This design comes from an exercise in tuning for small area and a short achievable clock period on the open sky130 flow, not from production work.
In this exercise RTL edits were held to simulation tests only and were not proved equivalent to the original.
The series may have gaps, and a smaller design here may also do less where the tests do not look.

==> flow/design.v <==
module top_32bit(
    input               clk,
    input               we,
    input               reset,
    input      [31:0]   data,
    input      [1:0]    p_sel,
    input      [31:0]   P0,
    input      [31:0]   P1,
    output     [31:0]   P0_out,
    output     [31:0]   P1_out,
    output     [31:0]   data_out
  );
  localparam [2:0] OP_ADD = 3'd0, OP_SUB = 3'd1, OP_MUL = 3'd2, OP_AND = 3'd3,
                   OP_OR  = 3'd4, OP_XOR = 3'd5, OP_LT  = 3'd6;
  reg  [4:0]  a1;
  reg         first;
  always @(posedge clk or posedge reset)
    if (reset) a1 <= 5'd0;
    else       a1 <= first ? 5'd0 : a1 + 5'd1;
  always @(posedge clk)
    first <= reset;
  wire [3:0] d_op = data[31:28];
  wire [2:0] d_rs = data[27:25];
  wire [2:0] d_rA = data[24:22];
  wire [2:0] d_rB = data[21:19];
  reg  [2:0] e_op, e_A, e_B;
  always @* begin
    e_A = d_rA;
    e_B = d_rB;
    case (d_op)
      4'b0000: e_op = OP_ADD;
      4'b0001: e_op = OP_SUB;
      4'b0010: e_op = OP_MUL;
      4'b0011: e_op = OP_AND;
      4'b0100: e_op = OP_OR;
      4'b0101: e_op = OP_XOR;
      4'b0110: begin e_op = OP_LT; e_A = d_rB; e_B = d_rA; end
      4'b0111: e_op = OP_LT;
      4'b1001: begin e_op = OP_AND; e_B = d_rA; end
      default: begin e_op = OP_XOR; e_B = d_rA; end
    endcase
  end
  wire [11:0] enc = {e_op, d_rs, e_A, e_B};
  reg  [11:0] mem [0:31];
  always @(posedge clk)
    if (we) mem[a1] <= enc;
  wire [11:0] Jn = we ? enc : mem[a1];
  wire [2:0]  jn_A = Jn[5:3];
  wire [2:0]  jn_B = Jn[2:0];
  reg  [5:0]  J;
  always @(posedge clk)
    J <= Jn[11:6];
  wire [2:0] j_op = J[5:3];
  wire [2:0] j_rs = J[2:0];
  reg  [31:0]  R0, R1;
  reg  [191:0] Rh;         
  reg  [7:2]   valid;
  reg  [2:0]   rs_cur;     
  wire [31:0]  alu;        
  wire [31:0]  alu_rf;     
  wire [31:0]  wb0 = p_sel[0] ? alu_rf : P0;
  wire [31:0]  wb1 = p_sel[1] ? alu_rf : P1;
  always @(posedge clk or posedge reset)
    if (reset) begin
      R0 <= 32'd0;
      R1 <= 32'd0;
    end else begin
      if (rs_cur == 3'd0) R0 <= wb0;
      if (rs_cur == 3'd1) R1 <= wb1;
    end
  genvar k;
  generate
    for (k = 2; k < 8; k = k + 1) begin : g_reg
      always @(posedge clk)
        if (rs_cur == k) Rh[32*(k-2) +: 32] <= alu_rf;
      always @(posedge clk or posedge reset)
        if (reset)             valid[k] <= 1'b0;
        else if (rs_cur == k)  valid[k] <= 1'b1;
    end
  endgenerate
  wire [2:0]  rs_n    = reset ? 3'd0 : j_rs;
  wire [7:0]  valid_n = reset ? 8'd0 : ({valid, 2'b00} | (8'd1 << rs_cur));
  wire [7:0]  ok_n    = valid_n | 8'b11;
  wire        fwdA_n  = (jn_A == rs_n);
  wire        fwdB_n  = (jn_B == rs_n);
  reg  [7:0]  selA, selB;
  reg         gA0, gA1, gAY, gB0, gB1, gBY;
  always @(posedge clk) begin
    selA <= fwdA_n ? 8'd0 : ((8'd1 << jn_A) & ok_n);
    selB <= fwdB_n ? 8'd0 : ((8'd1 << jn_B) & ok_n);
    gA0  <= fwdA_n & (rs_n == 3'd0);
    gA1  <= fwdA_n & (rs_n == 3'd1);
    gAY  <= fwdA_n & (rs_n[2:1] != 2'd0);
    gB0  <= fwdB_n & (rs_n == 3'd0);
    gB1  <= fwdB_n & (rs_n == 3'd1);
    gBY  <= fwdB_n & (rs_n[2:1] != 2'd0);
  end
  wire [255:0] Rall = {Rh, R1, R0};
  reg  [31:0]  A_reg, B_reg;
  integer i;
  always @* begin
    A_reg = 32'd0;
    B_reg = 32'd0;
    for (i = 0; i < 8; i = i + 1) begin
      A_reg = A_reg | ({32{selA[i]}} & Rall[32*i +: 32]);
      B_reg = B_reg | ({32{selB[i]}} & Rall[32*i +: 32]);
    end
  end
  wire [31:0] A, B;
  opmux u_opA (.alu(alu), .p0(P0), .p1(P1), .r(A_reg),
               .ga(gAY | (gA0 & p_sel[0]) | (gA1 & p_sel[1])),
               .gp0(gA0 & ~p_sel[0]), .gp1(gA1 & ~p_sel[1]), .y(A));
  opmux u_opB (.alu(alu), .p0(P0), .p1(P1), .r(B_reg),
               .ga(gBY | (gB0 & p_sel[0]) | (gB1 & p_sel[1])),
               .gp0(gB0 & ~p_sel[0]), .gp1(gB1 & ~p_sel[1]), .y(B));
  wire        nr    = ~reset;
  wire        s_mul = nr & (j_op == OP_MUL);
  wire        s_add = nr & (j_op == OP_ADD);
  wire        s_sub = nr & (j_op == OP_SUB);
  wire        s_or  = nr & (j_op == OP_OR);
  wire        s_xor = nr & (j_op == OP_XOR);
  wire        s_lt  = nr & (j_op == OP_LT);
  wire        s_and = nr & (j_op == OP_AND | j_op == 3'd7);
  wire        lt;
  ltcmp u_lt (.a(A), .b(B), .lt(lt));
  wire [31:0] ox = ({32{s_add | s_sub}} & A) | ({32{s_or}} & (A | B)) |
                   ({32{s_xor}} & (A ^ B)) | ({32{s_and}} & (A & B)) |
                   {31'd0, s_lt & lt};
  wire [31:0] oy = ({32{s_add}} & B) | ({32{s_sub}} & ~B);
  wire        ocin = s_sub;
  wire [117:0] mid_next;
  reg  [117:0] mid;
  mulfront u_front (.a(A[15:0]), .b(B[15:0]), .is_mul(s_mul), .ox(ox), .oy(oy),
                    .ocin(ocin), .m(mid_next));
  always @(posedge clk) begin
    mid    <= mid_next;
    rs_cur <= reset ? 3'd0 : j_rs;
  end
  csaback u_back (.m(mid), .s(alu), .s2(alu_rf));
  assign P0_out   = R0;
  assign P1_out   = R1;
  assign data_out = alu;
endmodule
module opmux(input [31:0] alu, input [31:0] p0, input [31:0] p1, input [31:0] r,
             input ga, input gp0, input gp1, output [31:0] y);
  assign y = ({32{ga}} & alu) | ({32{gp0}} & p0) | ({32{gp1}} & p1) | r;
endmodule
module ltcmp(input [31:0] a, input [31:0] b, output lt);
  assign lt = a < b;
endmodule
module mulfront(input [15:0] a, input [15:0] b, input is_mul, input [31:0] ox,
                input [31:0] oy, input ocin, output [117:0] m);
  wire one1;
  wire two2;
  wire neg3;
  wire pp4;
  wire pp5;
  wire pp6;
  wire pp7;
  wire pp8;
  wire pp9;
  wire pp10;
  wire pp11;
  wire pp12;
  wire pp13;
  wire pp14;
  wire pp15;
  wire pp16;
  wire pp17;
  wire pp18;
  wire pp19;
  wire pp20;
  wire ns21;
  wire one22;
  wire two23;
  wire neg24;
  wire pp25;
  wire pp26;
  wire pp27;
  wire pp28;
  wire pp29;
  wire pp30;
  wire pp31;
  wire pp32;
  wire pp33;
  wire pp34;
  wire pp35;
  wire pp36;
  wire pp37;
  wire pp38;
  wire pp39;
  wire pp40;
  wire pp41;
  wire ns42;
  wire one43;
  wire two44;
  wire neg45;
  wire pp46;
  wire pp47;
  wire pp48;
  wire pp49;
  wire pp50;
  wire pp51;
  wire pp52;
  wire pp53;
  wire pp54;
  wire pp55;
  wire pp56;
  wire pp57;
  wire pp58;
  wire pp59;
  wire pp60;
  wire pp61;
  wire pp62;
  wire ns63;
  wire one64;
  wire two65;
  wire neg66;
  wire pp67;
  wire pp68;
  wire pp69;
  wire pp70;
  wire pp71;
  wire pp72;
  wire pp73;
  wire pp74;
  wire pp75;
  wire pp76;
  wire pp77;
  wire pp78;
  wire pp79;
  wire pp80;
  wire pp81;
  wire pp82;
  wire pp83;
  wire ns84;
  wire one85;
  wire two86;
  wire neg87;
  wire pp88;
  wire pp89;
  wire pp90;
  wire pp91;
  wire pp92;
  wire pp93;
  wire pp94;
  wire pp95;
  wire pp96;
  wire pp97;
  wire pp98;
  wire pp99;
  wire pp100;
  wire pp101;
  wire pp102;
  wire pp103;
  wire pp104;
  wire ns105;
  wire one106;
  wire two107;
  wire neg108;
  wire pp109;
  wire pp110;
  wire pp111;
  wire pp112;
  wire pp113;
  wire pp114;
  wire pp115;
  wire pp116;
  wire pp117;
  wire pp118;
  wire pp119;
  wire pp120;
  wire pp121;
  wire pp122;
  wire pp123;
  wire pp124;
  wire pp125;
  wire ns126;
  wire one127;
  wire two128;
  wire neg129;
  wire pp130;
  wire pp131;
  wire pp132;
  wire pp133;
  wire pp134;
  wire pp135;
  wire pp136;
  wire pp137;
  wire pp138;
  wire pp139;
  wire pp140;
  wire pp141;
  wire pp142;
  wire pp143;
  wire pp144;
  wire pp145;
  wire pp146;
  wire ns147;
  wire one148;
  wire two149;
  wire neg150;
  wire pp151;
  wire pp152;
  wire pp153;
  wire pp154;
  wire pp155;
  wire pp156;
  wire pp157;
  wire pp158;
  wire pp159;
  wire pp160;
  wire pp161;
  wire pp162;
  wire pp163;
  wire pp164;
  wire pp165;
  wire pp166;
  wire pp167;
  wire ns168;
  wire one169;
  wire pp170;
  wire pp171;
  wire pp172;
  wire pp173;
  wire pp174;
  wire pp175;
  wire pp176;
  wire pp177;
  wire pp178;
  wire pp179;
  wire pp180;
  wire pp181;
  wire pp182;
  wire pp183;
  wire pp184;
  wire pp185;
  wire s186;
  wire c187;
  wire s188;
  wire c189;
  wire s190;
  wire c191;
  wire s192;
  wire c193;
  wire s194;
  wire c195;
  wire s196;
  wire c197;
  wire s198;
  wire c199;
  wire s200;
  wire c201;
  wire s202;
  wire c203;
  wire s204;
  wire c205;
  wire s206;
  wire c207;
  wire s208;
  wire c209;
  wire s210;
  wire c211;
  wire s212;
  wire c213;
  wire s214;
  wire c215;
  wire s216;
  wire c217;
  wire s218;
  wire c219;
  wire s220;
  wire c221;
  wire s222;
  wire c223;
  wire s224;
  wire c225;
  wire s226;
  wire c227;
  wire s228;
  wire c229;
  wire s230;
  wire c231;
  wire s232;
  wire c233;
  wire s234;
  wire c235;
  wire s236;
  wire c237;
  wire s238;
  wire c239;
  wire s240;
  wire c241;
  wire s242;
  wire c243;
  wire s244;
  wire c245;
  wire s246;
  wire c247;
  wire s248;
  wire c249;
  wire s250;
  wire c251;
  wire s252;
  wire c253;
  wire s254;
  wire c255;
  wire s256;
  wire c257;
  wire s258;
  wire c259;
  wire s260;
  wire c261;
  wire s262;
  wire c263;
  wire s264;
  wire c265;
  wire s266;
  wire c267;
  wire s268;
  wire c269;
  wire s270;
  wire c271;
  wire s272;
  wire c273;
  wire s274;
  wire c275;
  wire s276;
  wire c277;
  wire s278;
  wire c279;
  wire s280;
  wire c281;
  wire s282;
  wire c283;
  wire s284;
  wire c285;
  wire s286;
  wire c287;
  wire s288;
  wire c289;
  wire s290;
  wire c291;
  wire s292;
  wire c293;
  wire s294;
  wire c295;
  wire s296;
  wire c297;
  wire s298;
  wire c299;
  wire s300;
  wire c301;
  wire s302;
  wire c303;
  wire s304;
  wire c305;
  wire s306;
  wire c307;
  wire s308;
  wire c309;
  wire s310;
  wire c311;
  wire s312;
  wire c313;
  wire s314;
  wire c315;
  wire s316;
  wire c317;
  wire s318;
  wire c319;
  wire s320;
  wire c321;
  wire s322;
  wire c323;
  wire s324;
  wire c325;
  wire s326;
  wire c327;
  wire s328;
  wire c329;
  wire s330;
  wire c331;
  wire s332;
  wire c333;
  wire s334;
  wire c335;
  benc u_e0 (.x2(b[1]), .x1(b[0]), .x0(1'b0), .one(one1), .two(two2), .neg(neg3));
  bsel u_s0_0 (.one(one1), .two(two2), .neg(neg3), .a1(a[0]), .a0(1'b0), .pp(pp4));
  bsel u_s0_1 (.one(one1), .two(two2), .neg(neg3), .a1(a[1]), .a0(a[0]), .pp(pp5));
  bsel u_s0_2 (.one(one1), .two(two2), .neg(neg3), .a1(a[2]), .a0(a[1]), .pp(pp6));
  bsel u_s0_3 (.one(one1), .two(two2), .neg(neg3), .a1(a[3]), .a0(a[2]), .pp(pp7));
  bsel u_s0_4 (.one(one1), .two(two2), .neg(neg3), .a1(a[4]), .a0(a[3]), .pp(pp8));
  bsel u_s0_5 (.one(one1), .two(two2), .neg(neg3), .a1(a[5]), .a0(a[4]), .pp(pp9));
  bsel u_s0_6 (.one(one1), .two(two2), .neg(neg3), .a1(a[6]), .a0(a[5]), .pp(pp10));
  bsel u_s0_7 (.one(one1), .two(two2), .neg(neg3), .a1(a[7]), .a0(a[6]), .pp(pp11));
  bsel u_s0_8 (.one(one1), .two(two2), .neg(neg3), .a1(a[8]), .a0(a[7]), .pp(pp12));
  bsel u_s0_9 (.one(one1), .two(two2), .neg(neg3), .a1(a[9]), .a0(a[8]), .pp(pp13));
  bsel u_s0_10 (.one(one1), .two(two2), .neg(neg3), .a1(a[10]), .a0(a[9]), .pp(pp14));
  bsel u_s0_11 (.one(one1), .two(two2), .neg(neg3), .a1(a[11]), .a0(a[10]), .pp(pp15));
  bsel u_s0_12 (.one(one1), .two(two2), .neg(neg3), .a1(a[12]), .a0(a[11]), .pp(pp16));
  bsel u_s0_13 (.one(one1), .two(two2), .neg(neg3), .a1(a[13]), .a0(a[12]), .pp(pp17));
  bsel u_s0_14 (.one(one1), .two(two2), .neg(neg3), .a1(a[14]), .a0(a[13]), .pp(pp18));
  bsel u_s0_15 (.one(one1), .two(two2), .neg(neg3), .a1(a[15]), .a0(a[14]), .pp(pp19));
  bsel u_s0_16 (.one(one1), .two(two2), .neg(neg3), .a1(1'b0), .a0(a[15]), .pp(pp20));
  assign ns21 = ~neg3;
  benc u_e1 (.x2(b[3]), .x1(b[2]), .x0(b[1]), .one(one22), .two(two23), .neg(neg24));
  bsel u_s1_0 (.one(one22), .two(two23), .neg(neg24), .a1(a[0]), .a0(1'b0), .pp(pp25));
  bsel u_s1_1 (.one(one22), .two(two23), .neg(neg24), .a1(a[1]), .a0(a[0]), .pp(pp26));
  bsel u_s1_2 (.one(one22), .two(two23), .neg(neg24), .a1(a[2]), .a0(a[1]), .pp(pp27));
  bsel u_s1_3 (.one(one22), .two(two23), .neg(neg24), .a1(a[3]), .a0(a[2]), .pp(pp28));
  bsel u_s1_4 (.one(one22), .two(two23), .neg(neg24), .a1(a[4]), .a0(a[3]), .pp(pp29));
  bsel u_s1_5 (.one(one22), .two(two23), .neg(neg24), .a1(a[5]), .a0(a[4]), .pp(pp30));
  bsel u_s1_6 (.one(one22), .two(two23), .neg(neg24), .a1(a[6]), .a0(a[5]), .pp(pp31));
  bsel u_s1_7 (.one(one22), .two(two23), .neg(neg24), .a1(a[7]), .a0(a[6]), .pp(pp32));
  bsel u_s1_8 (.one(one22), .two(two23), .neg(neg24), .a1(a[8]), .a0(a[7]), .pp(pp33));
  bsel u_s1_9 (.one(one22), .two(two23), .neg(neg24), .a1(a[9]), .a0(a[8]), .pp(pp34));
  bsel u_s1_10 (.one(one22), .two(two23), .neg(neg24), .a1(a[10]), .a0(a[9]), .pp(pp35));
  bsel u_s1_11 (.one(one22), .two(two23), .neg(neg24), .a1(a[11]), .a0(a[10]), .pp(pp36));
  bsel u_s1_12 (.one(one22), .two(two23), .neg(neg24), .a1(a[12]), .a0(a[11]), .pp(pp37));
  bsel u_s1_13 (.one(one22), .two(two23), .neg(neg24), .a1(a[13]), .a0(a[12]), .pp(pp38));
  bsel u_s1_14 (.one(one22), .two(two23), .neg(neg24), .a1(a[14]), .a0(a[13]), .pp(pp39));
  bsel u_s1_15 (.one(one22), .two(two23), .neg(neg24), .a1(a[15]), .a0(a[14]), .pp(pp40));
  bsel u_s1_16 (.one(one22), .two(two23), .neg(neg24), .a1(1'b0), .a0(a[15]), .pp(pp41));
  assign ns42 = ~neg24;
  benc u_e2 (.x2(b[5]), .x1(b[4]), .x0(b[3]), .one(one43), .two(two44), .neg(neg45));
  bsel u_s2_0 (.one(one43), .two(two44), .neg(neg45), .a1(a[0]), .a0(1'b0), .pp(pp46));
  bsel u_s2_1 (.one(one43), .two(two44), .neg(neg45), .a1(a[1]), .a0(a[0]), .pp(pp47));
  bsel u_s2_2 (.one(one43), .two(two44), .neg(neg45), .a1(a[2]), .a0(a[1]), .pp(pp48));
  bsel u_s2_3 (.one(one43), .two(two44), .neg(neg45), .a1(a[3]), .a0(a[2]), .pp(pp49));
  bsel u_s2_4 (.one(one43), .two(two44), .neg(neg45), .a1(a[4]), .a0(a[3]), .pp(pp50));
  bsel u_s2_5 (.one(one43), .two(two44), .neg(neg45), .a1(a[5]), .a0(a[4]), .pp(pp51));
  bsel u_s2_6 (.one(one43), .two(two44), .neg(neg45), .a1(a[6]), .a0(a[5]), .pp(pp52));
  bsel u_s2_7 (.one(one43), .two(two44), .neg(neg45), .a1(a[7]), .a0(a[6]), .pp(pp53));
  bsel u_s2_8 (.one(one43), .two(two44), .neg(neg45), .a1(a[8]), .a0(a[7]), .pp(pp54));
  bsel u_s2_9 (.one(one43), .two(two44), .neg(neg45), .a1(a[9]), .a0(a[8]), .pp(pp55));
  bsel u_s2_10 (.one(one43), .two(two44), .neg(neg45), .a1(a[10]), .a0(a[9]), .pp(pp56));
  bsel u_s2_11 (.one(one43), .two(two44), .neg(neg45), .a1(a[11]), .a0(a[10]), .pp(pp57));
  bsel u_s2_12 (.one(one43), .two(two44), .neg(neg45), .a1(a[12]), .a0(a[11]), .pp(pp58));
  bsel u_s2_13 (.one(one43), .two(two44), .neg(neg45), .a1(a[13]), .a0(a[12]), .pp(pp59));
  bsel u_s2_14 (.one(one43), .two(two44), .neg(neg45), .a1(a[14]), .a0(a[13]), .pp(pp60));
  bsel u_s2_15 (.one(one43), .two(two44), .neg(neg45), .a1(a[15]), .a0(a[14]), .pp(pp61));
  bsel u_s2_16 (.one(one43), .two(two44), .neg(neg45), .a1(1'b0), .a0(a[15]), .pp(pp62));
  assign ns63 = ~neg45;
  benc u_e3 (.x2(b[7]), .x1(b[6]), .x0(b[5]), .one(one64), .two(two65), .neg(neg66));
  bsel u_s3_0 (.one(one64), .two(two65), .neg(neg66), .a1(a[0]), .a0(1'b0), .pp(pp67));
  bsel u_s3_1 (.one(one64), .two(two65), .neg(neg66), .a1(a[1]), .a0(a[0]), .pp(pp68));
  bsel u_s3_2 (.one(one64), .two(two65), .neg(neg66), .a1(a[2]), .a0(a[1]), .pp(pp69));
  bsel u_s3_3 (.one(one64), .two(two65), .neg(neg66), .a1(a[3]), .a0(a[2]), .pp(pp70));
  bsel u_s3_4 (.one(one64), .two(two65), .neg(neg66), .a1(a[4]), .a0(a[3]), .pp(pp71));
  bsel u_s3_5 (.one(one64), .two(two65), .neg(neg66), .a1(a[5]), .a0(a[4]), .pp(pp72));
  bsel u_s3_6 (.one(one64), .two(two65), .neg(neg66), .a1(a[6]), .a0(a[5]), .pp(pp73));
  bsel u_s3_7 (.one(one64), .two(two65), .neg(neg66), .a1(a[7]), .a0(a[6]), .pp(pp74));
  bsel u_s3_8 (.one(one64), .two(two65), .neg(neg66), .a1(a[8]), .a0(a[7]), .pp(pp75));
  bsel u_s3_9 (.one(one64), .two(two65), .neg(neg66), .a1(a[9]), .a0(a[8]), .pp(pp76));
  bsel u_s3_10 (.one(one64), .two(two65), .neg(neg66), .a1(a[10]), .a0(a[9]), .pp(pp77));
  bsel u_s3_11 (.one(one64), .two(two65), .neg(neg66), .a1(a[11]), .a0(a[10]), .pp(pp78));
  bsel u_s3_12 (.one(one64), .two(two65), .neg(neg66), .a1(a[12]), .a0(a[11]), .pp(pp79));
  bsel u_s3_13 (.one(one64), .two(two65), .neg(neg66), .a1(a[13]), .a0(a[12]), .pp(pp80));
  bsel u_s3_14 (.one(one64), .two(two65), .neg(neg66), .a1(a[14]), .a0(a[13]), .pp(pp81));
  bsel u_s3_15 (.one(one64), .two(two65), .neg(neg66), .a1(a[15]), .a0(a[14]), .pp(pp82));
  bsel u_s3_16 (.one(one64), .two(two65), .neg(neg66), .a1(1'b0), .a0(a[15]), .pp(pp83));
  assign ns84 = ~neg66;
  benc u_e4 (.x2(b[9]), .x1(b[8]), .x0(b[7]), .one(one85), .two(two86), .neg(neg87));
  bsel u_s4_0 (.one(one85), .two(two86), .neg(neg87), .a1(a[0]), .a0(1'b0), .pp(pp88));
  bsel u_s4_1 (.one(one85), .two(two86), .neg(neg87), .a1(a[1]), .a0(a[0]), .pp(pp89));
  bsel u_s4_2 (.one(one85), .two(two86), .neg(neg87), .a1(a[2]), .a0(a[1]), .pp(pp90));
  bsel u_s4_3 (.one(one85), .two(two86), .neg(neg87), .a1(a[3]), .a0(a[2]), .pp(pp91));
  bsel u_s4_4 (.one(one85), .two(two86), .neg(neg87), .a1(a[4]), .a0(a[3]), .pp(pp92));
  bsel u_s4_5 (.one(one85), .two(two86), .neg(neg87), .a1(a[5]), .a0(a[4]), .pp(pp93));
  bsel u_s4_6 (.one(one85), .two(two86), .neg(neg87), .a1(a[6]), .a0(a[5]), .pp(pp94));
  bsel u_s4_7 (.one(one85), .two(two86), .neg(neg87), .a1(a[7]), .a0(a[6]), .pp(pp95));
  bsel u_s4_8 (.one(one85), .two(two86), .neg(neg87), .a1(a[8]), .a0(a[7]), .pp(pp96));
  bsel u_s4_9 (.one(one85), .two(two86), .neg(neg87), .a1(a[9]), .a0(a[8]), .pp(pp97));
  bsel u_s4_10 (.one(one85), .two(two86), .neg(neg87), .a1(a[10]), .a0(a[9]), .pp(pp98));
  bsel u_s4_11 (.one(one85), .two(two86), .neg(neg87), .a1(a[11]), .a0(a[10]), .pp(pp99));
  bsel u_s4_12 (.one(one85), .two(two86), .neg(neg87), .a1(a[12]), .a0(a[11]), .pp(pp100));
  bsel u_s4_13 (.one(one85), .two(two86), .neg(neg87), .a1(a[13]), .a0(a[12]), .pp(pp101));
  bsel u_s4_14 (.one(one85), .two(two86), .neg(neg87), .a1(a[14]), .a0(a[13]), .pp(pp102));
  bsel u_s4_15 (.one(one85), .two(two86), .neg(neg87), .a1(a[15]), .a0(a[14]), .pp(pp103));
  bsel u_s4_16 (.one(one85), .two(two86), .neg(neg87), .a1(1'b0), .a0(a[15]), .pp(pp104));
  assign ns105 = ~neg87;
  benc u_e5 (.x2(b[11]), .x1(b[10]), .x0(b[9]), .one(one106), .two(two107), .neg(neg108));
  bsel u_s5_0 (.one(one106), .two(two107), .neg(neg108), .a1(a[0]), .a0(1'b0), .pp(pp109));
  bsel u_s5_1 (.one(one106), .two(two107), .neg(neg108), .a1(a[1]), .a0(a[0]), .pp(pp110));
  bsel u_s5_2 (.one(one106), .two(two107), .neg(neg108), .a1(a[2]), .a0(a[1]), .pp(pp111));
  bsel u_s5_3 (.one(one106), .two(two107), .neg(neg108), .a1(a[3]), .a0(a[2]), .pp(pp112));
  bsel u_s5_4 (.one(one106), .two(two107), .neg(neg108), .a1(a[4]), .a0(a[3]), .pp(pp113));
  bsel u_s5_5 (.one(one106), .two(two107), .neg(neg108), .a1(a[5]), .a0(a[4]), .pp(pp114));
  bsel u_s5_6 (.one(one106), .two(two107), .neg(neg108), .a1(a[6]), .a0(a[5]), .pp(pp115));
  bsel u_s5_7 (.one(one106), .two(two107), .neg(neg108), .a1(a[7]), .a0(a[6]), .pp(pp116));
  bsel u_s5_8 (.one(one106), .two(two107), .neg(neg108), .a1(a[8]), .a0(a[7]), .pp(pp117));
  bsel u_s5_9 (.one(one106), .two(two107), .neg(neg108), .a1(a[9]), .a0(a[8]), .pp(pp118));
  bsel u_s5_10 (.one(one106), .two(two107), .neg(neg108), .a1(a[10]), .a0(a[9]), .pp(pp119));
  bsel u_s5_11 (.one(one106), .two(two107), .neg(neg108), .a1(a[11]), .a0(a[10]), .pp(pp120));
  bsel u_s5_12 (.one(one106), .two(two107), .neg(neg108), .a1(a[12]), .a0(a[11]), .pp(pp121));
  bsel u_s5_13 (.one(one106), .two(two107), .neg(neg108), .a1(a[13]), .a0(a[12]), .pp(pp122));
  bsel u_s5_14 (.one(one106), .two(two107), .neg(neg108), .a1(a[14]), .a0(a[13]), .pp(pp123));
  bsel u_s5_15 (.one(one106), .two(two107), .neg(neg108), .a1(a[15]), .a0(a[14]), .pp(pp124));
  bsel u_s5_16 (.one(one106), .two(two107), .neg(neg108), .a1(1'b0), .a0(a[15]), .pp(pp125));
  assign ns126 = ~neg108;
  benc u_e6 (.x2(b[13]), .x1(b[12]), .x0(b[11]), .one(one127), .two(two128), .neg(neg129));
  bsel u_s6_0 (.one(one127), .two(two128), .neg(neg129), .a1(a[0]), .a0(1'b0), .pp(pp130));
  bsel u_s6_1 (.one(one127), .two(two128), .neg(neg129), .a1(a[1]), .a0(a[0]), .pp(pp131));
  bsel u_s6_2 (.one(one127), .two(two128), .neg(neg129), .a1(a[2]), .a0(a[1]), .pp(pp132));
  bsel u_s6_3 (.one(one127), .two(two128), .neg(neg129), .a1(a[3]), .a0(a[2]), .pp(pp133));
  bsel u_s6_4 (.one(one127), .two(two128), .neg(neg129), .a1(a[4]), .a0(a[3]), .pp(pp134));
  bsel u_s6_5 (.one(one127), .two(two128), .neg(neg129), .a1(a[5]), .a0(a[4]), .pp(pp135));
  bsel u_s6_6 (.one(one127), .two(two128), .neg(neg129), .a1(a[6]), .a0(a[5]), .pp(pp136));
  bsel u_s6_7 (.one(one127), .two(two128), .neg(neg129), .a1(a[7]), .a0(a[6]), .pp(pp137));
  bsel u_s6_8 (.one(one127), .two(two128), .neg(neg129), .a1(a[8]), .a0(a[7]), .pp(pp138));
  bsel u_s6_9 (.one(one127), .two(two128), .neg(neg129), .a1(a[9]), .a0(a[8]), .pp(pp139));
  bsel u_s6_10 (.one(one127), .two(two128), .neg(neg129), .a1(a[10]), .a0(a[9]), .pp(pp140));
  bsel u_s6_11 (.one(one127), .two(two128), .neg(neg129), .a1(a[11]), .a0(a[10]), .pp(pp141));
  bsel u_s6_12 (.one(one127), .two(two128), .neg(neg129), .a1(a[12]), .a0(a[11]), .pp(pp142));
  bsel u_s6_13 (.one(one127), .two(two128), .neg(neg129), .a1(a[13]), .a0(a[12]), .pp(pp143));
  bsel u_s6_14 (.one(one127), .two(two128), .neg(neg129), .a1(a[14]), .a0(a[13]), .pp(pp144));
  bsel u_s6_15 (.one(one127), .two(two128), .neg(neg129), .a1(a[15]), .a0(a[14]), .pp(pp145));
  bsel u_s6_16 (.one(one127), .two(two128), .neg(neg129), .a1(1'b0), .a0(a[15]), .pp(pp146));
  assign ns147 = ~neg129;
  benc u_e7 (.x2(b[15]), .x1(b[14]), .x0(b[13]), .one(one148), .two(two149), .neg(neg150));
  bsel u_s7_0 (.one(one148), .two(two149), .neg(neg150), .a1(a[0]), .a0(1'b0), .pp(pp151));
  bsel u_s7_1 (.one(one148), .two(two149), .neg(neg150), .a1(a[1]), .a0(a[0]), .pp(pp152));
  bsel u_s7_2 (.one(one148), .two(two149), .neg(neg150), .a1(a[2]), .a0(a[1]), .pp(pp153));
  bsel u_s7_3 (.one(one148), .two(two149), .neg(neg150), .a1(a[3]), .a0(a[2]), .pp(pp154));
  bsel u_s7_4 (.one(one148), .two(two149), .neg(neg150), .a1(a[4]), .a0(a[3]), .pp(pp155));
  bsel u_s7_5 (.one(one148), .two(two149), .neg(neg150), .a1(a[5]), .a0(a[4]), .pp(pp156));
  bsel u_s7_6 (.one(one148), .two(two149), .neg(neg150), .a1(a[6]), .a0(a[5]), .pp(pp157));
  bsel u_s7_7 (.one(one148), .two(two149), .neg(neg150), .a1(a[7]), .a0(a[6]), .pp(pp158));
  bsel u_s7_8 (.one(one148), .two(two149), .neg(neg150), .a1(a[8]), .a0(a[7]), .pp(pp159));
  bsel u_s7_9 (.one(one148), .two(two149), .neg(neg150), .a1(a[9]), .a0(a[8]), .pp(pp160));
  bsel u_s7_10 (.one(one148), .two(two149), .neg(neg150), .a1(a[10]), .a0(a[9]), .pp(pp161));
  bsel u_s7_11 (.one(one148), .two(two149), .neg(neg150), .a1(a[11]), .a0(a[10]), .pp(pp162));
  bsel u_s7_12 (.one(one148), .two(two149), .neg(neg150), .a1(a[12]), .a0(a[11]), .pp(pp163));
  bsel u_s7_13 (.one(one148), .two(two149), .neg(neg150), .a1(a[13]), .a0(a[12]), .pp(pp164));
  bsel u_s7_14 (.one(one148), .two(two149), .neg(neg150), .a1(a[14]), .a0(a[13]), .pp(pp165));
  bsel u_s7_15 (.one(one148), .two(two149), .neg(neg150), .a1(a[15]), .a0(a[14]), .pp(pp166));
  bsel u_s7_16 (.one(one148), .two(two149), .neg(neg150), .a1(1'b0), .a0(a[15]), .pp(pp167));
  assign ns168 = ~neg150;
  assign one169 = 1'b0 ^ b[15];
  assign pp170 = one169 & a[0];
  assign pp171 = one169 & a[1];
  assign pp172 = one169 & a[2];
  assign pp173 = one169 & a[3];
  assign pp174 = one169 & a[4];
  assign pp175 = one169 & a[5];
  assign pp176 = one169 & a[6];
  assign pp177 = one169 & a[7];
  assign pp178 = one169 & a[8];
  assign pp179 = one169 & a[9];
  assign pp180 = one169 & a[10];
  assign pp181 = one169 & a[11];
  assign pp182 = one169 & a[12];
  assign pp183 = one169 & a[13];
  assign pp184 = one169 & a[14];
  assign pp185 = one169 & a[15];
  assign {c187,s186} = neg66 + pp10;
  assign {c189,s188} = pp11 + pp30;
  assign {c191,s190} = neg87 + pp12 + pp31;
  assign {c193,s192} = pp50 + pp69;
  assign {c195,s194} = pp13 + pp32 + pp51;
  assign {c197,s196} = pp70 + pp89;
  assign {c199,s198} = neg108 + pp14 + pp33;
  assign {c201,s200} = pp52 + pp71 + pp90;
  assign {c203,s202} = pp109 + c197;
  assign {c205,s204} = pp15 + pp34 + pp53;
  assign {c207,s206} = pp72 + pp91 + pp110;
  assign {c209,s208} = c199 + c201;
  assign {c211,s210} = neg129 + pp16 + pp35;
  assign {c213,s212} = pp54 + pp73 + pp92;
  assign {c215,s214} = pp111 + pp130 + c205;
  assign {c217,s216} = c207 + s210;
  assign {c219,s218} = pp17 + pp36 + pp55;
  assign {c221,s220} = pp74 + pp93 + pp112;
  assign {c223,s222} = pp131 + c211 + c213;
  assign {c225,s224} = s218 + s220;
  assign {c227,s226} = neg150 + pp18 + pp37;
  assign {c229,s228} = pp56 + pp75 + pp94;
  assign {c231,s230} = pp113 + pp132 + pp151;
  assign {c233,s232} = c219 + c221 + s226;
  assign {c235,s234} = s228 + s230;
  assign {c237,s236} = pp19 + pp38 + pp57;
  assign {c239,s238} = pp76 + pp95 + pp114;
  assign {c241,s240} = pp133 + pp152 + c227;
  assign {c243,s242} = c229 + c231 + s236;
  assign {c245,s244} = s238 + c235;
  assign {c247,s246} = pp20 + pp39 + pp58;
  assign {c249,s248} = pp77 + pp96 + pp115;
  assign {c251,s250} = pp134 + pp153 + pp170;
  assign {c253,s252} = c237 + c239 + s246;
  assign {c255,s254} = s248 + s250 + c241;
  assign {c257,s256} = neg3 + pp40 + pp59;
  assign {c259,s258} = pp78 + pp97 + pp116;
  assign {c261,s260} = pp135 + pp154 + pp171;
  assign {c263,s262} = c247 + c249 + c251;
  assign {c265,s264} = s256 + s258 + s260;
  assign {c267,s266} = neg3 + pp41 + pp60;
  assign {c269,s268} = pp79 + pp98 + pp117;
  assign {c271,s270} = pp136 + pp155 + pp172;
  assign {c273,s272} = c257 + c259 + c261;
  assign {c275,s274} = s266 + s268 + s270;
  assign {c277,s276} = ns21 + ns42 + pp61;
  assign {c279,s278} = pp80 + pp99 + pp118;
  assign {c281,s280} = pp137 + pp156 + pp173;
  assign {c283,s282} = c267 + c269 + c271;
  assign {c285,s284} = s276 + s278 + s280;
  assign {c287,s286} = pp62 + pp81 + 1'b1;
  assign {c289,s288} = pp100 + pp119 + pp138;
  assign {c291,s290} = pp157 + pp174 + c277;
  assign {c293,s292} = c279 + c281 + s286;
  assign {c295,s294} = s288 + c283;
  assign {c297,s296} = ns63 + pp82 + pp101;
  assign {c299,s298} = pp120 + pp139 + pp158;
  assign {c301,s300} = pp175 + c287 + c289;
  assign {c303,s302} = s296 + s298 + c291;
  assign {c305,s304} = pp83 + pp102 + 1'b1;
  assign {c307,s306} = pp121 + pp140 + pp159;
  assign {c309,s308} = pp176 + c297 + c299;
  assign {c311,s310} = s304 + s306;
  assign {c313,s312} = ns84 + pp103 + pp122;
  assign {c315,s314} = pp141 + pp160 + pp177;
  assign {c317,s316} = c305 + c307 + s312;
  assign {c319,s318} = pp104 + pp123 + 1'b1;
  assign {c321,s320} = pp142 + pp161 + pp178;
  assign {c323,s322} = c313 + c315;
  assign {c325,s324} = ns105 + pp124 + pp143;
  assign {c327,s326} = pp162 + pp179 + c319;
  assign {c329,s328} = pp125 + pp144 + 1'b1;
  assign {c331,s330} = pp163 + pp180;
  assign {c333,s332} = ns126 + pp145 + pp164;
  assign {c335,s334} = pp146 + pp165;
  ao21 u_m0 (.a(is_mul), .b(pp4), .c(ox[0]), .y(m[0]));
  ao21 u_m1 (.a(is_mul), .b(neg3), .c(oy[0]), .y(m[1]));
  assign m[2] = ocin;
  ao21 u_m3 (.a(is_mul), .b(pp5), .c(ox[1]), .y(m[3]));
  assign m[4] = oy[1];
  ao21 u_m5 (.a(is_mul), .b(pp6), .c(ox[2]), .y(m[5]));
  ao21 u_m6 (.a(is_mul), .b(pp25), .c(oy[2]), .y(m[6]));
  ao21 u_m7 (.a(is_mul), .b(neg24), .c(1'b0), .y(m[7]));
  ao21 u_m8 (.a(is_mul), .b(pp7), .c(ox[3]), .y(m[8]));
  ao21 u_m9 (.a(is_mul), .b(pp26), .c(oy[3]), .y(m[9]));
  ao21 u_m10 (.a(is_mul), .b(pp8), .c(ox[4]), .y(m[10]));
  ao21 u_m11 (.a(is_mul), .b(pp27), .c(oy[4]), .y(m[11]));
  ao21 u_m12 (.a(is_mul), .b(pp46), .c(1'b0), .y(m[12]));
  ao21 u_m13 (.a(is_mul), .b(neg45), .c(1'b0), .y(m[13]));
  ao21 u_m14 (.a(is_mul), .b(pp9), .c(ox[5]), .y(m[14]));
  ao21 u_m15 (.a(is_mul), .b(pp28), .c(oy[5]), .y(m[15]));
  ao21 u_m16 (.a(is_mul), .b(pp47), .c(1'b0), .y(m[16]));
  ao21 u_m17 (.a(is_mul), .b(pp29), .c(ox[6]), .y(m[17]));
  ao21 u_m18 (.a(is_mul), .b(pp48), .c(oy[6]), .y(m[18]));
  ao21 u_m19 (.a(is_mul), .b(pp67), .c(1'b0), .y(m[19]));
  ao21 u_m20 (.a(is_mul), .b(s186), .c(1'b0), .y(m[20]));
  ao21 u_m21 (.a(is_mul), .b(pp49), .c(ox[7]), .y(m[21]));
  ao21 u_m22 (.a(is_mul), .b(pp68), .c(oy[7]), .y(m[22]));
  ao21 u_m23 (.a(is_mul), .b(c187), .c(1'b0), .y(m[23]));
  ao21 u_m24 (.a(is_mul), .b(s188), .c(1'b0), .y(m[24]));
  ao21 u_m25 (.a(is_mul), .b(pp88), .c(ox[8]), .y(m[25]));
  ao21 u_m26 (.a(is_mul), .b(c189), .c(oy[8]), .y(m[26]));
  ao21 u_m27 (.a(is_mul), .b(s190), .c(1'b0), .y(m[27]));
  ao21 u_m28 (.a(is_mul), .b(s192), .c(1'b0), .y(m[28]));
  ao21 u_m29 (.a(is_mul), .b(c193), .c(ox[9]), .y(m[29]));
  ao21 u_m30 (.a(is_mul), .b(c191), .c(oy[9]), .y(m[30]));
  ao21 u_m31 (.a(is_mul), .b(s194), .c(1'b0), .y(m[31]));
  ao21 u_m32 (.a(is_mul), .b(s196), .c(1'b0), .y(m[32]));
  ao21 u_m33 (.a(is_mul), .b(c195), .c(ox[10]), .y(m[33]));
  ao21 u_m34 (.a(is_mul), .b(s198), .c(oy[10]), .y(m[34]));
  ao21 u_m35 (.a(is_mul), .b(s200), .c(1'b0), .y(m[35]));
  ao21 u_m36 (.a(is_mul), .b(s202), .c(1'b0), .y(m[36]));
  ao21 u_m37 (.a(is_mul), .b(s204), .c(ox[11]), .y(m[37]));
  ao21 u_m38 (.a(is_mul), .b(s206), .c(oy[11]), .y(m[38]));
  ao21 u_m39 (.a(is_mul), .b(c203), .c(1'b0), .y(m[39]));
  ao21 u_m40 (.a(is_mul), .b(s208), .c(1'b0), .y(m[40]));
  ao21 u_m41 (.a(is_mul), .b(s212), .c(ox[12]), .y(m[41]));
  ao21 u_m42 (.a(is_mul), .b(c209), .c(oy[12]), .y(m[42]));
  ao21 u_m43 (.a(is_mul), .b(s214), .c(1'b0), .y(m[43]));
  ao21 u_m44 (.a(is_mul), .b(s216), .c(1'b0), .y(m[44]));
  ao21 u_m45 (.a(is_mul), .b(c217), .c(ox[13]), .y(m[45]));
  ao21 u_m46 (.a(is_mul), .b(c215), .c(oy[13]), .y(m[46]));
  ao21 u_m47 (.a(is_mul), .b(s222), .c(1'b0), .y(m[47]));
  ao21 u_m48 (.a(is_mul), .b(s224), .c(1'b0), .y(m[48]));
  ao21 u_m49 (.a(is_mul), .b(c225), .c(ox[14]), .y(m[49]));
  ao21 u_m50 (.a(is_mul), .b(c223), .c(oy[14]), .y(m[50]));
  ao21 u_m51 (.a(is_mul), .b(s232), .c(1'b0), .y(m[51]));
  ao21 u_m52 (.a(is_mul), .b(s234), .c(1'b0), .y(m[52]));
  ao21 u_m53 (.a(is_mul), .b(c233), .c(ox[15]), .y(m[53]));
  ao21 u_m54 (.a(is_mul), .b(s240), .c(oy[15]), .y(m[54]));
  ao21 u_m55 (.a(is_mul), .b(s242), .c(1'b0), .y(m[55]));
  ao21 u_m56 (.a(is_mul), .b(s244), .c(1'b0), .y(m[56]));
  ao21 u_m57 (.a(is_mul), .b(c243), .c(ox[16]), .y(m[57]));
  ao21 u_m58 (.a(is_mul), .b(s252), .c(oy[16]), .y(m[58]));
  ao21 u_m59 (.a(is_mul), .b(c245), .c(1'b0), .y(m[59]));
  ao21 u_m60 (.a(is_mul), .b(s254), .c(1'b0), .y(m[60]));
  ao21 u_m61 (.a(is_mul), .b(c253), .c(ox[17]), .y(m[61]));
  ao21 u_m62 (.a(is_mul), .b(s262), .c(oy[17]), .y(m[62]));
  ao21 u_m63 (.a(is_mul), .b(c255), .c(1'b0), .y(m[63]));
  ao21 u_m64 (.a(is_mul), .b(s264), .c(1'b0), .y(m[64]));
  ao21 u_m65 (.a(is_mul), .b(c263), .c(ox[18]), .y(m[65]));
  ao21 u_m66 (.a(is_mul), .b(c265), .c(oy[18]), .y(m[66]));
  ao21 u_m67 (.a(is_mul), .b(s272), .c(1'b0), .y(m[67]));
  ao21 u_m68 (.a(is_mul), .b(s274), .c(1'b0), .y(m[68]));
  ao21 u_m69 (.a(is_mul), .b(c273), .c(ox[19]), .y(m[69]));
  ao21 u_m70 (.a(is_mul), .b(c275), .c(oy[19]), .y(m[70]));
  ao21 u_m71 (.a(is_mul), .b(s282), .c(1'b0), .y(m[71]));
  ao21 u_m72 (.a(is_mul), .b(s284), .c(1'b0), .y(m[72]));
  ao21 u_m73 (.a(is_mul), .b(c285), .c(ox[20]), .y(m[73]));
  ao21 u_m74 (.a(is_mul), .b(s290), .c(oy[20]), .y(m[74]));
  ao21 u_m75 (.a(is_mul), .b(s292), .c(1'b0), .y(m[75]));
  ao21 u_m76 (.a(is_mul), .b(s294), .c(1'b0), .y(m[76]));
  ao21 u_m77 (.a(is_mul), .b(c293), .c(ox[21]), .y(m[77]));
  ao21 u_m78 (.a(is_mul), .b(s300), .c(oy[21]), .y(m[78]));
  ao21 u_m79 (.a(is_mul), .b(c295), .c(1'b0), .y(m[79]));
  ao21 u_m80 (.a(is_mul), .b(s302), .c(1'b0), .y(m[80]));
  ao21 u_m81 (.a(is_mul), .b(c301), .c(ox[22]), .y(m[81]));
  ao21 u_m82 (.a(is_mul), .b(s308), .c(oy[22]), .y(m[82]));
  ao21 u_m83 (.a(is_mul), .b(c303), .c(1'b0), .y(m[83]));
  ao21 u_m84 (.a(is_mul), .b(s310), .c(1'b0), .y(m[84]));
  ao21 u_m85 (.a(is_mul), .b(s314), .c(ox[23]), .y(m[85]));
  ao21 u_m86 (.a(is_mul), .b(c311), .c(oy[23]), .y(m[86]));
  ao21 u_m87 (.a(is_mul), .b(c309), .c(1'b0), .y(m[87]));
  ao21 u_m88 (.a(is_mul), .b(s316), .c(1'b0), .y(m[88]));
  ao21 u_m89 (.a(is_mul), .b(s318), .c(ox[24]), .y(m[89]));
  ao21 u_m90 (.a(is_mul), .b(s320), .c(oy[24]), .y(m[90]));
  ao21 u_m91 (.a(is_mul), .b(c317), .c(1'b0), .y(m[91]));
  ao21 u_m92 (.a(is_mul), .b(s322), .c(1'b0), .y(m[92]));
  ao21 u_m93 (.a(is_mul), .b(c321), .c(ox[25]), .y(m[93]));
  ao21 u_m94 (.a(is_mul), .b(s324), .c(oy[25]), .y(m[94]));
  ao21 u_m95 (.a(is_mul), .b(c323), .c(1'b0), .y(m[95]));
  ao21 u_m96 (.a(is_mul), .b(s326), .c(1'b0), .y(m[96]));
  ao21 u_m97 (.a(is_mul), .b(c325), .c(ox[26]), .y(m[97]));
  ao21 u_m98 (.a(is_mul), .b(s328), .c(oy[26]), .y(m[98]));
  ao21 u_m99 (.a(is_mul), .b(c327), .c(1'b0), .y(m[99]));
  ao21 u_m100 (.a(is_mul), .b(s330), .c(1'b0), .y(m[100]));
  ao21 u_m101 (.a(is_mul), .b(pp181), .c(ox[27]), .y(m[101]));
  ao21 u_m102 (.a(is_mul), .b(c331), .c(oy[27]), .y(m[102]));
  ao21 u_m103 (.a(is_mul), .b(c329), .c(1'b0), .y(m[103]));
  ao21 u_m104 (.a(is_mul), .b(s332), .c(1'b0), .y(m[104]));
  assign m[105] = is_mul | ox[28];
  ao21 u_m106 (.a(is_mul), .b(pp182), .c(oy[28]), .y(m[106]));
  ao21 u_m107 (.a(is_mul), .b(c333), .c(1'b0), .y(m[107]));
  ao21 u_m108 (.a(is_mul), .b(s334), .c(1'b0), .y(m[108]));
  ao21 u_m109 (.a(is_mul), .b(ns147), .c(ox[29]), .y(m[109]));
  ao21 u_m110 (.a(is_mul), .b(pp166), .c(oy[29]), .y(m[110]));
  ao21 u_m111 (.a(is_mul), .b(pp183), .c(1'b0), .y(m[111]));
  ao21 u_m112 (.a(is_mul), .b(c335), .c(1'b0), .y(m[112]));
  ao21 u_m113 (.a(is_mul), .b(pp167), .c(ox[30]), .y(m[113]));
  ao21 u_m114 (.a(is_mul), .b(pp184), .c(oy[30]), .y(m[114]));
  assign m[115] = is_mul | 1'b0;
  ao21 u_m116 (.a(is_mul), .b(ns168), .c(ox[31]), .y(m[116]));
  ao21 u_m117 (.a(is_mul), .b(pp185), .c(oy[31]), .y(m[117]));
endmodule
module csaback(input [117:0] m, output [31:0] s, output [31:0] s2);
  wire s1;
  wire c2;
  wire s3;
  wire c4;
  wire s5;
  wire c6;
  wire s7;
  wire c8;
  wire s9;
  wire c10;
  wire s11;
  wire c12;
  wire s13;
  wire c14;
  wire s15;
  wire c16;
  wire s17;
  wire c18;
  wire s19;
  wire c20;
  wire s21;
  wire c22;
  wire s23;
  wire c24;
  wire s25;
  wire c26;
  wire s27;
  wire c28;
  wire s29;
  wire c30;
  wire s31;
  wire c32;
  wire s33;
  wire c34;
  wire s35;
  wire c36;
  wire s37;
  wire c38;
  wire s39;
  wire c40;
  wire s41;
  wire c42;
  wire s43;
  wire c44;
  wire s45;
  wire c46;
  wire s47;
  wire c48;
  wire s49;
  wire c50;
  wire s51;
  wire c52;
  wire s53;
  wire c54;
  wire s55;
  wire c56;
  wire s57;
  wire c58;
  wire s59;
  wire c60;
  wire s61;
  wire c62;
  wire s63;
  wire c64;
  wire s65;
  wire c66;
  wire s67;
  wire c68;
  wire s69;
  wire c70;
  wire s71;
  wire c72;
  wire s73;
  wire c74;
  wire s75;
  wire c76;
  wire s77;
  wire c78;
  wire s79;
  wire c80;
  wire s81;
  wire c82;
  wire s83;
  wire c84;
  wire s85;
  wire c86;
  wire s87;
  wire c88;
  wire s89;
  wire c90;
  wire s91;
  wire c92;
  wire s93;
  wire c94;
  wire s95;
  wire c96;
  wire s97;
  wire c98;
  wire s99;
  wire c100;
  wire s101;
  wire c102;
  wire s103;
  wire c104;
  wire s105;
  wire c106;
  wire s107;
  wire c108;
  wire s109;
  wire c110;
  wire s111;
  wire c112;
  wire s113;
  wire c114;
  wire s115;
  wire c116;
  wire s117;
  wire c118;
  assign {c2,s1} = m[0] + m[1];
  assign {c4,s3} = m[3] + m[4];
  assign {c6,s5} = m[5] + m[6] + m[7];
  assign {c8,s7} = m[8] + m[9];
  assign {c10,s9} = m[10] + m[11] + m[12];
  assign {c12,s11} = m[13] + c8;
  assign {c14,s13} = m[14] + m[15] + m[16];
  assign {c16,s15} = c10 + s13;
  assign {c18,s17} = m[17] + m[18] + m[19];
  assign {c20,s19} = m[20] + c14 + s17;
  assign {c22,s21} = m[21] + m[22] + m[23];
  assign {c24,s23} = m[24] + c18 + s21;
  assign {c26,s25} = m[25] + m[26] + m[27];
  assign {c28,s27} = m[28] + c22 + s25;
  assign {c30,s29} = m[29] + m[30] + m[31];
  assign {c32,s31} = m[32] + c26 + s29;
  assign {c34,s33} = m[33] + m[34] + m[35];
  assign {c36,s35} = m[36] + c30 + s33;
  assign {c38,s37} = m[37] + m[38] + m[39];
  assign {c40,s39} = m[40] + c34 + s37;
  assign {c42,s41} = m[41] + m[42] + m[43];
  assign {c44,s43} = m[44] + c38 + s41;
  assign {c46,s45} = m[45] + m[46] + m[47];
  assign {c48,s47} = m[48] + c42 + s45;
  assign {c50,s49} = m[49] + m[50] + m[51];
  assign {c52,s51} = m[52] + c46 + s49;
  assign {c54,s53} = m[53] + m[54] + m[55];
  assign {c56,s55} = m[56] + c50 + s53;
  assign {c58,s57} = m[57] + m[58] + m[59];
  assign {c60,s59} = m[60] + c54 + s57;
  assign {c62,s61} = m[61] + m[62] + m[63];
  assign {c64,s63} = m[64] + c58 + s61;
  assign {c66,s65} = m[65] + m[66] + m[67];
  assign {c68,s67} = m[68] + c62 + s65;
  assign {c70,s69} = m[69] + m[70] + m[71];
  assign {c72,s71} = m[72] + c66 + s69;
  assign {c74,s73} = m[73] + m[74] + m[75];
  assign {c76,s75} = m[76] + c70 + s73;
  assign {c78,s77} = m[77] + m[78] + m[79];
  assign {c80,s79} = m[80] + c74 + s77;
  assign {c82,s81} = m[81] + m[82] + m[83];
  assign {c84,s83} = m[84] + c78 + s81;
  assign {c86,s85} = m[85] + m[86] + m[87];
  assign {c88,s87} = m[88] + c82 + s85;
  assign {c90,s89} = m[89] + m[90] + m[91];
  assign {c92,s91} = m[92] + c86 + s89;
  assign {c94,s93} = m[93] + m[94] + m[95];
  assign {c96,s95} = m[96] + c90 + s93;
  assign {c98,s97} = m[97] + m[98] + m[99];
  assign {c100,s99} = m[100] + c94 + s97;
  assign {c102,s101} = m[101] + m[102] + m[103];
  assign {c104,s103} = m[104] + c98 + s101;
  assign {c106,s105} = m[105] + m[106] + m[107];
  assign {c108,s107} = m[108] + c102 + s105;
  assign {c110,s109} = m[109] + m[110] + m[111];
  assign {c112,s111} = m[112] + c106 + s109;
  assign {c114,s113} = m[113] + m[114] + m[115];
  assign {c116,s115} = c110 + s113;
  assign {c118,s117} = m[116] + m[117] + c114;
  wire [31:0] ra = {c116, c112, c108, c104, c100, c96, c92, c88, c84, c80, c76, c72, c68, c64, c60, c56, c52, c48, c44, c40, c36, c32, c28, c24, c20, c16, c12, s9, c6, c4, c2, m[2]};
  wire [31:0] rb = {s117, s115, s111, s107, s103, s99, s95, s91, s87, s83, s79, s75, s71, s67, s63, s59, s55, s51, s47, s43, s39, s35, s31, s27, s23, s19, s15, s11, s7, s5, s3, s1};
  cpa32 u_cpa (.a(ra), .b(rb), .s(s), .s2(s2));
endmodule
module cpa32(input [31:0] a, input [31:0] b, output [31:0] s, output [31:0] s2);
  wire w1;
  nd2 u_c1 (.a(a[0]), .b(b[0]), .y(w1));
  wire w2;
  nr2 u_c2 (.a(a[0]), .b(b[0]), .y(w2));
  wire w3;
  nd2 u_c3 (.a(a[1]), .b(b[1]), .y(w3));
  wire w4;
  nr2 u_c4 (.a(a[1]), .b(b[1]), .y(w4));
  wire w5;
  nd2 u_c5 (.a(a[2]), .b(b[2]), .y(w5));
  wire w6;
  nr2 u_c6 (.a(a[2]), .b(b[2]), .y(w6));
  wire w7;
  nd2 u_c7 (.a(a[3]), .b(b[3]), .y(w7));
  wire w8;
  nr2 u_c8 (.a(a[3]), .b(b[3]), .y(w8));
  wire w9;
  nd2 u_c9 (.a(a[4]), .b(b[4]), .y(w9));
  wire w10;
  nr2 u_c10 (.a(a[4]), .b(b[4]), .y(w10));
  wire w11;
  nd2 u_c11 (.a(a[5]), .b(b[5]), .y(w11));
  wire w12;
  nr2 u_c12 (.a(a[5]), .b(b[5]), .y(w12));
  wire w13;
  nd2 u_c13 (.a(a[6]), .b(b[6]), .y(w13));
  wire w14;
  nr2 u_c14 (.a(a[6]), .b(b[6]), .y(w14));
  wire w15;
  nd2 u_c15 (.a(a[7]), .b(b[7]), .y(w15));
  wire w16;
  nr2 u_c16 (.a(a[7]), .b(b[7]), .y(w16));
  wire w17;
  nd2 u_c17 (.a(a[8]), .b(b[8]), .y(w17));
  wire w18;
  nr2 u_c18 (.a(a[8]), .b(b[8]), .y(w18));
  wire w19;
  nd2 u_c19 (.a(a[9]), .b(b[9]), .y(w19));
  wire w20;
  nr2 u_c20 (.a(a[9]), .b(b[9]), .y(w20));
  wire w21;
  nd2 u_c21 (.a(a[10]), .b(b[10]), .y(w21));
  wire w22;
  nr2 u_c22 (.a(a[10]), .b(b[10]), .y(w22));
  wire w23;
  nd2 u_c23 (.a(a[11]), .b(b[11]), .y(w23));
  wire w24;
  nr2 u_c24 (.a(a[11]), .b(b[11]), .y(w24));
  wire w25;
  nd2 u_c25 (.a(a[12]), .b(b[12]), .y(w25));
  wire w26;
  nr2 u_c26 (.a(a[12]), .b(b[12]), .y(w26));
  wire w27;
  nd2 u_c27 (.a(a[13]), .b(b[13]), .y(w27));
  wire w28;
  nr2 u_c28 (.a(a[13]), .b(b[13]), .y(w28));
  wire w29;
  nd2 u_c29 (.a(a[14]), .b(b[14]), .y(w29));
  wire w30;
  nr2 u_c30 (.a(a[14]), .b(b[14]), .y(w30));
  wire w31;
  nd2 u_c31 (.a(a[15]), .b(b[15]), .y(w31));
  wire w32;
  nr2 u_c32 (.a(a[15]), .b(b[15]), .y(w32));
  wire w33;
  nd2 u_c33 (.a(a[16]), .b(b[16]), .y(w33));
  wire w34;
  nr2 u_c34 (.a(a[16]), .b(b[16]), .y(w34));
  wire w35;
  nd2 u_c35 (.a(a[17]), .b(b[17]), .y(w35));
  wire w36;
  nr2 u_c36 (.a(a[17]), .b(b[17]), .y(w36));
  wire w37;
  nd2 u_c37 (.a(a[18]), .b(b[18]), .y(w37));
  wire w38;
  nr2 u_c38 (.a(a[18]), .b(b[18]), .y(w38));
  wire w39;
  nd2 u_c39 (.a(a[19]), .b(b[19]), .y(w39));
  wire w40;
  nr2 u_c40 (.a(a[19]), .b(b[19]), .y(w40));
  wire w41;
  nd2 u_c41 (.a(a[20]), .b(b[20]), .y(w41));
  wire w42;
  nr2 u_c42 (.a(a[20]), .b(b[20]), .y(w42));
  wire w43;
  nd2 u_c43 (.a(a[21]), .b(b[21]), .y(w43));
  wire w44;
  nr2 u_c44 (.a(a[21]), .b(b[21]), .y(w44));
  wire w45;
  nd2 u_c45 (.a(a[22]), .b(b[22]), .y(w45));
  wire w46;
  nr2 u_c46 (.a(a[22]), .b(b[22]), .y(w46));
  wire w47;
  nd2 u_c47 (.a(a[23]), .b(b[23]), .y(w47));
  wire w48;
  nr2 u_c48 (.a(a[23]), .b(b[23]), .y(w48));
  wire w49;
  nd2 u_c49 (.a(a[24]), .b(b[24]), .y(w49));
  wire w50;
  nr2 u_c50 (.a(a[24]), .b(b[24]), .y(w50));
  wire w51;
  nd2 u_c51 (.a(a[25]), .b(b[25]), .y(w51));
  wire w52;
  nr2 u_c52 (.a(a[25]), .b(b[25]), .y(w52));
  wire w53;
  nd2 u_c53 (.a(a[26]), .b(b[26]), .y(w53));
  wire w54;
  nr2 u_c54 (.a(a[26]), .b(b[26]), .y(w54));
  wire w55;
  nd2 u_c55 (.a(a[27]), .b(b[27]), .y(w55));
  wire w56;
  nr2 u_c56 (.a(a[27]), .b(b[27]), .y(w56));
  wire w57;
  nd2 u_c57 (.a(a[28]), .b(b[28]), .y(w57));
  wire w58;
  nr2 u_c58 (.a(a[28]), .b(b[28]), .y(w58));
  wire w59;
  nd2 u_c59 (.a(a[29]), .b(b[29]), .y(w59));
  wire w60;
  nr2 u_c60 (.a(a[29]), .b(b[29]), .y(w60));
  wire w61;
  nd2 u_c61 (.a(a[30]), .b(b[30]), .y(w61));
  wire w62;
  nr2 u_c62 (.a(a[30]), .b(b[30]), .y(w62));
  wire w63;
  nd2 u_c63 (.a(a[31]), .b(b[31]), .y(w63));
  wire w64;
  nr2 u_c64 (.a(a[31]), .b(b[31]), .y(w64));
  wire w65;
  xo2 u_c65 (.a(a[0]), .b(b[0]), .y(w65));
  wire w66;
  xo2 u_c66 (.a(a[1]), .b(b[1]), .y(w66));
  wire w67;
  xo2 u_c67 (.a(a[2]), .b(b[2]), .y(w67));
  wire w68;
  xo2 u_c68 (.a(a[3]), .b(b[3]), .y(w68));
  wire w69;
  xo2 u_c69 (.a(a[4]), .b(b[4]), .y(w69));
  wire w70;
  xo2 u_c70 (.a(a[5]), .b(b[5]), .y(w70));
  wire w71;
  xo2 u_c71 (.a(a[6]), .b(b[6]), .y(w71));
  wire w72;
  xo2 u_c72 (.a(a[7]), .b(b[7]), .y(w72));
  wire w73;
  xo2 u_c73 (.a(a[8]), .b(b[8]), .y(w73));
  wire w74;
  xo2 u_c74 (.a(a[9]), .b(b[9]), .y(w74));
  wire w75;
  xo2 u_c75 (.a(a[10]), .b(b[10]), .y(w75));
  wire w76;
  xo2 u_c76 (.a(a[11]), .b(b[11]), .y(w76));
  wire w77;
  xo2 u_c77 (.a(a[12]), .b(b[12]), .y(w77));
  wire w78;
  xo2 u_c78 (.a(a[13]), .b(b[13]), .y(w78));
  wire w79;
  xo2 u_c79 (.a(a[14]), .b(b[14]), .y(w79));
  wire w80;
  xo2 u_c80 (.a(a[15]), .b(b[15]), .y(w80));
  wire w81;
  xo2 u_c81 (.a(a[16]), .b(b[16]), .y(w81));
  wire w82;
  xo2 u_c82 (.a(a[17]), .b(b[17]), .y(w82));
  wire w83;
  xo2 u_c83 (.a(a[18]), .b(b[18]), .y(w83));
  wire w84;
  xo2 u_c84 (.a(a[19]), .b(b[19]), .y(w84));
  wire w85;
  xo2 u_c85 (.a(a[20]), .b(b[20]), .y(w85));
  wire w86;
  xo2 u_c86 (.a(a[21]), .b(b[21]), .y(w86));
  wire w87;
  xo2 u_c87 (.a(a[22]), .b(b[22]), .y(w87));
  wire w88;
  xo2 u_c88 (.a(a[23]), .b(b[23]), .y(w88));
  wire w89;
  xo2 u_c89 (.a(a[24]), .b(b[24]), .y(w89));
  wire w90;
  xo2 u_c90 (.a(a[25]), .b(b[25]), .y(w90));
  wire w91;
  xo2 u_c91 (.a(a[26]), .b(b[26]), .y(w91));
  wire w92;
  xo2 u_c92 (.a(a[27]), .b(b[27]), .y(w92));
  wire w93;
  xo2 u_c93 (.a(a[28]), .b(b[28]), .y(w93));
  wire w94;
  xo2 u_c94 (.a(a[29]), .b(b[29]), .y(w94));
  wire w95;
  xo2 u_c95 (.a(a[30]), .b(b[30]), .y(w95));
  wire w96;
  xo2 u_c96 (.a(a[31]), .b(b[31]), .y(w96));
  wire w97;
  oai21 u_c97 (.a(w3), .b(w4), .c(w1), .y(w97));
  wire w98;
  oai21 u_c98 (.a(w5), .b(w6), .c(w3), .y(w98));
  wire w99;
  nr2 u_c99 (.a(w6), .b(w4), .y(w99));
  wire w100;
  oai21 u_c100 (.a(w7), .b(w8), .c(w5), .y(w100));
  wire w101;
  nr2 u_c101 (.a(w8), .b(w6), .y(w101));
  wire w102;
  oai21 u_c102 (.a(w9), .b(w10), .c(w7), .y(w102));
  wire w103;
  nr2 u_c103 (.a(w10), .b(w8), .y(w103));
  wire w104;
  oai21 u_c104 (.a(w11), .b(w12), .c(w9), .y(w104));
  wire w105;
  nr2 u_c105 (.a(w12), .b(w10), .y(w105));
  wire w106;
  oai21 u_c106 (.a(w13), .b(w14), .c(w11), .y(w106));
  wire w107;
  nr2 u_c107 (.a(w14), .b(w12), .y(w107));
  wire w108;
  oai21 u_c108 (.a(w15), .b(w16), .c(w13), .y(w108));
  wire w109;
  nr2 u_c109 (.a(w16), .b(w14), .y(w109));
  wire w110;
  oai21 u_c110 (.a(w17), .b(w18), .c(w15), .y(w110));
  wire w111;
  nr2 u_c111 (.a(w18), .b(w16), .y(w111));
  wire w112;
  oai21 u_c112 (.a(w19), .b(w20), .c(w17), .y(w112));
  wire w113;
  nr2 u_c113 (.a(w20), .b(w18), .y(w113));
  wire w114;
  oai21 u_c114 (.a(w21), .b(w22), .c(w19), .y(w114));
  wire w115;
  nr2 u_c115 (.a(w22), .b(w20), .y(w115));
  wire w116;
  oai21 u_c116 (.a(w23), .b(w24), .c(w21), .y(w116));
  wire w117;
  nr2 u_c117 (.a(w24), .b(w22), .y(w117));
  wire w118;
  oai21 u_c118 (.a(w25), .b(w26), .c(w23), .y(w118));
  wire w119;
  nr2 u_c119 (.a(w26), .b(w24), .y(w119));
  wire w120;
  oai21 u_c120 (.a(w27), .b(w28), .c(w25), .y(w120));
  wire w121;
  nr2 u_c121 (.a(w28), .b(w26), .y(w121));
  wire w122;
  oai21 u_c122 (.a(w29), .b(w30), .c(w27), .y(w122));
  wire w123;
  nr2 u_c123 (.a(w30), .b(w28), .y(w123));
  wire w124;
  oai21 u_c124 (.a(w31), .b(w32), .c(w29), .y(w124));
  wire w125;
  nr2 u_c125 (.a(w32), .b(w30), .y(w125));
  wire w126;
  oai21 u_c126 (.a(w33), .b(w34), .c(w31), .y(w126));
  wire w127;
  nr2 u_c127 (.a(w34), .b(w32), .y(w127));
  wire w128;
  oai21 u_c128 (.a(w35), .b(w36), .c(w33), .y(w128));
  wire w129;
  nr2 u_c129 (.a(w36), .b(w34), .y(w129));
  wire w130;
  oai21 u_c130 (.a(w37), .b(w38), .c(w35), .y(w130));
  wire w131;
  nr2 u_c131 (.a(w38), .b(w36), .y(w131));
  wire w132;
  oai21 u_c132 (.a(w39), .b(w40), .c(w37), .y(w132));
  wire w133;
  nr2 u_c133 (.a(w40), .b(w38), .y(w133));
  wire w134;
  oai21 u_c134 (.a(w41), .b(w42), .c(w39), .y(w134));
  wire w135;
  nr2 u_c135 (.a(w42), .b(w40), .y(w135));
  wire w136;
  oai21 u_c136 (.a(w43), .b(w44), .c(w41), .y(w136));
  wire w137;
  nr2 u_c137 (.a(w44), .b(w42), .y(w137));
  wire w138;
  oai21 u_c138 (.a(w45), .b(w46), .c(w43), .y(w138));
  wire w139;
  nr2 u_c139 (.a(w46), .b(w44), .y(w139));
  wire w140;
  oai21 u_c140 (.a(w47), .b(w48), .c(w45), .y(w140));
  wire w141;
  nr2 u_c141 (.a(w48), .b(w46), .y(w141));
  wire w142;
  oai21 u_c142 (.a(w49), .b(w50), .c(w47), .y(w142));
  wire w143;
  nr2 u_c143 (.a(w50), .b(w48), .y(w143));
  wire w144;
  oai21 u_c144 (.a(w51), .b(w52), .c(w49), .y(w144));
  wire w145;
  nr2 u_c145 (.a(w52), .b(w50), .y(w145));
  wire w146;
  oai21 u_c146 (.a(w53), .b(w54), .c(w51), .y(w146));
  wire w147;
  nr2 u_c147 (.a(w54), .b(w52), .y(w147));
  wire w148;
  oai21 u_c148 (.a(w55), .b(w56), .c(w53), .y(w148));
  wire w149;
  nr2 u_c149 (.a(w56), .b(w54), .y(w149));
  wire w150;
  oai21 u_c150 (.a(w57), .b(w58), .c(w55), .y(w150));
  wire w151;
  nr2 u_c151 (.a(w58), .b(w56), .y(w151));
  wire w152;
  oai21 u_c152 (.a(w59), .b(w60), .c(w57), .y(w152));
  wire w153;
  nr2 u_c153 (.a(w60), .b(w58), .y(w153));
  wire w154;
  oai21 u_c154 (.a(w61), .b(w62), .c(w59), .y(w154));
  wire w155;
  nr2 u_c155 (.a(w62), .b(w60), .y(w155));
  wire w156;
  oai21 u_c156 (.a(w63), .b(w64), .c(w61), .y(w156));
  wire w157;
  nr2 u_c157 (.a(w64), .b(w62), .y(w157));
  wire w158;
  iv u_c158 (.a(w1), .y(w158));
  wire w159;
  aoi21 u_c159 (.a(w98), .b(w99), .c(w158), .y(w159));
  wire w160;
  aoi21 u_c160 (.a(w100), .b(w101), .c(w97), .y(w160));
  wire w161;
  aoi21 u_c161 (.a(w102), .b(w103), .c(w98), .y(w161));
  wire w162;
  nd2 u_c162 (.a(w103), .b(w99), .y(w162));
  wire w163;
  aoi21 u_c163 (.a(w104), .b(w105), .c(w100), .y(w163));
  wire w164;
  nd2 u_c164 (.a(w105), .b(w101), .y(w164));
  wire w165;
  aoi21 u_c165 (.a(w106), .b(w107), .c(w102), .y(w165));
  wire w166;
  nd2 u_c166 (.a(w107), .b(w103), .y(w166));
  wire w167;
  aoi21 u_c167 (.a(w108), .b(w109), .c(w104), .y(w167));
  wire w168;
  nd2 u_c168 (.a(w109), .b(w105), .y(w168));
  wire w169;
  aoi21 u_c169 (.a(w110), .b(w111), .c(w106), .y(w169));
  wire w170;
  nd2 u_c170 (.a(w111), .b(w107), .y(w170));
  wire w171;
  aoi21 u_c171 (.a(w112), .b(w113), .c(w108), .y(w171));
  wire w172;
  nd2 u_c172 (.a(w113), .b(w109), .y(w172));
  wire w173;
  aoi21 u_c173 (.a(w114), .b(w115), .c(w110), .y(w173));
  wire w174;
  nd2 u_c174 (.a(w115), .b(w111), .y(w174));
  wire w175;
  aoi21 u_c175 (.a(w116), .b(w117), .c(w112), .y(w175));
  wire w176;
  nd2 u_c176 (.a(w117), .b(w113), .y(w176));
  wire w177;
  aoi21 u_c177 (.a(w118), .b(w119), .c(w114), .y(w177));
  wire w178;
  nd2 u_c178 (.a(w119), .b(w115), .y(w178));
  wire w179;
  aoi21 u_c179 (.a(w120), .b(w121), .c(w116), .y(w179));
  wire w180;
  nd2 u_c180 (.a(w121), .b(w117), .y(w180));
  wire w181;
  aoi21 u_c181 (.a(w122), .b(w123), .c(w118), .y(w181));
  wire w182;
  nd2 u_c182 (.a(w123), .b(w119), .y(w182));
  wire w183;
  aoi21 u_c183 (.a(w124), .b(w125), .c(w120), .y(w183));
  wire w184;
  nd2 u_c184 (.a(w125), .b(w121), .y(w184));
  wire w185;
  aoi21 u_c185 (.a(w126), .b(w127), .c(w122), .y(w185));
  wire w186;
  nd2 u_c186 (.a(w127), .b(w123), .y(w186));
  wire w187;
  aoi21 u_c187 (.a(w128), .b(w129), .c(w124), .y(w187));
  wire w188;
  nd2 u_c188 (.a(w129), .b(w125), .y(w188));
  wire w189;
  aoi21 u_c189 (.a(w130), .b(w131), .c(w126), .y(w189));
  wire w190;
  nd2 u_c190 (.a(w131), .b(w127), .y(w190));
  wire w191;
  aoi21 u_c191 (.a(w132), .b(w133), .c(w128), .y(w191));
  wire w192;
  nd2 u_c192 (.a(w133), .b(w129), .y(w192));
  wire w193;
  aoi21 u_c193 (.a(w134), .b(w135), .c(w130), .y(w193));
  wire w194;
  nd2 u_c194 (.a(w135), .b(w131), .y(w194));
  wire w195;
  aoi21 u_c195 (.a(w136), .b(w137), .c(w132), .y(w195));
  wire w196;
  nd2 u_c196 (.a(w137), .b(w133), .y(w196));
  wire w197;
  aoi21 u_c197 (.a(w138), .b(w139), .c(w134), .y(w197));
  wire w198;
  nd2 u_c198 (.a(w139), .b(w135), .y(w198));
  wire w199;
  aoi21 u_c199 (.a(w140), .b(w141), .c(w136), .y(w199));
  wire w200;
  nd2 u_c200 (.a(w141), .b(w137), .y(w200));
  wire w201;
  aoi21 u_c201 (.a(w142), .b(w143), .c(w138), .y(w201));
  wire w202;
  nd2 u_c202 (.a(w143), .b(w139), .y(w202));
  wire w203;
  aoi21 u_c203 (.a(w144), .b(w145), .c(w140), .y(w203));
  wire w204;
  nd2 u_c204 (.a(w145), .b(w141), .y(w204));
  wire w205;
  aoi21 u_c205 (.a(w146), .b(w147), .c(w142), .y(w205));
  wire w206;
  nd2 u_c206 (.a(w147), .b(w143), .y(w206));
  wire w207;
  aoi21 u_c207 (.a(w148), .b(w149), .c(w144), .y(w207));
  wire w208;
  nd2 u_c208 (.a(w149), .b(w145), .y(w208));
  wire w209;
  aoi21 u_c209 (.a(w150), .b(w151), .c(w146), .y(w209));
  wire w210;
  nd2 u_c210 (.a(w151), .b(w147), .y(w210));
  wire w211;
  aoi21 u_c211 (.a(w152), .b(w153), .c(w148), .y(w211));
  wire w212;
  nd2 u_c212 (.a(w153), .b(w149), .y(w212));
  wire w213;
  aoi21 u_c213 (.a(w154), .b(w155), .c(w150), .y(w213));
  wire w214;
  nd2 u_c214 (.a(w155), .b(w151), .y(w214));
  wire w215;
  aoi21 u_c215 (.a(w156), .b(w157), .c(w152), .y(w215));
  wire w216;
  nd2 u_c216 (.a(w157), .b(w153), .y(w216));
  wire w217;
  oai21 u_c217 (.a(w161), .b(w162), .c(w1), .y(w217));
  wire w218;
  iv u_c218 (.a(w97), .y(w218));
  wire w219;
  oai21 u_c219 (.a(w163), .b(w164), .c(w218), .y(w219));
  wire w220;
  oai21 u_c220 (.a(w165), .b(w166), .c(w159), .y(w220));
  wire w221;
  oai21 u_c221 (.a(w167), .b(w168), .c(w160), .y(w221));
  wire w222;
  oai21 u_c222 (.a(w169), .b(w170), .c(w161), .y(w222));
  wire w223;
  nr2 u_c223 (.a(w170), .b(w162), .y(w223));
  wire w224;
  oai21 u_c224 (.a(w171), .b(w172), .c(w163), .y(w224));
  wire w225;
  nr2 u_c225 (.a(w172), .b(w164), .y(w225));
  wire w226;
  oai21 u_c226 (.a(w173), .b(w174), .c(w165), .y(w226));
  wire w227;
  nr2 u_c227 (.a(w174), .b(w166), .y(w227));
  wire w228;
  oai21 u_c228 (.a(w175), .b(w176), .c(w167), .y(w228));
  wire w229;
  nr2 u_c229 (.a(w176), .b(w168), .y(w229));
  wire w230;
  oai21 u_c230 (.a(w177), .b(w178), .c(w169), .y(w230));
  wire w231;
  nr2 u_c231 (.a(w178), .b(w170), .y(w231));
  wire w232;
  oai21 u_c232 (.a(w179), .b(w180), .c(w171), .y(w232));
  wire w233;
  nr2 u_c233 (.a(w180), .b(w172), .y(w233));
  wire w234;
  oai21 u_c234 (.a(w181), .b(w182), .c(w173), .y(w234));
  wire w235;
  nr2 u_c235 (.a(w182), .b(w174), .y(w235));
  wire w236;
  oai21 u_c236 (.a(w183), .b(w184), .c(w175), .y(w236));
  wire w237;
  nr2 u_c237 (.a(w184), .b(w176), .y(w237));
  wire w238;
  oai21 u_c238 (.a(w185), .b(w186), .c(w177), .y(w238));
  wire w239;
  nr2 u_c239 (.a(w186), .b(w178), .y(w239));
  wire w240;
  oai21 u_c240 (.a(w187), .b(w188), .c(w179), .y(w240));
  wire w241;
  nr2 u_c241 (.a(w188), .b(w180), .y(w241));
  wire w242;
  oai21 u_c242 (.a(w189), .b(w190), .c(w181), .y(w242));
  wire w243;
  nr2 u_c243 (.a(w190), .b(w182), .y(w243));
  wire w244;
  oai21 u_c244 (.a(w191), .b(w192), .c(w183), .y(w244));
  wire w245;
  nr2 u_c245 (.a(w192), .b(w184), .y(w245));
  wire w246;
  oai21 u_c246 (.a(w193), .b(w194), .c(w185), .y(w246));
  wire w247;
  nr2 u_c247 (.a(w194), .b(w186), .y(w247));
  wire w248;
  oai21 u_c248 (.a(w195), .b(w196), .c(w187), .y(w248));
  wire w249;
  nr2 u_c249 (.a(w196), .b(w188), .y(w249));
  wire w250;
  oai21 u_c250 (.a(w197), .b(w198), .c(w189), .y(w250));
  wire w251;
  nr2 u_c251 (.a(w198), .b(w190), .y(w251));
  wire w252;
  oai21 u_c252 (.a(w199), .b(w200), .c(w191), .y(w252));
  wire w253;
  nr2 u_c253 (.a(w200), .b(w192), .y(w253));
  wire w254;
  oai21 u_c254 (.a(w201), .b(w202), .c(w193), .y(w254));
  wire w255;
  nr2 u_c255 (.a(w202), .b(w194), .y(w255));
  wire w256;
  oai21 u_c256 (.a(w203), .b(w204), .c(w195), .y(w256));
  wire w257;
  nr2 u_c257 (.a(w204), .b(w196), .y(w257));
  wire w258;
  oai21 u_c258 (.a(w205), .b(w206), .c(w197), .y(w258));
  wire w259;
  nr2 u_c259 (.a(w206), .b(w198), .y(w259));
  wire w260;
  oai21 u_c260 (.a(w207), .b(w208), .c(w199), .y(w260));
  wire w261;
  nr2 u_c261 (.a(w208), .b(w200), .y(w261));
  wire w262;
  oai21 u_c262 (.a(w209), .b(w210), .c(w201), .y(w262));
  wire w263;
  nr2 u_c263 (.a(w210), .b(w202), .y(w263));
  wire w264;
  oai21 u_c264 (.a(w211), .b(w212), .c(w203), .y(w264));
  wire w265;
  nr2 u_c265 (.a(w212), .b(w204), .y(w265));
  wire w266;
  oai21 u_c266 (.a(w213), .b(w214), .c(w205), .y(w266));
  wire w267;
  nr2 u_c267 (.a(w214), .b(w206), .y(w267));
  wire w268;
  oai21 u_c268 (.a(w215), .b(w216), .c(w207), .y(w268));
  wire w269;
  nr2 u_c269 (.a(w216), .b(w208), .y(w269));
  wire w270;
  aoi21 u_c270 (.a(w222), .b(w223), .c(w158), .y(w270));
  wire w271;
  aoi21 u_c271 (.a(w224), .b(w225), .c(w97), .y(w271));
  wire w272;
  iv u_c272 (.a(w159), .y(w272));
  wire w273;
  aoi21 u_c273 (.a(w226), .b(w227), .c(w272), .y(w273));
  wire w274;
  iv u_c274 (.a(w160), .y(w274));
  wire w275;
  aoi21 u_c275 (.a(w228), .b(w229), .c(w274), .y(w275));
  wire w276;
  aoi21 u_c276 (.a(w230), .b(w231), .c(w217), .y(w276));
  wire w277;
  aoi21 u_c277 (.a(w232), .b(w233), .c(w219), .y(w277));
  wire w278;
  aoi21 u_c278 (.a(w234), .b(w235), .c(w220), .y(w278));
  wire w279;
  aoi21 u_c279 (.a(w236), .b(w237), .c(w221), .y(w279));
  wire w280;
  aoi21 u_c280 (.a(w238), .b(w239), .c(w222), .y(w280));
  wire w281;
  nd2 u_c281 (.a(w239), .b(w223), .y(w281));
  wire w282;
  aoi21 u_c282 (.a(w240), .b(w241), .c(w224), .y(w282));
  wire w283;
  nd2 u_c283 (.a(w241), .b(w225), .y(w283));
  wire w284;
  aoi21 u_c284 (.a(w242), .b(w243), .c(w226), .y(w284));
  wire w285;
  nd2 u_c285 (.a(w243), .b(w227), .y(w285));
  wire w286;
  aoi21 u_c286 (.a(w244), .b(w245), .c(w228), .y(w286));
  wire w287;
  nd2 u_c287 (.a(w245), .b(w229), .y(w287));
  wire w288;
  aoi21 u_c288 (.a(w246), .b(w247), .c(w230), .y(w288));
  wire w289;
  nd2 u_c289 (.a(w247), .b(w231), .y(w289));
  wire w290;
  aoi21 u_c290 (.a(w248), .b(w249), .c(w232), .y(w290));
  wire w291;
  nd2 u_c291 (.a(w249), .b(w233), .y(w291));
  wire w292;
  aoi21 u_c292 (.a(w250), .b(w251), .c(w234), .y(w292));
  wire w293;
  nd2 u_c293 (.a(w251), .b(w235), .y(w293));
  wire w294;
  aoi21 u_c294 (.a(w252), .b(w253), .c(w236), .y(w294));
  wire w295;
  nd2 u_c295 (.a(w253), .b(w237), .y(w295));
  wire w296;
  aoi21 u_c296 (.a(w254), .b(w255), .c(w238), .y(w296));
  wire w297;
  nd2 u_c297 (.a(w255), .b(w239), .y(w297));
  wire w298;
  aoi21 u_c298 (.a(w256), .b(w257), .c(w240), .y(w298));
  wire w299;
  nd2 u_c299 (.a(w257), .b(w241), .y(w299));
  wire w300;
  aoi21 u_c300 (.a(w258), .b(w259), .c(w242), .y(w300));
  wire w301;
  nd2 u_c301 (.a(w259), .b(w243), .y(w301));
  wire w302;
  aoi21 u_c302 (.a(w260), .b(w261), .c(w244), .y(w302));
  wire w303;
  nd2 u_c303 (.a(w261), .b(w245), .y(w303));
  wire w304;
  aoi21 u_c304 (.a(w262), .b(w263), .c(w246), .y(w304));
  wire w305;
  nd2 u_c305 (.a(w263), .b(w247), .y(w305));
  wire w306;
  aoi21 u_c306 (.a(w264), .b(w265), .c(w248), .y(w306));
  wire w307;
  nd2 u_c307 (.a(w265), .b(w249), .y(w307));
  wire w308;
  aoi21 u_c308 (.a(w266), .b(w267), .c(w250), .y(w308));
  wire w309;
  nd2 u_c309 (.a(w267), .b(w251), .y(w309));
  wire w310;
  aoi21 u_c310 (.a(w268), .b(w269), .c(w252), .y(w310));
  wire w311;
  nd2 u_c311 (.a(w269), .b(w253), .y(w311));
  wire w312;
  oai21 u_c312 (.a(w280), .b(w281), .c(w1), .y(w312));
  wire w313;
  oai21 u_c313 (.a(w282), .b(w283), .c(w218), .y(w313));
  wire w314;
  oai21 u_c314 (.a(w284), .b(w285), .c(w159), .y(w314));
  wire w315;
  oai21 u_c315 (.a(w286), .b(w287), .c(w160), .y(w315));
  wire w316;
  iv u_c316 (.a(w217), .y(w316));
  wire w317;
  oai21 u_c317 (.a(w288), .b(w289), .c(w316), .y(w317));
  wire w318;
  iv u_c318 (.a(w219), .y(w318));
  wire w319;
  oai21 u_c319 (.a(w290), .b(w291), .c(w318), .y(w319));
  wire w320;
  iv u_c320 (.a(w220), .y(w320));
  wire w321;
  oai21 u_c321 (.a(w292), .b(w293), .c(w320), .y(w321));
  wire w322;
  iv u_c322 (.a(w221), .y(w322));
  wire w323;
  oai21 u_c323 (.a(w294), .b(w295), .c(w322), .y(w323));
  wire w324;
  oai21 u_c324 (.a(w296), .b(w297), .c(w270), .y(w324));
  wire w325;
  oai21 u_c325 (.a(w298), .b(w299), .c(w271), .y(w325));
  wire w326;
  oai21 u_c326 (.a(w300), .b(w301), .c(w273), .y(w326));
  wire w327;
  oai21 u_c327 (.a(w302), .b(w303), .c(w275), .y(w327));
  wire w328;
  oai21 u_c328 (.a(w304), .b(w305), .c(w276), .y(w328));
  wire w329;
  oai21 u_c329 (.a(w306), .b(w307), .c(w277), .y(w329));
  wire w330;
  oai21 u_c330 (.a(w308), .b(w309), .c(w278), .y(w330));
  wire w331;
  oai21 u_c331 (.a(w310), .b(w311), .c(w279), .y(w331));
  assign s[0] = w65;
  assign s2[0] = w65;
  xn2 u_s1 (.a(w66), .b(w1), .y(s[1]));
  xn2 u_t1 (.a(w66), .b(w1), .y(s2[1]));
  xo2 u_s2 (.a(w67), .b(w97), .y(s[2]));
  xo2 u_t2 (.a(w67), .b(w97), .y(s2[2]));
  xn2 u_s3 (.a(w68), .b(w159), .y(s[3]));
  xn2 u_t3 (.a(w68), .b(w159), .y(s2[3]));
  xn2 u_s4 (.a(w69), .b(w160), .y(s[4]));
  xn2 u_t4 (.a(w69), .b(w160), .y(s2[4]));
  xo2 u_s5 (.a(w70), .b(w217), .y(s[5]));
  xo2 u_t5 (.a(w70), .b(w217), .y(s2[5]));
  xo2 u_s6 (.a(w71), .b(w219), .y(s[6]));
  xo2 u_t6 (.a(w71), .b(w219), .y(s2[6]));
  xo2 u_s7 (.a(w72), .b(w220), .y(s[7]));
  xo2 u_t7 (.a(w72), .b(w220), .y(s2[7]));
  xo2 u_s8 (.a(w73), .b(w221), .y(s[8]));
  xo2 u_t8 (.a(w73), .b(w221), .y(s2[8]));
  xn2 u_s9 (.a(w74), .b(w270), .y(s[9]));
  xn2 u_t9 (.a(w74), .b(w270), .y(s2[9]));
  xn2 u_s10 (.a(w75), .b(w271), .y(s[10]));
  xn2 u_t10 (.a(w75), .b(w271), .y(s2[10]));
  xn2 u_s11 (.a(w76), .b(w273), .y(s[11]));
  xn2 u_t11 (.a(w76), .b(w273), .y(s2[11]));
  xn2 u_s12 (.a(w77), .b(w275), .y(s[12]));
  xn2 u_t12 (.a(w77), .b(w275), .y(s2[12]));
  xn2 u_s13 (.a(w78), .b(w276), .y(s[13]));
  xn2 u_t13 (.a(w78), .b(w276), .y(s2[13]));
  xn2 u_s14 (.a(w79), .b(w277), .y(s[14]));
  xn2 u_t14 (.a(w79), .b(w277), .y(s2[14]));
  xn2 u_s15 (.a(w80), .b(w278), .y(s[15]));
  xn2 u_t15 (.a(w80), .b(w278), .y(s2[15]));
  xn2 u_s16 (.a(w81), .b(w279), .y(s[16]));
  xn2 u_t16 (.a(w81), .b(w279), .y(s2[16]));
  xo2 u_s17 (.a(w82), .b(w312), .y(s[17]));
  xo2 u_t17 (.a(w82), .b(w312), .y(s2[17]));
  xo2 u_s18 (.a(w83), .b(w313), .y(s[18]));
  xo2 u_t18 (.a(w83), .b(w313), .y(s2[18]));
  xo2 u_s19 (.a(w84), .b(w314), .y(s[19]));
  xo2 u_t19 (.a(w84), .b(w314), .y(s2[19]));
  xo2 u_s20 (.a(w85), .b(w315), .y(s[20]));
  xo2 u_t20 (.a(w85), .b(w315), .y(s2[20]));
  xo2 u_s21 (.a(w86), .b(w317), .y(s[21]));
  xo2 u_t21 (.a(w86), .b(w317), .y(s2[21]));
  xo2 u_s22 (.a(w87), .b(w319), .y(s[22]));
  xo2 u_t22 (.a(w87), .b(w319), .y(s2[22]));
  xo2 u_s23 (.a(w88), .b(w321), .y(s[23]));
  xo2 u_t23 (.a(w88), .b(w321), .y(s2[23]));
  xo2 u_s24 (.a(w89), .b(w323), .y(s[24]));
  xo2 u_t24 (.a(w89), .b(w323), .y(s2[24]));
  xo2 u_s25 (.a(w90), .b(w324), .y(s[25]));
  xo2 u_t25 (.a(w90), .b(w324), .y(s2[25]));
  xo2 u_s26 (.a(w91), .b(w325), .y(s[26]));
  xo2 u_t26 (.a(w91), .b(w325), .y(s2[26]));
  xo2 u_s27 (.a(w92), .b(w326), .y(s[27]));
  xo2 u_t27 (.a(w92), .b(w326), .y(s2[27]));
  xo2 u_s28 (.a(w93), .b(w327), .y(s[28]));
  xo2 u_t28 (.a(w93), .b(w327), .y(s2[28]));
  xo2 u_s29 (.a(w94), .b(w328), .y(s[29]));
  xo2 u_t29 (.a(w94), .b(w328), .y(s2[29]));
  xo2 u_s30 (.a(w95), .b(w329), .y(s[30]));
  xo2 u_t30 (.a(w95), .b(w329), .y(s2[30]));
  xo2 u_s31 (.a(w96), .b(w330), .y(s[31]));
  xo2 u_t31 (.a(w96), .b(w330), .y(s2[31]));
endmodule
module nd2(input a, input b, output y);
  assign y = ~(a & b);
endmodule
module nr2(input a, input b, output y);
  assign y = ~(a | b);
endmodule
module xn2(input a, input b, output y);
  assign y = ~(a ^ b);
endmodule
module iv(input a, output y);
  assign y = ~a;
endmodule
module aoi21(input a, input b, input c, output y);
  assign y = ~(a | (b & c));
endmodule
module oai21(input a, input b, input c, output y);
  assign y = ~(a & (b | c));
endmodule
module benc(input x2, input x1, input x0, output one, output two, output neg);
  assign one = x1 ^ x0;
  assign two = (x2 & ~x1 & ~x0) | (~x2 & x1 & x0);
  assign neg = x2;
endmodule
module bsel(input one, input two, input neg, input a1, input a0, output pp);
  assign pp = ((one & a1) | (two & a0)) ^ neg;
endmodule
module ao21(input a, input b, input c, output y);
  assign y = (a & b) | c;
endmodule
module xo2(input a, input b, output y);
  assign y = a ^ b;
endmodule
==> flow/flow/run.sh <==
#!/bin/bash
set -euo pipefail
bash standard.sh SETUP_SLACK_MARGIN=6.5 finish > layout_make.log 2>&1
==> flow/standard.sh <==
#!/bin/bash
# synth_recipe.tcl (not shown) runs the flow's synth.tcl, then flattens the netlist and writes it again
# the make line also repeats each setting of config.mk as NAME=value (left out here)
make -C /OpenROAD-flow-scripts/flow DESIGN_CONFIG=/design/flow/config.mk WORK_HOME=/design/flow/orfs CLKGATE_MAP_FILE= SYNTH_SCRIPT=/design/flow/synth_recipe.tcl "${@:-finish}"
==> flow/config.mk <==
export PLATFORM = sky130hd
export DESIGN_NAME = top_32bit
export DESIGN_NICKNAME = top_32bit
export VERILOG_FILES = /design/flow/design.v
export SDC_FILE = /design/flow/constraint.sdc
export NUM_CORES = 4
export LEC_CHECK = 0
export CAP_MARGIN = 20
export CORE_MARGIN = 2
export CORE_UTILIZATION = 60
export SLEW_MARGIN = 20
export SYNTH_HIERARCHICAL = 1
==> flow/constraint.sdc <==
create_clock -name core_clock -period 12.0 [get_ports {clk}]
set_input_delay 2.4000 -clock core_clock [delete_from_list [all_inputs] [get_ports {clk}]]
set_output_delay 2.4000 -clock core_clock [all_outputs]
set_load 0.01 [all_outputs]
==> reports/results.ini, run 1 <==
[floorplanning]
core_area_sq_um=73200
dieArea_sq_um=76400
placementRows=99
io_pins=197

[min_path]
min_from=valid[3]
min_to=valid[3]
worstHoldPathCells=2
hp-class=flop to flop

[routing]
avgViaCountPerCell=6.79
drc=0
drt_iter0_markers=4634
route.vias.total=34600
wire_per_inst_um=32.1

[global_routing]
antenna_found_initial=7
grt_start_max_net_pins=75

[synthesis]
synth.avg_cell_area_sq_um=12.2
syn_area_sq_um=44500
synth_edf_count=576
synth.distinct_cells=88
yosysWarningCount=7
ys_ff_latch=801

[layout]
finish.utilization_pct=74.6
final_area_sq_um=54600
fin_nets=4393
drive_above_1_share_pct=26.8
area_growth_pct=22.7

[clock_tree]
root_buffer=clkbuf_16
hold_buffers=0
post_cts_buffers=133
cts_tree=yes
cts-resized-gates=441
clkTransAtPathRegs_ns=0.07

[sta]
setup_tns_ns=0
timing.fmax_mhz=167
min_period_ns=5.99
finalHoldViolCount=0

[worst_setup_path]
reg2reg_from=mid[21]
slowest_stage=fa_2
cp-start-kind=flop
required_ns=9.60
worst-path-buf-inv=1
path_class=flop to output pin

[status]
outcome=timing/DRC/antenna clean

[placed_design]
placement.io_buffers=177
gp_congestion=1.01

run 1: Yosys cell counts, types with 4 or more instances:
master	n	share of area [%]
edfxtp_1	576	39
a22oi_1	325	5.5
inv_1	267	2.2
nor2_1	242	2.0
xnor2_1	195	3.8
nand2_1	189	1.6
a21oi_1	153	1.7
dfxtp_1	150	6.7
a22oi_2	136	3.8
ha_1	124	3.5
mux2i_1	122	2.7
a21o_1	120	2.0
fa_1	108	4.9
clkbuf_1	98	0.83
buf_4	83	1.4
xor2_1	83	1.6
dfrtp_1	75	4.2
o21ai_1	74	0.83
nand4_1	69	0.97
mux4_2	67	3.4
a21oi_2	52	1.0
o21ai_0	43	0.48
a222oi_1	32	0.72
buf_2	23	0.26
buf_6	18	0.46
nor2b_1	18	0.25
nand2b_1	16	0.22
nor3_1	15	0.17
o22ai_1	15	0.21
and2_1	14	0.20
mux2_2	11	0.28
o22ai_2	9	0.25
buf_1	8	0.067
nand3_1	8	0.090
and3_1	7	0.098
or3_1	7	0.098
o221ai_1	6	0.12
nand3b_1	5	0.084
nand4b_1	5	0.098
nor3b_1	5	0.084
a221oi_1	4	0.079
nor4b_2	4	0.13
o21a_1	4	0.067
run 1: area by class of cell:
type	count	area [sq um]
flip-flops and latches	801	22200
inverters	268	1010
clock inverters	51	668
repair buffers	461	4320
fillers	4711	18600
diodes	3	7.51
multi-input cells	2444	23000
repair inverters	1	5.00
clock buffers	104	2230
well taps	959	1200
run 1: cell families (layout without fill, tap and decap cells):
family                     Yosys count  in the layout  share of synthesized area (%)
xor gates and xnor gates           279            279                           5.52
DFF                                801            801                           49.8
buffers and inverters              501            885                           5.34
adders and majority gates          232            232                           8.34
other                                1             74                        0.00842
AOI/OAI and AO/OA                 1003           1004                           17.6
and+or+nand+nor                    636            654                           6.84
muxes                              204            204                           6.58
run 1: sequential cells by signal, indices dropped and copies added (netlist names), 6 cells and up:
| register | count |
|---|---|
| mid | 118 |
| J | 6 |
| R0 | 32 |
| selA | 8 |
| mem | 384 |
| Rh | 192 |
| selB | 8 |
| R1 | 32 |
| valid | 6 |
run 1: per-layer routing:
layer	wire length [um]	global-route usage (%)	vias up	share of wire [%]
li1	-	-	14300	-
met1	54400	47.5	17000	33
met2	74800	64.1	2478	46
met3	18000	8.02	735	11
met4	16400	29.5	4	10
met5	24	0	-	0.015
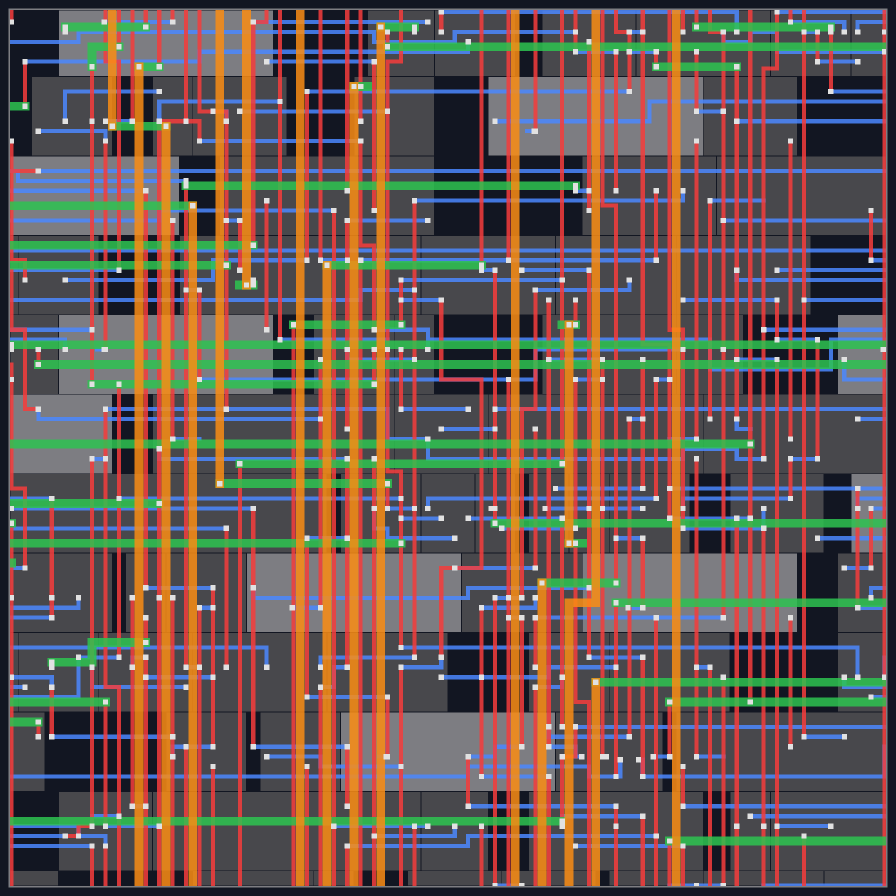
(run_1/closeup.png)
Window x 123 to 153, y 179 to 209 um. Cells in grey, sequential cells in the stronger grey; small squares are vias.
| colour | layer |
|---|---|
| green | M3 |
| orange | M4 |
| red | M2 |
| blue | M1 |
most frequent: a21o_1 (7), dfxtp_1 (7), buf_4 (7)
sequential cells in the window: 7
cells with their middle in the window: 65
netlist names of flops here include: `mid` (7)

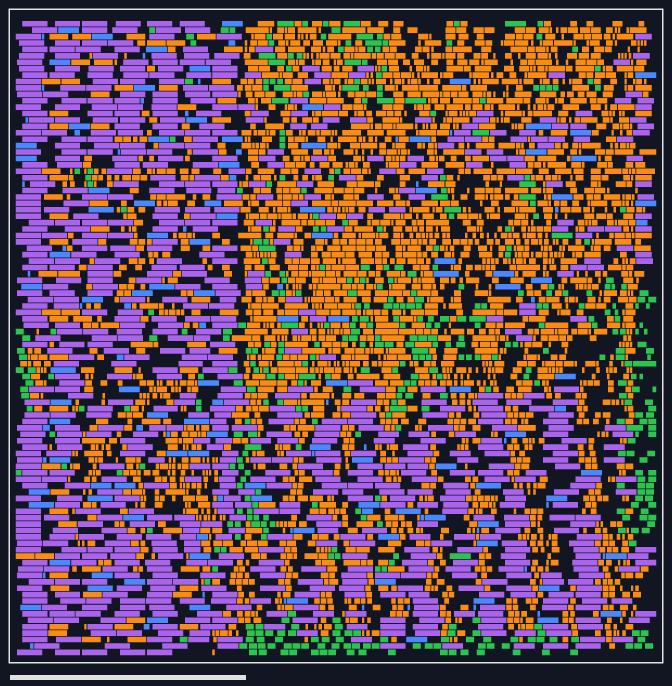
(run_1/class_map.png)
Scale bar: 100 um.
| colour | class | cells | share of their area |
|---|---|---|---|
| orange | remaining logic cells | 2713 | 45% |
| green | remaining buffers and delay cells | 461 | 8.1% |
| blue | clock drivers and dummy loads | 155 | 5.4% |
| purple | registers | 801 | 42% |

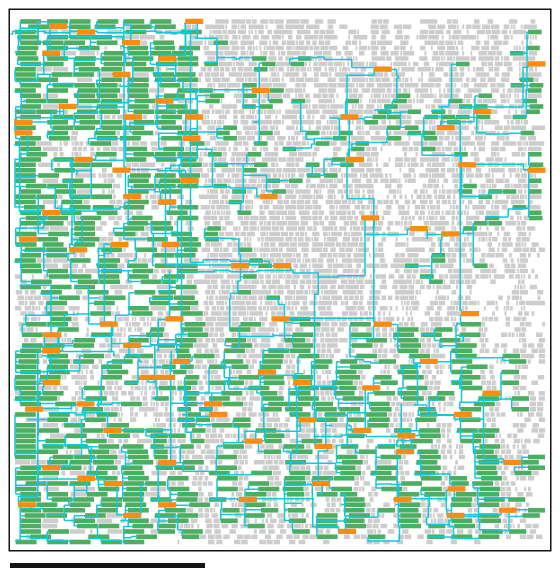
(run_1/clock_wires.png)
Scale bar: 100 um.
[green] flip-flops | count: 801
[orange] clock-net drivers | count: 83
[cyan] clock wires | length: 9330 um
routed clock nets: 84

==> run_1/ff_map.png <==
Scale bar: 100 um.
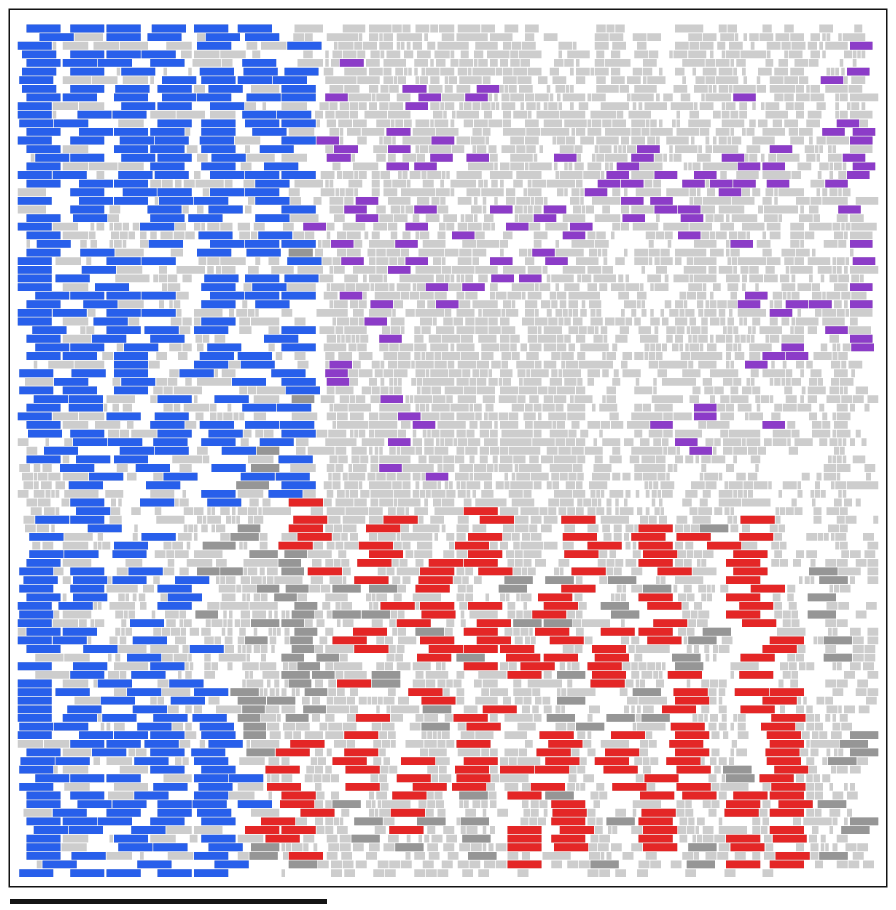

--- run 2 (diff from run 1) ---
==> flow/run.sh (new file) <==
#!/bin/bash
# synth_recipe.tcl (not shown) runs the flow's synth.tcl, then flattens the netlist and writes it again
# the make line also repeats each setting of config.mk as NAME=value (left out here)
make -C /OpenROAD-flow-scripts/flow DESIGN_CONFIG=/design/flow/config.mk WORK_HOME=/design/flow/orfs CLKGATE_MAP_FILE= SYNTH_SCRIPT=/design/flow/synth_recipe.tcl finish
--- a/flow/config.mk
+++ b/flow/config.mk
@@ -7,6 +7,7 @@
 export LEC_CHECK = 0
 export CAP_MARGIN = 20
 export CORE_MARGIN = 2
-export CORE_UTILIZATION = 60
+export CORE_UTILIZATION = 55
+export SETUP_SLACK_MARGIN = 5
 export SLEW_MARGIN = 20
 export SYNTH_HIERARCHICAL = 1
removed: flow/flow/run.sh
removed: flow/standard.sh
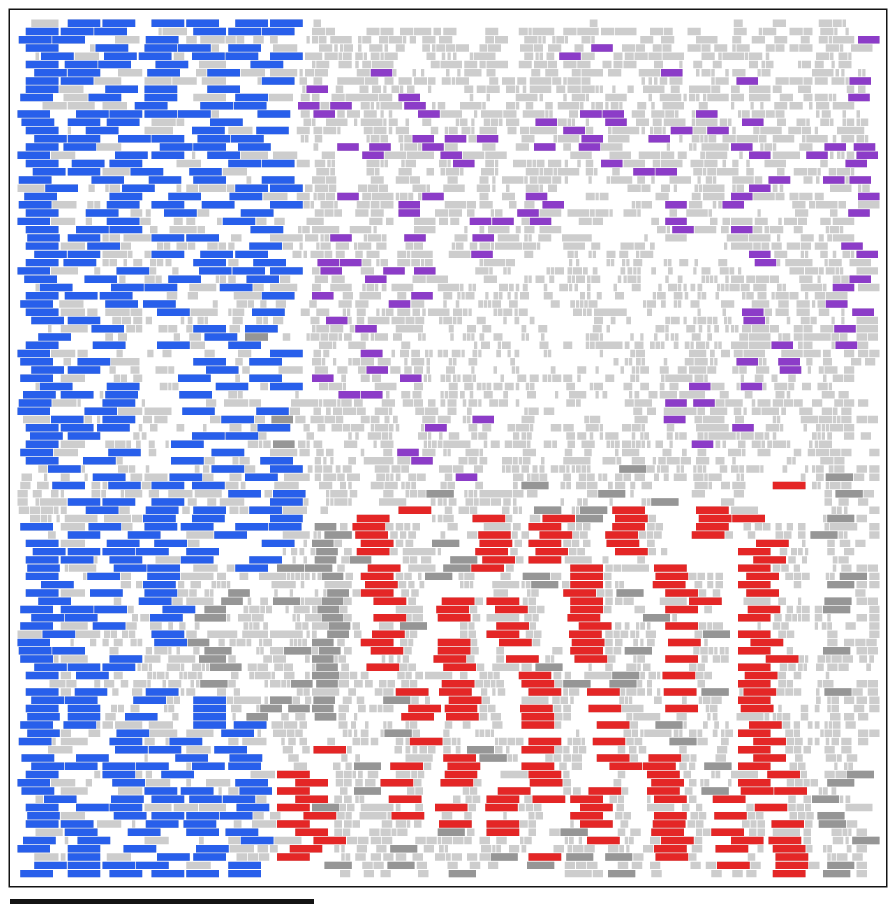
(run_2/ff_map.png)
Scale bar: 100 um.
| colour | signal | placed flops |
|---|---|---|
| purple | `mid` | 118 |
| red | `Rh` | 192 |
| blue | `mem` | 384 |

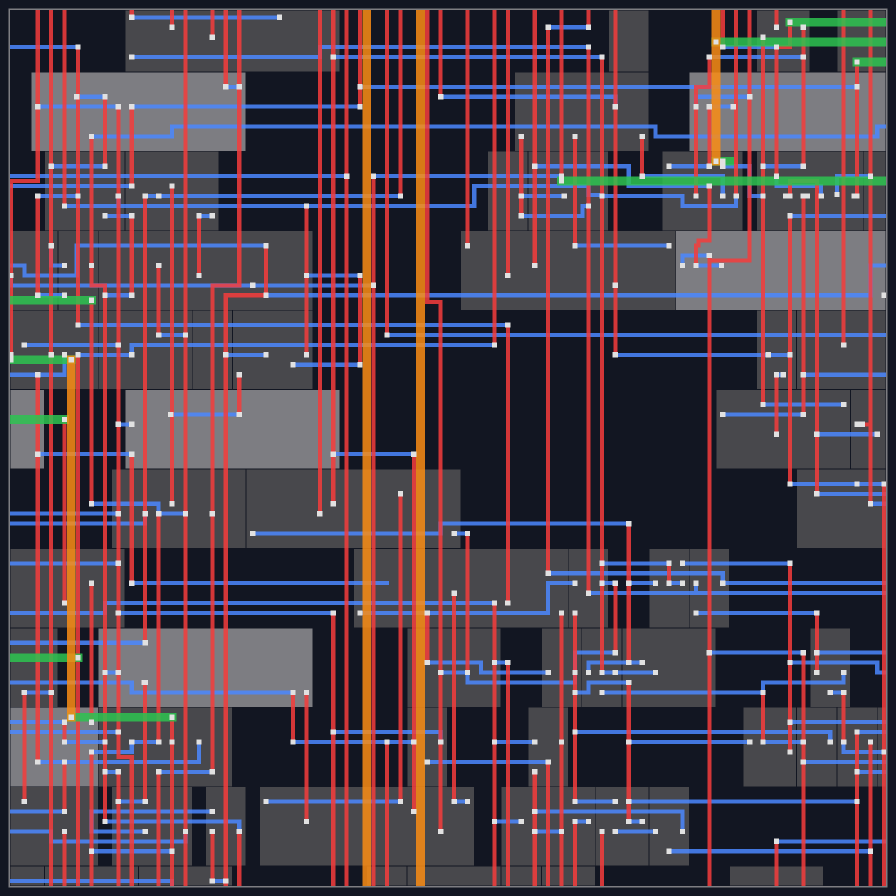
(run_2/closeup.png)
Window x 129 to 159, y 187 to 217 um. Cells in grey, sequential cells in the stronger grey; small squares are vias.
| colour | layer |
|---|---|
| blue | M1 |
| orange | M4 |
| green | M3 |
| red | M2 |
sequential cells in the window: 5
netlist names of flops here include: `mid` (5)
most frequent: nor2_1 (9), fa_1 (7)
cells with their middle in the window: 54

==> run 2 against run 1 <==
Fmax is 14% lower. Clock skew is 0.020 ns lower. Setup slack worse by 0.96 ns. First-iteration DRC count is 26% lower. Hold slack worse by 0.0094 ns. Die area is 9.0% higher. Critical endpoint is now data_out[24].
==> reports/results.ini, run 2 <==
[routing]
dr.pass1.iters=8  ; unchanged
drt_iter0_markers=3438  ; was 4634
drc=0  ; unchanged
avgViaCountPerCell=6.43  ; was 6.79
route.vias.total=32100  ; was 34600
wire_per_inst_um=30.4  ; was 32.1 um

[synthesis]
synth_top_flop_cell=edfxtp_1  ; unchanged
syn_area_sq_um=44500  ; unchanged
ys_ff_latch=801  ; unchanged
synth.distinct_cells=88  ; unchanged
synth-simple-area-share_pct=6.84  ; unchanged
yosysWarningCount=7  ; unchanged
yosys-top-cells-count=576 x edfxtp_1, 325 x a22oi_1, 267 x inv_1  ; unchanged
yosys.area.top_type_share_pct=38.8  ; unchanged
yosysMostFrequentCell=edfxtp_1  ; unchanged
yosys-mux-area-fraction_pct=6.58  ; unchanged
synth_top_family_by_area=compound AO/OA/AOI/OAI gates  ; unchanged
synth_top_area_cell=edfxtp_1  ; unchanged
synthTopCellsByArea=edfxtp_1 39%, dfxtp_1 6.7%, a22oi_1 5.5%  ; unchanged
async_flop_share_pct=9.36  ; unchanged
synth_xor_area_share_pct=5.52  ; unchanged
synth.avg_cell_area_sq_um=12.2  ; unchanged
synth_adder_area_share_pct=8.34  ; unchanged
synth_compound_area_share_pct=17.6  ; unchanged
synth_edf_count=576  ; unchanged

[min_path]
worstHoldPathCells=2  ; unchanged
hp-class=flop to flop  ; unchanged

[global_routing]
grt_start_max_net_pins=75  ; unchanged
antenna_found_initial=7  ; unchanged
grt.overflow.total=0  ; unchanged
grtUsageTotal_pct=36.2  ; was 39.7%

[layout]
fin_nets=4192  ; was 4393
largest_reg_flops=384  ; unchanged
drive_above_1_share_pct=15.6  ; was 26.8%
fillers=6200  ; was 4711
reg_top3=mem (384), Rh (192), mid (118)  ; unchanged
final_area_sq_um=50600  ; was 54600 sq um
finish.utilization_pct=62.9  ; was 74.6%
area_growth_pct=13.6  ; was 22.7%
largest_register=mem  ; unchanged
final_cell_mix=576 x edfxtp_1, 325 x a22oi_1, 264 x inv_1  ; was 576 x edfxtp_1, 306 x a22oi_1, 264 x inv_1

[clock_tree]
root_buffer=clkbuf_16  ; unchanged
cts_max_level=3  ; unchanged
clock_latency_ns=0.67  ; was 0.68 ns
cts_tree=yes  ; unchanged
clkTransAtPathRegs_ns=0.06  ; was 0.07 ns
hold_buffers=0  ; unchanged

[sta]
rsz0062_at_grt=true  ; unchanged
clock_skew_ns=0.0331  ; was 0.0532 ns
whs_ns=0.462  ; was 0.472 ns
finalHoldViolCount=0  ; unchanged
slew_headroom_pct=23.0  ; was 20.7%
drv_slew=0  ; unchanged
setup_tns_ns=0  ; unchanged
timing.fmax_mhz=144  ; was 167 MHz
min_period_ns=6.95  ; was 5.99 ns
finalCritPeriodShare_pct=57.9  ; was 49.9%

[worst_setup_path]
crit_cells=10  ; unchanged
cp_top_family=adder cells  ; unchanged
path_class=flop to output pin  ; unchanged
cpPeakStageDelay_ns=0.64  ; was 0.62 ns
cp-start-kind=flop  ; unchanged
worst-path-buf-inv=2  ; was 1
slowest_stage=clkdlybuf4s50_1  ; was fa_2
critPathMaxFanout=4  ; was 3
required_ns=9.60  ; about the same
cp_data_arrival_time_ns=4.55  ; was 3.59 ns

[placed_design]
gp_congestion=0.972  ; was 1.01
placed_area_sq_um=47400  ; was 47500 sq um
placement.io_buffers=177  ; unchanged

[floorplanning]
start_util_pct=55.4  ; was 60.8%
dieArea_sq_um=83300  ; was 76400 sq um
io_pins=197  ; unchanged
die_w_um=289  ; was 276 um
placementRows=104  ; was 99
core_area_sq_um=80400  ; was 73200 sq um

[status]
outcome=timing/DRC/antenna clean  ; unchanged

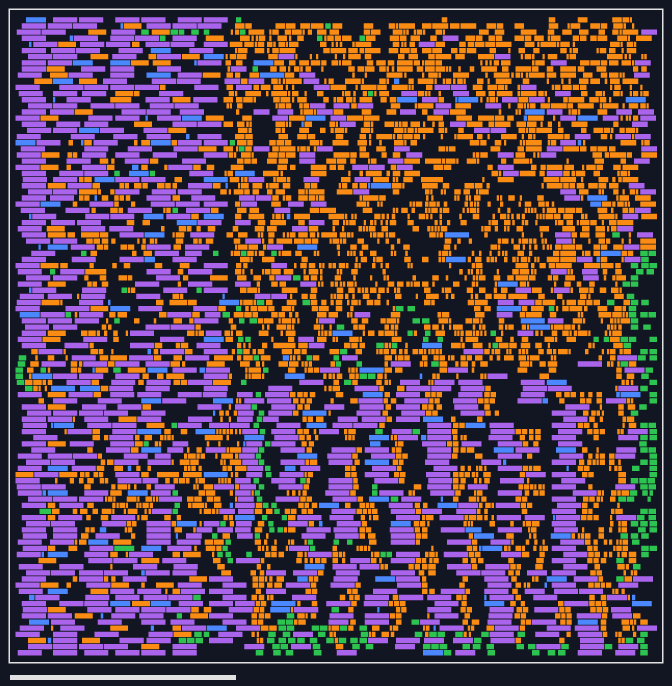
(run_2/class_map.png)
Scale bar: 100 um.
| colour | class | cells | share of their area |
|---|---|---|---|
| purple | registers | 801 | 45% |
| blue | clock drivers and dummy loads | 163 | 5.9% |
| orange | remaining logic cells | 2693 | 44% |
| green | remaining buffers and delay cells | 276 | 5.1% |

[run 2: changes by cell type in the layout (fill, tap and decap cells not counted), moves of 34 or more]
cell | previous run | this run
o21ai_1 | 31 | 70
a21oi_4 | 37 | 0
nor2_1 | 160 | 212
buf_4 | 237 | 97
nand2_1 | 131 | 184
nor2_4 | 36 | 1
nand2_2 | 39 | 5
[run 2: routing by layer]
| metal | vias to the layer above | GRT usage [%] | wire [um] |
|---|---|---|---|
| met5 | - | 0 | 13 |
| met4 | 2 | 22.2 | 10300 |
| met3 | 454 | 7.20 | 13800 |
| met2 | 1785 | 59.3 | 72100 |
| met1 | 16000 | 44.4 | 55400 |
| li1 | 13900 | - | - |
[run 2: area by class of cell]
cell class	instances	area [sq um]	share of cell area [%]
Inverter	268	1010	1.99
Sequential cell	801	22200	43.8
Timing Repair Buffer	276	2530	5.00
Antenna cell	4	10.0	0.0198
Clock buffer	107	2310	4.56
Clock inverter	56	619	1.22
Tap cell	1060	1330	2.62
Multi-Input combinational cell	2425	20600	40.7
[run 2: final timing paths]
check / start / end / slack (ns)
worst min register to register: valid[3] / valid[3] / 0.46
worst max register to register: mid[17] / mid[68] / 5.54
worst min-delay path: valid[3] / valid[3] / 0.46
worst max-delay path: mid[17] / data_out[24] / 5.05
max in group asynchronous: reset / R0[25] / 8.09
min in group asynchronous: reset / a1[2] / 2.51
[run 2: cell families (layout without fill, tap and decap cells)]
logic type / count (synthesis) / count (layout)
buffers and inverters: 501 / 707
and+or+nand+nor: 636 / 636
DFF: 801 / 801
AOI/OAI and AO/OA: 1003 / 1003
muxes: 204 / 204
other: 1 / 75
xor gates and xnor gates: 279 / 279
adders and majority gates: 232 / 232
[run 2: timing repair]
| action | CTS | global route |
|---|---|---|
| hold endpoints to repair | 0 | 0 |
| setup endpoints to repair | 8 | 13 |
| resized for setup | 8 | 10 |
| pin swaps | 0 | 1 |
| buffers inserted | 0 | 1 |
==> run_2/clock_wires.png <==
Scale bar: 100 um.
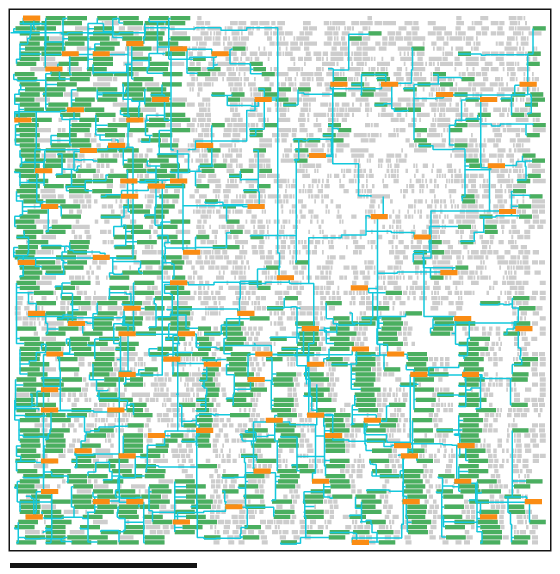

--- run 3 (diff from run 2) ---
--- a/flow/design.v
+++ b/flow/design.v
@@ -128,8 +128,8 @@
                    {31'd0, s_lt & lt};
   wire [31:0] oy = ({32{s_add}} & B) | ({32{s_sub}} & ~B);
   wire        ocin = s_sub;
-  wire [117:0] mid_next;
-  reg  [117:0] mid;
+  wire [93:0] mid_next;
+  reg  [93:0] mid;
   mulfront u_front (.a(A[15:0]), .b(B[15:0]), .is_mul(s_mul), .ox(ox), .oy(oy),
                     .ocin(ocin), .m(mid_next));
   always @(posedge clk) begin
@@ -149,7 +149,7 @@
   assign lt = a < b;
 endmodule
 module mulfront(input [15:0] a, input [15:0] b, input is_mul, input [31:0] ox,
-                input [31:0] oy, input ocin, output [117:0] m);
+                input [31:0] oy, input ocin, output [93:0] m);
   wire one1;
   wire two2;
   wire neg3;
@@ -485,6 +485,60 @@
   wire c333;
   wire s334;
   wire c335;
+  wire s336;
+  wire c337;
+  wire s338;
+  wire c339;
+  wire s340;
+  wire c341;
+  wire s342;
+  wire c343;
+  wire s344;
+  wire c345;
+  wire s346;
+  wire c347;
+  wire s348;
+  wire c349;
+  wire s350;
+  wire c351;
+  wire s352;
+  wire c353;
+  wire s354;
+  wire c355;
+  wire s356;
+  wire c357;
+  wire s358;
+  wire c359;
+  wire s360;
+  wire c361;
+  wire s362;
+  wire c363;
+  wire s364;
+  wire c365;
+  wire s366;
+  wire c367;
+  wire s368;
+  wire c369;
+  wire s370;
+  wire c371;
+  wire s372;
+  wire c373;
+  wire s374;
+  wire c375;
+  wire s376;
+  wire c377;
+  wire s378;
+  wire c379;
+  wire s380;
+  wire c381;
+  wire s382;
+  wire c383;
+  wire s384;
+  wire c385;
+  wire s386;
+  wire c387;
+  wire s388;
+  wire c389;
   benc u_e0 (.x2(b[1]), .x1(b[0]), .x0(1'b0), .one(one1), .two(two2), .neg(neg3));
   bsel u_s0_0 (.one(one1), .two(two2), .neg(neg3), .a1(a[0]), .a0(1'b0), .pp(pp4));
   bsel u_s0_1 (.one(one1), .two(two2), .neg(neg3), .a1(a[1]), .a0(a[0]), .pp(pp5));
@@ -654,81 +708,108 @@
   assign pp183 = one169 & a[13];
   assign pp184 = one169 & a[14];
   assign pp185 = one169 & a[15];
-  assign {c187,s186} = neg66 + pp10;
-  assign {c189,s188} = pp11 + pp30;
-  assign {c191,s190} = neg87 + pp12 + pp31;
-  assign {c193,s192} = pp50 + pp69;
-  assign {c195,s194} = pp13 + pp32 + pp51;
-  assign {c197,s196} = pp70 + pp89;
-  assign {c199,s198} = neg108 + pp14 + pp33;
-  assign {c201,s200} = pp52 + pp71 + pp90;
-  assign {c203,s202} = pp109 + c197;
-  assign {c205,s204} = pp15 + pp34 + pp53;
-  assign {c207,s206} = pp72 + pp91 + pp110;
-  assign {c209,s208} = c199 + c201;
-  assign {c211,s210} = neg129 + pp16 + pp35;
-  assign {c213,s212} = pp54 + pp73 + pp92;
-  assign {c215,s214} = pp111 + pp130 + c205;
-  assign {c217,s216} = c207 + s210;
-  assign {c219,s218} = pp17 + pp36 + pp55;
-  assign {c221,s220} = pp74 + pp93 + pp112;
-  assign {c223,s222} = pp131 + c211 + c213;
-  assign {c225,s224} = s218 + s220;
-  assign {c227,s226} = neg150 + pp18 + pp37;
-  assign {c229,s228} = pp56 + pp75 + pp94;
-  assign {c231,s230} = pp113 + pp132 + pp151;
-  assign {c233,s232} = c219 + c221 + s226;
-  assign {c235,s234} = s228 + s230;
-  assign {c237,s236} = pp19 + pp38 + pp57;
-  assign {c239,s238} = pp76 + pp95 + pp114;
-  assign {c241,s240} = pp133 + pp152 + c227;
-  assign {c243,s242} = c229 + c231 + s236;
-  assign {c245,s244} = s238 + c235;
-  assign {c247,s246} = pp20 + pp39 + pp58;
-  assign {c249,s248} = pp77 + pp96 + pp115;
-  assign {c251,s250} = pp134 + pp153 + pp170;
+  assign {c187,s186} = neg45 + pp8;
+  assign {c189,s188} = pp9 + pp28;
+  assign {c191,s190} = neg66 + pp10 + pp29;
+  assign {c193,s192} = pp48 + pp67;
+  assign {c195,s194} = pp11 + pp30 + pp49;
+  assign {c197,s196} = pp68 + c193;
+  assign {c199,s198} = neg87 + pp12 + pp31;
+  assign {c201,s200} = pp50 + pp69 + pp88;
+  assign {c203,s202} = c195 + s198;
+  assign {c205,s204} = pp13 + pp32 + pp51;
+  assign {c207,s206} = pp70 + pp89 + c199;
+  assign {c209,s208} = c201 + s204;
+  assign {c211,s210} = neg108 + pp14 + pp33;
+  assign {c213,s212} = pp52 + pp71 + pp90;
+  assign {c215,s214} = pp109 + c205 + s210;
+  assign {c217,s216} = s212 + c209;
+  assign {c219,s218} = pp15 + pp34 + pp53;
+  assign {c221,s220} = pp72 + pp91 + pp110;
+  assign {c223,s222} = c211 + c213 + s218;
+  assign {c225,s224} = s220 + c215;
+  assign {c227,s226} = neg129 + pp16 + pp35;
+  assign {c229,s228} = pp54 + pp73 + pp92;
+  assign {c231,s230} = pp111 + pp130 + c219;
+  assign {c233,s232} = c221 + s226 + s228;
+  assign {c235,s234} = c223 + s230;
+  assign {c237,s236} = pp17 + pp36 + pp55;
+  assign {c239,s238} = pp74 + pp93 + pp112;
+  assign {c241,s240} = pp131 + c227 + c229;
+  assign {c243,s242} = s236 + s238 + c231;
+  assign {c245,s244} = c233 + s240;
+  assign {c247,s246} = neg150 + pp18 + pp37;
+  assign {c249,s248} = pp56 + pp75 + pp94;
+  assign {c251,s250} = pp113 + pp132 + pp151;
   assign {c253,s252} = c237 + c239 + s246;
   assign {c255,s254} = s248 + s250 + c241;
-  assign {c257,s256} = neg3 + pp40 + pp59;
-  assign {c259,s258} = pp78 + pp97 + pp116;
-  assign {c261,s260} = pp135 + pp154 + pp171;
-  assign {c263,s262} = c247 + c249 + c251;
-  assign {c265,s264} = s256 + s258 + s260;
-  assign {c267,s266} = neg3 + pp41 + pp60;
-  assign {c269,s268} = pp79 + pp98 + pp117;
-  assign {c271,s270} = pp136 + pp155 + pp172;
-  assign {c273,s272} = c257 + c259 + c261;
-  assign {c275,s274} = s266 + s268 + s270;
-  assign {c277,s276} = ns21 + ns42 + pp61;
-  assign {c279,s278} = pp80 + pp99 + pp118;
-  assign {c281,s280} = pp137 + pp156 + pp173;
-  assign {c283,s282} = c267 + c269 + c271;
-  assign {c285,s284} = s276 + s278 + s280;
-  assign {c287,s286} = pp62 + pp81 + 1'b1;
-  assign {c289,s288} = pp100 + pp119 + pp138;
-  assign {c291,s290} = pp157 + pp174 + c277;
-  assign {c293,s292} = c279 + c281 + s286;
-  assign {c295,s294} = s288 + c283;
-  assign {c297,s296} = ns63 + pp82 + pp101;
-  assign {c299,s298} = pp120 + pp139 + pp158;
-  assign {c301,s300} = pp175 + c287 + c289;
-  assign {c303,s302} = s296 + s298 + c291;
-  assign {c305,s304} = pp83 + pp102 + 1'b1;
-  assign {c307,s306} = pp121 + pp140 + pp159;
-  assign {c309,s308} = pp176 + c297 + c299;
-  assign {c311,s310} = s304 + s306;
-  assign {c313,s312} = ns84 + pp103 + pp122;
-  assign {c315,s314} = pp141 + pp160 + pp177;
-  assign {c317,s316} = c305 + c307 + s312;
-  assign {c319,s318} = pp104 + pp123 + 1'b1;
-  assign {c321,s320} = pp142 + pp161 + pp178;
-  assign {c323,s322} = c313 + c315;
-  assign {c325,s324} = ns105 + pp124 + pp143;
-  assign {c327,s326} = pp162 + pp179 + c319;
-  assign {c329,s328} = pp125 + pp144 + 1'b1;
-  assign {c331,s330} = pp163 + pp180;
-  assign {c333,s332} = ns126 + pp145 + pp164;
-  assign {c335,s334} = pp146 + pp165;
+  assign {c257,s256} = s252 + c245;
+  assign {c259,s258} = pp19 + pp38 + pp57;
+  assign {c261,s260} = pp76 + pp95 + pp114;
+  assign {c263,s262} = pp133 + pp152 + c247;
+  assign {c265,s264} = c249 + c251 + s258;
+  assign {c267,s266} = s260 + c253 + s262;
+  assign {c269,s268} = s264 + c255;
+  assign {c271,s270} = pp20 + pp39 + pp58;
+  assign {c273,s272} = pp77 + pp96 + pp115;
+  assign {c275,s274} = pp134 + pp153 + pp170;
+  assign {c277,s276} = c259 + c261 + s270;
+  assign {c279,s278} = s272 + s274 + c263;
+  assign {c281,s280} = c265 + s276 + c267;
+  assign {c283,s282} = neg3 + pp40 + pp59;
+  assign {c285,s284} = pp78 + pp97 + pp116;
+  assign {c287,s286} = pp135 + pp154 + pp171;
+  assign {c289,s288} = c271 + c273 + c275;
+  assign {c291,s290} = s282 + s284 + s286;
+  assign {c293,s292} = c277 + s288 + s290;
+  assign {c295,s294} = neg3 + pp41 + pp60;
+  assign {c297,s296} = pp79 + pp98 + pp117;
+  assign {c299,s298} = pp136 + pp155 + pp172;
+  assign {c301,s300} = c283 + c285 + c287;
+  assign {c303,s302} = s294 + s296 + s298;
+  assign {c305,s304} = c289 + c291 + s300;
+  assign {c307,s306} = ns21 + ns42 + pp61;
+  assign {c309,s308} = pp80 + pp99 + pp118;
+  assign {c311,s310} = pp137 + pp156 + pp173;
+  assign {c313,s312} = c295 + c297 + c299;
+  assign {c315,s314} = s306 + s308 + s310;
+  assign {c317,s316} = c301 + c303 + s312;
+  assign {c319,s318} = pp62 + pp81 + 1'b1;
+  assign {c321,s320} = pp100 + pp119 + pp138;
+  assign {c323,s322} = pp157 + pp174 + c307;
+  assign {c325,s324} = c309 + c311 + s318;
+  assign {c327,s326} = s320 + c313 + c315;
+  assign {c329,s328} = s322 + s324;
+  assign {c331,s330} = ns63 + pp82 + pp101;
+  assign {c333,s332} = pp120 + pp139 + pp158;
+  assign {c335,s334} = pp175 + c319 + c321;
+  assign {c337,s336} = s330 + s332 + c323;
+  assign {c339,s338} = c325 + s334 + c329;
+  assign {c341,s340} = pp83 + pp102 + 1'b1;
+  assign {c343,s342} = pp121 + pp140 + pp159;
+  assign {c345,s344} = pp176 + c331 + c333;
+  assign {c347,s346} = s340 + s342 + c335;
+  assign {c349,s348} = s344 + c337;
+  assign {c351,s350} = ns84 + pp103 + pp122;
+  assign {c353,s352} = pp141 + pp160 + pp177;
+  assign {c355,s354} = c341 + c343 + s350;
+  assign {c357,s356} = s352 + c345 + s354;
+  assign {c359,s358} = pp104 + pp123 + 1'b1;
+  assign {c361,s360} = pp142 + pp161 + pp178;
+  assign {c363,s362} = c351 + c353 + s358;
+  assign {c365,s364} = s360 + c355;
+  assign {c367,s366} = ns105 + pp124 + pp143;
+  assign {c369,s368} = pp162 + pp179 + c359;
+  assign {c371,s370} = c361 + s366 + c363;
+  assign {c373,s372} = pp125 + pp144 + 1'b1;
+  assign {c375,s374} = pp163 + pp180 + c367;
+  assign {c377,s376} = s372 + c369;
+  assign {c379,s378} = ns126 + pp145 + pp164;
+  assign {c381,s380} = pp181 + c373 + s378;
+  assign {c383,s382} = pp146 + pp165 + 1'b1;
+  assign {c385,s384} = pp182 + c379;
+  assign {c387,s386} = ns147 + pp166 + pp183;
+  assign {c389,s388} = pp167 + pp184;
   ao21 u_m0 (.a(is_mul), .b(pp4), .c(ox[0]), .y(m[0]));
   ao21 u_m1 (.a(is_mul), .b(neg3), .c(oy[0]), .y(m[1]));
   assign m[2] = ocin;
@@ -739,116 +820,92 @@
   ao21 u_m7 (.a(is_mul), .b(neg24), .c(1'b0), .y(m[7]));
   ao21 u_m8 (.a(is_mul), .b(pp7), .c(ox[3]), .y(m[8]));
   ao21 u_m9 (.a(is_mul), .b(pp26), .c(oy[3]), .y(m[9]));
-  ao21 u_m10 (.a(is_mul), .b(pp8), .c(ox[4]), .y(m[10]));
-  ao21 u_m11 (.a(is_mul), .b(pp27), .c(oy[4]), .y(m[11]));
-  ao21 u_m12 (.a(is_mul), .b(pp46), .c(1'b0), .y(m[12]));
-  ao21 u_m13 (.a(is_mul), .b(neg45), .c(1'b0), .y(m[13]));
-  ao21 u_m14 (.a(is_mul), .b(pp9), .c(ox[5]), .y(m[14]));
-  ao21 u_m15 (.a(is_mul), .b(pp28), .c(oy[5]), .y(m[15]));
-  ao21 u_m16 (.a(is_mul), .b(pp47), .c(1'b0), .y(m[16]));
-  ao21 u_m17 (.a(is_mul), .b(pp29), .c(ox[6]), .y(m[17]));
-  ao21 u_m18 (.a(is_mul), .b(pp48), .c(oy[6]), .y(m[18]));
-  ao21 u_m19 (.a(is_mul), .b(pp67), .c(1'b0), .y(m[19]));
-  ao21 u_m20 (.a(is_mul), .b(s186), .c(1'b0), .y(m[20]));
-  ao21 u_m21 (.a(is_mul), .b(pp49), .c(ox[7]), .y(m[21]));
-  ao21 u_m22 (.a(is_mul), .b(pp68), .c(oy[7]), .y(m[22]));
-  ao21 u_m23 (.a(is_mul), .b(c187), .c(1'b0), .y(m[23]));
-  ao21 u_m24 (.a(is_mul), .b(s188), .c(1'b0), .y(m[24]));
-  ao21 u_m25 (.a(is_mul), .b(pp88), .c(ox[8]), .y(m[25]));
-  ao21 u_m26 (.a(is_mul), .b(c189), .c(oy[8]), .y(m[26]));
-  ao21 u_m27 (.a(is_mul), .b(s190), .c(1'b0), .y(m[27]));
-  ao21 u_m28 (.a(is_mul), .b(s192), .c(1'b0), .y(m[28]));
-  ao21 u_m29 (.a(is_mul), .b(c193), .c(ox[9]), .y(m[29]));
-  ao21 u_m30 (.a(is_mul), .b(c191), .c(oy[9]), .y(m[30]));
-  ao21 u_m31 (.a(is_mul), .b(s194), .c(1'b0), .y(m[31]));
-  ao21 u_m32 (.a(is_mul), .b(s196), .c(1'b0), .y(m[32]));
-  ao21 u_m33 (.a(is_mul), .b(c195), .c(ox[10]), .y(m[33]));
-  ao21 u_m34 (.a(is_mul), .b(s198), .c(oy[10]), .y(m[34]));
-  ao21 u_m35 (.a(is_mul), .b(s200), .c(1'b0), .y(m[35]));
-  ao21 u_m36 (.a(is_mul), .b(s202), .c(1'b0), .y(m[36]));
-  ao21 u_m37 (.a(is_mul), .b(s204), .c(ox[11]), .y(m[37]));
-  ao21 u_m38 (.a(is_mul), .b(s206), .c(oy[11]), .y(m[38]));
-  ao21 u_m39 (.a(is_mul), .b(c203), .c(1'b0), .y(m[39]));
-  ao21 u_m40 (.a(is_mul), .b(s208), .c(1'b0), .y(m[40]));
-  ao21 u_m41 (.a(is_mul), .b(s212), .c(ox[12]), .y(m[41]));
-  ao21 u_m42 (.a(is_mul), .b(c209), .c(oy[12]), .y(m[42]));
-  ao21 u_m43 (.a(is_mul), .b(s214), .c(1'b0), .y(m[43]));
-  ao21 u_m44 (.a(is_mul), .b(s216), .c(1'b0), .y(m[44]));
-  ao21 u_m45 (.a(is_mul), .b(c217), .c(ox[13]), .y(m[45]));
-  ao21 u_m46 (.a(is_mul), .b(c215), .c(oy[13]), .y(m[46]));
-  ao21 u_m47 (.a(is_mul), .b(s222), .c(1'b0), .y(m[47]));
-  ao21 u_m48 (.a(is_mul), .b(s224), .c(1'b0), .y(m[48]));
-  ao21 u_m49 (.a(is_mul), .b(c225), .c(ox[14]), .y(m[49]));
-  ao21 u_m50 (.a(is_mul), .b(c223), .c(oy[14]), .y(m[50]));
-  ao21 u_m51 (.a(is_mul), .b(s232), .c(1'b0), .y(m[51]));
-  ao21 u_m52 (.a(is_mul), .b(s234), .c(1'b0), .y(m[52]));
-  ao21 u_m53 (.a(is_mul), .b(c233), .c(ox[15]), .y(m[53]));
-  ao21 u_m54 (.a(is_mul), .b(s240), .c(oy[15]), .y(m[54]));
-  ao21 u_m55 (.a(is_mul), .b(s242), .c(1'b0), .y(m[55]));
-  ao21 u_m56 (.a(is_mul), .b(s244), .c(1'b0), .y(m[56]));
-  ao21 u_m57 (.a(is_mul), .b(c243), .c(ox[16]), .y(m[57]));
-  ao21 u_m58 (.a(is_mul), .b(s252), .c(oy[16]), .y(m[58]));
-  ao21 u_m59 (.a(is_mul), .b(c245), .c(1'b0), .y(m[59]));
-  ao21 u_m60 (.a(is_mul), .b(s254), .c(1'b0), .y(m[60]));
-  ao21 u_m61 (.a(is_mul), .b(c253), .c(ox[17]), .y(m[61]));
-  ao21 u_m62 (.a(is_mul), .b(s262), .c(oy[17]), .y(m[62]));
-  ao21 u_m63 (.a(is_mul), .b(c255), .c(1'b0), .y(m[63]));
-  ao21 u_m64 (.a(is_mul), .b(s264), .c(1'b0), .y(m[64]));
-  ao21 u_m65 (.a(is_mul), .b(c263), .c(ox[18]), .y(m[65]));
-  ao21 u_m66 (.a(is_mul), .b(c265), .c(oy[18]), .y(m[66]));
-  ao21 u_m67 (.a(is_mul), .b(s272), .c(1'b0), .y(m[67]));
-  ao21 u_m68 (.a(is_mul), .b(s274), .c(1'b0), .y(m[68]));
-  ao21 u_m69 (.a(is_mul), .b(c273), .c(ox[19]), .y(m[69]));
-  ao21 u_m70 (.a(is_mul), .b(c275), .c(oy[19]), .y(m[70]));
-  ao21 u_m71 (.a(is_mul), .b(s282), .c(1'b0), .y(m[71]));
-  ao21 u_m72 (.a(is_mul), .b(s284), .c(1'b0), .y(m[72]));
-  ao21 u_m73 (.a(is_mul), .b(c285), .c(ox[20]), .y(m[73]));
-  ao21 u_m74 (.a(is_mul), .b(s290), .c(oy[20]), .y(m[74]));
-  ao21 u_m75 (.a(is_mul), .b(s292), .c(1'b0), .y(m[75]));
-  ao21 u_m76 (.a(is_mul), .b(s294), .c(1'b0), .y(m[76]));
-  ao21 u_m77 (.a(is_mul), .b(c293), .c(ox[21]), .y(m[77]));
-  ao21 u_m78 (.a(is_mul), .b(s300), .c(oy[21]), .y(m[78]));
-  ao21 u_m79 (.a(is_mul), .b(c295), .c(1'b0), .y(m[79]));
-  ao21 u_m80 (.a(is_mul), .b(s302), .c(1'b0), .y(m[80]));
-  ao21 u_m81 (.a(is_mul), .b(c301), .c(ox[22]), .y(m[81]));
-  ao21 u_m82 (.a(is_mul), .b(s308), .c(oy[22]), .y(m[82]));
-  ao21 u_m83 (.a(is_mul), .b(c303), .c(1'b0), .y(m[83]));
-  ao21 u_m84 (.a(is_mul), .b(s310), .c(1'b0), .y(m[84]));
-  ao21 u_m85 (.a(is_mul), .b(s314), .c(ox[23]), .y(m[85]));
-  ao21 u_m86 (.a(is_mul), .b(c311), .c(oy[23]), .y(m[86]));
-  ao21 u_m87 (.a(is_mul), .b(c309), .c(1'b0), .y(m[87]));
-  ao21 u_m88 (.a(is_mul), .b(s316), .c(1'b0), .y(m[88]));
-  ao21 u_m89 (.a(is_mul), .b(s318), .c(ox[24]), .y(m[89]));
-  ao21 u_m90 (.a(is_mul), .b(s320), .c(oy[24]), .y(m[90]));
-  ao21 u_m91 (.a(is_mul), .b(c317), .c(1'b0), .y(m[91]));
-  ao21 u_m92 (.a(is_mul), .b(s322), .c(1'b0), .y(m[92]));
-  ao21 u_m93 (.a(is_mul), .b(c321), .c(ox[25]), .y(m[93]));
-  ao21 u_m94 (.a(is_mul), .b(s324), .c(oy[25]), .y(m[94]));
-  ao21 u_m95 (.a(is_mul), .b(c323), .c(1'b0), .y(m[95]));
-  ao21 u_m96 (.a(is_mul), .b(s326), .c(1'b0), .y(m[96]));
-  ao21 u_m97 (.a(is_mul), .b(c325), .c(ox[26]), .y(m[97]));
-  ao21 u_m98 (.a(is_mul), .b(s328), .c(oy[26]), .y(m[98]));
-  ao21 u_m99 (.a(is_mul), .b(c327), .c(1'b0), .y(m[99]));
-  ao21 u_m100 (.a(is_mul), .b(s330), .c(1'b0), .y(m[100]));
-  ao21 u_m101 (.a(is_mul), .b(pp181), .c(ox[27]), .y(m[101]));
-  ao21 u_m102 (.a(is_mul), .b(c331), .c(oy[27]), .y(m[102]));
-  ao21 u_m103 (.a(is_mul), .b(c329), .c(1'b0), .y(m[103]));
-  ao21 u_m104 (.a(is_mul), .b(s332), .c(1'b0), .y(m[104]));
-  assign m[105] = is_mul | ox[28];
-  ao21 u_m106 (.a(is_mul), .b(pp182), .c(oy[28]), .y(m[106]));
-  ao21 u_m107 (.a(is_mul), .b(c333), .c(1'b0), .y(m[107]));
-  ao21 u_m108 (.a(is_mul), .b(s334), .c(1'b0), .y(m[108]));
-  ao21 u_m109 (.a(is_mul), .b(ns147), .c(ox[29]), .y(m[109]));
-  ao21 u_m110 (.a(is_mul), .b(pp166), .c(oy[29]), .y(m[110]));
-  ao21 u_m111 (.a(is_mul), .b(pp183), .c(1'b0), .y(m[111]));
-  ao21 u_m112 (.a(is_mul), .b(c335), .c(1'b0), .y(m[112]));
-  ao21 u_m113 (.a(is_mul), .b(pp167), .c(ox[30]), .y(m[113]));
-  ao21 u_m114 (.a(is_mul), .b(pp184), .c(oy[30]), .y(m[114]));
-  assign m[115] = is_mul | 1'b0;
-  ao21 u_m116 (.a(is_mul), .b(ns168), .c(ox[31]), .y(m[116]));
-  ao21 u_m117 (.a(is_mul), .b(pp185), .c(oy[31]), .y(m[117]));
+  ao21 u_m10 (.a(is_mul), .b(pp27), .c(ox[4]), .y(m[10]));
+  ao21 u_m11 (.a(is_mul), .b(pp46), .c(oy[4]), .y(m[11]));
+  ao21 u_m12 (.a(is_mul), .b(s186), .c(1'b0), .y(m[12]));
+  ao21 u_m13 (.a(is_mul), .b(pp47), .c(ox[5]), .y(m[13]));
+  ao21 u_m14 (.a(is_mul), .b(c187), .c(oy[5]), .y(m[14]));
+  ao21 u_m15 (.a(is_mul), .b(s188), .c(1'b0), .y(m[15]));
+  ao21 u_m16 (.a(is_mul), .b(c189), .c(ox[6]), .y(m[16]));
+  ao21 u_m17 (.a(is_mul), .b(s190), .c(oy[6]), .y(m[17]));
+  ao21 u_m18 (.a(is_mul), .b(s192), .c(1'b0), .y(m[18]));
+  ao21 u_m19 (.a(is_mul), .b(c191), .c(ox[7]), .y(m[19]));
+  ao21 u_m20 (.a(is_mul), .b(s194), .c(oy[7]), .y(m[20]));
+  ao21 u_m21 (.a(is_mul), .b(s196), .c(1'b0), .y(m[21]));
+  ao21 u_m22 (.a(is_mul), .b(s200), .c(ox[8]), .y(m[22]));
+  ao21 u_m23 (.a(is_mul), .b(c197), .c(oy[8]), .y(m[23]));
+  ao21 u_m24 (.a(is_mul), .b(s202), .c(1'b0), .y(m[24]));
+  ao21 u_m25 (.a(is_mul), .b(c203), .c(ox[9]), .y(m[25]));
+  ao21 u_m26 (.a(is_mul), .b(s206), .c(oy[9]), .y(m[26]));
+  ao21 u_m27 (.a(is_mul), .b(s208), .c(1'b0), .y(m[27]));
+  ao21 u_m28 (.a(is_mul), .b(c207), .c(ox[10]), .y(m[28]));
+  ao21 u_m29 (.a(is_mul), .b(s214), .c(oy[10]), .y(m[29]));
+  ao21 u_m30 (.a(is_mul), .b(s216), .c(1'b0), .y(m[30]));
+  ao21 u_m31 (.a(is_mul), .b(s222), .c(ox[11]), .y(m[31]));
+  ao21 u_m32 (.a(is_mul), .b(c217), .c(oy[11]), .y(m[32]));
+  ao21 u_m33 (.a(is_mul), .b(s224), .c(1'b0), .y(m[33]));
+  ao21 u_m34 (.a(is_mul), .b(s232), .c(ox[12]), .y(m[34]));
+  ao21 u_m35 (.a(is_mul), .b(c225), .c(oy[12]), .y(m[35]));
+  ao21 u_m36 (.a(is_mul), .b(s234), .c(1'b0), .y(m[36]));
+  ao21 u_m37 (.a(is_mul), .b(c235), .c(ox[13]), .y(m[37]));
+  ao21 u_m38 (.a(is_mul), .b(s242), .c(oy[13]), .y(m[38]));
+  ao21 u_m39 (.a(is_mul), .b(s244), .c(1'b0), .y(m[39]));
+  ao21 u_m40 (.a(is_mul), .b(c243), .c(ox[14]), .y(m[40]));
+  ao21 u_m41 (.a(is_mul), .b(s254), .c(oy[14]), .y(m[41]));
+  ao21 u_m42 (.a(is_mul), .b(s256), .c(1'b0), .y(m[42]));
+  ao21 u_m43 (.a(is_mul), .b(s266), .c(ox[15]), .y(m[43]));
+  ao21 u_m44 (.a(is_mul), .b(c257), .c(oy[15]), .y(m[44]));
+  ao21 u_m45 (.a(is_mul), .b(s268), .c(1'b0), .y(m[45]));
+  ao21 u_m46 (.a(is_mul), .b(s278), .c(ox[16]), .y(m[46]));
+  ao21 u_m47 (.a(is_mul), .b(c269), .c(oy[16]), .y(m[47]));
+  ao21 u_m48 (.a(is_mul), .b(s280), .c(1'b0), .y(m[48]));
+  ao21 u_m49 (.a(is_mul), .b(c279), .c(ox[17]), .y(m[49]));
+  ao21 u_m50 (.a(is_mul), .b(c281), .c(oy[17]), .y(m[50]));
+  ao21 u_m51 (.a(is_mul), .b(s292), .c(1'b0), .y(m[51]));
+  ao21 u_m52 (.a(is_mul), .b(s302), .c(ox[18]), .y(m[52]));
+  ao21 u_m53 (.a(is_mul), .b(c293), .c(oy[18]), .y(m[53]));
+  ao21 u_m54 (.a(is_mul), .b(s304), .c(1'b0), .y(m[54]));
+  ao21 u_m55 (.a(is_mul), .b(s314), .c(ox[19]), .y(m[55]));
+  ao21 u_m56 (.a(is_mul), .b(c305), .c(oy[19]), .y(m[56]));
+  ao21 u_m57 (.a(is_mul), .b(s316), .c(1'b0), .y(m[57]));
+  ao21 u_m58 (.a(is_mul), .b(c317), .c(ox[20]), .y(m[58]));
+  ao21 u_m59 (.a(is_mul), .b(s326), .c(oy[20]), .y(m[59]));
+  ao21 u_m60 (.a(is_mul), .b(s328), .c(1'b0), .y(m[60]));
+  ao21 u_m61 (.a(is_mul), .b(c327), .c(ox[21]), .y(m[61]));
+  ao21 u_m62 (.a(is_mul), .b(s336), .c(oy[21]), .y(m[62]));
+  ao21 u_m63 (.a(is_mul), .b(s338), .c(1'b0), .y(m[63]));
+  ao21 u_m64 (.a(is_mul), .b(s346), .c(ox[22]), .y(m[64]));
+  ao21 u_m65 (.a(is_mul), .b(c339), .c(oy[22]), .y(m[65]));
+  ao21 u_m66 (.a(is_mul), .b(s348), .c(1'b0), .y(m[66]));
+  ao21 u_m67 (.a(is_mul), .b(c347), .c(ox[23]), .y(m[67]));
+  ao21 u_m68 (.a(is_mul), .b(c349), .c(oy[23]), .y(m[68]));
+  ao21 u_m69 (.a(is_mul), .b(s356), .c(1'b0), .y(m[69]));
+  ao21 u_m70 (.a(is_mul), .b(s362), .c(ox[24]), .y(m[70]));
+  ao21 u_m71 (.a(is_mul), .b(c357), .c(oy[24]), .y(m[71]));
+  ao21 u_m72 (.a(is_mul), .b(s364), .c(1'b0), .y(m[72]));
+  ao21 u_m73 (.a(is_mul), .b(s368), .c(ox[25]), .y(m[73]));
+  ao21 u_m74 (.a(is_mul), .b(c365), .c(oy[25]), .y(m[74]));
+  ao21 u_m75 (.a(is_mul), .b(s370), .c(1'b0), .y(m[75]));
+  ao21 u_m76 (.a(is_mul), .b(s374), .c(ox[26]), .y(m[76]));
+  ao21 u_m77 (.a(is_mul), .b(c371), .c(oy[26]), .y(m[77]));
+  ao21 u_m78 (.a(is_mul), .b(s376), .c(1'b0), .y(m[78]));
+  ao21 u_m79 (.a(is_mul), .b(c375), .c(ox[27]), .y(m[79]));
+  ao21 u_m80 (.a(is_mul), .b(c377), .c(oy[27]), .y(m[80]));
+  ao21 u_m81 (.a(is_mul), .b(s380), .c(1'b0), .y(m[81]));
+  ao21 u_m82 (.a(is_mul), .b(s382), .c(ox[28]), .y(m[82]));
+  ao21 u_m83 (.a(is_mul), .b(c381), .c(oy[28]), .y(m[83]));
+  ao21 u_m84 (.a(is_mul), .b(s384), .c(1'b0), .y(m[84]));
+  ao21 u_m85 (.a(is_mul), .b(c383), .c(ox[29]), .y(m[85]));
+  ao21 u_m86 (.a(is_mul), .b(c385), .c(oy[29]), .y(m[86]));
+  ao21 u_m87 (.a(is_mul), .b(s386), .c(1'b0), .y(m[87]));
+  assign m[88] = is_mul | ox[30];
+  ao21 u_m89 (.a(is_mul), .b(c387), .c(oy[30]), .y(m[89]));
+  ao21 u_m90 (.a(is_mul), .b(s388), .c(1'b0), .y(m[90]));
+  ao21 u_m91 (.a(is_mul), .b(ns168), .c(ox[31]), .y(m[91]));
+  ao21 u_m92 (.a(is_mul), .b(pp185), .c(oy[31]), .y(m[92]));
+  ao21 u_m93 (.a(is_mul), .b(c389), .c(1'b0), .y(m[93]));
 endmodule
-module csaback(input [117:0] m, output [31:0] s, output [31:0] s2);
+module csaback(input [93:0] m, output [31:0] s, output [31:0] s2);
   wire s1;
   wire c2;
   wire s3;
@@ -913,121 +970,40 @@
   wire c62;
   wire s63;
   wire c64;
-  wire s65;
-  wire c66;
-  wire s67;
-  wire c68;
-  wire s69;
-  wire c70;
-  wire s71;
-  wire c72;
-  wire s73;
-  wire c74;
-  wire s75;
-  wire c76;
-  wire s77;
-  wire c78;
-  wire s79;
-  wire c80;
-  wire s81;
-  wire c82;
-  wire s83;
-  wire c84;
-  wire s85;
-  wire c86;
-  wire s87;
-  wire c88;
-  wire s89;
-  wire c90;
-  wire s91;
-  wire c92;
-  wire s93;
-  wire c94;
-  wire s95;
-  wire c96;
-  wire s97;
-  wire c98;
-  wire s99;
-  wire c100;
-  wire s101;
-  wire c102;
-  wire s103;
-  wire c104;
-  wire s105;
-  wire c106;
-  wire s107;
-  wire c108;
-  wire s109;
-  wire c110;
-  wire s111;
-  wire c112;
-  wire s113;
-  wire c114;
-  wire s115;
-  wire c116;
-  wire s117;
-  wire c118;
   assign {c2,s1} = m[0] + m[1];
   assign {c4,s3} = m[3] + m[4];
   assign {c6,s5} = m[5] + m[6] + m[7];
   assign {c8,s7} = m[8] + m[9];
   assign {c10,s9} = m[10] + m[11] + m[12];
-  assign {c12,s11} = m[13] + c8;
-  assign {c14,s13} = m[14] + m[15] + m[16];
-  assign {c16,s15} = c10 + s13;
-  assign {c18,s17} = m[17] + m[18] + m[19];
-  assign {c20,s19} = m[20] + c14 + s17;
-  assign {c22,s21} = m[21] + m[22] + m[23];
-  assign {c24,s23} = m[24] + c18 + s21;
-  assign {c26,s25} = m[25] + m[26] + m[27];
-  assign {c28,s27} = m[28] + c22 + s25;
-  assign {c30,s29} = m[29] + m[30] + m[31];
-  assign {c32,s31} = m[32] + c26 + s29;
-  assign {c34,s33} = m[33] + m[34] + m[35];
-  assign {c36,s35} = m[36] + c30 + s33;
-  assign {c38,s37} = m[37] + m[38] + m[39];
-  assign {c40,s39} = m[40] + c34 + s37;
-  assign {c42,s41} = m[41] + m[42] + m[43];
-  assign {c44,s43} = m[44] + c38 + s41;
-  assign {c46,s45} = m[45] + m[46] + m[47];
-  assign {c48,s47} = m[48] + c42 + s45;
-  assign {c50,s49} = m[49] + m[50] + m[51];
-  assign {c52,s51} = m[52] + c46 + s49;
-  assign {c54,s53} = m[53] + m[54] + m[55];
-  assign {c56,s55} = m[56] + c50 + s53;
-  assign {c58,s57} = m[57] + m[58] + m[59];
-  assign {c60,s59} = m[60] + c54 + s57;
-  assign {c62,s61} = m[61] + m[62] + m[63];
-  assign {c64,s63} = m[64] + c58 + s61;
-  assign {c66,s65} = m[65] + m[66] + m[67];
-  assign {c68,s67} = m[68] + c62 + s65;
-  assign {c70,s69} = m[69] + m[70] + m[71];
-  assign {c72,s71} = m[72] + c66 + s69;
-  assign {c74,s73} = m[73] + m[74] + m[75];
-  assign {c76,s75} = m[76] + c70 + s73;
-  assign {c78,s77} = m[77] + m[78] + m[79];
-  assign {c80,s79} = m[80] + c74 + s77;
-  assign {c82,s81} = m[81] + m[82] + m[83];
-  assign {c84,s83} = m[84] + c78 + s81;
-  assign {c86,s85} = m[85] + m[86] + m[87];
-  assign {c88,s87} = m[88] + c82 + s85;
-  assign {c90,s89} = m[89] + m[90] + m[91];
-  assign {c92,s91} = m[92] + c86 + s89;
-  assign {c94,s93} = m[93] + m[94] + m[95];
-  assign {c96,s95} = m[96] + c90 + s93;
-  assign {c98,s97} = m[97] + m[98] + m[99];
-  assign {c100,s99} = m[100] + c94 + s97;
-  assign {c102,s101} = m[101] + m[102] + m[103];
-  assign {c104,s103} = m[104] + c98 + s101;
-  assign {c106,s105} = m[105] + m[106] + m[107];
-  assign {c108,s107} = m[108] + c102 + s105;
-  assign {c110,s109} = m[109] + m[110] + m[111];
-  assign {c112,s111} = m[112] + c106 + s109;
-  assign {c114,s113} = m[113] + m[114] + m[115];
-  assign {c116,s115} = c110 + s113;
-  assign {c118,s117} = m[116] + m[117] + c114;
-  wire [31:0] ra = {c116, c112, c108, c104, c100, c96, c92, c88, c84, c80, c76, c72, c68, c64, c60, c56, c52, c48, c44, c40, c36, c32, c28, c24, c20, c16, c12, s9, c6, c4, c2, m[2]};
-  wire [31:0] rb = {s117, s115, s111, s107, s103, s99, s95, s91, s87, s83, s79, s75, s71, s67, s63, s59, s55, s51, s47, s43, s39, s35, s31, s27, s23, s19, s15, s11, s7, s5, s3, s1};
+  assign {c12,s11} = m[13] + m[14] + m[15];
+  assign {c14,s13} = m[16] + m[17] + m[18];
+  assign {c16,s15} = m[19] + m[20] + m[21];
+  assign {c18,s17} = m[22] + m[23] + m[24];
+  assign {c20,s19} = m[25] + m[26] + m[27];
+  assign {c22,s21} = m[28] + m[29] + m[30];
+  assign {c24,s23} = m[31] + m[32] + m[33];
+  assign {c26,s25} = m[34] + m[35] + m[36];
+  assign {c28,s27} = m[37] + m[38] + m[39];
+  assign {c30,s29} = m[40] + m[41] + m[42];
+  assign {c32,s31} = m[43] + m[44] + m[45];
+  assign {c34,s33} = m[46] + m[47] + m[48];
+  assign {c36,s35} = m[49] + m[50] + m[51];
+  assign {c38,s37} = m[52] + m[53] + m[54];
+  assign {c40,s39} = m[55] + m[56] + m[57];
+  assign {c42,s41} = m[58] + m[59] + m[60];
+  assign {c44,s43} = m[61] + m[62] + m[63];
+  assign {c46,s45} = m[64] + m[65] + m[66];
+  assign {c48,s47} = m[67] + m[68] + m[69];
+  assign {c50,s49} = m[70] + m[71] + m[72];
+  assign {c52,s51} = m[73] + m[74] + m[75];
+  assign {c54,s53} = m[76] + m[77] + m[78];
+  assign {c56,s55} = m[79] + m[80] + m[81];
+  assign {c58,s57} = m[82] + m[83] + m[84];
+  assign {c60,s59} = m[85] + m[86] + m[87];
+  assign {c62,s61} = m[88] + m[89] + m[90];
+  assign {c64,s63} = m[91] + m[92] + m[93];
+  wire [31:0] ra = {c62, c60, c58, c56, c54, c52, c50, c48, c46, c44, c42, c40, c38, c36, c34, c32, c30, c28, c26, c24, c22, c20, c18, c16, c14, c12, c10, c8, c6, c4, c2, m[2]};
+  wire [31:0] rb = {s63, s61, s59, s57, s55, s53, s51, s49, s47, s45, s43, s41, s39, s37, s35, s33, s31, s29, s27, s25, s23, s21, s19, s17, s15, s13, s11, s9, s7, s5, s3, s1};
   cpa32 u_cpa (.a(ra), .b(rb), .s(s), .s2(s2));
 endmodule
 module cpa32(input [31:0] a, input [31:0] b, output [31:0] s, output [31:0] s2);
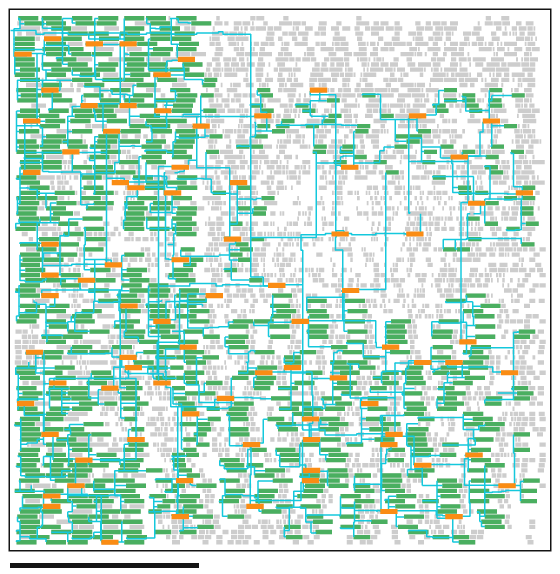
(run_3/clock_wires.png)
Scale bar: 100 um.
[green] flip-flops | count: 777
[orange] clock-net drivers | count: 84
[cyan] clock wires | length: 9450 um
routed clock nets: 85

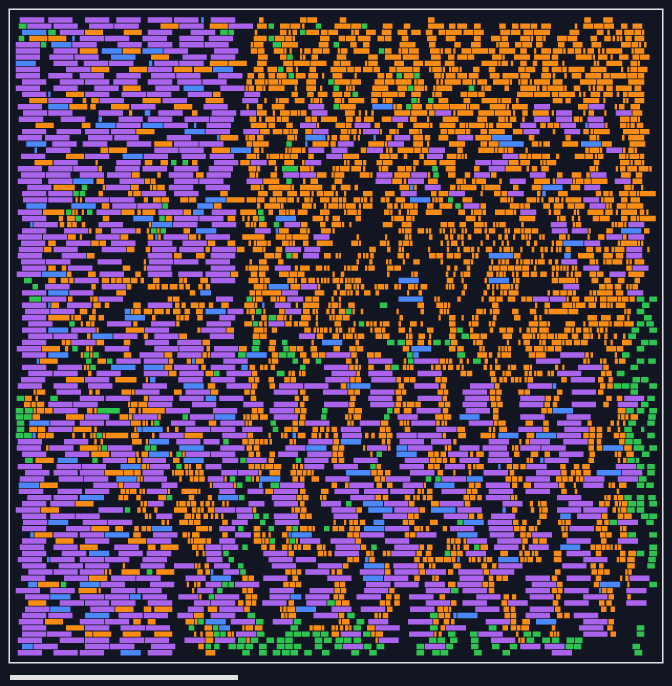
(run_3/class_map.png)
Scale bar: 100 um.
| colour | class | cells | share of their area |
|---|---|---|---|
| purple | registers | 777 | 45% |
| green | remaining buffers and delay cells | 312 | 5.8% |
| orange | remaining logic cells | 2616 | 43% |
| blue | clock drivers and dummy loads | 158 | 6.2% |

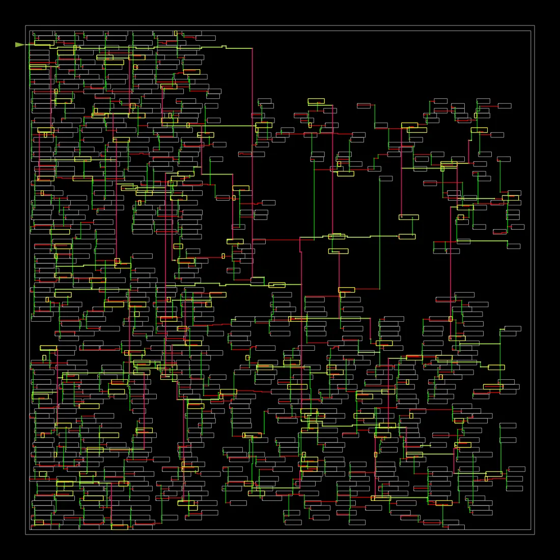
(run_3/clock_nets.png)
Seq cells: 777
CTS sink cnt: 777
clk_buf instances: 110

==> run 3 against run 2 <==
Register-to-register slack better by 0.28 ns. Clock-buffer cell count is 3 higher. Still clean. Critical path depth is 1 lower. Clock skew is 0.027 ns higher. Cell count is 1.7% lower. Flip-flop and latch count is 24 lower.
==> reports/results.ini, run 3 <==
[status]
outcome=timing/DRC/antenna clean  ; unchanged

[layout]
reg_top3=mem (384), Rh (192), mid (94)  ; was mem (384), Rh (192), mid (118)
final_cell_mix=576 x edfxtp_1, 322 x a22oi_1, 231 x nor2_1  ; was 576 x edfxtp_1, 325 x a22oi_1, 264 x inv_1
instances_no_fill=4913  ; was 4997
area_growth_pct=14.2  ; was 13.6%
largest_reg_flops=384  ; unchanged
antennaDiodeCount=0  ; was 4
fin_nets=4124  ; was 4192
final_common_cell=edfxtp_1  ; unchanged
drive_above_1_share_pct=15.5  ; was 15.6%
fillers=6071  ; was 6200
largest_register=mem  ; unchanged

[worst_setup_path]
cpMostUsedCell=o21ai_1
path_class=flop to output pin  ; unchanged
cpPeakStageDelay_ns=0.65  ; was 0.64 ns
slowest_stage=clkdlybuf4s50_1  ; unchanged
critPathMaxFanout=6  ; was 4
crit_start=mid[0]  ; was mid[17]
end_kind=output pin  ; unchanged
ff2ff_path_depth=21  ; was 20
cp_top_family=compound AO/OA/AOI/OAI gates  ; was adder cells
cp_cell_sequence=ha_1 > nand2_1 > o21ai_1 > a21oi_2 > o21ai_1 > inv_1 > o21ai_1 > xor2_1 > clkdlybuf4s50_1  ; was fa_1 > fa_1 > nor2_1 > nor2_1 > nand2_1 > o21ai_2 > inv_1 > o21ai_1 > xor2_2 > clkdlybuf4s50_1
r2r_slack_ns=5.82  ; was 5.54 ns
worst-path-buf-inv=2  ; unchanged
r2r-end=mid[48]  ; was mid[68]
reg2reg_from=mid[16]  ; was mid[17]
required_ns=9.60  ; about the same
cp_data_arrival_time_ns=4.48  ; was 4.55 ns
cp-start-kind=flop  ; unchanged

[synthesis]
synth_edf_count=576  ; unchanged
netlist_instances=3573  ; was 3657
async_flop_share_pct=9.65  ; was 9.36%
synthTopCellsByArea=edfxtp_1 40%, dfxtp_1 5.8%, a22oi_1 5.5%  ; was edfxtp_1 39%, dfxtp_1 6.7%, a22oi_1 5.5%
yosysWarningCount=7  ; unchanged
syn_area_sq_um=43700  ; was 44500 sq um
yosys-top-cells-count=576 x edfxtp_1, 322 x a22oi_1, 236 x nor2_1  ; was 576 x edfxtp_1, 325 x a22oi_1, 267 x inv_1
yosysMostFrequentCell=edfxtp_1  ; unchanged
ys_seq_area_share_pct=49.6  ; was 49.8%
yosys.area.top_type_share_pct=39.6  ; was 38.8%
synth.avg_cell_area_sq_um=12.2  ; about the same
ys_ff_latch=777  ; was 801
synth.distinct_cells=84  ; was 88
synth_top_flop_cell=edfxtp_1  ; unchanged
synth_top_area_cell=edfxtp_1  ; unchanged

[global_routing]
grt_start_max_net_pins=79  ; was 75
grtUsageTotal_pct=36.2  ; about the same
antenna_found_initial=1  ; was 7
grt_pass1_wl_mm=216  ; was 217 mm
grt.overflow.total=0  ; unchanged
grt_pass1_vias=32900  ; was 32400

[clock_tree]
cts_buffers=84  ; was 87
cts_max_level=3  ; unchanged
root_buffer=clkbuf_16  ; unchanged
hold_buffers=0  ; unchanged
cts_tree=yes  ; unchanged
clkTransAtPathRegs_ns=0.06  ; about the same
clk_path_buf_depth=3  ; unchanged
clock_latency_ns=0.67  ; about the same

[sta]
rsz0062_at_grt=false  ; was true
drv_slew=0  ; unchanged
clock_skew_ns=0.0598  ; was 0.0331 ns
setup_viol=0  ; unchanged
min_period_ns=6.88  ; was 6.95 ns
slew_headroom_pct=26.0  ; was 23.0%
finalCritPeriodShare_pct=57.3  ; was 57.9%
setup_tns_ns=0  ; unchanged
tightest_slew_ns=1.11  ; was 1.15 ns
timing.fmax_mhz=145  ; was 144 MHz
finalHoldViolCount=0  ; unchanged

[placed_design]
dp_hpwl_mm=98.1  ; was 100 mm
placement.io_buffers=177  ; unchanged
place_inst=4735  ; was 4825
gp_congestion=0.965  ; was 0.972

[min_path]
worstHoldPathCells=2  ; unchanged
hp-class=flop to flop  ; unchanged
min_to=valid[3]  ; unchanged
min_from=valid[3]  ; unchanged

[routing]
avgViaCountPerCell=6.56  ; was 6.43
drc=0  ; unchanged
postRouteAntennaNets=0  ; unchanged
dr.pass1.iters=8  ; unchanged
drt_iter0_markers=3372  ; was 3438
wire_per_inst_um=30.4  ; about the same
route.vias.total=32200  ; was 32100
drt_wl_total_mm=149  ; was 152 mm

[floorplanning]
core_area_sq_um=78900  ; was 80400 sq um
die_w_um=286  ; was 289 um
placementRows=103  ; was 104
dieArea_sq_um=81700  ; was 83300 sq um
io_pins=197  ; unchanged
die_h_um=286  ; was 289 um
start_util_pct=55.4  ; about the same

[flow_run]
maxCapViolCount=0  ; unchanged

run 3: through the flow:
stage               util, %  setup slack, ns  hold WS (ns)  cell area, sq um
floorplan                 -             5.01         0.427             44000
global placement       59.2             4.06         0.446             46700
CTS                    63.1             5.00         0.462             49800
finish                 63.3             5.12         0.468             49900
detailed placement     59.2             3.98         0.447             46700
global route           63.3             5.02         0.476             49900
run 3: layout make-up:
class / count / area (sq um) / share of cell area (%)
Clock buffer: 110 / 2340 / 4.70
Sequential cell: 777 / 21700 / 43.5
Tap cell: 1050 / 1310 / 2.63
Clock inverter: 48 / 683 / 1.37
Timing Repair Buffer: 312 / 2830 / 5.67
Multi-Input combinational cell: 2384 / 20200 / 40.4
Inverter: 232 / 872 / 1.75
run 3: kinds of logic (layout without fill, tap and decap cells):
kind of cell,after synthesis,count (layout),synth area share (%)
and+or+nand+nor,634,634,6.73
muxes,213,213,6.91
adders and majority gates,232,232,8.48
buffers and inverters,459,702,5.12
DFF,777,777,49.6
other,1,48,0.00858
AOI/OAI and AO/OA,980,980,17.5
xor gates and xnor gates,277,277,5.60
run 3: metal layers:
layer  vias up  global-route usage, %  part of all wire, %
li1      13700                      -                    -
met1     16100                   44.5                   36
met2      1927                   59.3                   48
met3       506                   7.13                  9.3
met4         0                   22.1                  6.9
met5         -                      0                    0
run 3: per-module statistics from Yosys (local to each module, per instance), a selection:
module	flip-flops and latches	cells
xo2	0	1
nr2	0	1
xn2	0	1
cpa32	0	2
benc	0	5
opmux	0	105
ao21	0	1
top_32bit	777	2201
ltcmp	0	110
bsel	0	2
run 3: what timing repair did:
item                                    4_1_cts  5_1_grt
pin swaps                                     2        1
resized for setup                             2        5
endpoints found under the setup margin       21       10
buffers inserted                              9        9
run 3: how the worst max path moves through the flow:
stage,end,slack [ns],cells after the start
after floorplan,mid[48],5.01,15
after global placement,mid[48],4.06,16
after detailed placement,mid[48],3.98,16
after CTS,mid[48],5.00,15
after global routing,data_out[24],5.02,9
final,data_out[24],5.12,9
==> run_3/closeup.png <==
Window x 128 to 158, y 185 to 215 um. Cells in grey, sequential cells in the stronger grey; small squares are vias.
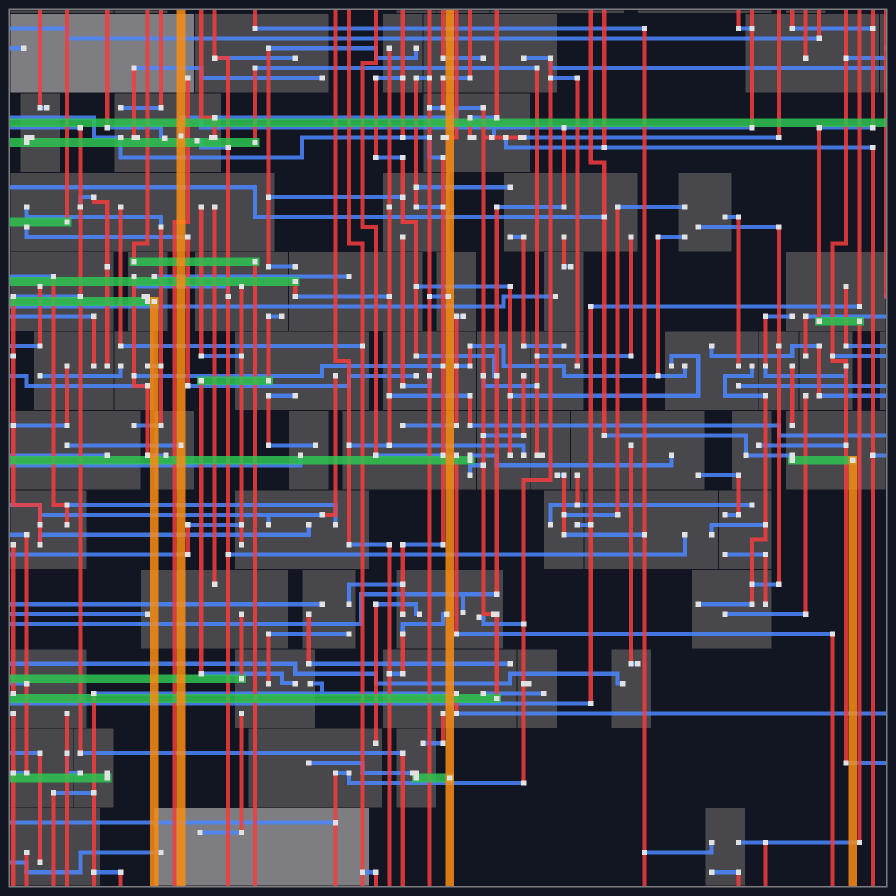

--- run 4 (diff from run 3) ---
--- a/flow/design.v
+++ b/flow/design.v
@@ -145,9 +145,6 @@
              input ga, input gp0, input gp1, output [31:0] y);
   assign y = ({32{ga}} & alu) | ({32{gp0}} & p0) | ({32{gp1}} & p1) | r;
 endmodule
-module ltcmp(input [31:0] a, input [31:0] b, output lt);
-  assign lt = a < b;
-endmodule
 module mulfront(input [15:0] a, input [15:0] b, input is_mul, input [31:0] ox,
                 input [31:0] oy, input ocin, output [93:0] m);
   wire one1;
@@ -1752,6 +1749,262 @@
 module oai21(input a, input b, input c, output y);
   assign y = ~(a & (b | c));
 endmodule
+module ltcmp(input [31:0] a, input [31:0] b, output lt);
+  wire [31:0] nb = ~b;
+  wire w1;
+  nd2 u_l1 (.a(a[0]), .b(nb[0]), .y(w1));
+  wire w2;
+  nr2 u_l2 (.a(a[0]), .b(nb[0]), .y(w2));
+  wire w3;
+  nd2 u_l3 (.a(a[1]), .b(nb[1]), .y(w3));
+  wire w4;
+  nr2 u_l4 (.a(a[1]), .b(nb[1]), .y(w4));
+  wire w5;
+  nd2 u_l5 (.a(a[2]), .b(nb[2]), .y(w5));
+  wire w6;
+  nr2 u_l6 (.a(a[2]), .b(nb[2]), .y(w6));
+  wire w7;
+  nd2 u_l7 (.a(a[3]), .b(nb[3]), .y(w7));
+  wire w8;
+  nr2 u_l8 (.a(a[3]), .b(nb[3]), .y(w8));
+  wire w9;
+  nd2 u_l9 (.a(a[4]), .b(nb[4]), .y(w9));
+  wire w10;
+  nr2 u_l10 (.a(a[4]), .b(nb[4]), .y(w10));
+  wire w11;
+  nd2 u_l11 (.a(a[5]), .b(nb[5]), .y(w11));
+  wire w12;
+  nr2 u_l12 (.a(a[5]), .b(nb[5]), .y(w12));
+  wire w13;
+  nd2 u_l13 (.a(a[6]), .b(nb[6]), .y(w13));
+  wire w14;
+  nr2 u_l14 (.a(a[6]), .b(nb[6]), .y(w14));
+  wire w15;
+  nd2 u_l15 (.a(a[7]), .b(nb[7]), .y(w15));
+  wire w16;
+  nr2 u_l16 (.a(a[7]), .b(nb[7]), .y(w16));
+  wire w17;
+  nd2 u_l17 (.a(a[8]), .b(nb[8]), .y(w17));
+  wire w18;
+  nr2 u_l18 (.a(a[8]), .b(nb[8]), .y(w18));
+  wire w19;
+  nd2 u_l19 (.a(a[9]), .b(nb[9]), .y(w19));
+  wire w20;
+  nr2 u_l20 (.a(a[9]), .b(nb[9]), .y(w20));
+  wire w21;
+  nd2 u_l21 (.a(a[10]), .b(nb[10]), .y(w21));
+  wire w22;
+  nr2 u_l22 (.a(a[10]), .b(nb[10]), .y(w22));
+  wire w23;
+  nd2 u_l23 (.a(a[11]), .b(nb[11]), .y(w23));
+  wire w24;
+  nr2 u_l24 (.a(a[11]), .b(nb[11]), .y(w24));
+  wire w25;
+  nd2 u_l25 (.a(a[12]), .b(nb[12]), .y(w25));
+  wire w26;
+  nr2 u_l26 (.a(a[12]), .b(nb[12]), .y(w26));
+  wire w27;
+  nd2 u_l27 (.a(a[13]), .b(nb[13]), .y(w27));
+  wire w28;
+  nr2 u_l28 (.a(a[13]), .b(nb[13]), .y(w28));
+  wire w29;
+  nd2 u_l29 (.a(a[14]), .b(nb[14]), .y(w29));
+  wire w30;
+  nr2 u_l30 (.a(a[14]), .b(nb[14]), .y(w30));
+  wire w31;
+  nd2 u_l31 (.a(a[15]), .b(nb[15]), .y(w31));
+  wire w32;
+  nr2 u_l32 (.a(a[15]), .b(nb[15]), .y(w32));
+  wire w33;
+  nd2 u_l33 (.a(a[16]), .b(nb[16]), .y(w33));
+  wire w34;
+  nr2 u_l34 (.a(a[16]), .b(nb[16]), .y(w34));
+  wire w35;
+  nd2 u_l35 (.a(a[17]), .b(nb[17]), .y(w35));
+  wire w36;
+  nr2 u_l36 (.a(a[17]), .b(nb[17]), .y(w36));
+  wire w37;
+  nd2 u_l37 (.a(a[18]), .b(nb[18]), .y(w37));
+  wire w38;
+  nr2 u_l38 (.a(a[18]), .b(nb[18]), .y(w38));
+  wire w39;
+  nd2 u_l39 (.a(a[19]), .b(nb[19]), .y(w39));
+  wire w40;
+  nr2 u_l40 (.a(a[19]), .b(nb[19]), .y(w40));
+  wire w41;
+  nd2 u_l41 (.a(a[20]), .b(nb[20]), .y(w41));
+  wire w42;
+  nr2 u_l42 (.a(a[20]), .b(nb[20]), .y(w42));
+  wire w43;
+  nd2 u_l43 (.a(a[21]), .b(nb[21]), .y(w43));
+  wire w44;
+  nr2 u_l44 (.a(a[21]), .b(nb[21]), .y(w44));
+  wire w45;
+  nd2 u_l45 (.a(a[22]), .b(nb[22]), .y(w45));
+  wire w46;
+  nr2 u_l46 (.a(a[22]), .b(nb[22]), .y(w46));
+  wire w47;
+  nd2 u_l47 (.a(a[23]), .b(nb[23]), .y(w47));
+  wire w48;
+  nr2 u_l48 (.a(a[23]), .b(nb[23]), .y(w48));
+  wire w49;
+  nd2 u_l49 (.a(a[24]), .b(nb[24]), .y(w49));
+  wire w50;
+  nr2 u_l50 (.a(a[24]), .b(nb[24]), .y(w50));
+  wire w51;
+  nd2 u_l51 (.a(a[25]), .b(nb[25]), .y(w51));
+  wire w52;
+  nr2 u_l52 (.a(a[25]), .b(nb[25]), .y(w52));
+  wire w53;
+  nd2 u_l53 (.a(a[26]), .b(nb[26]), .y(w53));
+  wire w54;
+  nr2 u_l54 (.a(a[26]), .b(nb[26]), .y(w54));
+  wire w55;
+  nd2 u_l55 (.a(a[27]), .b(nb[27]), .y(w55));
+  wire w56;
+  nr2 u_l56 (.a(a[27]), .b(nb[27]), .y(w56));
+  wire w57;
+  nd2 u_l57 (.a(a[28]), .b(nb[28]), .y(w57));
+  wire w58;
+  nr2 u_l58 (.a(a[28]), .b(nb[28]), .y(w58));
+  wire w59;
+  nd2 u_l59 (.a(a[29]), .b(nb[29]), .y(w59));
+  wire w60;
+  nr2 u_l60 (.a(a[29]), .b(nb[29]), .y(w60));
+  wire w61;
+  nd2 u_l61 (.a(a[30]), .b(nb[30]), .y(w61));
+  wire w62;
+  nr2 u_l62 (.a(a[30]), .b(nb[30]), .y(w62));
+  wire w63;
+  nd2 u_l63 (.a(a[31]), .b(nb[31]), .y(w63));
+  wire w64;
+  nr2 u_l64 (.a(a[31]), .b(nb[31]), .y(w64));
+  wire w65;
+  oai21 u_l65 (.a(w3), .b(w4), .c(w1), .y(w65));
+  wire w66;
+  nr2 u_l66 (.a(w4), .b(w2), .y(w66));
+  wire w67;
+  oai21 u_l67 (.a(w7), .b(w8), .c(w5), .y(w67));
+  wire w68;
+  nr2 u_l68 (.a(w8), .b(w6), .y(w68));
+  wire w69;
+  oai21 u_l69 (.a(w11), .b(w12), .c(w9), .y(w69));
+  wire w70;
+  nr2 u_l70 (.a(w12), .b(w10), .y(w70));
+  wire w71;
+  oai21 u_l71 (.a(w15), .b(w16), .c(w13), .y(w71));
+  wire w72;
+  nr2 u_l72 (.a(w16), .b(w14), .y(w72));
+  wire w73;
+  oai21 u_l73 (.a(w19), .b(w20), .c(w17), .y(w73));
+  wire w74;
+  nr2 u_l74 (.a(w20), .b(w18), .y(w74));
+  wire w75;
+  oai21 u_l75 (.a(w23), .b(w24), .c(w21), .y(w75));
+  wire w76;
+  nr2 u_l76 (.a(w24), .b(w22), .y(w76));
+  wire w77;
+  oai21 u_l77 (.a(w27), .b(w28), .c(w25), .y(w77));
+  wire w78;
+  nr2 u_l78 (.a(w28), .b(w26), .y(w78));
+  wire w79;
+  oai21 u_l79 (.a(w31), .b(w32), .c(w29), .y(w79));
+  wire w80;
+  nr2 u_l80 (.a(w32), .b(w30), .y(w80));
+  wire w81;
+  oai21 u_l81 (.a(w35), .b(w36), .c(w33), .y(w81));
+  wire w82;
+  nr2 u_l82 (.a(w36), .b(w34), .y(w82));
+  wire w83;
+  oai21 u_l83 (.a(w39), .b(w40), .c(w37), .y(w83));
+  wire w84;
+  nr2 u_l84 (.a(w40), .b(w38), .y(w84));
+  wire w85;
+  oai21 u_l85 (.a(w43), .b(w44), .c(w41), .y(w85));
+  wire w86;
+  nr2 u_l86 (.a(w44), .b(w42), .y(w86));
+  wire w87;
+  oai21 u_l87 (.a(w47), .b(w48), .c(w45), .y(w87));
+  wire w88;
+  nr2 u_l88 (.a(w48), .b(w46), .y(w88));
+  wire w89;
+  oai21 u_l89 (.a(w51), .b(w52), .c(w49), .y(w89));
+  wire w90;
+  nr2 u_l90 (.a(w52), .b(w50), .y(w90));
+  wire w91;
+  oai21 u_l91 (.a(w55), .b(w56), .c(w53), .y(w91));
+  wire w92;
+  nr2 u_l92 (.a(w56), .b(w54), .y(w92));
+  wire w93;
+  oai21 u_l93 (.a(w59), .b(w60), .c(w57), .y(w93));
+  wire w94;
+  nr2 u_l94 (.a(w60), .b(w58), .y(w94));
+  wire w95;
+  oai21 u_l95 (.a(w63), .b(w64), .c(w61), .y(w95));
+  wire w96;
+  nr2 u_l96 (.a(w64), .b(w62), .y(w96));
+  wire w97;
+  aoi21 u_l97 (.a(w67), .b(w68), .c(w65), .y(w97));
+  wire w98;
+  nd2 u_l98 (.a(w68), .b(w66), .y(w98));
+  wire w99;
+  aoi21 u_l99 (.a(w71), .b(w72), .c(w69), .y(w99));
+  wire w100;
+  nd2 u_l100 (.a(w72), .b(w70), .y(w100));
+  wire w101;
+  aoi21 u_l101 (.a(w75), .b(w76), .c(w73), .y(w101));
+  wire w102;
+  nd2 u_l102 (.a(w76), .b(w74), .y(w102));
+  wire w103;
+  aoi21 u_l103 (.a(w79), .b(w80), .c(w77), .y(w103));
+  wire w104;
+  nd2 u_l104 (.a(w80), .b(w78), .y(w104));
+  wire w105;
+  aoi21 u_l105 (.a(w83), .b(w84), .c(w81), .y(w105));
+  wire w106;
+  nd2 u_l106 (.a(w84), .b(w82), .y(w106));
+  wire w107;
+  aoi21 u_l107 (.a(w87), .b(w88), .c(w85), .y(w107));
+  wire w108;
+  nd2 u_l108 (.a(w88), .b(w86), .y(w108));
+  wire w109;
+  aoi21 u_l109 (.a(w91), .b(w92), .c(w89), .y(w109));
+  wire w110;
+  nd2 u_l110 (.a(w92), .b(w90), .y(w110));
+  wire w111;
+  aoi21 u_l111 (.a(w95), .b(w96), .c(w93), .y(w111));
+  wire w112;
+  nd2 u_l112 (.a(w96), .b(w94), .y(w112));
+  wire w113;
+  oai21 u_l113 (.a(w99), .b(w100), .c(w97), .y(w113));
+  wire w114;
+  nr2 u_l114 (.a(w100), .b(w98), .y(w114));
+  wire w115;
+  oai21 u_l115 (.a(w103), .b(w104), .c(w101), .y(w115));
+  wire w116;
+  nr2 u_l116 (.a(w104), .b(w102), .y(w116));
+  wire w117;
+  oai21 u_l117 (.a(w107), .b(w108), .c(w105), .y(w117));
+  wire w118;
+  nr2 u_l118 (.a(w108), .b(w106), .y(w118));
+  wire w119;
+  oai21 u_l119 (.a(w111), .b(w112), .c(w109), .y(w119));
+  wire w120;
+  nr2 u_l120 (.a(w112), .b(w110), .y(w120));
+  wire w121;
+  aoi21 u_l121 (.a(w115), .b(w116), .c(w113), .y(w121));
+  wire w122;
+  nd2 u_l122 (.a(w116), .b(w114), .y(w122));
+  wire w123;
+  aoi21 u_l123 (.a(w119), .b(w120), .c(w117), .y(w123));
+  wire w124;
+  nd2 u_l124 (.a(w120), .b(w118), .y(w124));
+  wire w125;
+  oai21 u_l125 (.a(w123), .b(w124), .c(w121), .y(w125));
+  wire w126;
+  nr2 u_l126 (.a(w124), .b(w122), .y(w126));
+  nr2 u_lo (.a(w125), .b(w126), .y(lt));
+endmodule
 module benc(input x2, input x1, input x0, output one, output two, output neg);
   assign one = x1 ^ x0;
   assign two = (x2 & ~x1 & ~x0) | (~x2 & x1 & x0);
==> flow/flow/run.sh (new file) <==
#!/bin/bash
set -euo pipefail
bash standard.sh SETUP_SLACK_MARGIN=6.5 finish > layout_make.log 2>&1
==> flow/standard.sh (new file) <==
#!/bin/bash
# synth_recipe.tcl (not shown) runs the flow's synth.tcl, then flattens the netlist and writes it again
# the make line also repeats each setting of config.mk as NAME=value (left out here)
make -C /OpenROAD-flow-scripts/flow DESIGN_CONFIG=/design/flow/config.mk WORK_HOME=/design/flow/orfs CLKGATE_MAP_FILE= SYNTH_SCRIPT=/design/flow/synth_recipe.tcl "${@:-finish}"
--- a/flow/config.mk
+++ b/flow/config.mk
@@ -7,7 +7,6 @@
 export LEC_CHECK = 0
 export CAP_MARGIN = 20
 export CORE_MARGIN = 2
-export CORE_UTILIZATION = 55
-export SETUP_SLACK_MARGIN = 5
+export CORE_UTILIZATION = 60
 export SLEW_MARGIN = 20
 export SYNTH_HIERARCHICAL = 1
removed: flow/run.sh
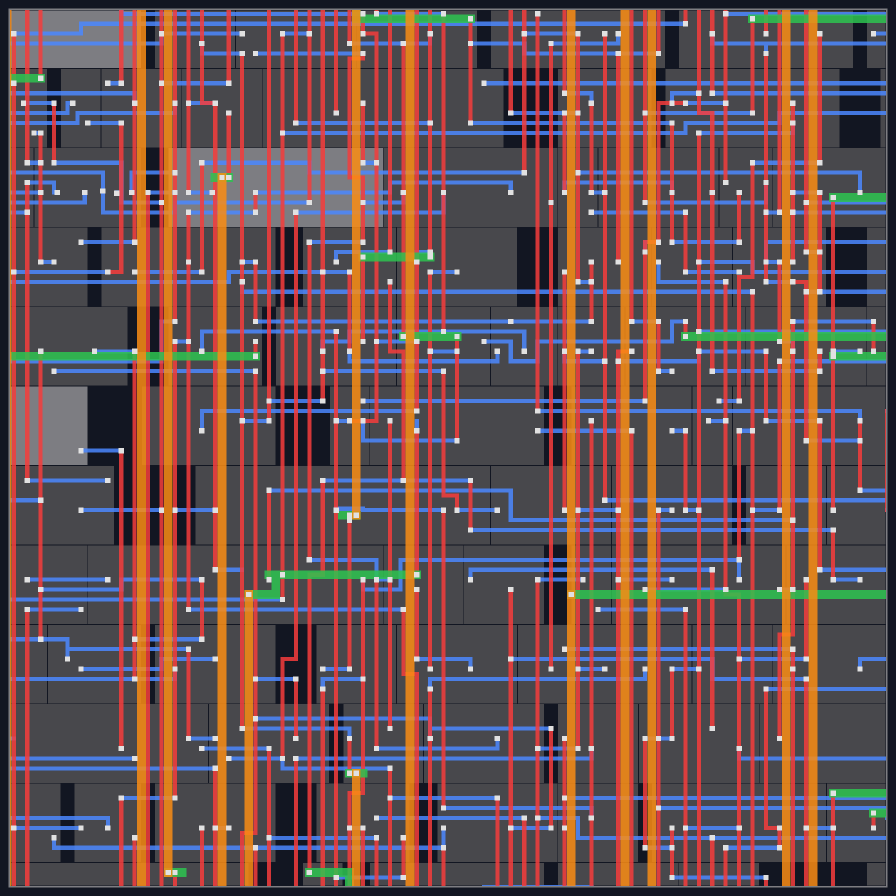
(run_4/closeup.png)
Window x 122 to 152, y 176 to 206 um. Cells in grey, sequential cells in the stronger grey; small squares are vias.
| colour | layer |
|---|---|
| blue | M1 |
| green | M3 |
| red | M2 |
| orange | M4 |
sequential cells in the window: 2
most frequent: nor2_4 (12), buf_4 (11)
netlist names of flops here include: `mid` (2)
cells with their middle in the window: 72

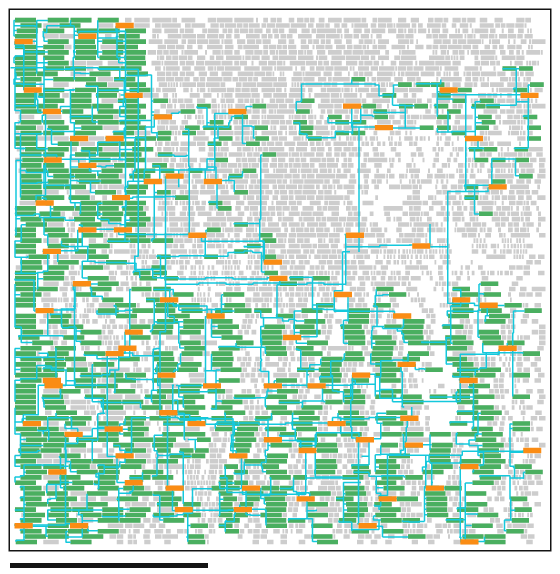
(run_4/clock_wires.png)
Scale bar: 100 um.
[orange] clock-net drivers | count: 81
[green] flip-flops | count: 777
[cyan] clock wires | length: 9100 um
flops lie: widely spread
routed clock nets: 82

==> run 4 against run 3 <==
Utilization up 12 points. Via count up 7.4%. Register-to-register slack better by 0.78 ns. Critical path depth up 8. Cell count up 2.8%. Critical path type is now primary input to flop.
==> reports/results.ini, run 4 <==
[status]
outcome=timing/DRC/antenna clean  ; unchanged

[worst_setup_path]
crit_cells=17  ; was 9
cp_cell_sequence=buf_12 > a221o_2 > buf_6 > buf_12 > a21oi_4 > nand2_4 > nand2b_4 > o22ai_4 > buf_6 > a22oi_2 > xnor2_2 > fa_1 > inv_2 > fa_2 > inv_2 > fa_2 > a21o_1  ; was ha_1 > nand2_1 > o21ai_1 > a21oi_2 > o21ai_1 > inv_1 > o21ai_1 > xor2_1 > clkdlybuf4s50_1
critPathMaxFanout=8  ; was 6
path_class=primary input to flop  ; was flop to output pin
ff2ff_path_depth=22  ; was 21
r2r-end=mid[51]  ; was mid[48]
cp-start-kind=primary input  ; was flop
worstSetupEndpoint=mid[51]  ; was data_out[24]
cpPeakStageDelay_ns=0.57  ; was 0.65 ns

[sta]
finalCritPeriodShare_pct=47.1  ; was 57.3%
setup_viol=0  ; unchanged
tightest_slew_ns=1.18  ; was 1.11 ns
drv_slew=0  ; unchanged
whs_ns=0.459  ; was 0.468 ns
finalHoldViolCount=0  ; unchanged
rsz0062_at_grt=true  ; was false
min_period_ns=5.65  ; was 6.88 ns
timing.fmax_mhz=177  ; was 145 MHz

[layout]
drive_above_1_share_pct=28.4  ; was 15.5%
fillers=4553  ; was 6071
multiInputGateArea_sq_um=22300  ; was 20200 sq um
reg_top3=mem (384), Rh (192), mid (94)  ; unchanged
fin_nets=4332  ; was 4124
area_growth_pct=24.1  ; was 14.2%
largest_reg_flops=384  ; unchanged
final_area_sq_um=53900  ; was 49900 sq um
register_area_sq_um=21700  ; about the same

[placed_design]
dp_hpwl_mm=99.8  ; was 98.1 mm
placement.io_buffers=177  ; unchanged

[floorplanning]
die_w_um=273  ; was 286 um
start_util_pct=60.6  ; was 55.4%
die_h_um=273  ; was 286 um
placementRows=98  ; was 103
io_pins=197  ; unchanged

[routing]
route.vias.total=34600  ; was 32200
wire_per_inst_um=32.3  ; was 30.4 um
dr.pass1.iters=12  ; was 8
postRouteAntennaNets=0  ; unchanged

[synthesis]
synth.avg_cell_area_sq_um=12.0  ; was 12.2 sq um
synth_top_flop_cell=edfxtp_1  ; unchanged
synth_edf_count=576  ; unchanged
synth.distinct_cells=74  ; was 84
async_flop_share_pct=9.65  ; unchanged
yosysMostFrequentCell=edfxtp_1  ; unchanged
ys_seq_area_share_pct=50.0  ; was 49.6%
syn_area_sq_um=43400  ; was 43700 sq um

[clock_tree]
root_buffer=clkbuf_16  ; unchanged
clock_sinks=777  ; unchanged
cts_buffers=81  ; was 84
cts_tree=yes  ; unchanged
clkTransAtPathRegs_ns=0.07  ; was 0.06 ns

[global_routing]
grt_pass1_wl_mm=228  ; was 216 mm
grt_start_max_net_pins=93  ; was 79
grt_pass1_vias=33900  ; was 32900
grt.overflow.total=0  ; unchanged

[flow_run]
maxCapViolCount=0  ; unchanged

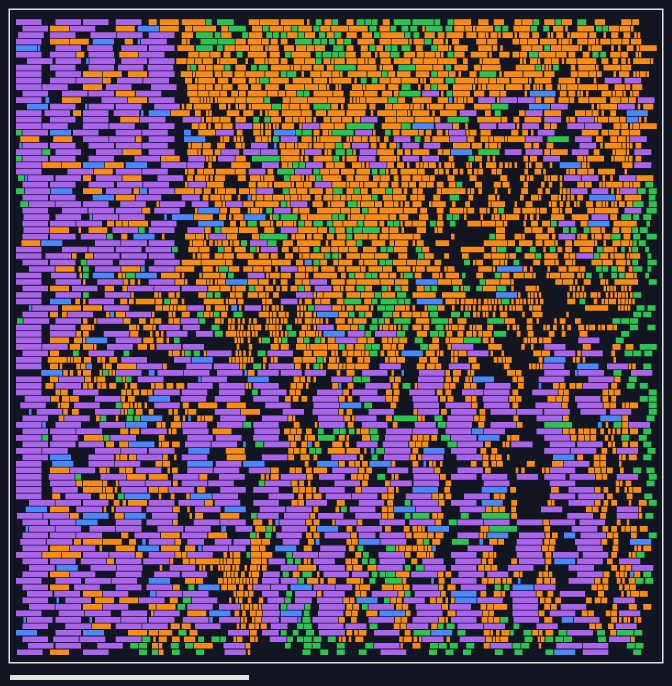
(run_4/class_map.png)
Scale bar: 100 um.
| colour | class | cells | share of their area |
|---|---|---|---|
| purple | registers | 777 | 41% |
| orange | remaining logic cells | 2649 | 44% |
| green | remaining buffers and delay cells | 521 | 9.7% |
| blue | clock drivers and dummy loads | 152 | 5.2% |

[run 4: changes by cell type after synthesis, sizes merged, moves of 7 or more]
cell	change
ha	-31
o21ai	+17
nand3	-7
o22ai	-19
nand2	+39
a22oi	+11
mux2i	-43
mux4	+11
mux2	+13
nor2	+52
[run 4: cell families (layout without fill, tap and decap cells)]
group,count (synthesis),count (layout),share of synthesized area [%]
flip-flops,777,777,50.0
multiplexers,194,194,6.83
AO/OA/AOI/OAI,992,992,17.8
other,1,51,0.00864
XOR/XNOR,276,276,5.60
adder cells (fa/ha/maj),201,201,7.64
buffers and inverters,464,908,5.04
AND/OR/NAND/NOR,700,703,7.17
[run 4: metal layers]
layer	wire length, um	GRT usage (%)	vias to the layer above
met2	74500	66.4	2702
met1	55600	52.0	17000
met3	17900	8.49	750
met4	15300	31.5	14
met5	78	0	-
li1	-	-	14200
[run 4: how the worst min path moves through the flow]
stage | from | to | depth (start not counted)
2_1_floorplan | valid[4] | valid[4] | 2
3_3_place_gp | valid[3] | valid[3] | 2
3_5_place_dp | valid[3] | valid[3] | 2
4_1_cts | valid[3] | valid[3] | 2
5_1_grt | valid[6] | valid[6] | 1
6_report | valid[3] | valid[3] | 2
[run 4: layout make-up]
cell class | count | share of cell area (%)
clock inverter | 43 | 1.03
inverter | 234 | 1.64
multi-input combinational | 2414 | 41.3
clock buffer | 109 | 4.03
tap | 950 | 2.21
timing repair inverter | 1 | 0.00929
sequential | 777 | 40.3
timing repair buffer | 521 | 9.46
antenna | 3 | 0.0139
[run 4: per-stage QoR]
| step | setup slack (ns) | instances | utilization (%) |
|---|---|---|---|
| after floorplan | 5.66 | 3652 | - |
| after global placement | 4.44 | 4642 | 64.7 |
| after detailed placement | 4.36 | 4643 | 64.8 |
| after CTS | 6.24 | 4965 | 73.1 |
| after global routing | 6.32 | 5049 | 75.2 |
| final | 6.35 | 5052 | 75.2 |
[run 4: timing repair]
action | in CTS | in global routing
pin swaps | 92 | 116
resized for setup | 374 | 203
gates cloned | 11 | 7
setup buffers | 159 | 75
endpoints found under the setup margin | 115 | 50
hold buffers | 0 | 0
==> run_4/clock_nets.png <==
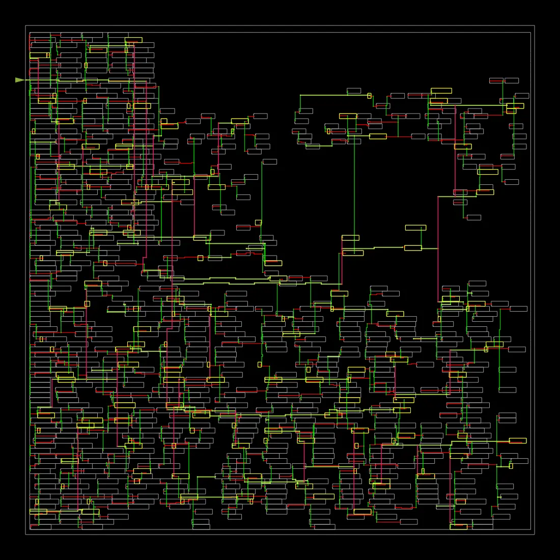

--- run 5 (diff from run 4) ---
==> flow/flow/run.sh (replaced) <==
#!/bin/bash
set -euo pipefail
bash standard.sh SETUP_SLACK_MARGIN=7.5 finish > layout_make.log 2>&1
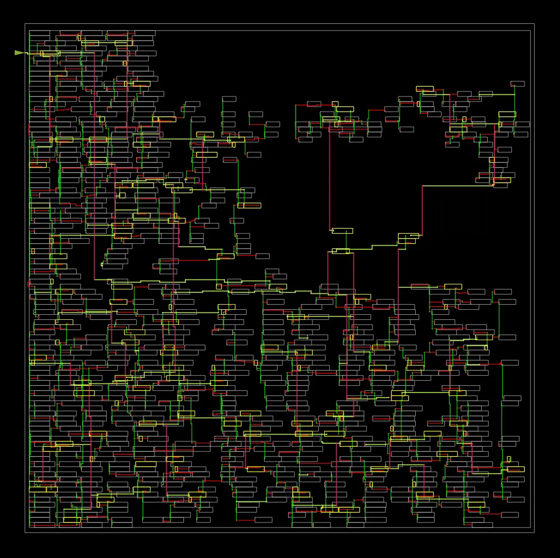
(run_5/clock_nets.png)
clk_buf instances: 98
later-pin clock latency in the skew report: 0.68 ns

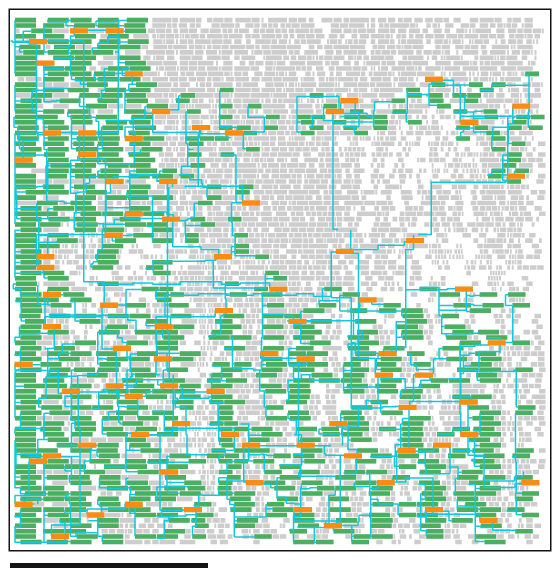
(run_5/clock_wires.png)
Scale bar: 100 um.
[cyan] clock wires | length: 8880 um
[green] flip-flops | count: 777
[orange] clock-net drivers | count: 81
flops lie: widely spread

==> run 5 against run 4 <==
Via count rose by 4.3%. Register-to-register slack worse by 0.09 ns. Cell area grew 3.7%. Still clean. Cell count increased by 1.9%. Hold slack improved by 0.011 ns.
==> reports/results.ini, run 5 <==
[worst_setup_path]
r2r_slack_ns=6.51  ; was 6.60 ns
reg2reg_from=mid[11]  ; was mid[13]
cp_data_arrival_time_ns=6.46  ; was 6.17 ns
r2r-end=mid[63]  ; was mid[51]
crit_start=p_sel[0]  ; unchanged
slowest_stage=a22oi_2  ; was fa_2
cpPeakStageDelay_ns=0.58  ; was 0.57 ns
cp-start-kind=primary input  ; unchanged
cp_cell_sequence=buf_2 > buf_12 > nor2b_2 > clkbuf_8 > a22oi_2 > nand2_4 > a22oi_2 > xnor2_2 > fa_2 > inv_2 > fa_2 > inv_2 > fa_2 > a21o_1  ; was buf_12 > a221o_2 > buf_6 > buf_12 > a21oi_4 > nand2_4 > nand2b_4 > o22ai_4 > buf_6 > a22oi_2 > xnor2_2 > fa_1 > inv_2 > fa_2 > inv_2 > fa_2 > a21o_1
required_ns=12.56  ; was 12.52 ns
critPathMaxFanout=32  ; was 8
worstSetupEndpoint=mid[51]  ; unchanged
path_class=primary input to flop  ; unchanged
end_kind=flop  ; unchanged
ff2ff_path_depth=26  ; was 22
cpMostUsedCell=fa_2

[global_routing]
grt_start_max_net_pins=87  ; was 93
antenna_found_initial=9  ; was 10
grtUsageTotal_pct=44.4  ; was 42.2%
grt_pass1_vias=35300  ; was 33900
grt_pass1_wl_mm=238  ; was 228 mm
grt.overflow.total=0  ; unchanged

[synthesis]
ys_ff_latch=777  ; unchanged
yosysWarningCount=7  ; unchanged
netlist_instances=3605  ; unchanged
yosysMostFrequentCell=edfxtp_1  ; unchanged
syn_area_sq_um=43400  ; unchanged
yosys.area.top_type_share_pct=39.8  ; unchanged
synth.avg_cell_area_sq_um=12.0  ; unchanged
synth.distinct_cells=74  ; unchanged
ys_seq_area_share_pct=50.0  ; unchanged
synth_edf_count=576  ; unchanged
async_flop_share_pct=9.65  ; unchanged
synth_top_area_cell=edfxtp_1  ; unchanged
yosys-top-cells-count=576 x edfxtp_1, 332 x a22oi_1, 288 x nor2_1  ; unchanged
synthTopCellsByArea=edfxtp_1 40%, dfxtp_1 5.8%, a22oi_1 5.7%  ; unchanged
synth_top_flop_cell=edfxtp_1  ; unchanged

[routing]
wire_per_inst_um=33.8  ; was 32.3 um
avgViaCountPerCell=7.01  ; was 6.85
postRouteAntennaNets=0  ; unchanged
route.vias.total=36100  ; was 34600
drc=0  ; unchanged
dr.pass1.iters=9  ; was 12
drt_wl_total_mm=174  ; was 163 mm
drt_iter0_markers=5595  ; was 4940

[clock_tree]
cts_buffers=81  ; unchanged
cts_tree=yes  ; unchanged
clk_path_buf_depth=3  ; unchanged
cts_max_level=3  ; unchanged
root_buffer=clkbuf_16  ; unchanged
clock_sinks=777  ; unchanged
clkTransAtPathRegs_ns=0.06  ; was 0.07 ns

[floorplanning]
start_util_pct=60.6  ; unchanged
die_w_um=273  ; unchanged
core_area_sq_um=71600  ; unchanged
dieArea_sq_um=74500  ; unchanged
die_h_um=273  ; unchanged
io_pins=197  ; unchanged
placementRows=98  ; unchanged

[sta]
timing.fmax_mhz=169  ; was 177 MHz
setup_viol=0  ; unchanged
finalCritPeriodShare_pct=49.2  ; was 47.1%
rsz0062_at_grt=true  ; unchanged
drv_slew=0  ; unchanged
min_period_ns=5.90  ; was 5.65 ns
tightest_slew_ns=1.19  ; was 1.18 ns
clock_skew_ns=0.0624  ; was 0.0549 ns
finalHoldViolCount=0  ; unchanged
slew_headroom_pct=20.5  ; was 20.9%
setup_tns_ns=0  ; unchanged

[layout]
finish.utilization_pct=78.0  ; was 75.2%
instances_no_fill=5150  ; was 5052
reg_top3=mem (384), Rh (192), mid (94)  ; unchanged
largest_register=mem  ; unchanged
final_cell_mix=576 x edfxtp_1, 317 x a22oi_1, 289 x buf_4  ; was 576 x edfxtp_1, 327 x a22oi_1, 265 x buf_4
largest_reg_flops=384  ; unchanged
area_growth_pct=28.7  ; was 24.1%
fin_nets=4433  ; was 4332
drive_above_1_share_pct=33.7  ; was 28.4%
fillers=4136  ; was 4553
final_common_cell=edfxtp_1  ; unchanged

[placed_design]
gp_congestion=1.03  ; was 1.02
placement.io_buffers=177  ; unchanged
place_inst=4643  ; unchanged
dp_hpwl_mm=99.6  ; was 99.8 mm

[status]
outcome=timing/DRC/antenna clean  ; unchanged

[min_path]
hp-class=flop to flop  ; unchanged
worstHoldPathCells=2  ; unchanged

[flow_run]
maxCapViolCount=0  ; unchanged

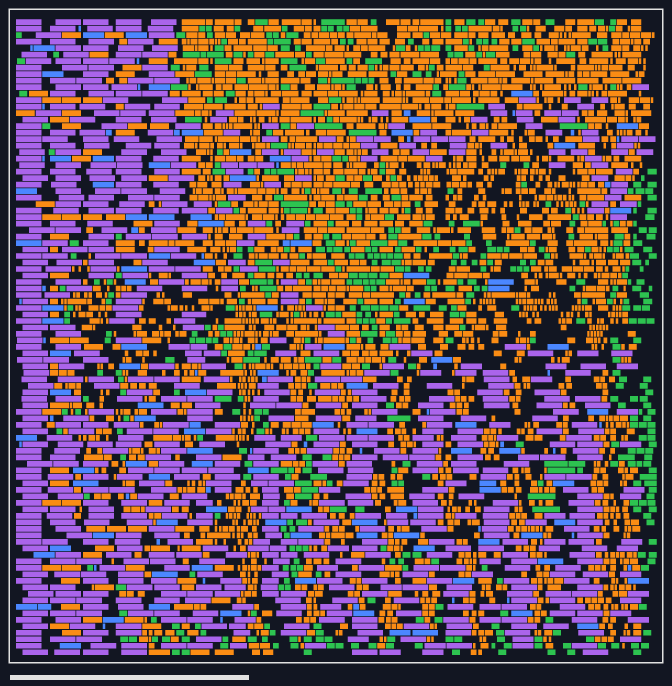
(run_5/class_map.png)
Scale bar: 100 um.
| colour | class | cells | share of their area |
|---|---|---|---|
| green | remaining buffers and delay cells | 610 | 11% |
| orange | remaining logic cells | 2661 | 44% |
| blue | clock drivers and dummy loads | 150 | 5.2% |
| purple | registers | 777 | 40% |

run 5: cell type report:
class / count / area (sq um) / area share, %
antenna: 2 / 5.00 / 0.00896
clock buffer: 98 / 2100 / 3.76
clock inverter: 52 / 723 / 1.29
inverter: 234 / 895 / 1.60
multi-input combinational: 2424 / 23100 / 41.3
sequential: 777 / 21700 / 38.9
tap: 950 / 1190 / 2.13
timing repair buffer: 610 / 6140 / 11.0
timing repair inverter: 3 / 22.5 / 0.0403
run 5: kinds of logic after synthesis:
kind of cell             after synthesis  synth area share (%)
adder cells (fa/ha/maj)              201                  7.64
XOR/XNOR                             276                  5.60
AO/OA/AOI/OAI                        992                  17.8
other                                  1               0.00864
multiplexers                         194                  6.83
flip-flops                           777                  50.0
buffers and inverters                464                  5.04
AND/OR/NAND/NOR                      700                  7.17
run 5: per-layer routing:
metal	wire (um)	share of wire (%)	track usage, %
met5	69	0.040	0
met4	17100	9.8	31.8
met3	22000	13	10.6
met2	78000	45	69.5
met1	57000	33	54.3
run 5: through the flow:
step	setup WS, ns	hold WS, ns	instance area [sq um]
2_1_floorplan	5.71	0.425	44200
3_3_place_gp	4.28	0.448	46500
3_5_place_dp	4.19	0.452	46500
4_1_cts	6.33	0.467	54600
5_1_grt	6.14	0.477	55900
6_report	6.10	0.470	55900
run 5: worst min-delay path by stage:
stage	from	end
2_1_floorplan	valid[4]	valid[4]
3_5_place_dp	valid[3]	valid[3]
3_3_place_gp	valid[3]	valid[3]
4_1_cts	valid[3]	valid[3]
5_1_grt	valid[3]	valid[3]
6_report	valid[3]	valid[3]
run 5: critical path: cells and delay by family:
kind	cells	cell delay, ns
adder cells (fa/ha/maj)	3	1.65
buffers and inverters	5	0.80
AO/OA/AOI/OAI	3	1.06
AND/OR/NAND/NOR	2	0.40
XOR/XNOR	1	0.12
run 5: repair_timing:
action                     in CTS  in global routing
setup endpoints to repair     143                134
gates cloned                   22                  7
pin swaps                     219                147
hold buffers                    0                  0
gates resized for setup       709                185
buffers inserted              258                 68
==> run_5/closeup.png <==
Window x 122 to 152, y 176 to 206 um. Cells in grey, sequential cells in the stronger grey; small squares are vias.
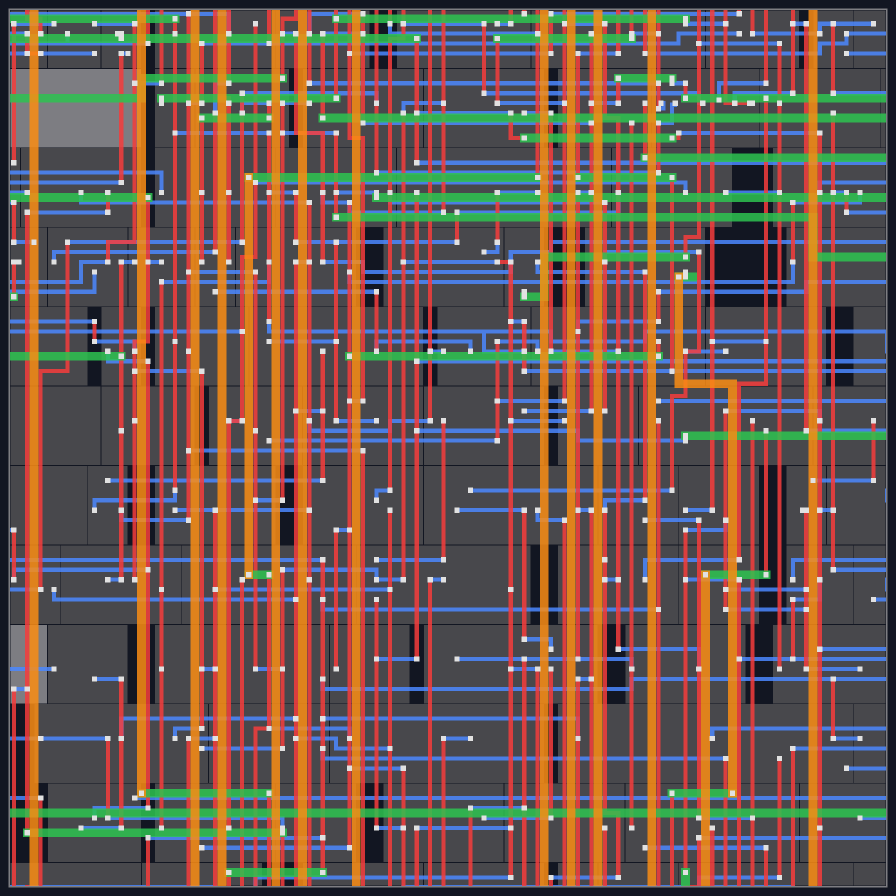

--- run 6 (diff from run 5) ---
==> flow/flow/run.sh (replaced) <==
#!/bin/bash
# The standard layout (standard.sh, standard synthesis included) with:
#  - a clock tree of smaller buffers, larger sink clusters and no dummy loads;
#  - port buffers of buf_2 cells.
# make's own output goes to layout_make.log; each ORFS step logs under orfs/logs.
set -euo pipefail
bash standard.sh SETUP_SLACK_MARGIN=6.5 \
  'CTS_ARGS=-sink_clustering_enable -repair_clock_nets -dont_use_dummy_load -buf_list {sky130_fd_sc_hd__clkbuf_4 sky130_fd_sc_hd__clkbuf_8} -sink_clustering_size 16' \
  'BUFFER_PORTS_ARGS=-buffer_cell sky130_fd_sc_hd__buf_2' \
  finish > layout_make.log 2>&1
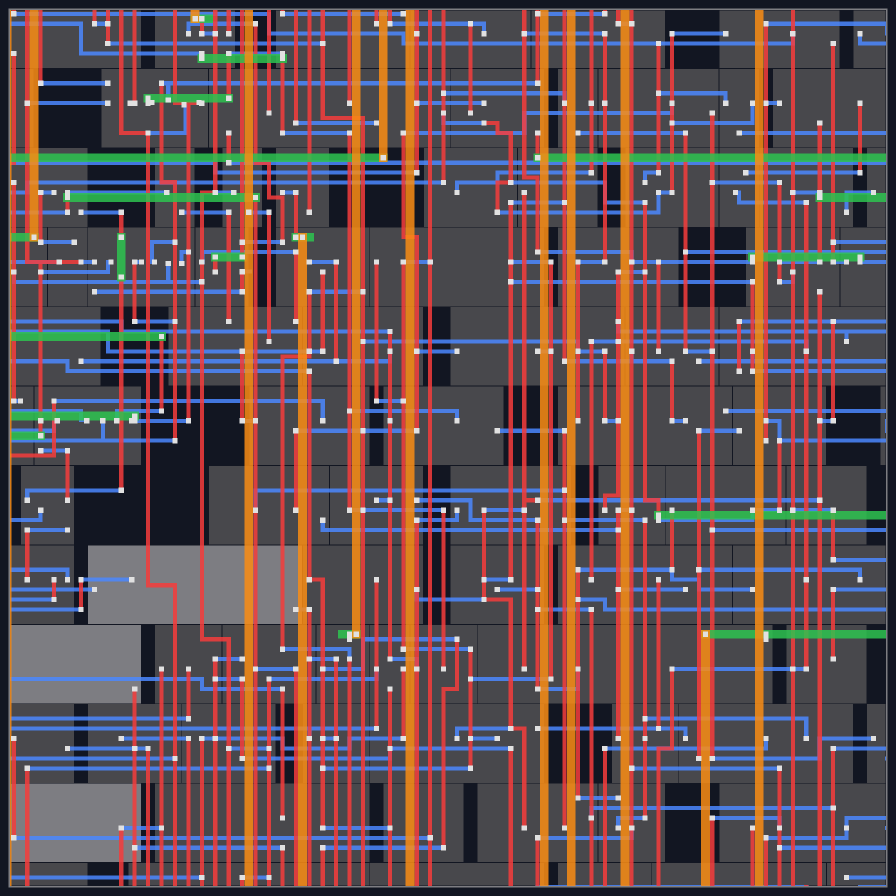
(run_6/closeup.png)
Window x 122 to 152, y 176 to 206 um. Cells in grey, sequential cells in the stronger grey; small squares are vias.
| colour | layer |
|---|---|
| orange | M4 |
| blue | M1 |
| green | M3 |
| red | M2 |
most frequent: nor2_4 (11), xor2_1 (10)
cells with their middle in the window: 75
netlist names of flops here include: `mid` (3)
sequential cells in the window: 3

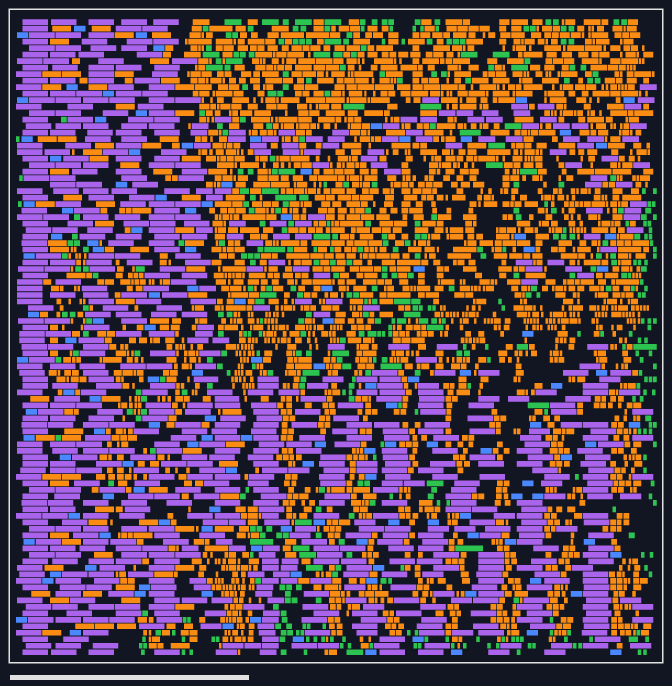
(run_6/class_map.png)
Scale bar: 100 um.
| colour | class | cells | share of their area |
|---|---|---|---|
| green | remaining buffers and delay cells | 477 | 7.5% |
| purple | registers | 777 | 43% |
| orange | remaining logic cells | 2650 | 46% |
| blue | clock-net drivers | 130 | 3.6% |

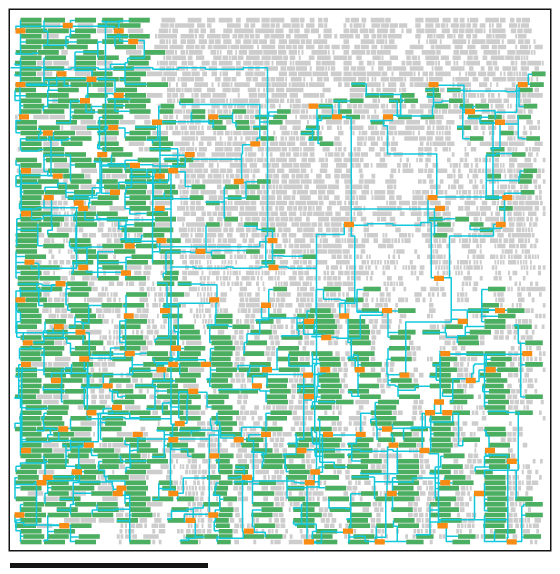
(run_6/clock_wires.png)
Scale bar: 100 um.
[orange] clock-net drivers | count: 130
[cyan] clock wires | length: 9440 um
[green] flip-flops | count: 777
flops lie: widely spread

==> run 6 against run 5 <==
Via count shrank 6.2%. Register-to-register slack gained 0.33 ns. Clock skew up 0.020 ns. Synthesized cell count is the same. Critical endpoint is now data_out[17]. Largest cell class unchanged.
==> reports/results.ini, run 6 <==
[global_routing]
grt_start_max_net_pins=78  ; was 87
grtUsageTotal_pct=40.8  ; was 44.4%

[clock_tree]
cts_buffers=130  ; was 81
root_buffer=clkbuf_8  ; was clkbuf_16
hold_buffers=0  ; unchanged

[floorplanning]
core_area_sq_um=71600  ; unchanged
placementRows=98  ; unchanged
start_util_pct=60.6  ; unchanged

[placed_design]
place_inst=4642  ; was 4643
gp_congestion=1.02  ; was 1.03

[worst_setup_path]
worst-path-buf-inv=1  ; was 5
critPathMaxFanout=3  ; was 32
path_class=flop to output pin  ; was primary input to flop
cpPeakStageDelay_ns=0.67  ; was 0.58 ns
end_kind=output pin  ; was flop
cp-start-kind=flop  ; was primary input
slowest_stage=fa_2  ; was a22oi_2

[status]
outcome=timing/DRC/antenna clean  ; unchanged

[synthesis]
ys_seq_area_share_pct=50.0  ; unchanged
synth_adder_area_share_pct=7.64  ; unchanged
synth.distinct_cells=74  ; unchanged
synth_top_flop_cell=edfxtp_1  ; unchanged
synth_top_area_cell=edfxtp_1  ; unchanged
synth_xor_area_share_pct=5.60  ; unchanged
synth_top_family_by_area=compound AO/OA/AOI/OAI gates  ; unchanged
yosysMostFrequentCell=edfxtp_1  ; unchanged
yosysWarningCount=7  ; unchanged

[layout]
largest_reg_flops=384  ; unchanged
largest_register=mem  ; unchanged
final_common_cell=edfxtp_1  ; unchanged
register_area_sq_um=21700  ; about the same
fillers=4924  ; was 4136
final_area_sq_um=51300  ; was 55900 sq um

[routing]
dr.pass1.iters=9  ; unchanged
drt_wl_total_mm=157  ; was 174 mm
wire_per_inst_um=31.4  ; was 33.8 um

[sta]
rsz0062_at_grt=true  ; unchanged
slew_headroom_pct=21.6  ; was 20.5%
drv_slew=0  ; unchanged
finalCritPeriodShare_pct=46.6  ; was 49.2%
min_period_ns=5.59  ; was 5.90 ns

[flow_run]
maxCapViolCount=0  ; unchanged

[run 6: cell types whose count changed in the layout (fill, tap and decap cells not counted), sizes merged, moves of 7 or more]
| cell | delta |
|---|---|
| clkdlybuf4s50 | -141 |
| clkinv | -30 |
| inv | -7 |
| nand2 | -11 |
| clkbuf | +37 |
| bufbuf | -7 |
| buf | +13 |
| diode | +7 |
| bufinv | -12 |
[run 6: layout make-up]
type                    count  area share [%]
diodes                      9          0.0439
clock buffers             130            3.49
inverters                 234            1.72
multi-input cells        2416            42.8
flip-flops and latches    777            42.3
well taps                 950            2.32
repair buffers            477            7.35
[run 6: layer usage]
| metal | part of all wire [%] | global-route usage [%] |
|---|---|---|
| met4 | 8.5 | 27.8 |
| met5 | 0.079 | 0 |
| met1 | 35 | 50.2 |
| met2 | 46 | 64.7 |
| met3 | 11 | 8.89 |
[run 6: worst paths after layout]
check,start,endpoint,slack [ns],cells after the start
setup / recovery,mid[22],data_out[17],6.41,9
hold reg to reg,valid[2],valid[2],0.47,2
setup reg to reg,mid[21],mid[51],6.84,20
min in group asynchronous,reset,valid[2],1.77,2
hold / removal,valid[2],valid[2],0.47,2
max in group asynchronous,reset,a1[1],8.77,3
[run 6: per-stage QoR]
step / hold WS (ns)
after floorplan: 0.425
after global placement: 0.452
after detailed placement: 0.456
after CTS: 0.467
after global routing: 0.469
final: 0.471
[run 6: Yosys stat by module, one instance, submodules excluded]
| module | flops+latches | times used |
|---|---|---|
| top_32bit | 777 | 1 |
| mulfront | 0 | 1 |
| csaback | 0 | 1 |
| opmux | 0 | 2 |
| ltcmp | 0 | 1 |
| benc | 0 | 8 |
| bsel | 0 | 136 |
| cpa32 | 0 | 1 |
| aoi21 | 0 | 62 |
| xn2 | 0 | 22 |
| xo2 | 0 | 72 |
| ao21 | 0 | 91 |
| oai21 | 0 | 93 |
| iv | 0 | 8 |
| nd2 | 0 | 115 |
| nr2 | 0 | 136 |
[run 6: timing repair]
action,4_1_cts,5_1_grt
setup endpoints to repair,107,61
gates resized for setup,193,225
buffers inserted,121,76
pin swaps,54,67
gates cloned,6,7
==> run_6/ff_map.png <==
Scale bar: 100 um.
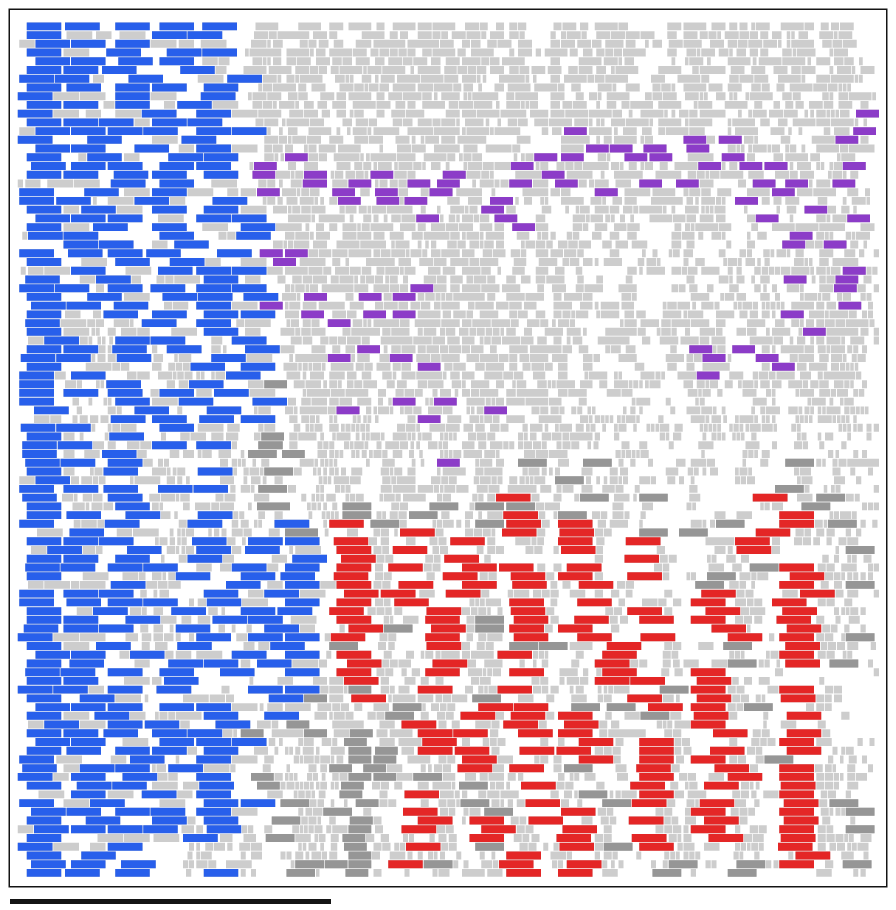

--- run 7 (diff from run 6) ---
--- a/flow/config.mk
+++ b/flow/config.mk
@@ -5,6 +5,7 @@
 export SDC_FILE = /design/flow/constraint.sdc
 export NUM_CORES = 4
 export LEC_CHECK = 0
+export ABC_AREA = 1
 export CAP_MARGIN = 20
 export CORE_MARGIN = 2
 export CORE_UTILIZATION = 60
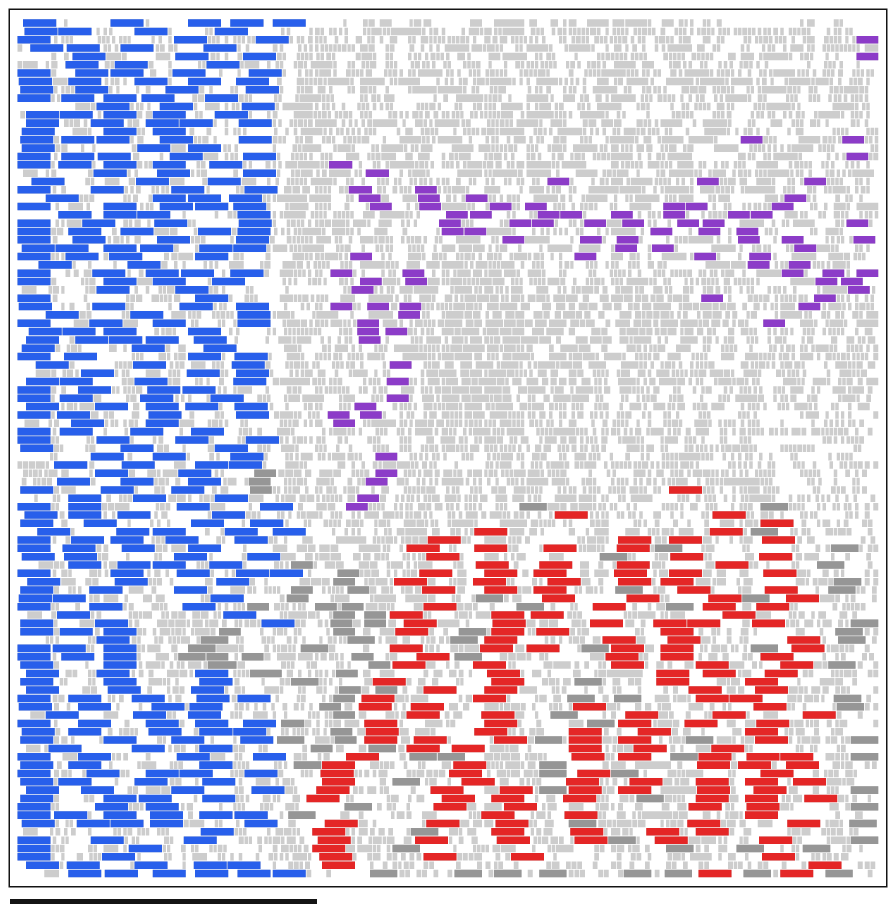
(run_7/ff_map.png)
Scale bar: 100 um.
| colour | signal | placed flops |
|---|---|---|
| purple | `mid` | 94 |
| blue | `mem` | 384 |
| red | `Rh` | 192 |
not coloured: 107

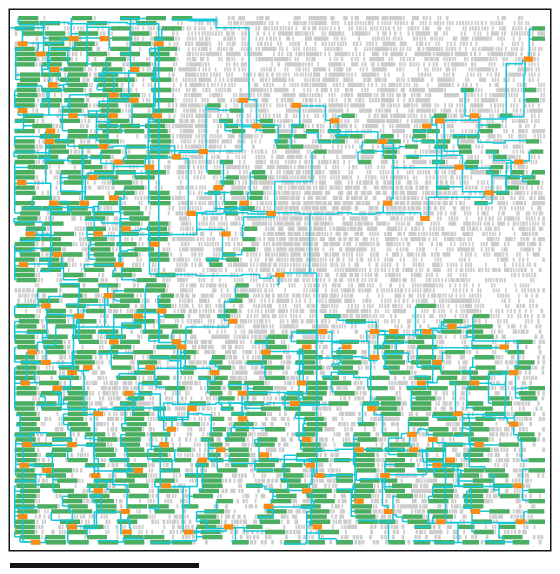
(run_7/clock_wires.png)
Scale bar: 100 um.
[orange] clock-net drivers | count: 134
[cyan] clock wires | length: 9920 um
[green] flip-flops | count: 777
flops lie: widely spread

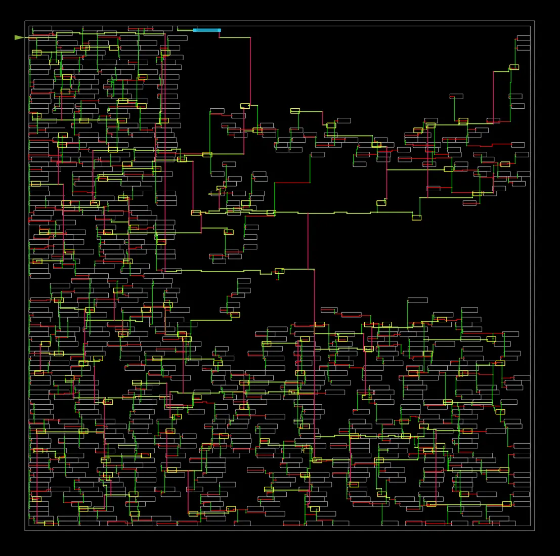
(run_7/clock_nets.png)
Layout Skew: 0.111 ns
clk_buf instances: 134
CTS Buf Count: 134

==> run 7 against run 6 <==
Setup slack got worse by 0.049 ns. Die area increased by 9.6%. Register-to-register slack got worse by 0.09 ns.
==> reports/results.ini, run 7 <==
[worst_setup_path]
end_kind=flop  ; was output pin
reg2reg_from=mid[26]  ; was mid[21]
cpPeakStageDelay_ns=0.56  ; was 0.67 ns
required_ns=12.68  ; was 9.60 ns
worst-path-buf-inv=7  ; was 1
cpMostUsedCell=nand2_1  ; was nor2_4
cp_top_family=adder cells  ; was simple AND/OR/NAND/NOR gates
critPathMaxFanout=8  ; was 3
cp_cell_sequence=buf_6 > buf_12 > buf_4 > nor2_4 > buf_4 > a21oi_4 > nand2_8 > inv_1 > nand3_4 > nand2_8 > nand2_1 > nand3_1 > nand2_1 > fa_2 > inv_1 > fa_1 > inv_1 > fa_2 > nand2_1 > nand2_1  ; was fa_2 > nor2_4 > nor2_4 > nand2_2 > nor2_2 > nand2_1 > o21ai_2 > xor2_2 > buf_2
slowest_stage=fa_2  ; unchanged
path_class=primary input to flop  ; was flop to output pin
cp-start-kind=primary input  ; was flop
cp_data_arrival_time_ns=6.32  ; was 3.19 ns
crit_start=p_sel[1]  ; was mid[22]

[sta]
min_period_ns=5.64  ; was 5.59 ns
setup_tns_ns=0  ; unchanged
drv_slew=0  ; unchanged
setup_ws_ns=6.36  ; was 6.41 ns
tightest_slew_ns=1.15  ; was 1.17 ns
slew_headroom_pct=23.1  ; was 21.6%
rsz0062_at_grt=true  ; unchanged
finalHoldViolCount=0  ; unchanged
timing.fmax_mhz=177  ; was 179 MHz
finalCritPeriodShare_pct=47.0  ; was 46.6%
setup_viol=0  ; unchanged

[synthesis]
yosysMostFrequentCell=nand2_1  ; was edfxtp_1
yosysWarningCount=7  ; unchanged
ys_seq_area_share_pct=45.5  ; was 50.0%
ys_ff_latch=777  ; unchanged
yosys-top-cells-count=2366 x nand2_1, 1042 x inv_1, 576 x edfxtp_1  ; was 576 x edfxtp_1, 332 x a22oi_1, 288 x nor2_1
synth-simple-area-share_pct=25.5  ; was 7.17%
yosys.area.top_type_share_pct=36.3  ; was 39.8%
synth_edf_count=576  ; unchanged
synth_top_family_by_area=simple AND/OR/NAND/NOR gates  ; was compound AO/OA/AOI/OAI gates
async_flop_share_pct=9.65  ; unchanged
yosys-mux-area-fraction_pct=0  ; was 6.83%
syn_area_sq_um=47600  ; was 43400 sq um
synth_adder_area_share_pct=6.96  ; was 7.64%
synth_xor_area_share_pct=0.165  ; was 5.60%
synth_top_area_cell=edfxtp_1  ; unchanged
synth.distinct_cells=44  ; was 74
synth_top_flop_cell=edfxtp_1  ; unchanged
synth_compound_area_share_pct=10.3  ; was 17.8%
synthTopCellsByArea=edfxtp_1 36%, nand2_1 19%, inv_1 8.2%  ; was edfxtp_1 40%, dfxtp_1 5.8%, a22oi_1 5.7%
netlist_instances=6163  ; was 3605

[routing]
route.vias.total=43700  ; was 33900
dr.pass1.iters=7  ; was 9
drt_wl_total_mm=166  ; was 157 mm
postRouteAntennaNets=0  ; unchanged
avgViaCountPerCell=5.77  ; was 6.78
wire_per_inst_um=21.9  ; was 31.4 um
drt_iter0_markers=4827  ; was 4744
drc=0  ; unchanged

[layout]
buffer_area_share_pct=5.71  ; was 7.35%
antennaDiodeCount=7  ; was 9
largest_reg_flops=384  ; unchanged
multi_input_gates=4126  ; was 2416
register_area_sq_um=21700  ; unchanged
drive_above_1_share_pct=16.7  ; was 30.7%
clock_area_share_pct=3.35  ; was 3.49%
design.seq.count=777  ; unchanged
multiInputGateArea_sq_um=23000  ; was 21900 sq um
seq_share_pct=39.4  ; was 42.3%
multi_input_area_share_pct=41.8  ; was 42.8%
final_cell_mix=2251 x nand2_1, 1005 x inv_1, 576 x edfxtp_1  ; was 576 x edfxtp_1, 329 x a22oi_1, 248 x buf_4
area_growth_pct=15.6  ; was 18.1%
buffers_excl_clock=417  ; was 477
largest_register=mem  ; unchanged
dominant_cells=multi-input combinational cells  ; unchanged
final_common_cell=nand2_1  ; was edfxtp_1
final_area_sq_um=55100  ; was 51300 sq um
fin_nets=6815  ; was 4338

[global_routing]
grt.overflow.total=0  ; unchanged
antenna_found_initial=11  ; was 17
grt_pass1_wl_mm=240  ; was 219 mm
grt_pass1_vias=40500  ; was 33000
grt_start_max_net_pins=88  ; was 78
grtUsageTotal_pct=39.5  ; was 40.8%

[floorplanning]
tap-cell-count=1050  ; was 950
die_w_um=286  ; was 273 um
die_h_um=286  ; was 273 um
core_area_sq_um=78700  ; was 71600 sq um
io_pins=197  ; unchanged
placementRows=103  ; was 98
dieArea_sq_um=81700  ; was 74500 sq um

[clock_tree]
cts_tree=yes  ; unchanged
cts_max_level=4  ; unchanged
clock_latency_ns=0.84  ; was 0.79 ns
clkTransAtPathRegs_ns=0.06  ; was 0.05 ns
root_buffer=clkbuf_8  ; unchanged
clock_sinks=777  ; unchanged
clk_path_buf_depth=3  ; unchanged
hold_buffers=0  ; unchanged

[flow_run]
maxCapViolCount=0  ; unchanged

[placed_design]
placed_area_sq_um=49600  ; was 45500 sq um
gp_congestion=1.00  ; was 1.02
placement.io_buffers=177  ; unchanged
pre_cts_ws_ns=4.44  ; was 3.86 ns
dp_hpwl_mm=102  ; was 98.8 mm

[status]
outcome=timing/DRC/antenna clean  ; unchanged

[min_path]
min_from=valid[2]  ; unchanged
hp-class=flop to flop  ; unchanged

==> run 7: cell types whose count changed after synthesis, moves of 92 or more <==
cell,delta
inv_1,+811
o21ai_0,+179
xnor2_1,-195
a22oi_2,-137
nand3_1,+262
nand2_1,+2130
mux2i_1,-97
a21o_1,-92
a22oi_1,-331
==> run 7: stage by stage <==
stage	utilization [%]	cells	hold slack (ns)
finish	69.9	7568	0.453
global route	69.9	7563	0.461
CTS	68.2	7501	0.454
detailed placement	63.0	7247	0.442
global placement	62.9	7243	0.434
floorplan	-	6210	0.423
==> run 7: worst paths after layout <==
| kind | endpoint | slack (ns) | cells after the start |
|---|---|---|---|
| hold / removal | valid[2] | 0.45 | 1 |
| hold reg to reg | valid[2] | 0.45 | 1 |
| setup / recovery | mid[51] | 6.36 | 20 |
| max in group asynchronous | R1[29] | 8.96 | 3 |
| setup reg to reg | mid[51] | 6.75 | 31 |
| min in group asynchronous | valid[2] | 1.88 | 2 |
==> run 7: modules after synthesis (local to each module, per instance), a selection <==
module | flops+latches | cell area, sq um
ao21 | 0 | 11.3
aoi21 | 0 | 8.76
bsel | 0 | 27.5
cpa32 | 0 | 15.0
csaback | 0 | 633
iv | 0 | 3.75
ltcmp | 0 | 120
mulfront | 0 | 2470
nd2 | 0 | 3.75
nr2 | 0 | 3.75
oai21 | 0 | 5.00
opmux | 0 | 843
top_32bit | 777 | 33900
xo2 | 0 | 18.8
==> run 7: layer usage <==
layer  part of all wire [%]  vias to the layer above  global-route usage, %
met2                     45                     2627                   63.2
met3                     11                      664                   8.67
met1                     35                    20200                   48.3
li1                       -                    20200                      -
met4                    7.9                       10                   26.4
met5                  0.045                        -                      0
==> run 7: what timing repair did <==
action,4_1_cts,5_1_grt
cloned,19,1
endpoints found under the setup margin,87,46
resized for setup,267,218
pin swaps,56,93
setup buffers,101,58
==> run 7: cell families after synthesis <==
logic type                 count (synthesis)
AOI/OAI and AO/OA                        770
xor gates and xnor gates                   9
adders and majority gates                201
buffers and inverters                   1322
DFF                                      777
other                                      1
and+or+nand+nor                         3083
==> run_7/closeup.png <==
Window x 128 to 158, y 185 to 215 um. Cells in grey, sequential cells in the stronger grey; small squares are vias.
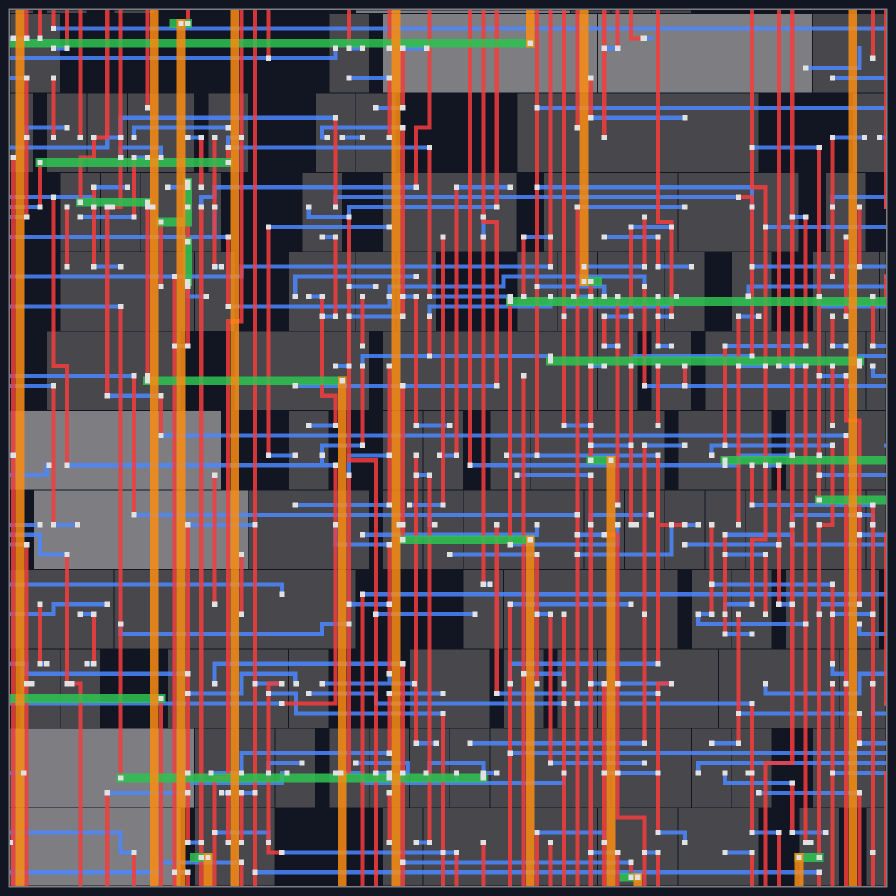

--- run 8 (diff from run 7) ---
--- a/flow/config.mk
+++ b/flow/config.mk
@@ -5,9 +5,8 @@
 export SDC_FILE = /design/flow/constraint.sdc
 export NUM_CORES = 4
 export LEC_CHECK = 0
-export ABC_AREA = 1
 export CAP_MARGIN = 20
 export CORE_MARGIN = 2
-export CORE_UTILIZATION = 60
+export CORE_UTILIZATION = 70
 export SLEW_MARGIN = 20
 export SYNTH_HIERARCHICAL = 1
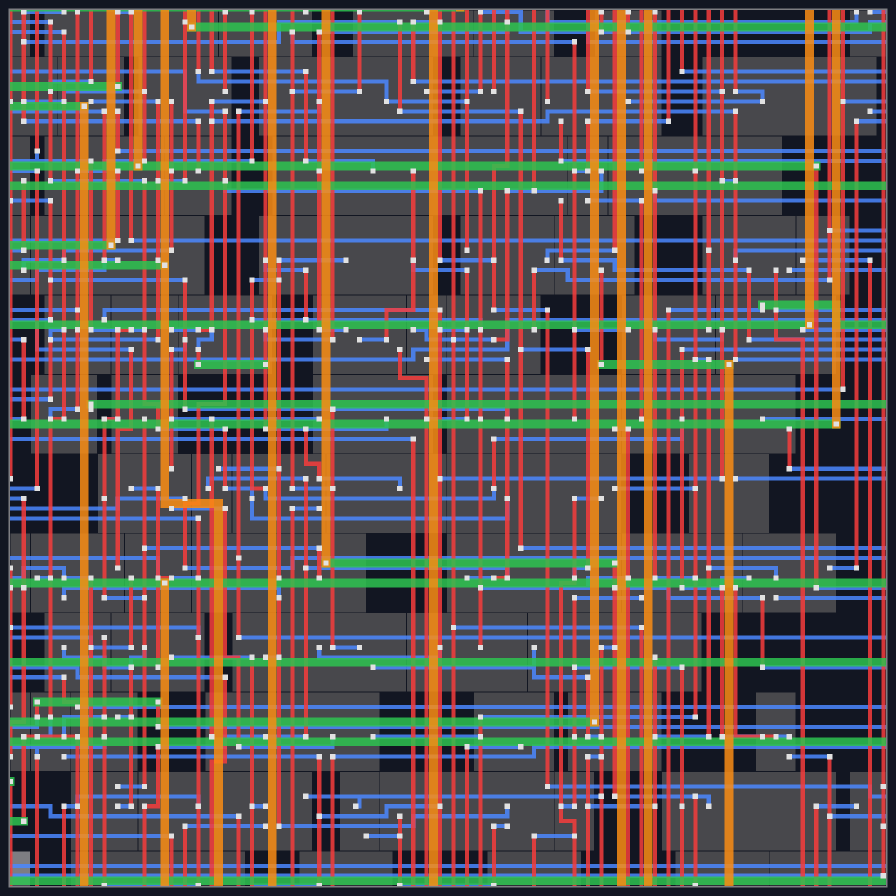
(run_8/closeup.png)
Window x 112 to 142, y 162 to 192 um. Cells in grey, sequential cells in the stronger grey; small squares are vias.
| colour | layer |
|---|---|
| green | M3 |
| orange | M4 |
| blue | M1 |
| red | M2 |
most frequent: o21ai_4 (9), nor2_4 (8)
sequential cells in the window: 0
cells with their middle in the window: 66

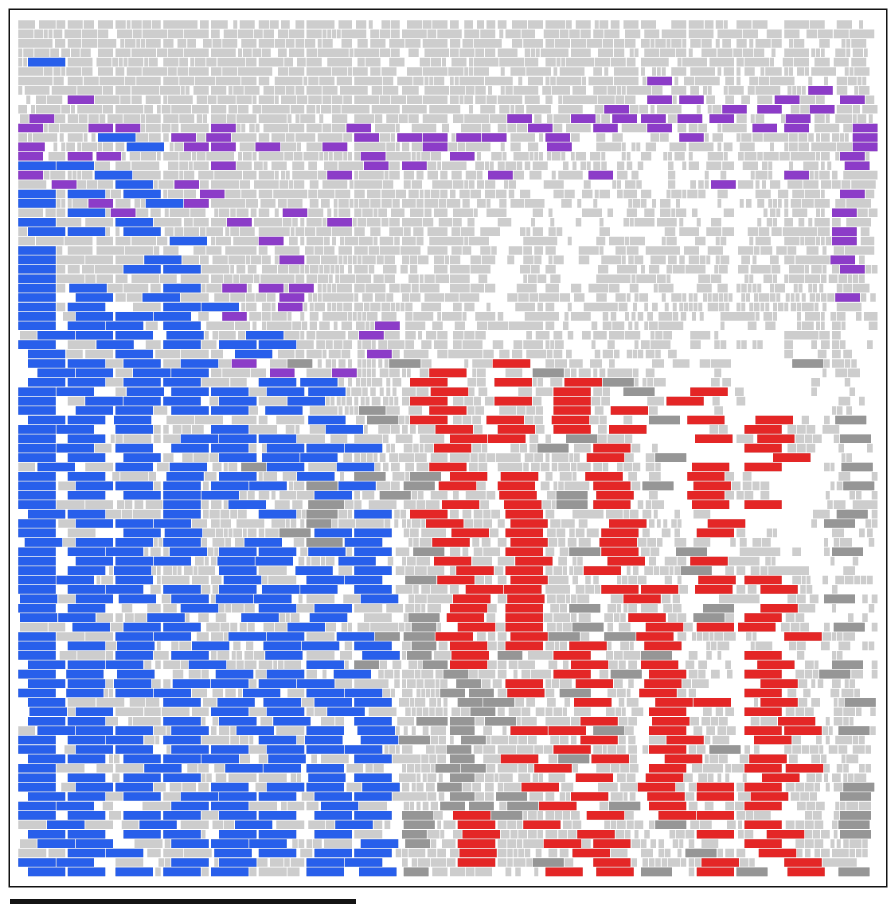
(run_8/ff_map.png)
Scale bar: 100 um.
| colour | signal | placed flops |
|---|---|---|
| purple | `mid` | 94 |
| red | `Rh` | 192 |
| blue | `mem` | 384 |
not coloured: 107

==> run 8 against run 7 <==
Now fails the layout checks on max-capacitance violations, max-slew violations. Sequential share of layout area up 3.4 points. Fmax shrank 10%. Hold slack improved by 0.015 ns. First-iteration DRC count increased by 59%. Clock skew is 0.056 ns higher. Cell area decreased by 7.9%. Register-to-register slack got worse by 0.85 ns. Wire length increased by 8.7%. Via count down 14%. Largest cell class unchanged. Highest routed layer unchanged.
==> reports/results.ini, run 8 <==
[synthesis]
yosys-top-cells-count=576 x edfxtp_1, 332 x a22oi_1, 288 x nor2_1  ; was 2366 x nand2_1, 1042 x inv_1, 576 x edfxtp_1
synth_edf_count=576  ; unchanged
ys_ff_latch=777  ; unchanged
synth.avg_cell_area_sq_um=12.0  ; was 7.73 sq um
yosysMostFrequentCell=edfxtp_1  ; was nand2_1
netlist_instances=3605  ; was 6163
yosysWarningCount=7  ; unchanged

[layout]
final_area_sq_um=50700  ; was 55100 sq um
largest_register=mem  ; unchanged
fillers=3043  ; was 6377
reg_top3=mem (384), Rh (192), mid (94)  ; unchanged
final_common_cell=edfxtp_1  ; was nand2_1
instances_no_fill=4807  ; was 7568
final_cell_mix=576 x edfxtp_1, 330 x a22oi_1, 225 x buf_4  ; was 2251 x nand2_1, 1005 x inv_1, 576 x edfxtp_1
drive_above_1_share_pct=29.9  ; was 16.7%
fin_nets=4305  ; was 6815
area_growth_pct=16.7  ; was 15.6%

[sta]
setup_tns_ns=0  ; unchanged
drv_slew=4  ; was 0
tightest_slew_ns=1.66  ; was 1.15 ns
min_period_ns=6.26  ; was 5.64 ns
setup_viol=0  ; unchanged
timing.fmax_mhz=160  ; was 177 MHz

[routing]
drt_wl_total_mm=180  ; was 166 mm
postRouteAntennaNets=0  ; unchanged

[worst_setup_path]
cpPeakStageDelay_ns=0.71  ; was 0.56 ns
cp_cell_sequence=buf_16 > a221o_2 > buf_12 > a21oi_4 > nand2_8 > nand2b_4 > o22ai_4 > clkbuf_16 > buf_12 > buf_4 > buf_4 > a22oi_2 > xnor2_1 > fa_1 > inv_1 > fa_1 > inv_1 > ha_1 > a21o_1  ; was buf_6 > buf_12 > buf_4 > nor2_4 > buf_4 > a21oi_4 > nand2_8 > inv_1 > nand3_4 > nand2_8 > nand2_1 > nand3_1 > nand2_1 > fa_2 > inv_1 > fa_1 > inv_1 > fa_2 > nand2_1 > nand2_1
cp_data_arrival_time_ns=6.97  ; was 6.32 ns
path_class=primary input to flop  ; unchanged
slowest_stage=fa_1  ; was fa_2
reg2reg_from=mid[20]  ; was mid[26]
worst-path-buf-inv=8  ; was 7
ff2ff_path_depth=24  ; was 31
crit_cells=19  ; was 20
cp_top_family=adder cells  ; unchanged
end_kind=flop  ; unchanged
critPathMaxFanout=10  ; was 8
r2r-end=mid[36]  ; was mid[51]
required_ns=12.71  ; was 12.68 ns

[global_routing]
use_met3_pct=18.0  ; was 8.67%
grt_pass1_vias=35100  ; was 40500
grt.busiest_layer=met2  ; unchanged
gr-usage-met2_pct=75.2  ; was 63.2%
grt_start_max_net_pins=92  ; was 88
grt_pass1_wl_mm=233  ; was 240 mm
grtUsageTotal_pct=51.0  ; was 39.5%
grt.met1_usage_pct=61.8  ; was 48.3%
antenna_found_initial=31  ; was 11

[floorplanning]
die_w_um=253  ; was 286 um
core_area_sq_um=61500  ; was 78700 sq um
placementRows=91  ; was 103
die_h_um=253  ; was 286 um
dieArea_sq_um=64000  ; was 81700 sq um
io_pins=197  ; unchanged

[clock_tree]
hold_buffers=0  ; unchanged
cts_tree=yes  ; unchanged
clk_path_buf_depth=3  ; unchanged
clock_sinks=777  ; unchanged
clock_latency_ns=0.82  ; was 0.84 ns
cts_buffers=116  ; was 134
cts_max_level=3  ; was 4
root_buffer=clkbuf_8  ; unchanged

[status]
outcome=finished with violations  ; was timing/DRC/antenna clean
checkFailReasons=max-capacitance violations, max-slew violations

[min_path]
min_from=valid[6]  ; was valid[2]
worstHoldPathCells=1  ; unchanged

[placed_design]
gp_congestion=1.07  ; was 1.00
placed_area_sq_um=45200  ; was 49600 sq um
placement.io_buffers=177  ; unchanged

[flow_run]
maxCapViolCount=1  ; was 0

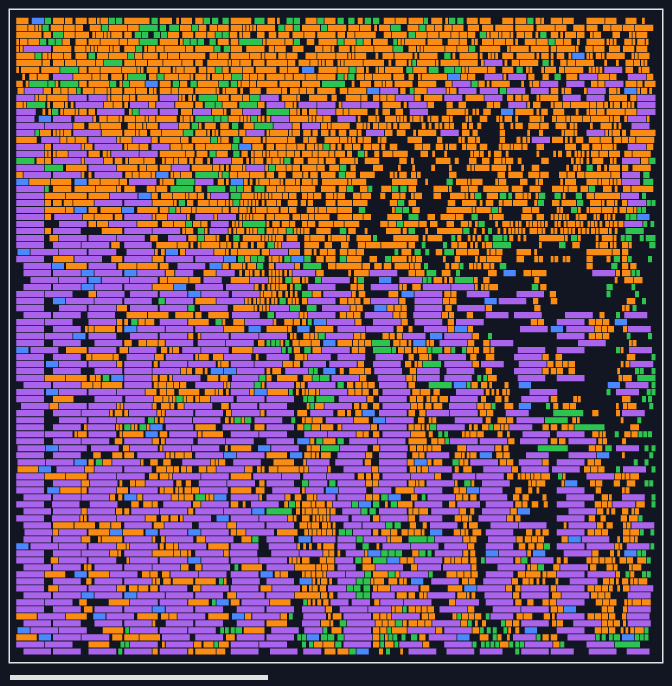
(run_8/class_map.png)
Scale bar: 100 um.
| colour | class | cells | share of their area |
|---|---|---|---|
| blue | clock-net drivers | 116 | 3.2% |
| green | remaining buffers and delay cells | 461 | 7.5% |
| orange | remaining logic cells | 2647 | 46% |
| purple | registers | 777 | 44% |

run 8: cell families after synthesis:
group                    synth area share [%]
XOR/XNOR                                 5.60
other                                 0.00864
buffers and inverters                    5.04
AO/OA/AOI/OAI                            17.8
multiplexers                             6.83
AND/OR/NAND/NOR                          7.17
adder cells (fa/ha/maj)                  7.64
flip-flops                               50.0
run 8: per-module statistics from Yosys (local to each module, per instance), a selection:
module | cell area (sq um) | flops+latches | copies in the design | cells inside
aoi21 | 8.76 | 0 | 62 | 1
benc | 38.8 | 0 | 8 | 5
bsel | 21.3 | 0 | 136 | 2
csaback | 622 | 0 | 1 | 32
mulfront | 2410 | 0 | 1 | 234
nr2 | 3.75 | 0 | 136 | 1
opmux | 603 | 0 | 2 | 105
xo2 | 8.76 | 0 | 72 | 1
run 8: how the worst max path moves through the flow:
stage,slack [ns],to,startpoint
global route,5.84,mid[36],p_sel[1]
finish,5.74,mid[36],p_sel[1]
floorplan,5.66,mid[48],p_sel[0]
detailed placement,4.43,mid[48],p_sel[1]
CTS,6.42,data_out[30],mid[18]
global placement,4.52,mid[48],p_sel[1]
run 8: layer usage:
layer / vias to the layer above / part of all wire, %
li1: 14000 / -
met1: 17400 / 29
met2: 4475 / 41
met3: 1559 / 17
met4: 32 / 12
met5: - / 0.21
run 8: area by class of cell:
cell class	count	area, sq um	share of cell area, %
antenna	16	40.0	0.0790
timing repair buffer	461	3740	7.37
tap	790	988	1.95
multi-input combinational	2413	21700	42.9
inverter	234	883	1.74
clock buffer	116	1600	3.15
sequential	777	21700	42.8
run 8: per-stage QoR:
stage               hold WS, ns  utilization, %  setup WS, ns
finish                    0.468            82.4          5.74
global route              0.494            82.4          5.84
CTS                       0.466            79.6          6.42
detailed placement        0.452            73.5          4.43
global placement          0.451            73.5          4.52
floorplan                 0.425               -          5.66
run 8: timing repair:
action / CTS / global route
endpoints found under the setup margin: 95 / 67
resized for setup: 220 / 171
gates cloned: 5 / 8
endpoints found under the hold margin: 0 / 0
buffers inserted: 112 / 78
pin swaps: 53 / 76
==> run_8/clock_nets.png <==
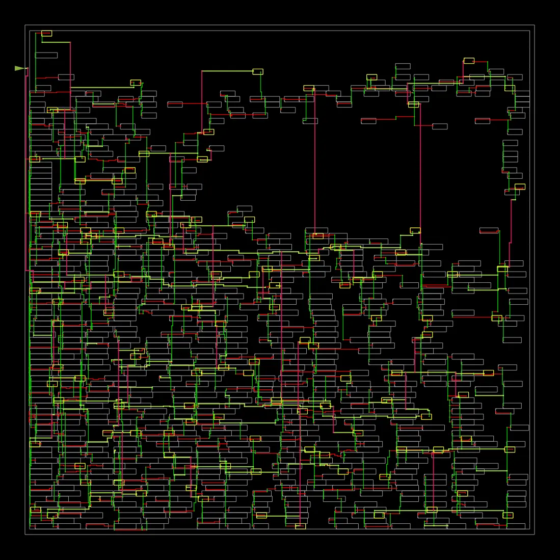

--- run 9 (diff from run 8) ---
--- a/flow/config.mk
+++ b/flow/config.mk
@@ -7,6 +7,6 @@
 export LEC_CHECK = 0
 export CAP_MARGIN = 20
 export CORE_MARGIN = 2
-export CORE_UTILIZATION = 70
+export CORE_UTILIZATION = 65
 export SLEW_MARGIN = 20
 export SYNTH_HIERARCHICAL = 1
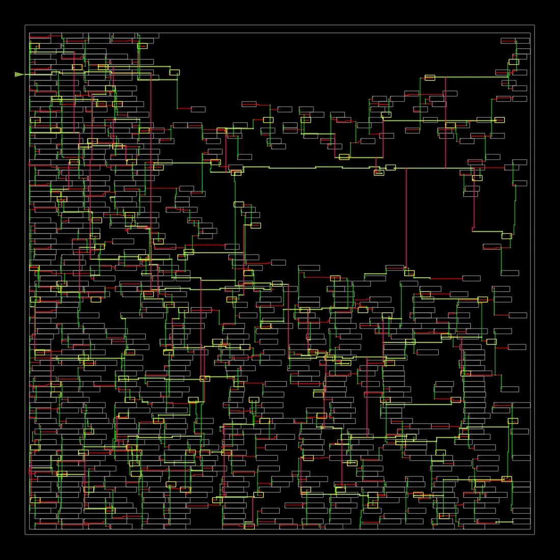
(run_9/clock_nets.png)
CTS Buf Count: 130
clk_buf instances: 130

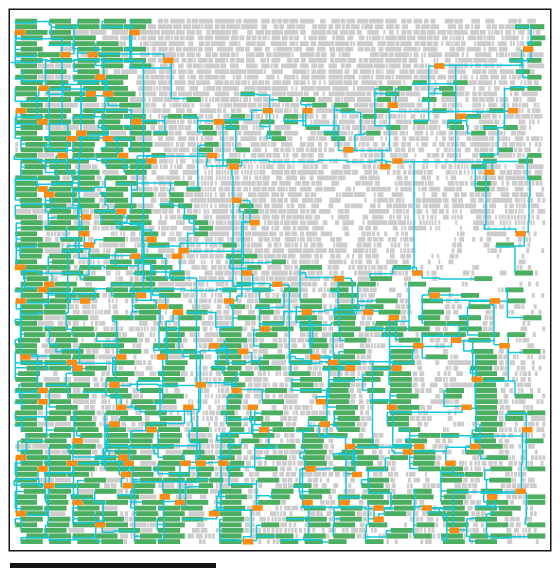
(run_9/clock_wires.png)
Scale bar: 100 um.
[green] flip-flops | count: 777
[cyan] clock wires | length: 9420 um
[orange] clock-net drivers | count: 130
flops lie: widely spread
routed clock nets: 131

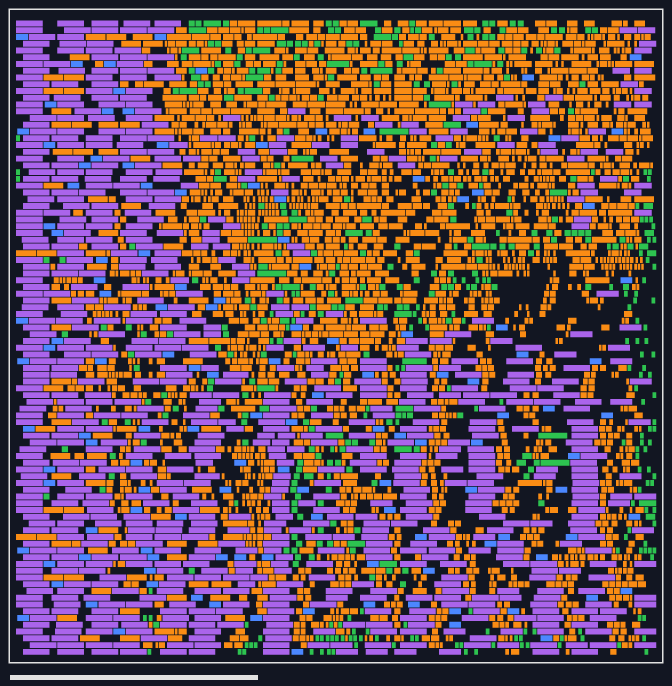
(run_9/class_map.png)
Scale bar: 100 um.
| colour | class | cells | share of their area |
|---|---|---|---|
| green | remaining buffers and delay cells | 480 | 7.6% |
| blue | clock-net drivers | 130 | 3.6% |
| orange | remaining logic cells | 2648 | 46% |
| purple | registers | 777 | 43% |

==> run 9 against run 8 <==
First-iteration DRC count is 31% lower. Hold slack improved by 0.0014 ns. Clock-buffer cell count up 14. The run now finishes clean. Utilization is 4.7 points lower.
==> reports/results.ini, run 9 <==
[clock_tree]
clkTransAtPathRegs_ns=0.05  ; was 0.07 ns
hold_buffers=0  ; unchanged
clock_sinks=777  ; unchanged
root_buffer=clkbuf_8  ; unchanged
cts_max_level=4  ; was 3
cts_tree=yes  ; unchanged
clk_path_buf_depth=3  ; unchanged
clock_latency_ns=0.81  ; was 0.82 ns

[synthesis]
yosysMostFrequentCell=edfxtp_1  ; unchanged
synth_top_flop_cell=edfxtp_1  ; unchanged
yosys.area.top_type_share_pct=39.8  ; unchanged
synth_top_area_cell=edfxtp_1  ; unchanged
netlist_instances=3605  ; unchanged
synth_edf_count=576  ; unchanged
yosysWarningCount=7  ; unchanged
synthTopCellsByArea=edfxtp_1 40%, dfxtp_1 5.8%, a22oi_1 5.7%  ; unchanged
synth.distinct_cells=74  ; unchanged
yosys-top-cells-count=576 x edfxtp_1, 332 x a22oi_1, 288 x nor2_1  ; unchanged
syn_area_sq_um=43400  ; unchanged
ys_ff_latch=777  ; unchanged
async_flop_share_pct=9.65  ; unchanged
synth.avg_cell_area_sq_um=12.0  ; unchanged
ys_seq_area_share_pct=50.0  ; unchanged

[worst_setup_path]
critPathMaxFanout=8  ; was 10
worst-path-buf-inv=5  ; was 8
end_kind=flop  ; unchanged
cp-start-kind=primary input  ; unchanged
required_ns=12.62  ; was 12.71 ns
path_class=primary input to flop  ; unchanged
cp_data_arrival_time_ns=6.31  ; was 6.97 ns
slowest_stage=fa_2  ; was fa_1
cpPeakStageDelay_ns=0.57  ; was 0.71 ns
cp_top_family=adder cells  ; unchanged

[sta]
drv_slew=0  ; was 4
tightest_slew_ns=1.23  ; was 1.66 ns
min_period_ns=5.69  ; was 6.26 ns
setup_viol=0  ; unchanged
rsz0062_at_grt=true  ; unchanged
setup_tns_ns=0  ; unchanged
finalHoldViolCount=0  ; unchanged
clock_skew_ns=0.0996  ; was 0.167 ns
timing.fmax_mhz=176  ; was 160 MHz
finalCritPeriodShare_pct=47.4  ; was 52.2%
whs_ns=0.469  ; was 0.468 ns

[layout]
final_cell_mix=576 x edfxtp_1, 329 x a22oi_1, 252 x buf_4  ; was 576 x edfxtp_1, 330 x a22oi_1, 225 x buf_4
largest_reg_flops=384  ; unchanged
final_common_cell=edfxtp_1  ; unchanged
area_growth_pct=18.1  ; was 16.7%
largest_register=mem  ; unchanged
fin_nets=4339  ; was 4305
drive_above_1_share_pct=31.7  ; was 29.9%
reg_top3=mem (384), Rh (192), mid (94)  ; unchanged
finish.utilization_pct=77.7  ; was 82.4%

[routing]
drc=0  ; unchanged
avgViaCountPerCell=7.13  ; was 7.81
wire_per_inst_um=32.3  ; was 37.5 um
drt_wl_total_mm=158  ; was 180 mm
dr.pass1.iters=10  ; was 17
drt_iter0_markers=5324  ; was 7677
route.vias.total=35000  ; was 37500
postRouteAntennaNets=0  ; unchanged

[floorplanning]
placementRows=94  ; was 91
io_pins=197  ; unchanged
dieArea_sq_um=68900  ; was 64000 sq um
start_util_pct=65.8  ; was 70.6%
die_h_um=262  ; was 253 um
die_w_um=262  ; was 253 um
core_area_sq_um=66000  ; was 61500 sq um

[placed_design]
dp_hpwl_mm=99.0  ; was 101 mm
placement.io_buffers=177  ; unchanged
gp_congestion=1.03  ; was 1.07

[status]
outcome=timing/DRC/antenna clean  ; was finished with violations

[global_routing]
grt_pass1_vias=34300  ; was 35100
antenna_found_initial=14  ; was 31
grt_pass1_wl_mm=221  ; was 233 mm
grt.overflow.total=0  ; unchanged
grt_start_max_net_pins=93  ; was 92
grtUsageTotal_pct=43.9  ; was 51.0%

[flow_run]
maxCapViolCount=0  ; was 1

[min_path]
hp-class=flop to flop  ; unchanged

-- run 9: cell count changes in the layout (fill, tap and decap cells not counted), sizes merged --
cell    delta
buf       +20
clkbuf    +11
diode     -10
bufbuf     +2
clkinv     +2
inv        -2
nand2      +1
-- run 9: kinds of logic after synthesis --
family,Yosys count,share of synthesized area [%]
compound gates,992,17.8
flops,777,50.0
simple gates,700,7.17
buf+inv,464,5.04
xor+xnor,276,5.60
fa+ha+maj,201,7.64
mux,194,6.83
other cells,1,0.00864
-- run 9: metal layers --
| layer | part of all wire (%) | vias up | track usage, % |
|---|---|---|---|
| li1 | - | 14100 | - |
| met3 | 13 | 878 | 11.5 |
| met1 | 33 | 17000 | 53.4 |
| met4 | 9.5 | 14 | 31.7 |
| met2 | 45 | 2963 | 68.5 |
| met5 | 0.061 | - | 0 |
-- run 9: stage by stage --
step | setup slack (ns) | area, sq um | instances
after global placement | 4.10 | 45300 | 4551
after global routing | 6.28 | 51300 | 4900
after detailed placement | 4.08 | 45400 | 4553
after floorplan | 5.66 | 44000 | 3652
after CTS | 6.42 | 49500 | 4814
final | 6.31 | 51300 | 4905
-- run 9: repair_timing --
item / in CTS / in global routing
pin swaps: 68 / 118
endpoints found under the setup margin: 106 / 68
resized for setup: 221 / 227
buffers inserted: 123 / 79
cloned: 8 / 5
-- run 9: final cells by class --
class,instances,area [sq um]
Tap cell,864,1080
Sequential cell,777,21700
Clock buffer,130,1790
Fill cell,3988,14700
Inverter,234,883
Multi-Input combinational cell,2414,22000
Antenna cell,6,15.0
Timing Repair Buffer,480,3800
-- run 9: worst paths after layout --
check | from | to | slack, ns | cells past startpoint
max reg2reg | mid[6] | mid[57] | 6.78 | 23
min in group asynchronous | reset | R0[11] | 1.95 | 3
min | valid[3] | valid[3] | 0.47 | 2
max | p_sel[0] | mid[48] | 6.31 | 16
min reg2reg | valid[3] | valid[3] | 0.47 | 2
max in group asynchronous | reset | R1[0] | 8.92 | 4
-- run 9: modules after synthesis, one instance, submodules excluded, excerpt --
module / cells / times used / area [sq um]
csaback: 32 / 1 / 622
benc: 5 / 8 / 38.8
nd2: 1 / 115 / 3.75
top_32bit: 2184 / 1 / 32400
bsel: 2 / 136 / 21.3
iv: 1 / 8 / 3.75
opmux: 105 / 2 / 603
xo2: 1 / 72 / 8.76
==> run_9/closeup.png <==
Window x 116 to 146, y 169 to 199 um. Cells in grey, sequential cells in the stronger grey; small squares are vias.
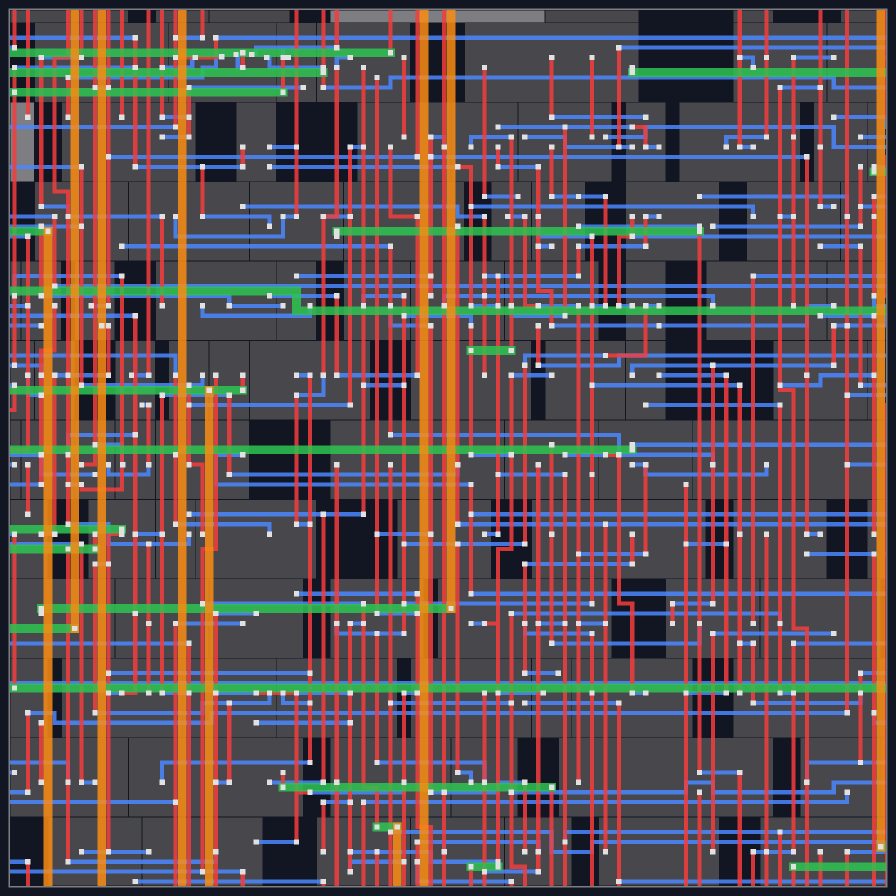

--- run 10 (diff from run 9) ---
--- a/flow/flow/run.sh
+++ b/flow/flow/run.sh
@@ -4,7 +4,7 @@
 #  - port buffers of buf_2 cells.
 # make's own output goes to layout_make.log; each ORFS step logs under orfs/logs.
 set -euo pipefail
-bash standard.sh SETUP_SLACK_MARGIN=6.5 \
+bash standard.sh SETUP_SLACK_MARGIN=7.0 \
   'CTS_ARGS=-sink_clustering_enable -repair_clock_nets -dont_use_dummy_load -buf_list {sky130_fd_sc_hd__clkbuf_4 sky130_fd_sc_hd__clkbuf_8} -sink_clustering_size 16' \
   'BUFFER_PORTS_ARGS=-buffer_cell sky130_fd_sc_hd__buf_2' \
   finish > layout_make.log 2>&1
--- a/flow/config.mk
+++ b/flow/config.mk
@@ -7,6 +7,6 @@
 export LEC_CHECK = 0
 export CAP_MARGIN = 20
 export CORE_MARGIN = 2
-export CORE_UTILIZATION = 65
+export CORE_UTILIZATION = 60
 export SLEW_MARGIN = 20
 export SYNTH_HIERARCHICAL = 1
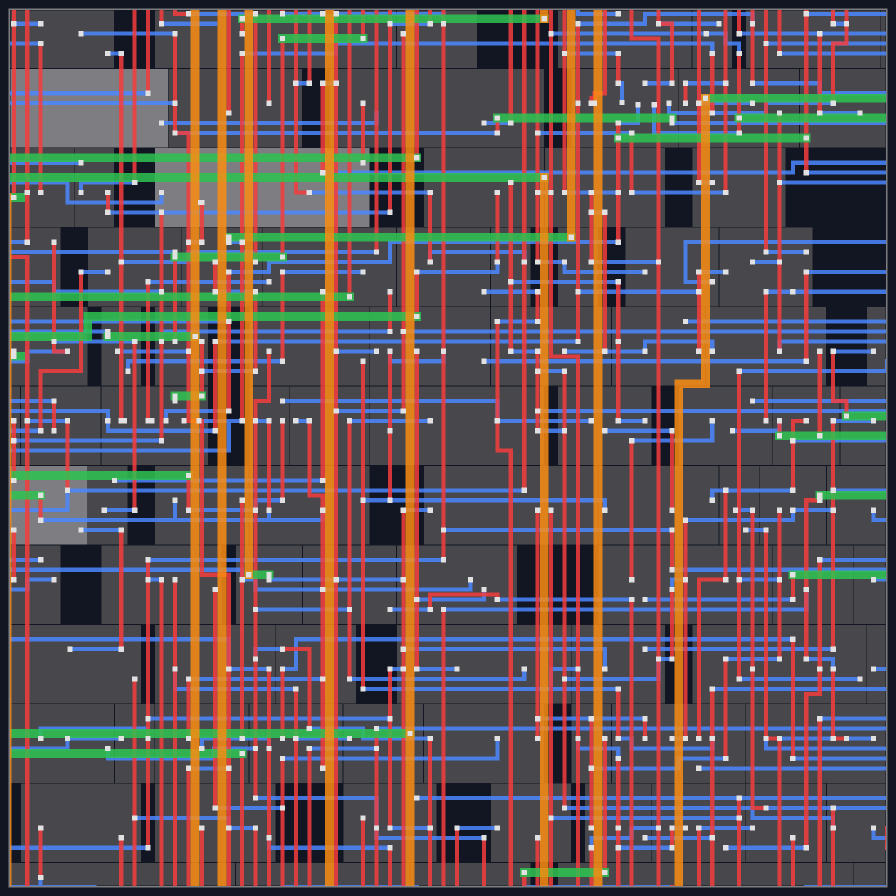
(run_10/closeup.png)
Window x 122 to 152, y 176 to 206 um. Cells in grey, sequential cells in the stronger grey; small squares are vias.
| colour | layer |
|---|---|
| orange | M4 |
| blue | M1 |
| red | M2 |
| green | M3 |
most frequent: nor2_4 (15), buf_4 (9), ha_1 (6)
cells with their middle in the window: 79
netlist names of flops here include: `mid` (2)
sequential cells in the window: 2

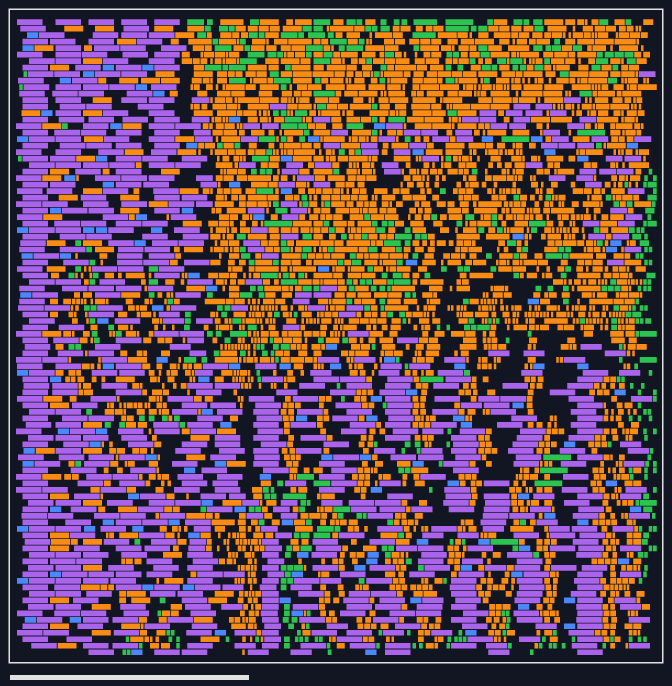
(run_10/class_map.png)
Scale bar: 100 um.
| colour | class | cells | share of their area |
|---|---|---|---|
| purple | registers | 777 | 42% |
| blue | clock-net drivers | 130 | 3.4% |
| orange | remaining logic cells | 2655 | 46% |
| green | remaining buffers and delay cells | 550 | 9.2% |

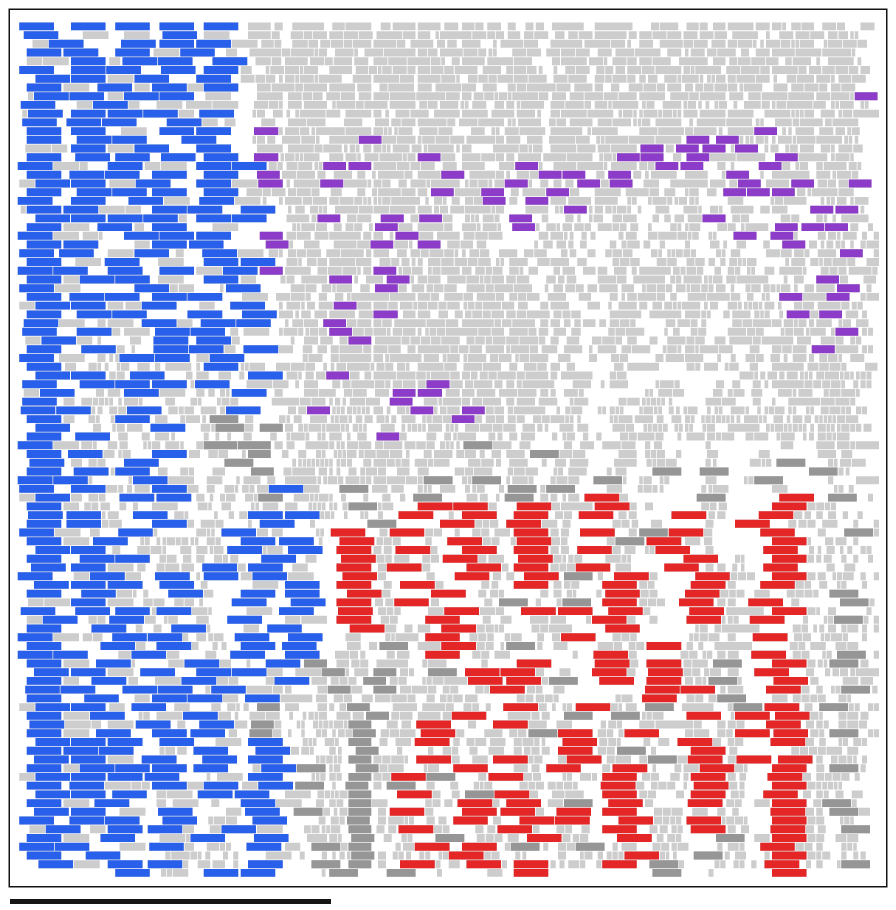
(run_10/ff_map.png)
Scale bar: 100 um.
| colour | signal | placed flops |
|---|---|---|
| red | `Rh` | 192 |
| purple | `mid` | 94 |
| blue | `mem` | 384 |

==> run 10 against run 9 <==
Still clean on timing, DRC and antenna. Clock skew shrank 0.00079 ns. Flip-flop and latch count unchanged. Utilization shrank 3.2 points. Fmax increased by 1.3%. Cell count rose by 3.4%. Critical path depth shrank 6. Clock-buffer cell count is the same. Critical endpoint is now data_out[17].
==> reports/results.ini, run 10 <==
[status]
outcome=timing/DRC/antenna clean  ; unchanged

[sta]
finalCritPeriodShare_pct=46.8  ; was 47.4%
whs_ns=0.475  ; was 0.469 ns

[global_routing]
antenna_found_initial=15  ; was 14
grt_pass1_wl_mm=230  ; was 221 mm
grt.busiest_layer=met2  ; unchanged

[placed_design]
place_inst=4638  ; was 4553

run 10: Yosys stat by module, one instance, submodules excluded, excerpt:
module	flip-flops and latches	cells	cell area (sq um)	times used
ao21	0	1	7.51	91
bsel	0	2	21.3	136
csaback	0	32	622	1
iv	0	1	3.75	8
ltcmp	0	32	120	1
mulfront	0	234	2410	1
nd2	0	1	3.75	115
oai21	0	1	5.00	93
opmux	0	105	603	2
top_32bit	777	2184	32400	1
xn2	0	1	8.76	22
xo2	0	1	8.76	72
run 10: repair_timing:
item	in CTS	in global routing
resized for setup	491	196
setup endpoints to repair	126	99
pin swaps	171	166
cloned	21	2
setup buffers	209	59

==> layout pictures side by side <==
Clock wiring as the flow saved it.
image #1
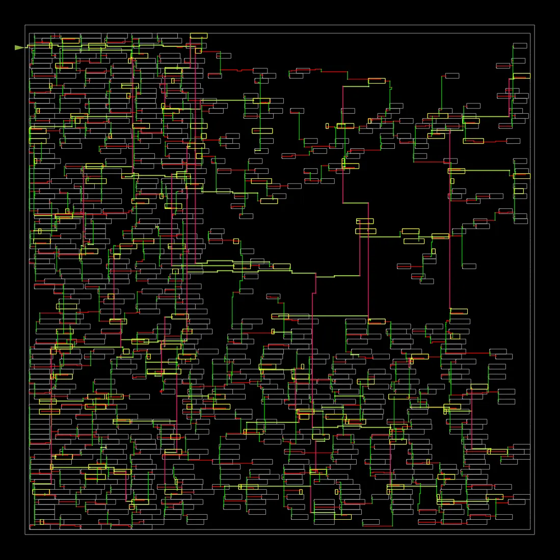
image #2
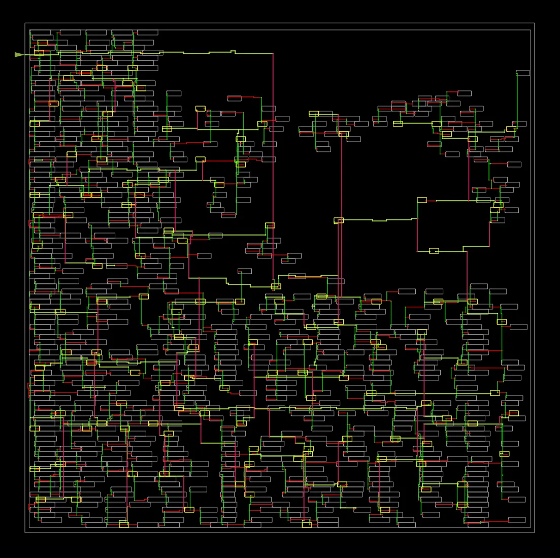
- run 1 = image #1
- run 10 = image #2
Of these, most clock buffers: image #2


## Gallery

Where the registers sit.
Scale bar: 100 um.
Plate I
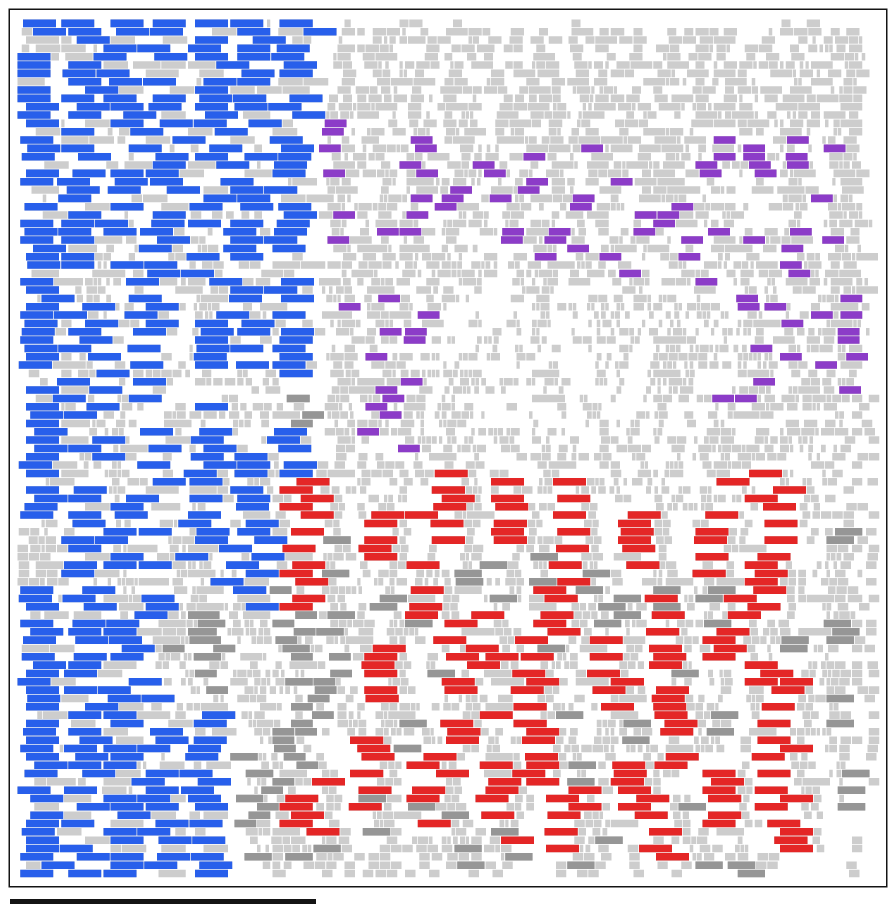
Plate II
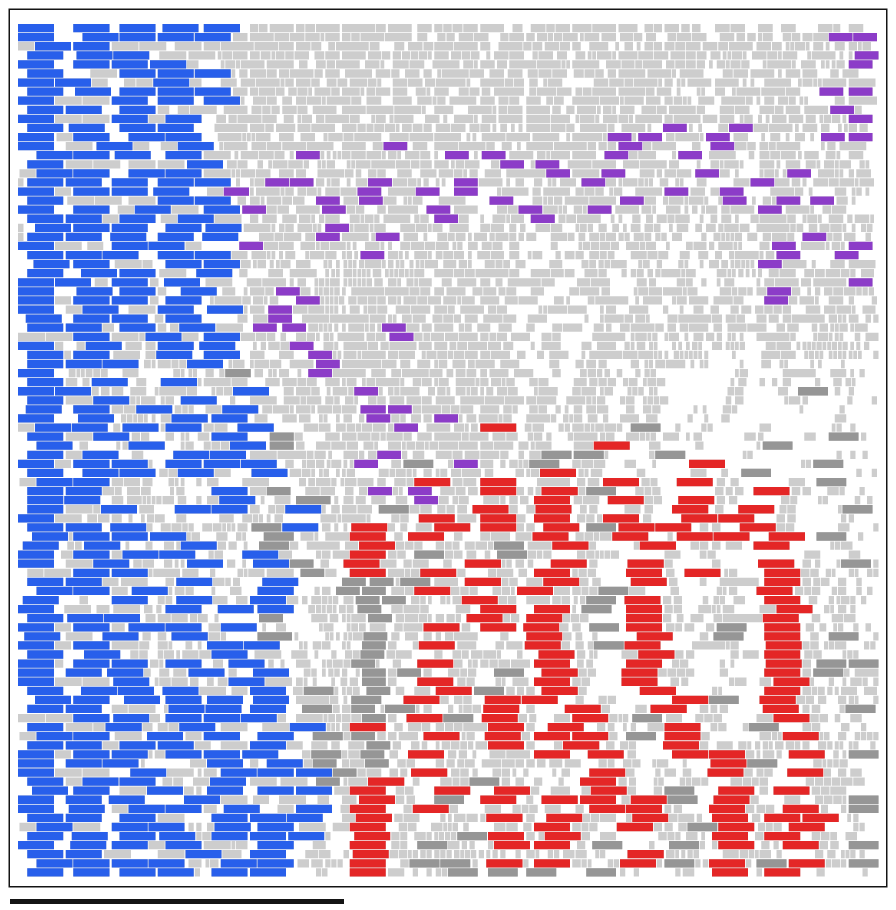
Plate I comes from run 3.
Plate II comes from run 9.
Of these, largest die: Plate I

-- afterwards: timing with drivers on the ports --
Ports are ideal in the flow. The routed layouts listed here were re-timed in OpenROAD.
Step 1, drivers: a clkbuf_16 drives clk and a buf_2 each remaining input, both assumed.
Step 2 moves the port delays by t, midway between the first and last clock arrival at a register: inputs arrive t later, outputs are due t later. That takes back most of the time a late clock gives input paths.
Three values: ideal, step 1, step 2; two values: the first two.
| run | t (ns) | slack for setup (ns) | hold WS [ns] | worst setup path after step 2 | clock arrival spread, ns |
|---|---|---|---|---|---|
| run 1 | 0.719 | 6.013 / 5.945 / 5.742 | 0.472 / 0.472 / 0.472 | input to register | 0.056 / 0.056 |
| run 2 | 0.728 | 5.052 / 4.978 / 4.548 | 0.462 / 0.462 / 0.462 | input to register | 0.051 / 0.051 |
| run 3 | 0.722 | 5.121 / 5.047 / 4.511 | 0.468 / 0.468 / 0.468 | input to register | 0.069 / 0.069 |
| run 4 | 0.716 | 6.351 / 6.329 / 5.652 | 0.459 / 0.459 / 0.459 | input to register | 0.066 / 0.066 |
| run 5 | 0.716 | 6.097 / 6.131 / 5.415 | 0.470 / 0.470 / 0.470 | input to register | 0.064 / 0.064 |
| run 6 | 0.814 | 6.413 / 6.351 / 5.624 | 0.471 / 0.471 / 0.471 | input to register | 0.101 / 0.101 |
| run 7 | 0.845 | 6.365 / 6.304 / 5.541 | 0.453 / 0.453 / 0.453 | input to register | 0.132 / 0.132 |
| run 8 | 0.803 | 5.740 / 5.743 / 4.940 | 0.468 / 0.468 / 0.468 | input to register | 0.168 / 0.169 |
| run 9 | 0.825 | 6.312 / 6.247 / 5.422 | 0.469 / 0.469 / 0.469 | input to register | 0.109 / 0.110 |
| run 10 | 0.839 | 6.384 / 6.316 / 5.623 | 0.475 / 0.475 / 0.475 | input to register | 0.109 / 0.109 |
For run 9, which loses most, drivers alone change the setup slack by -0.065 ns; drivers and shift together by -0.890 ns.
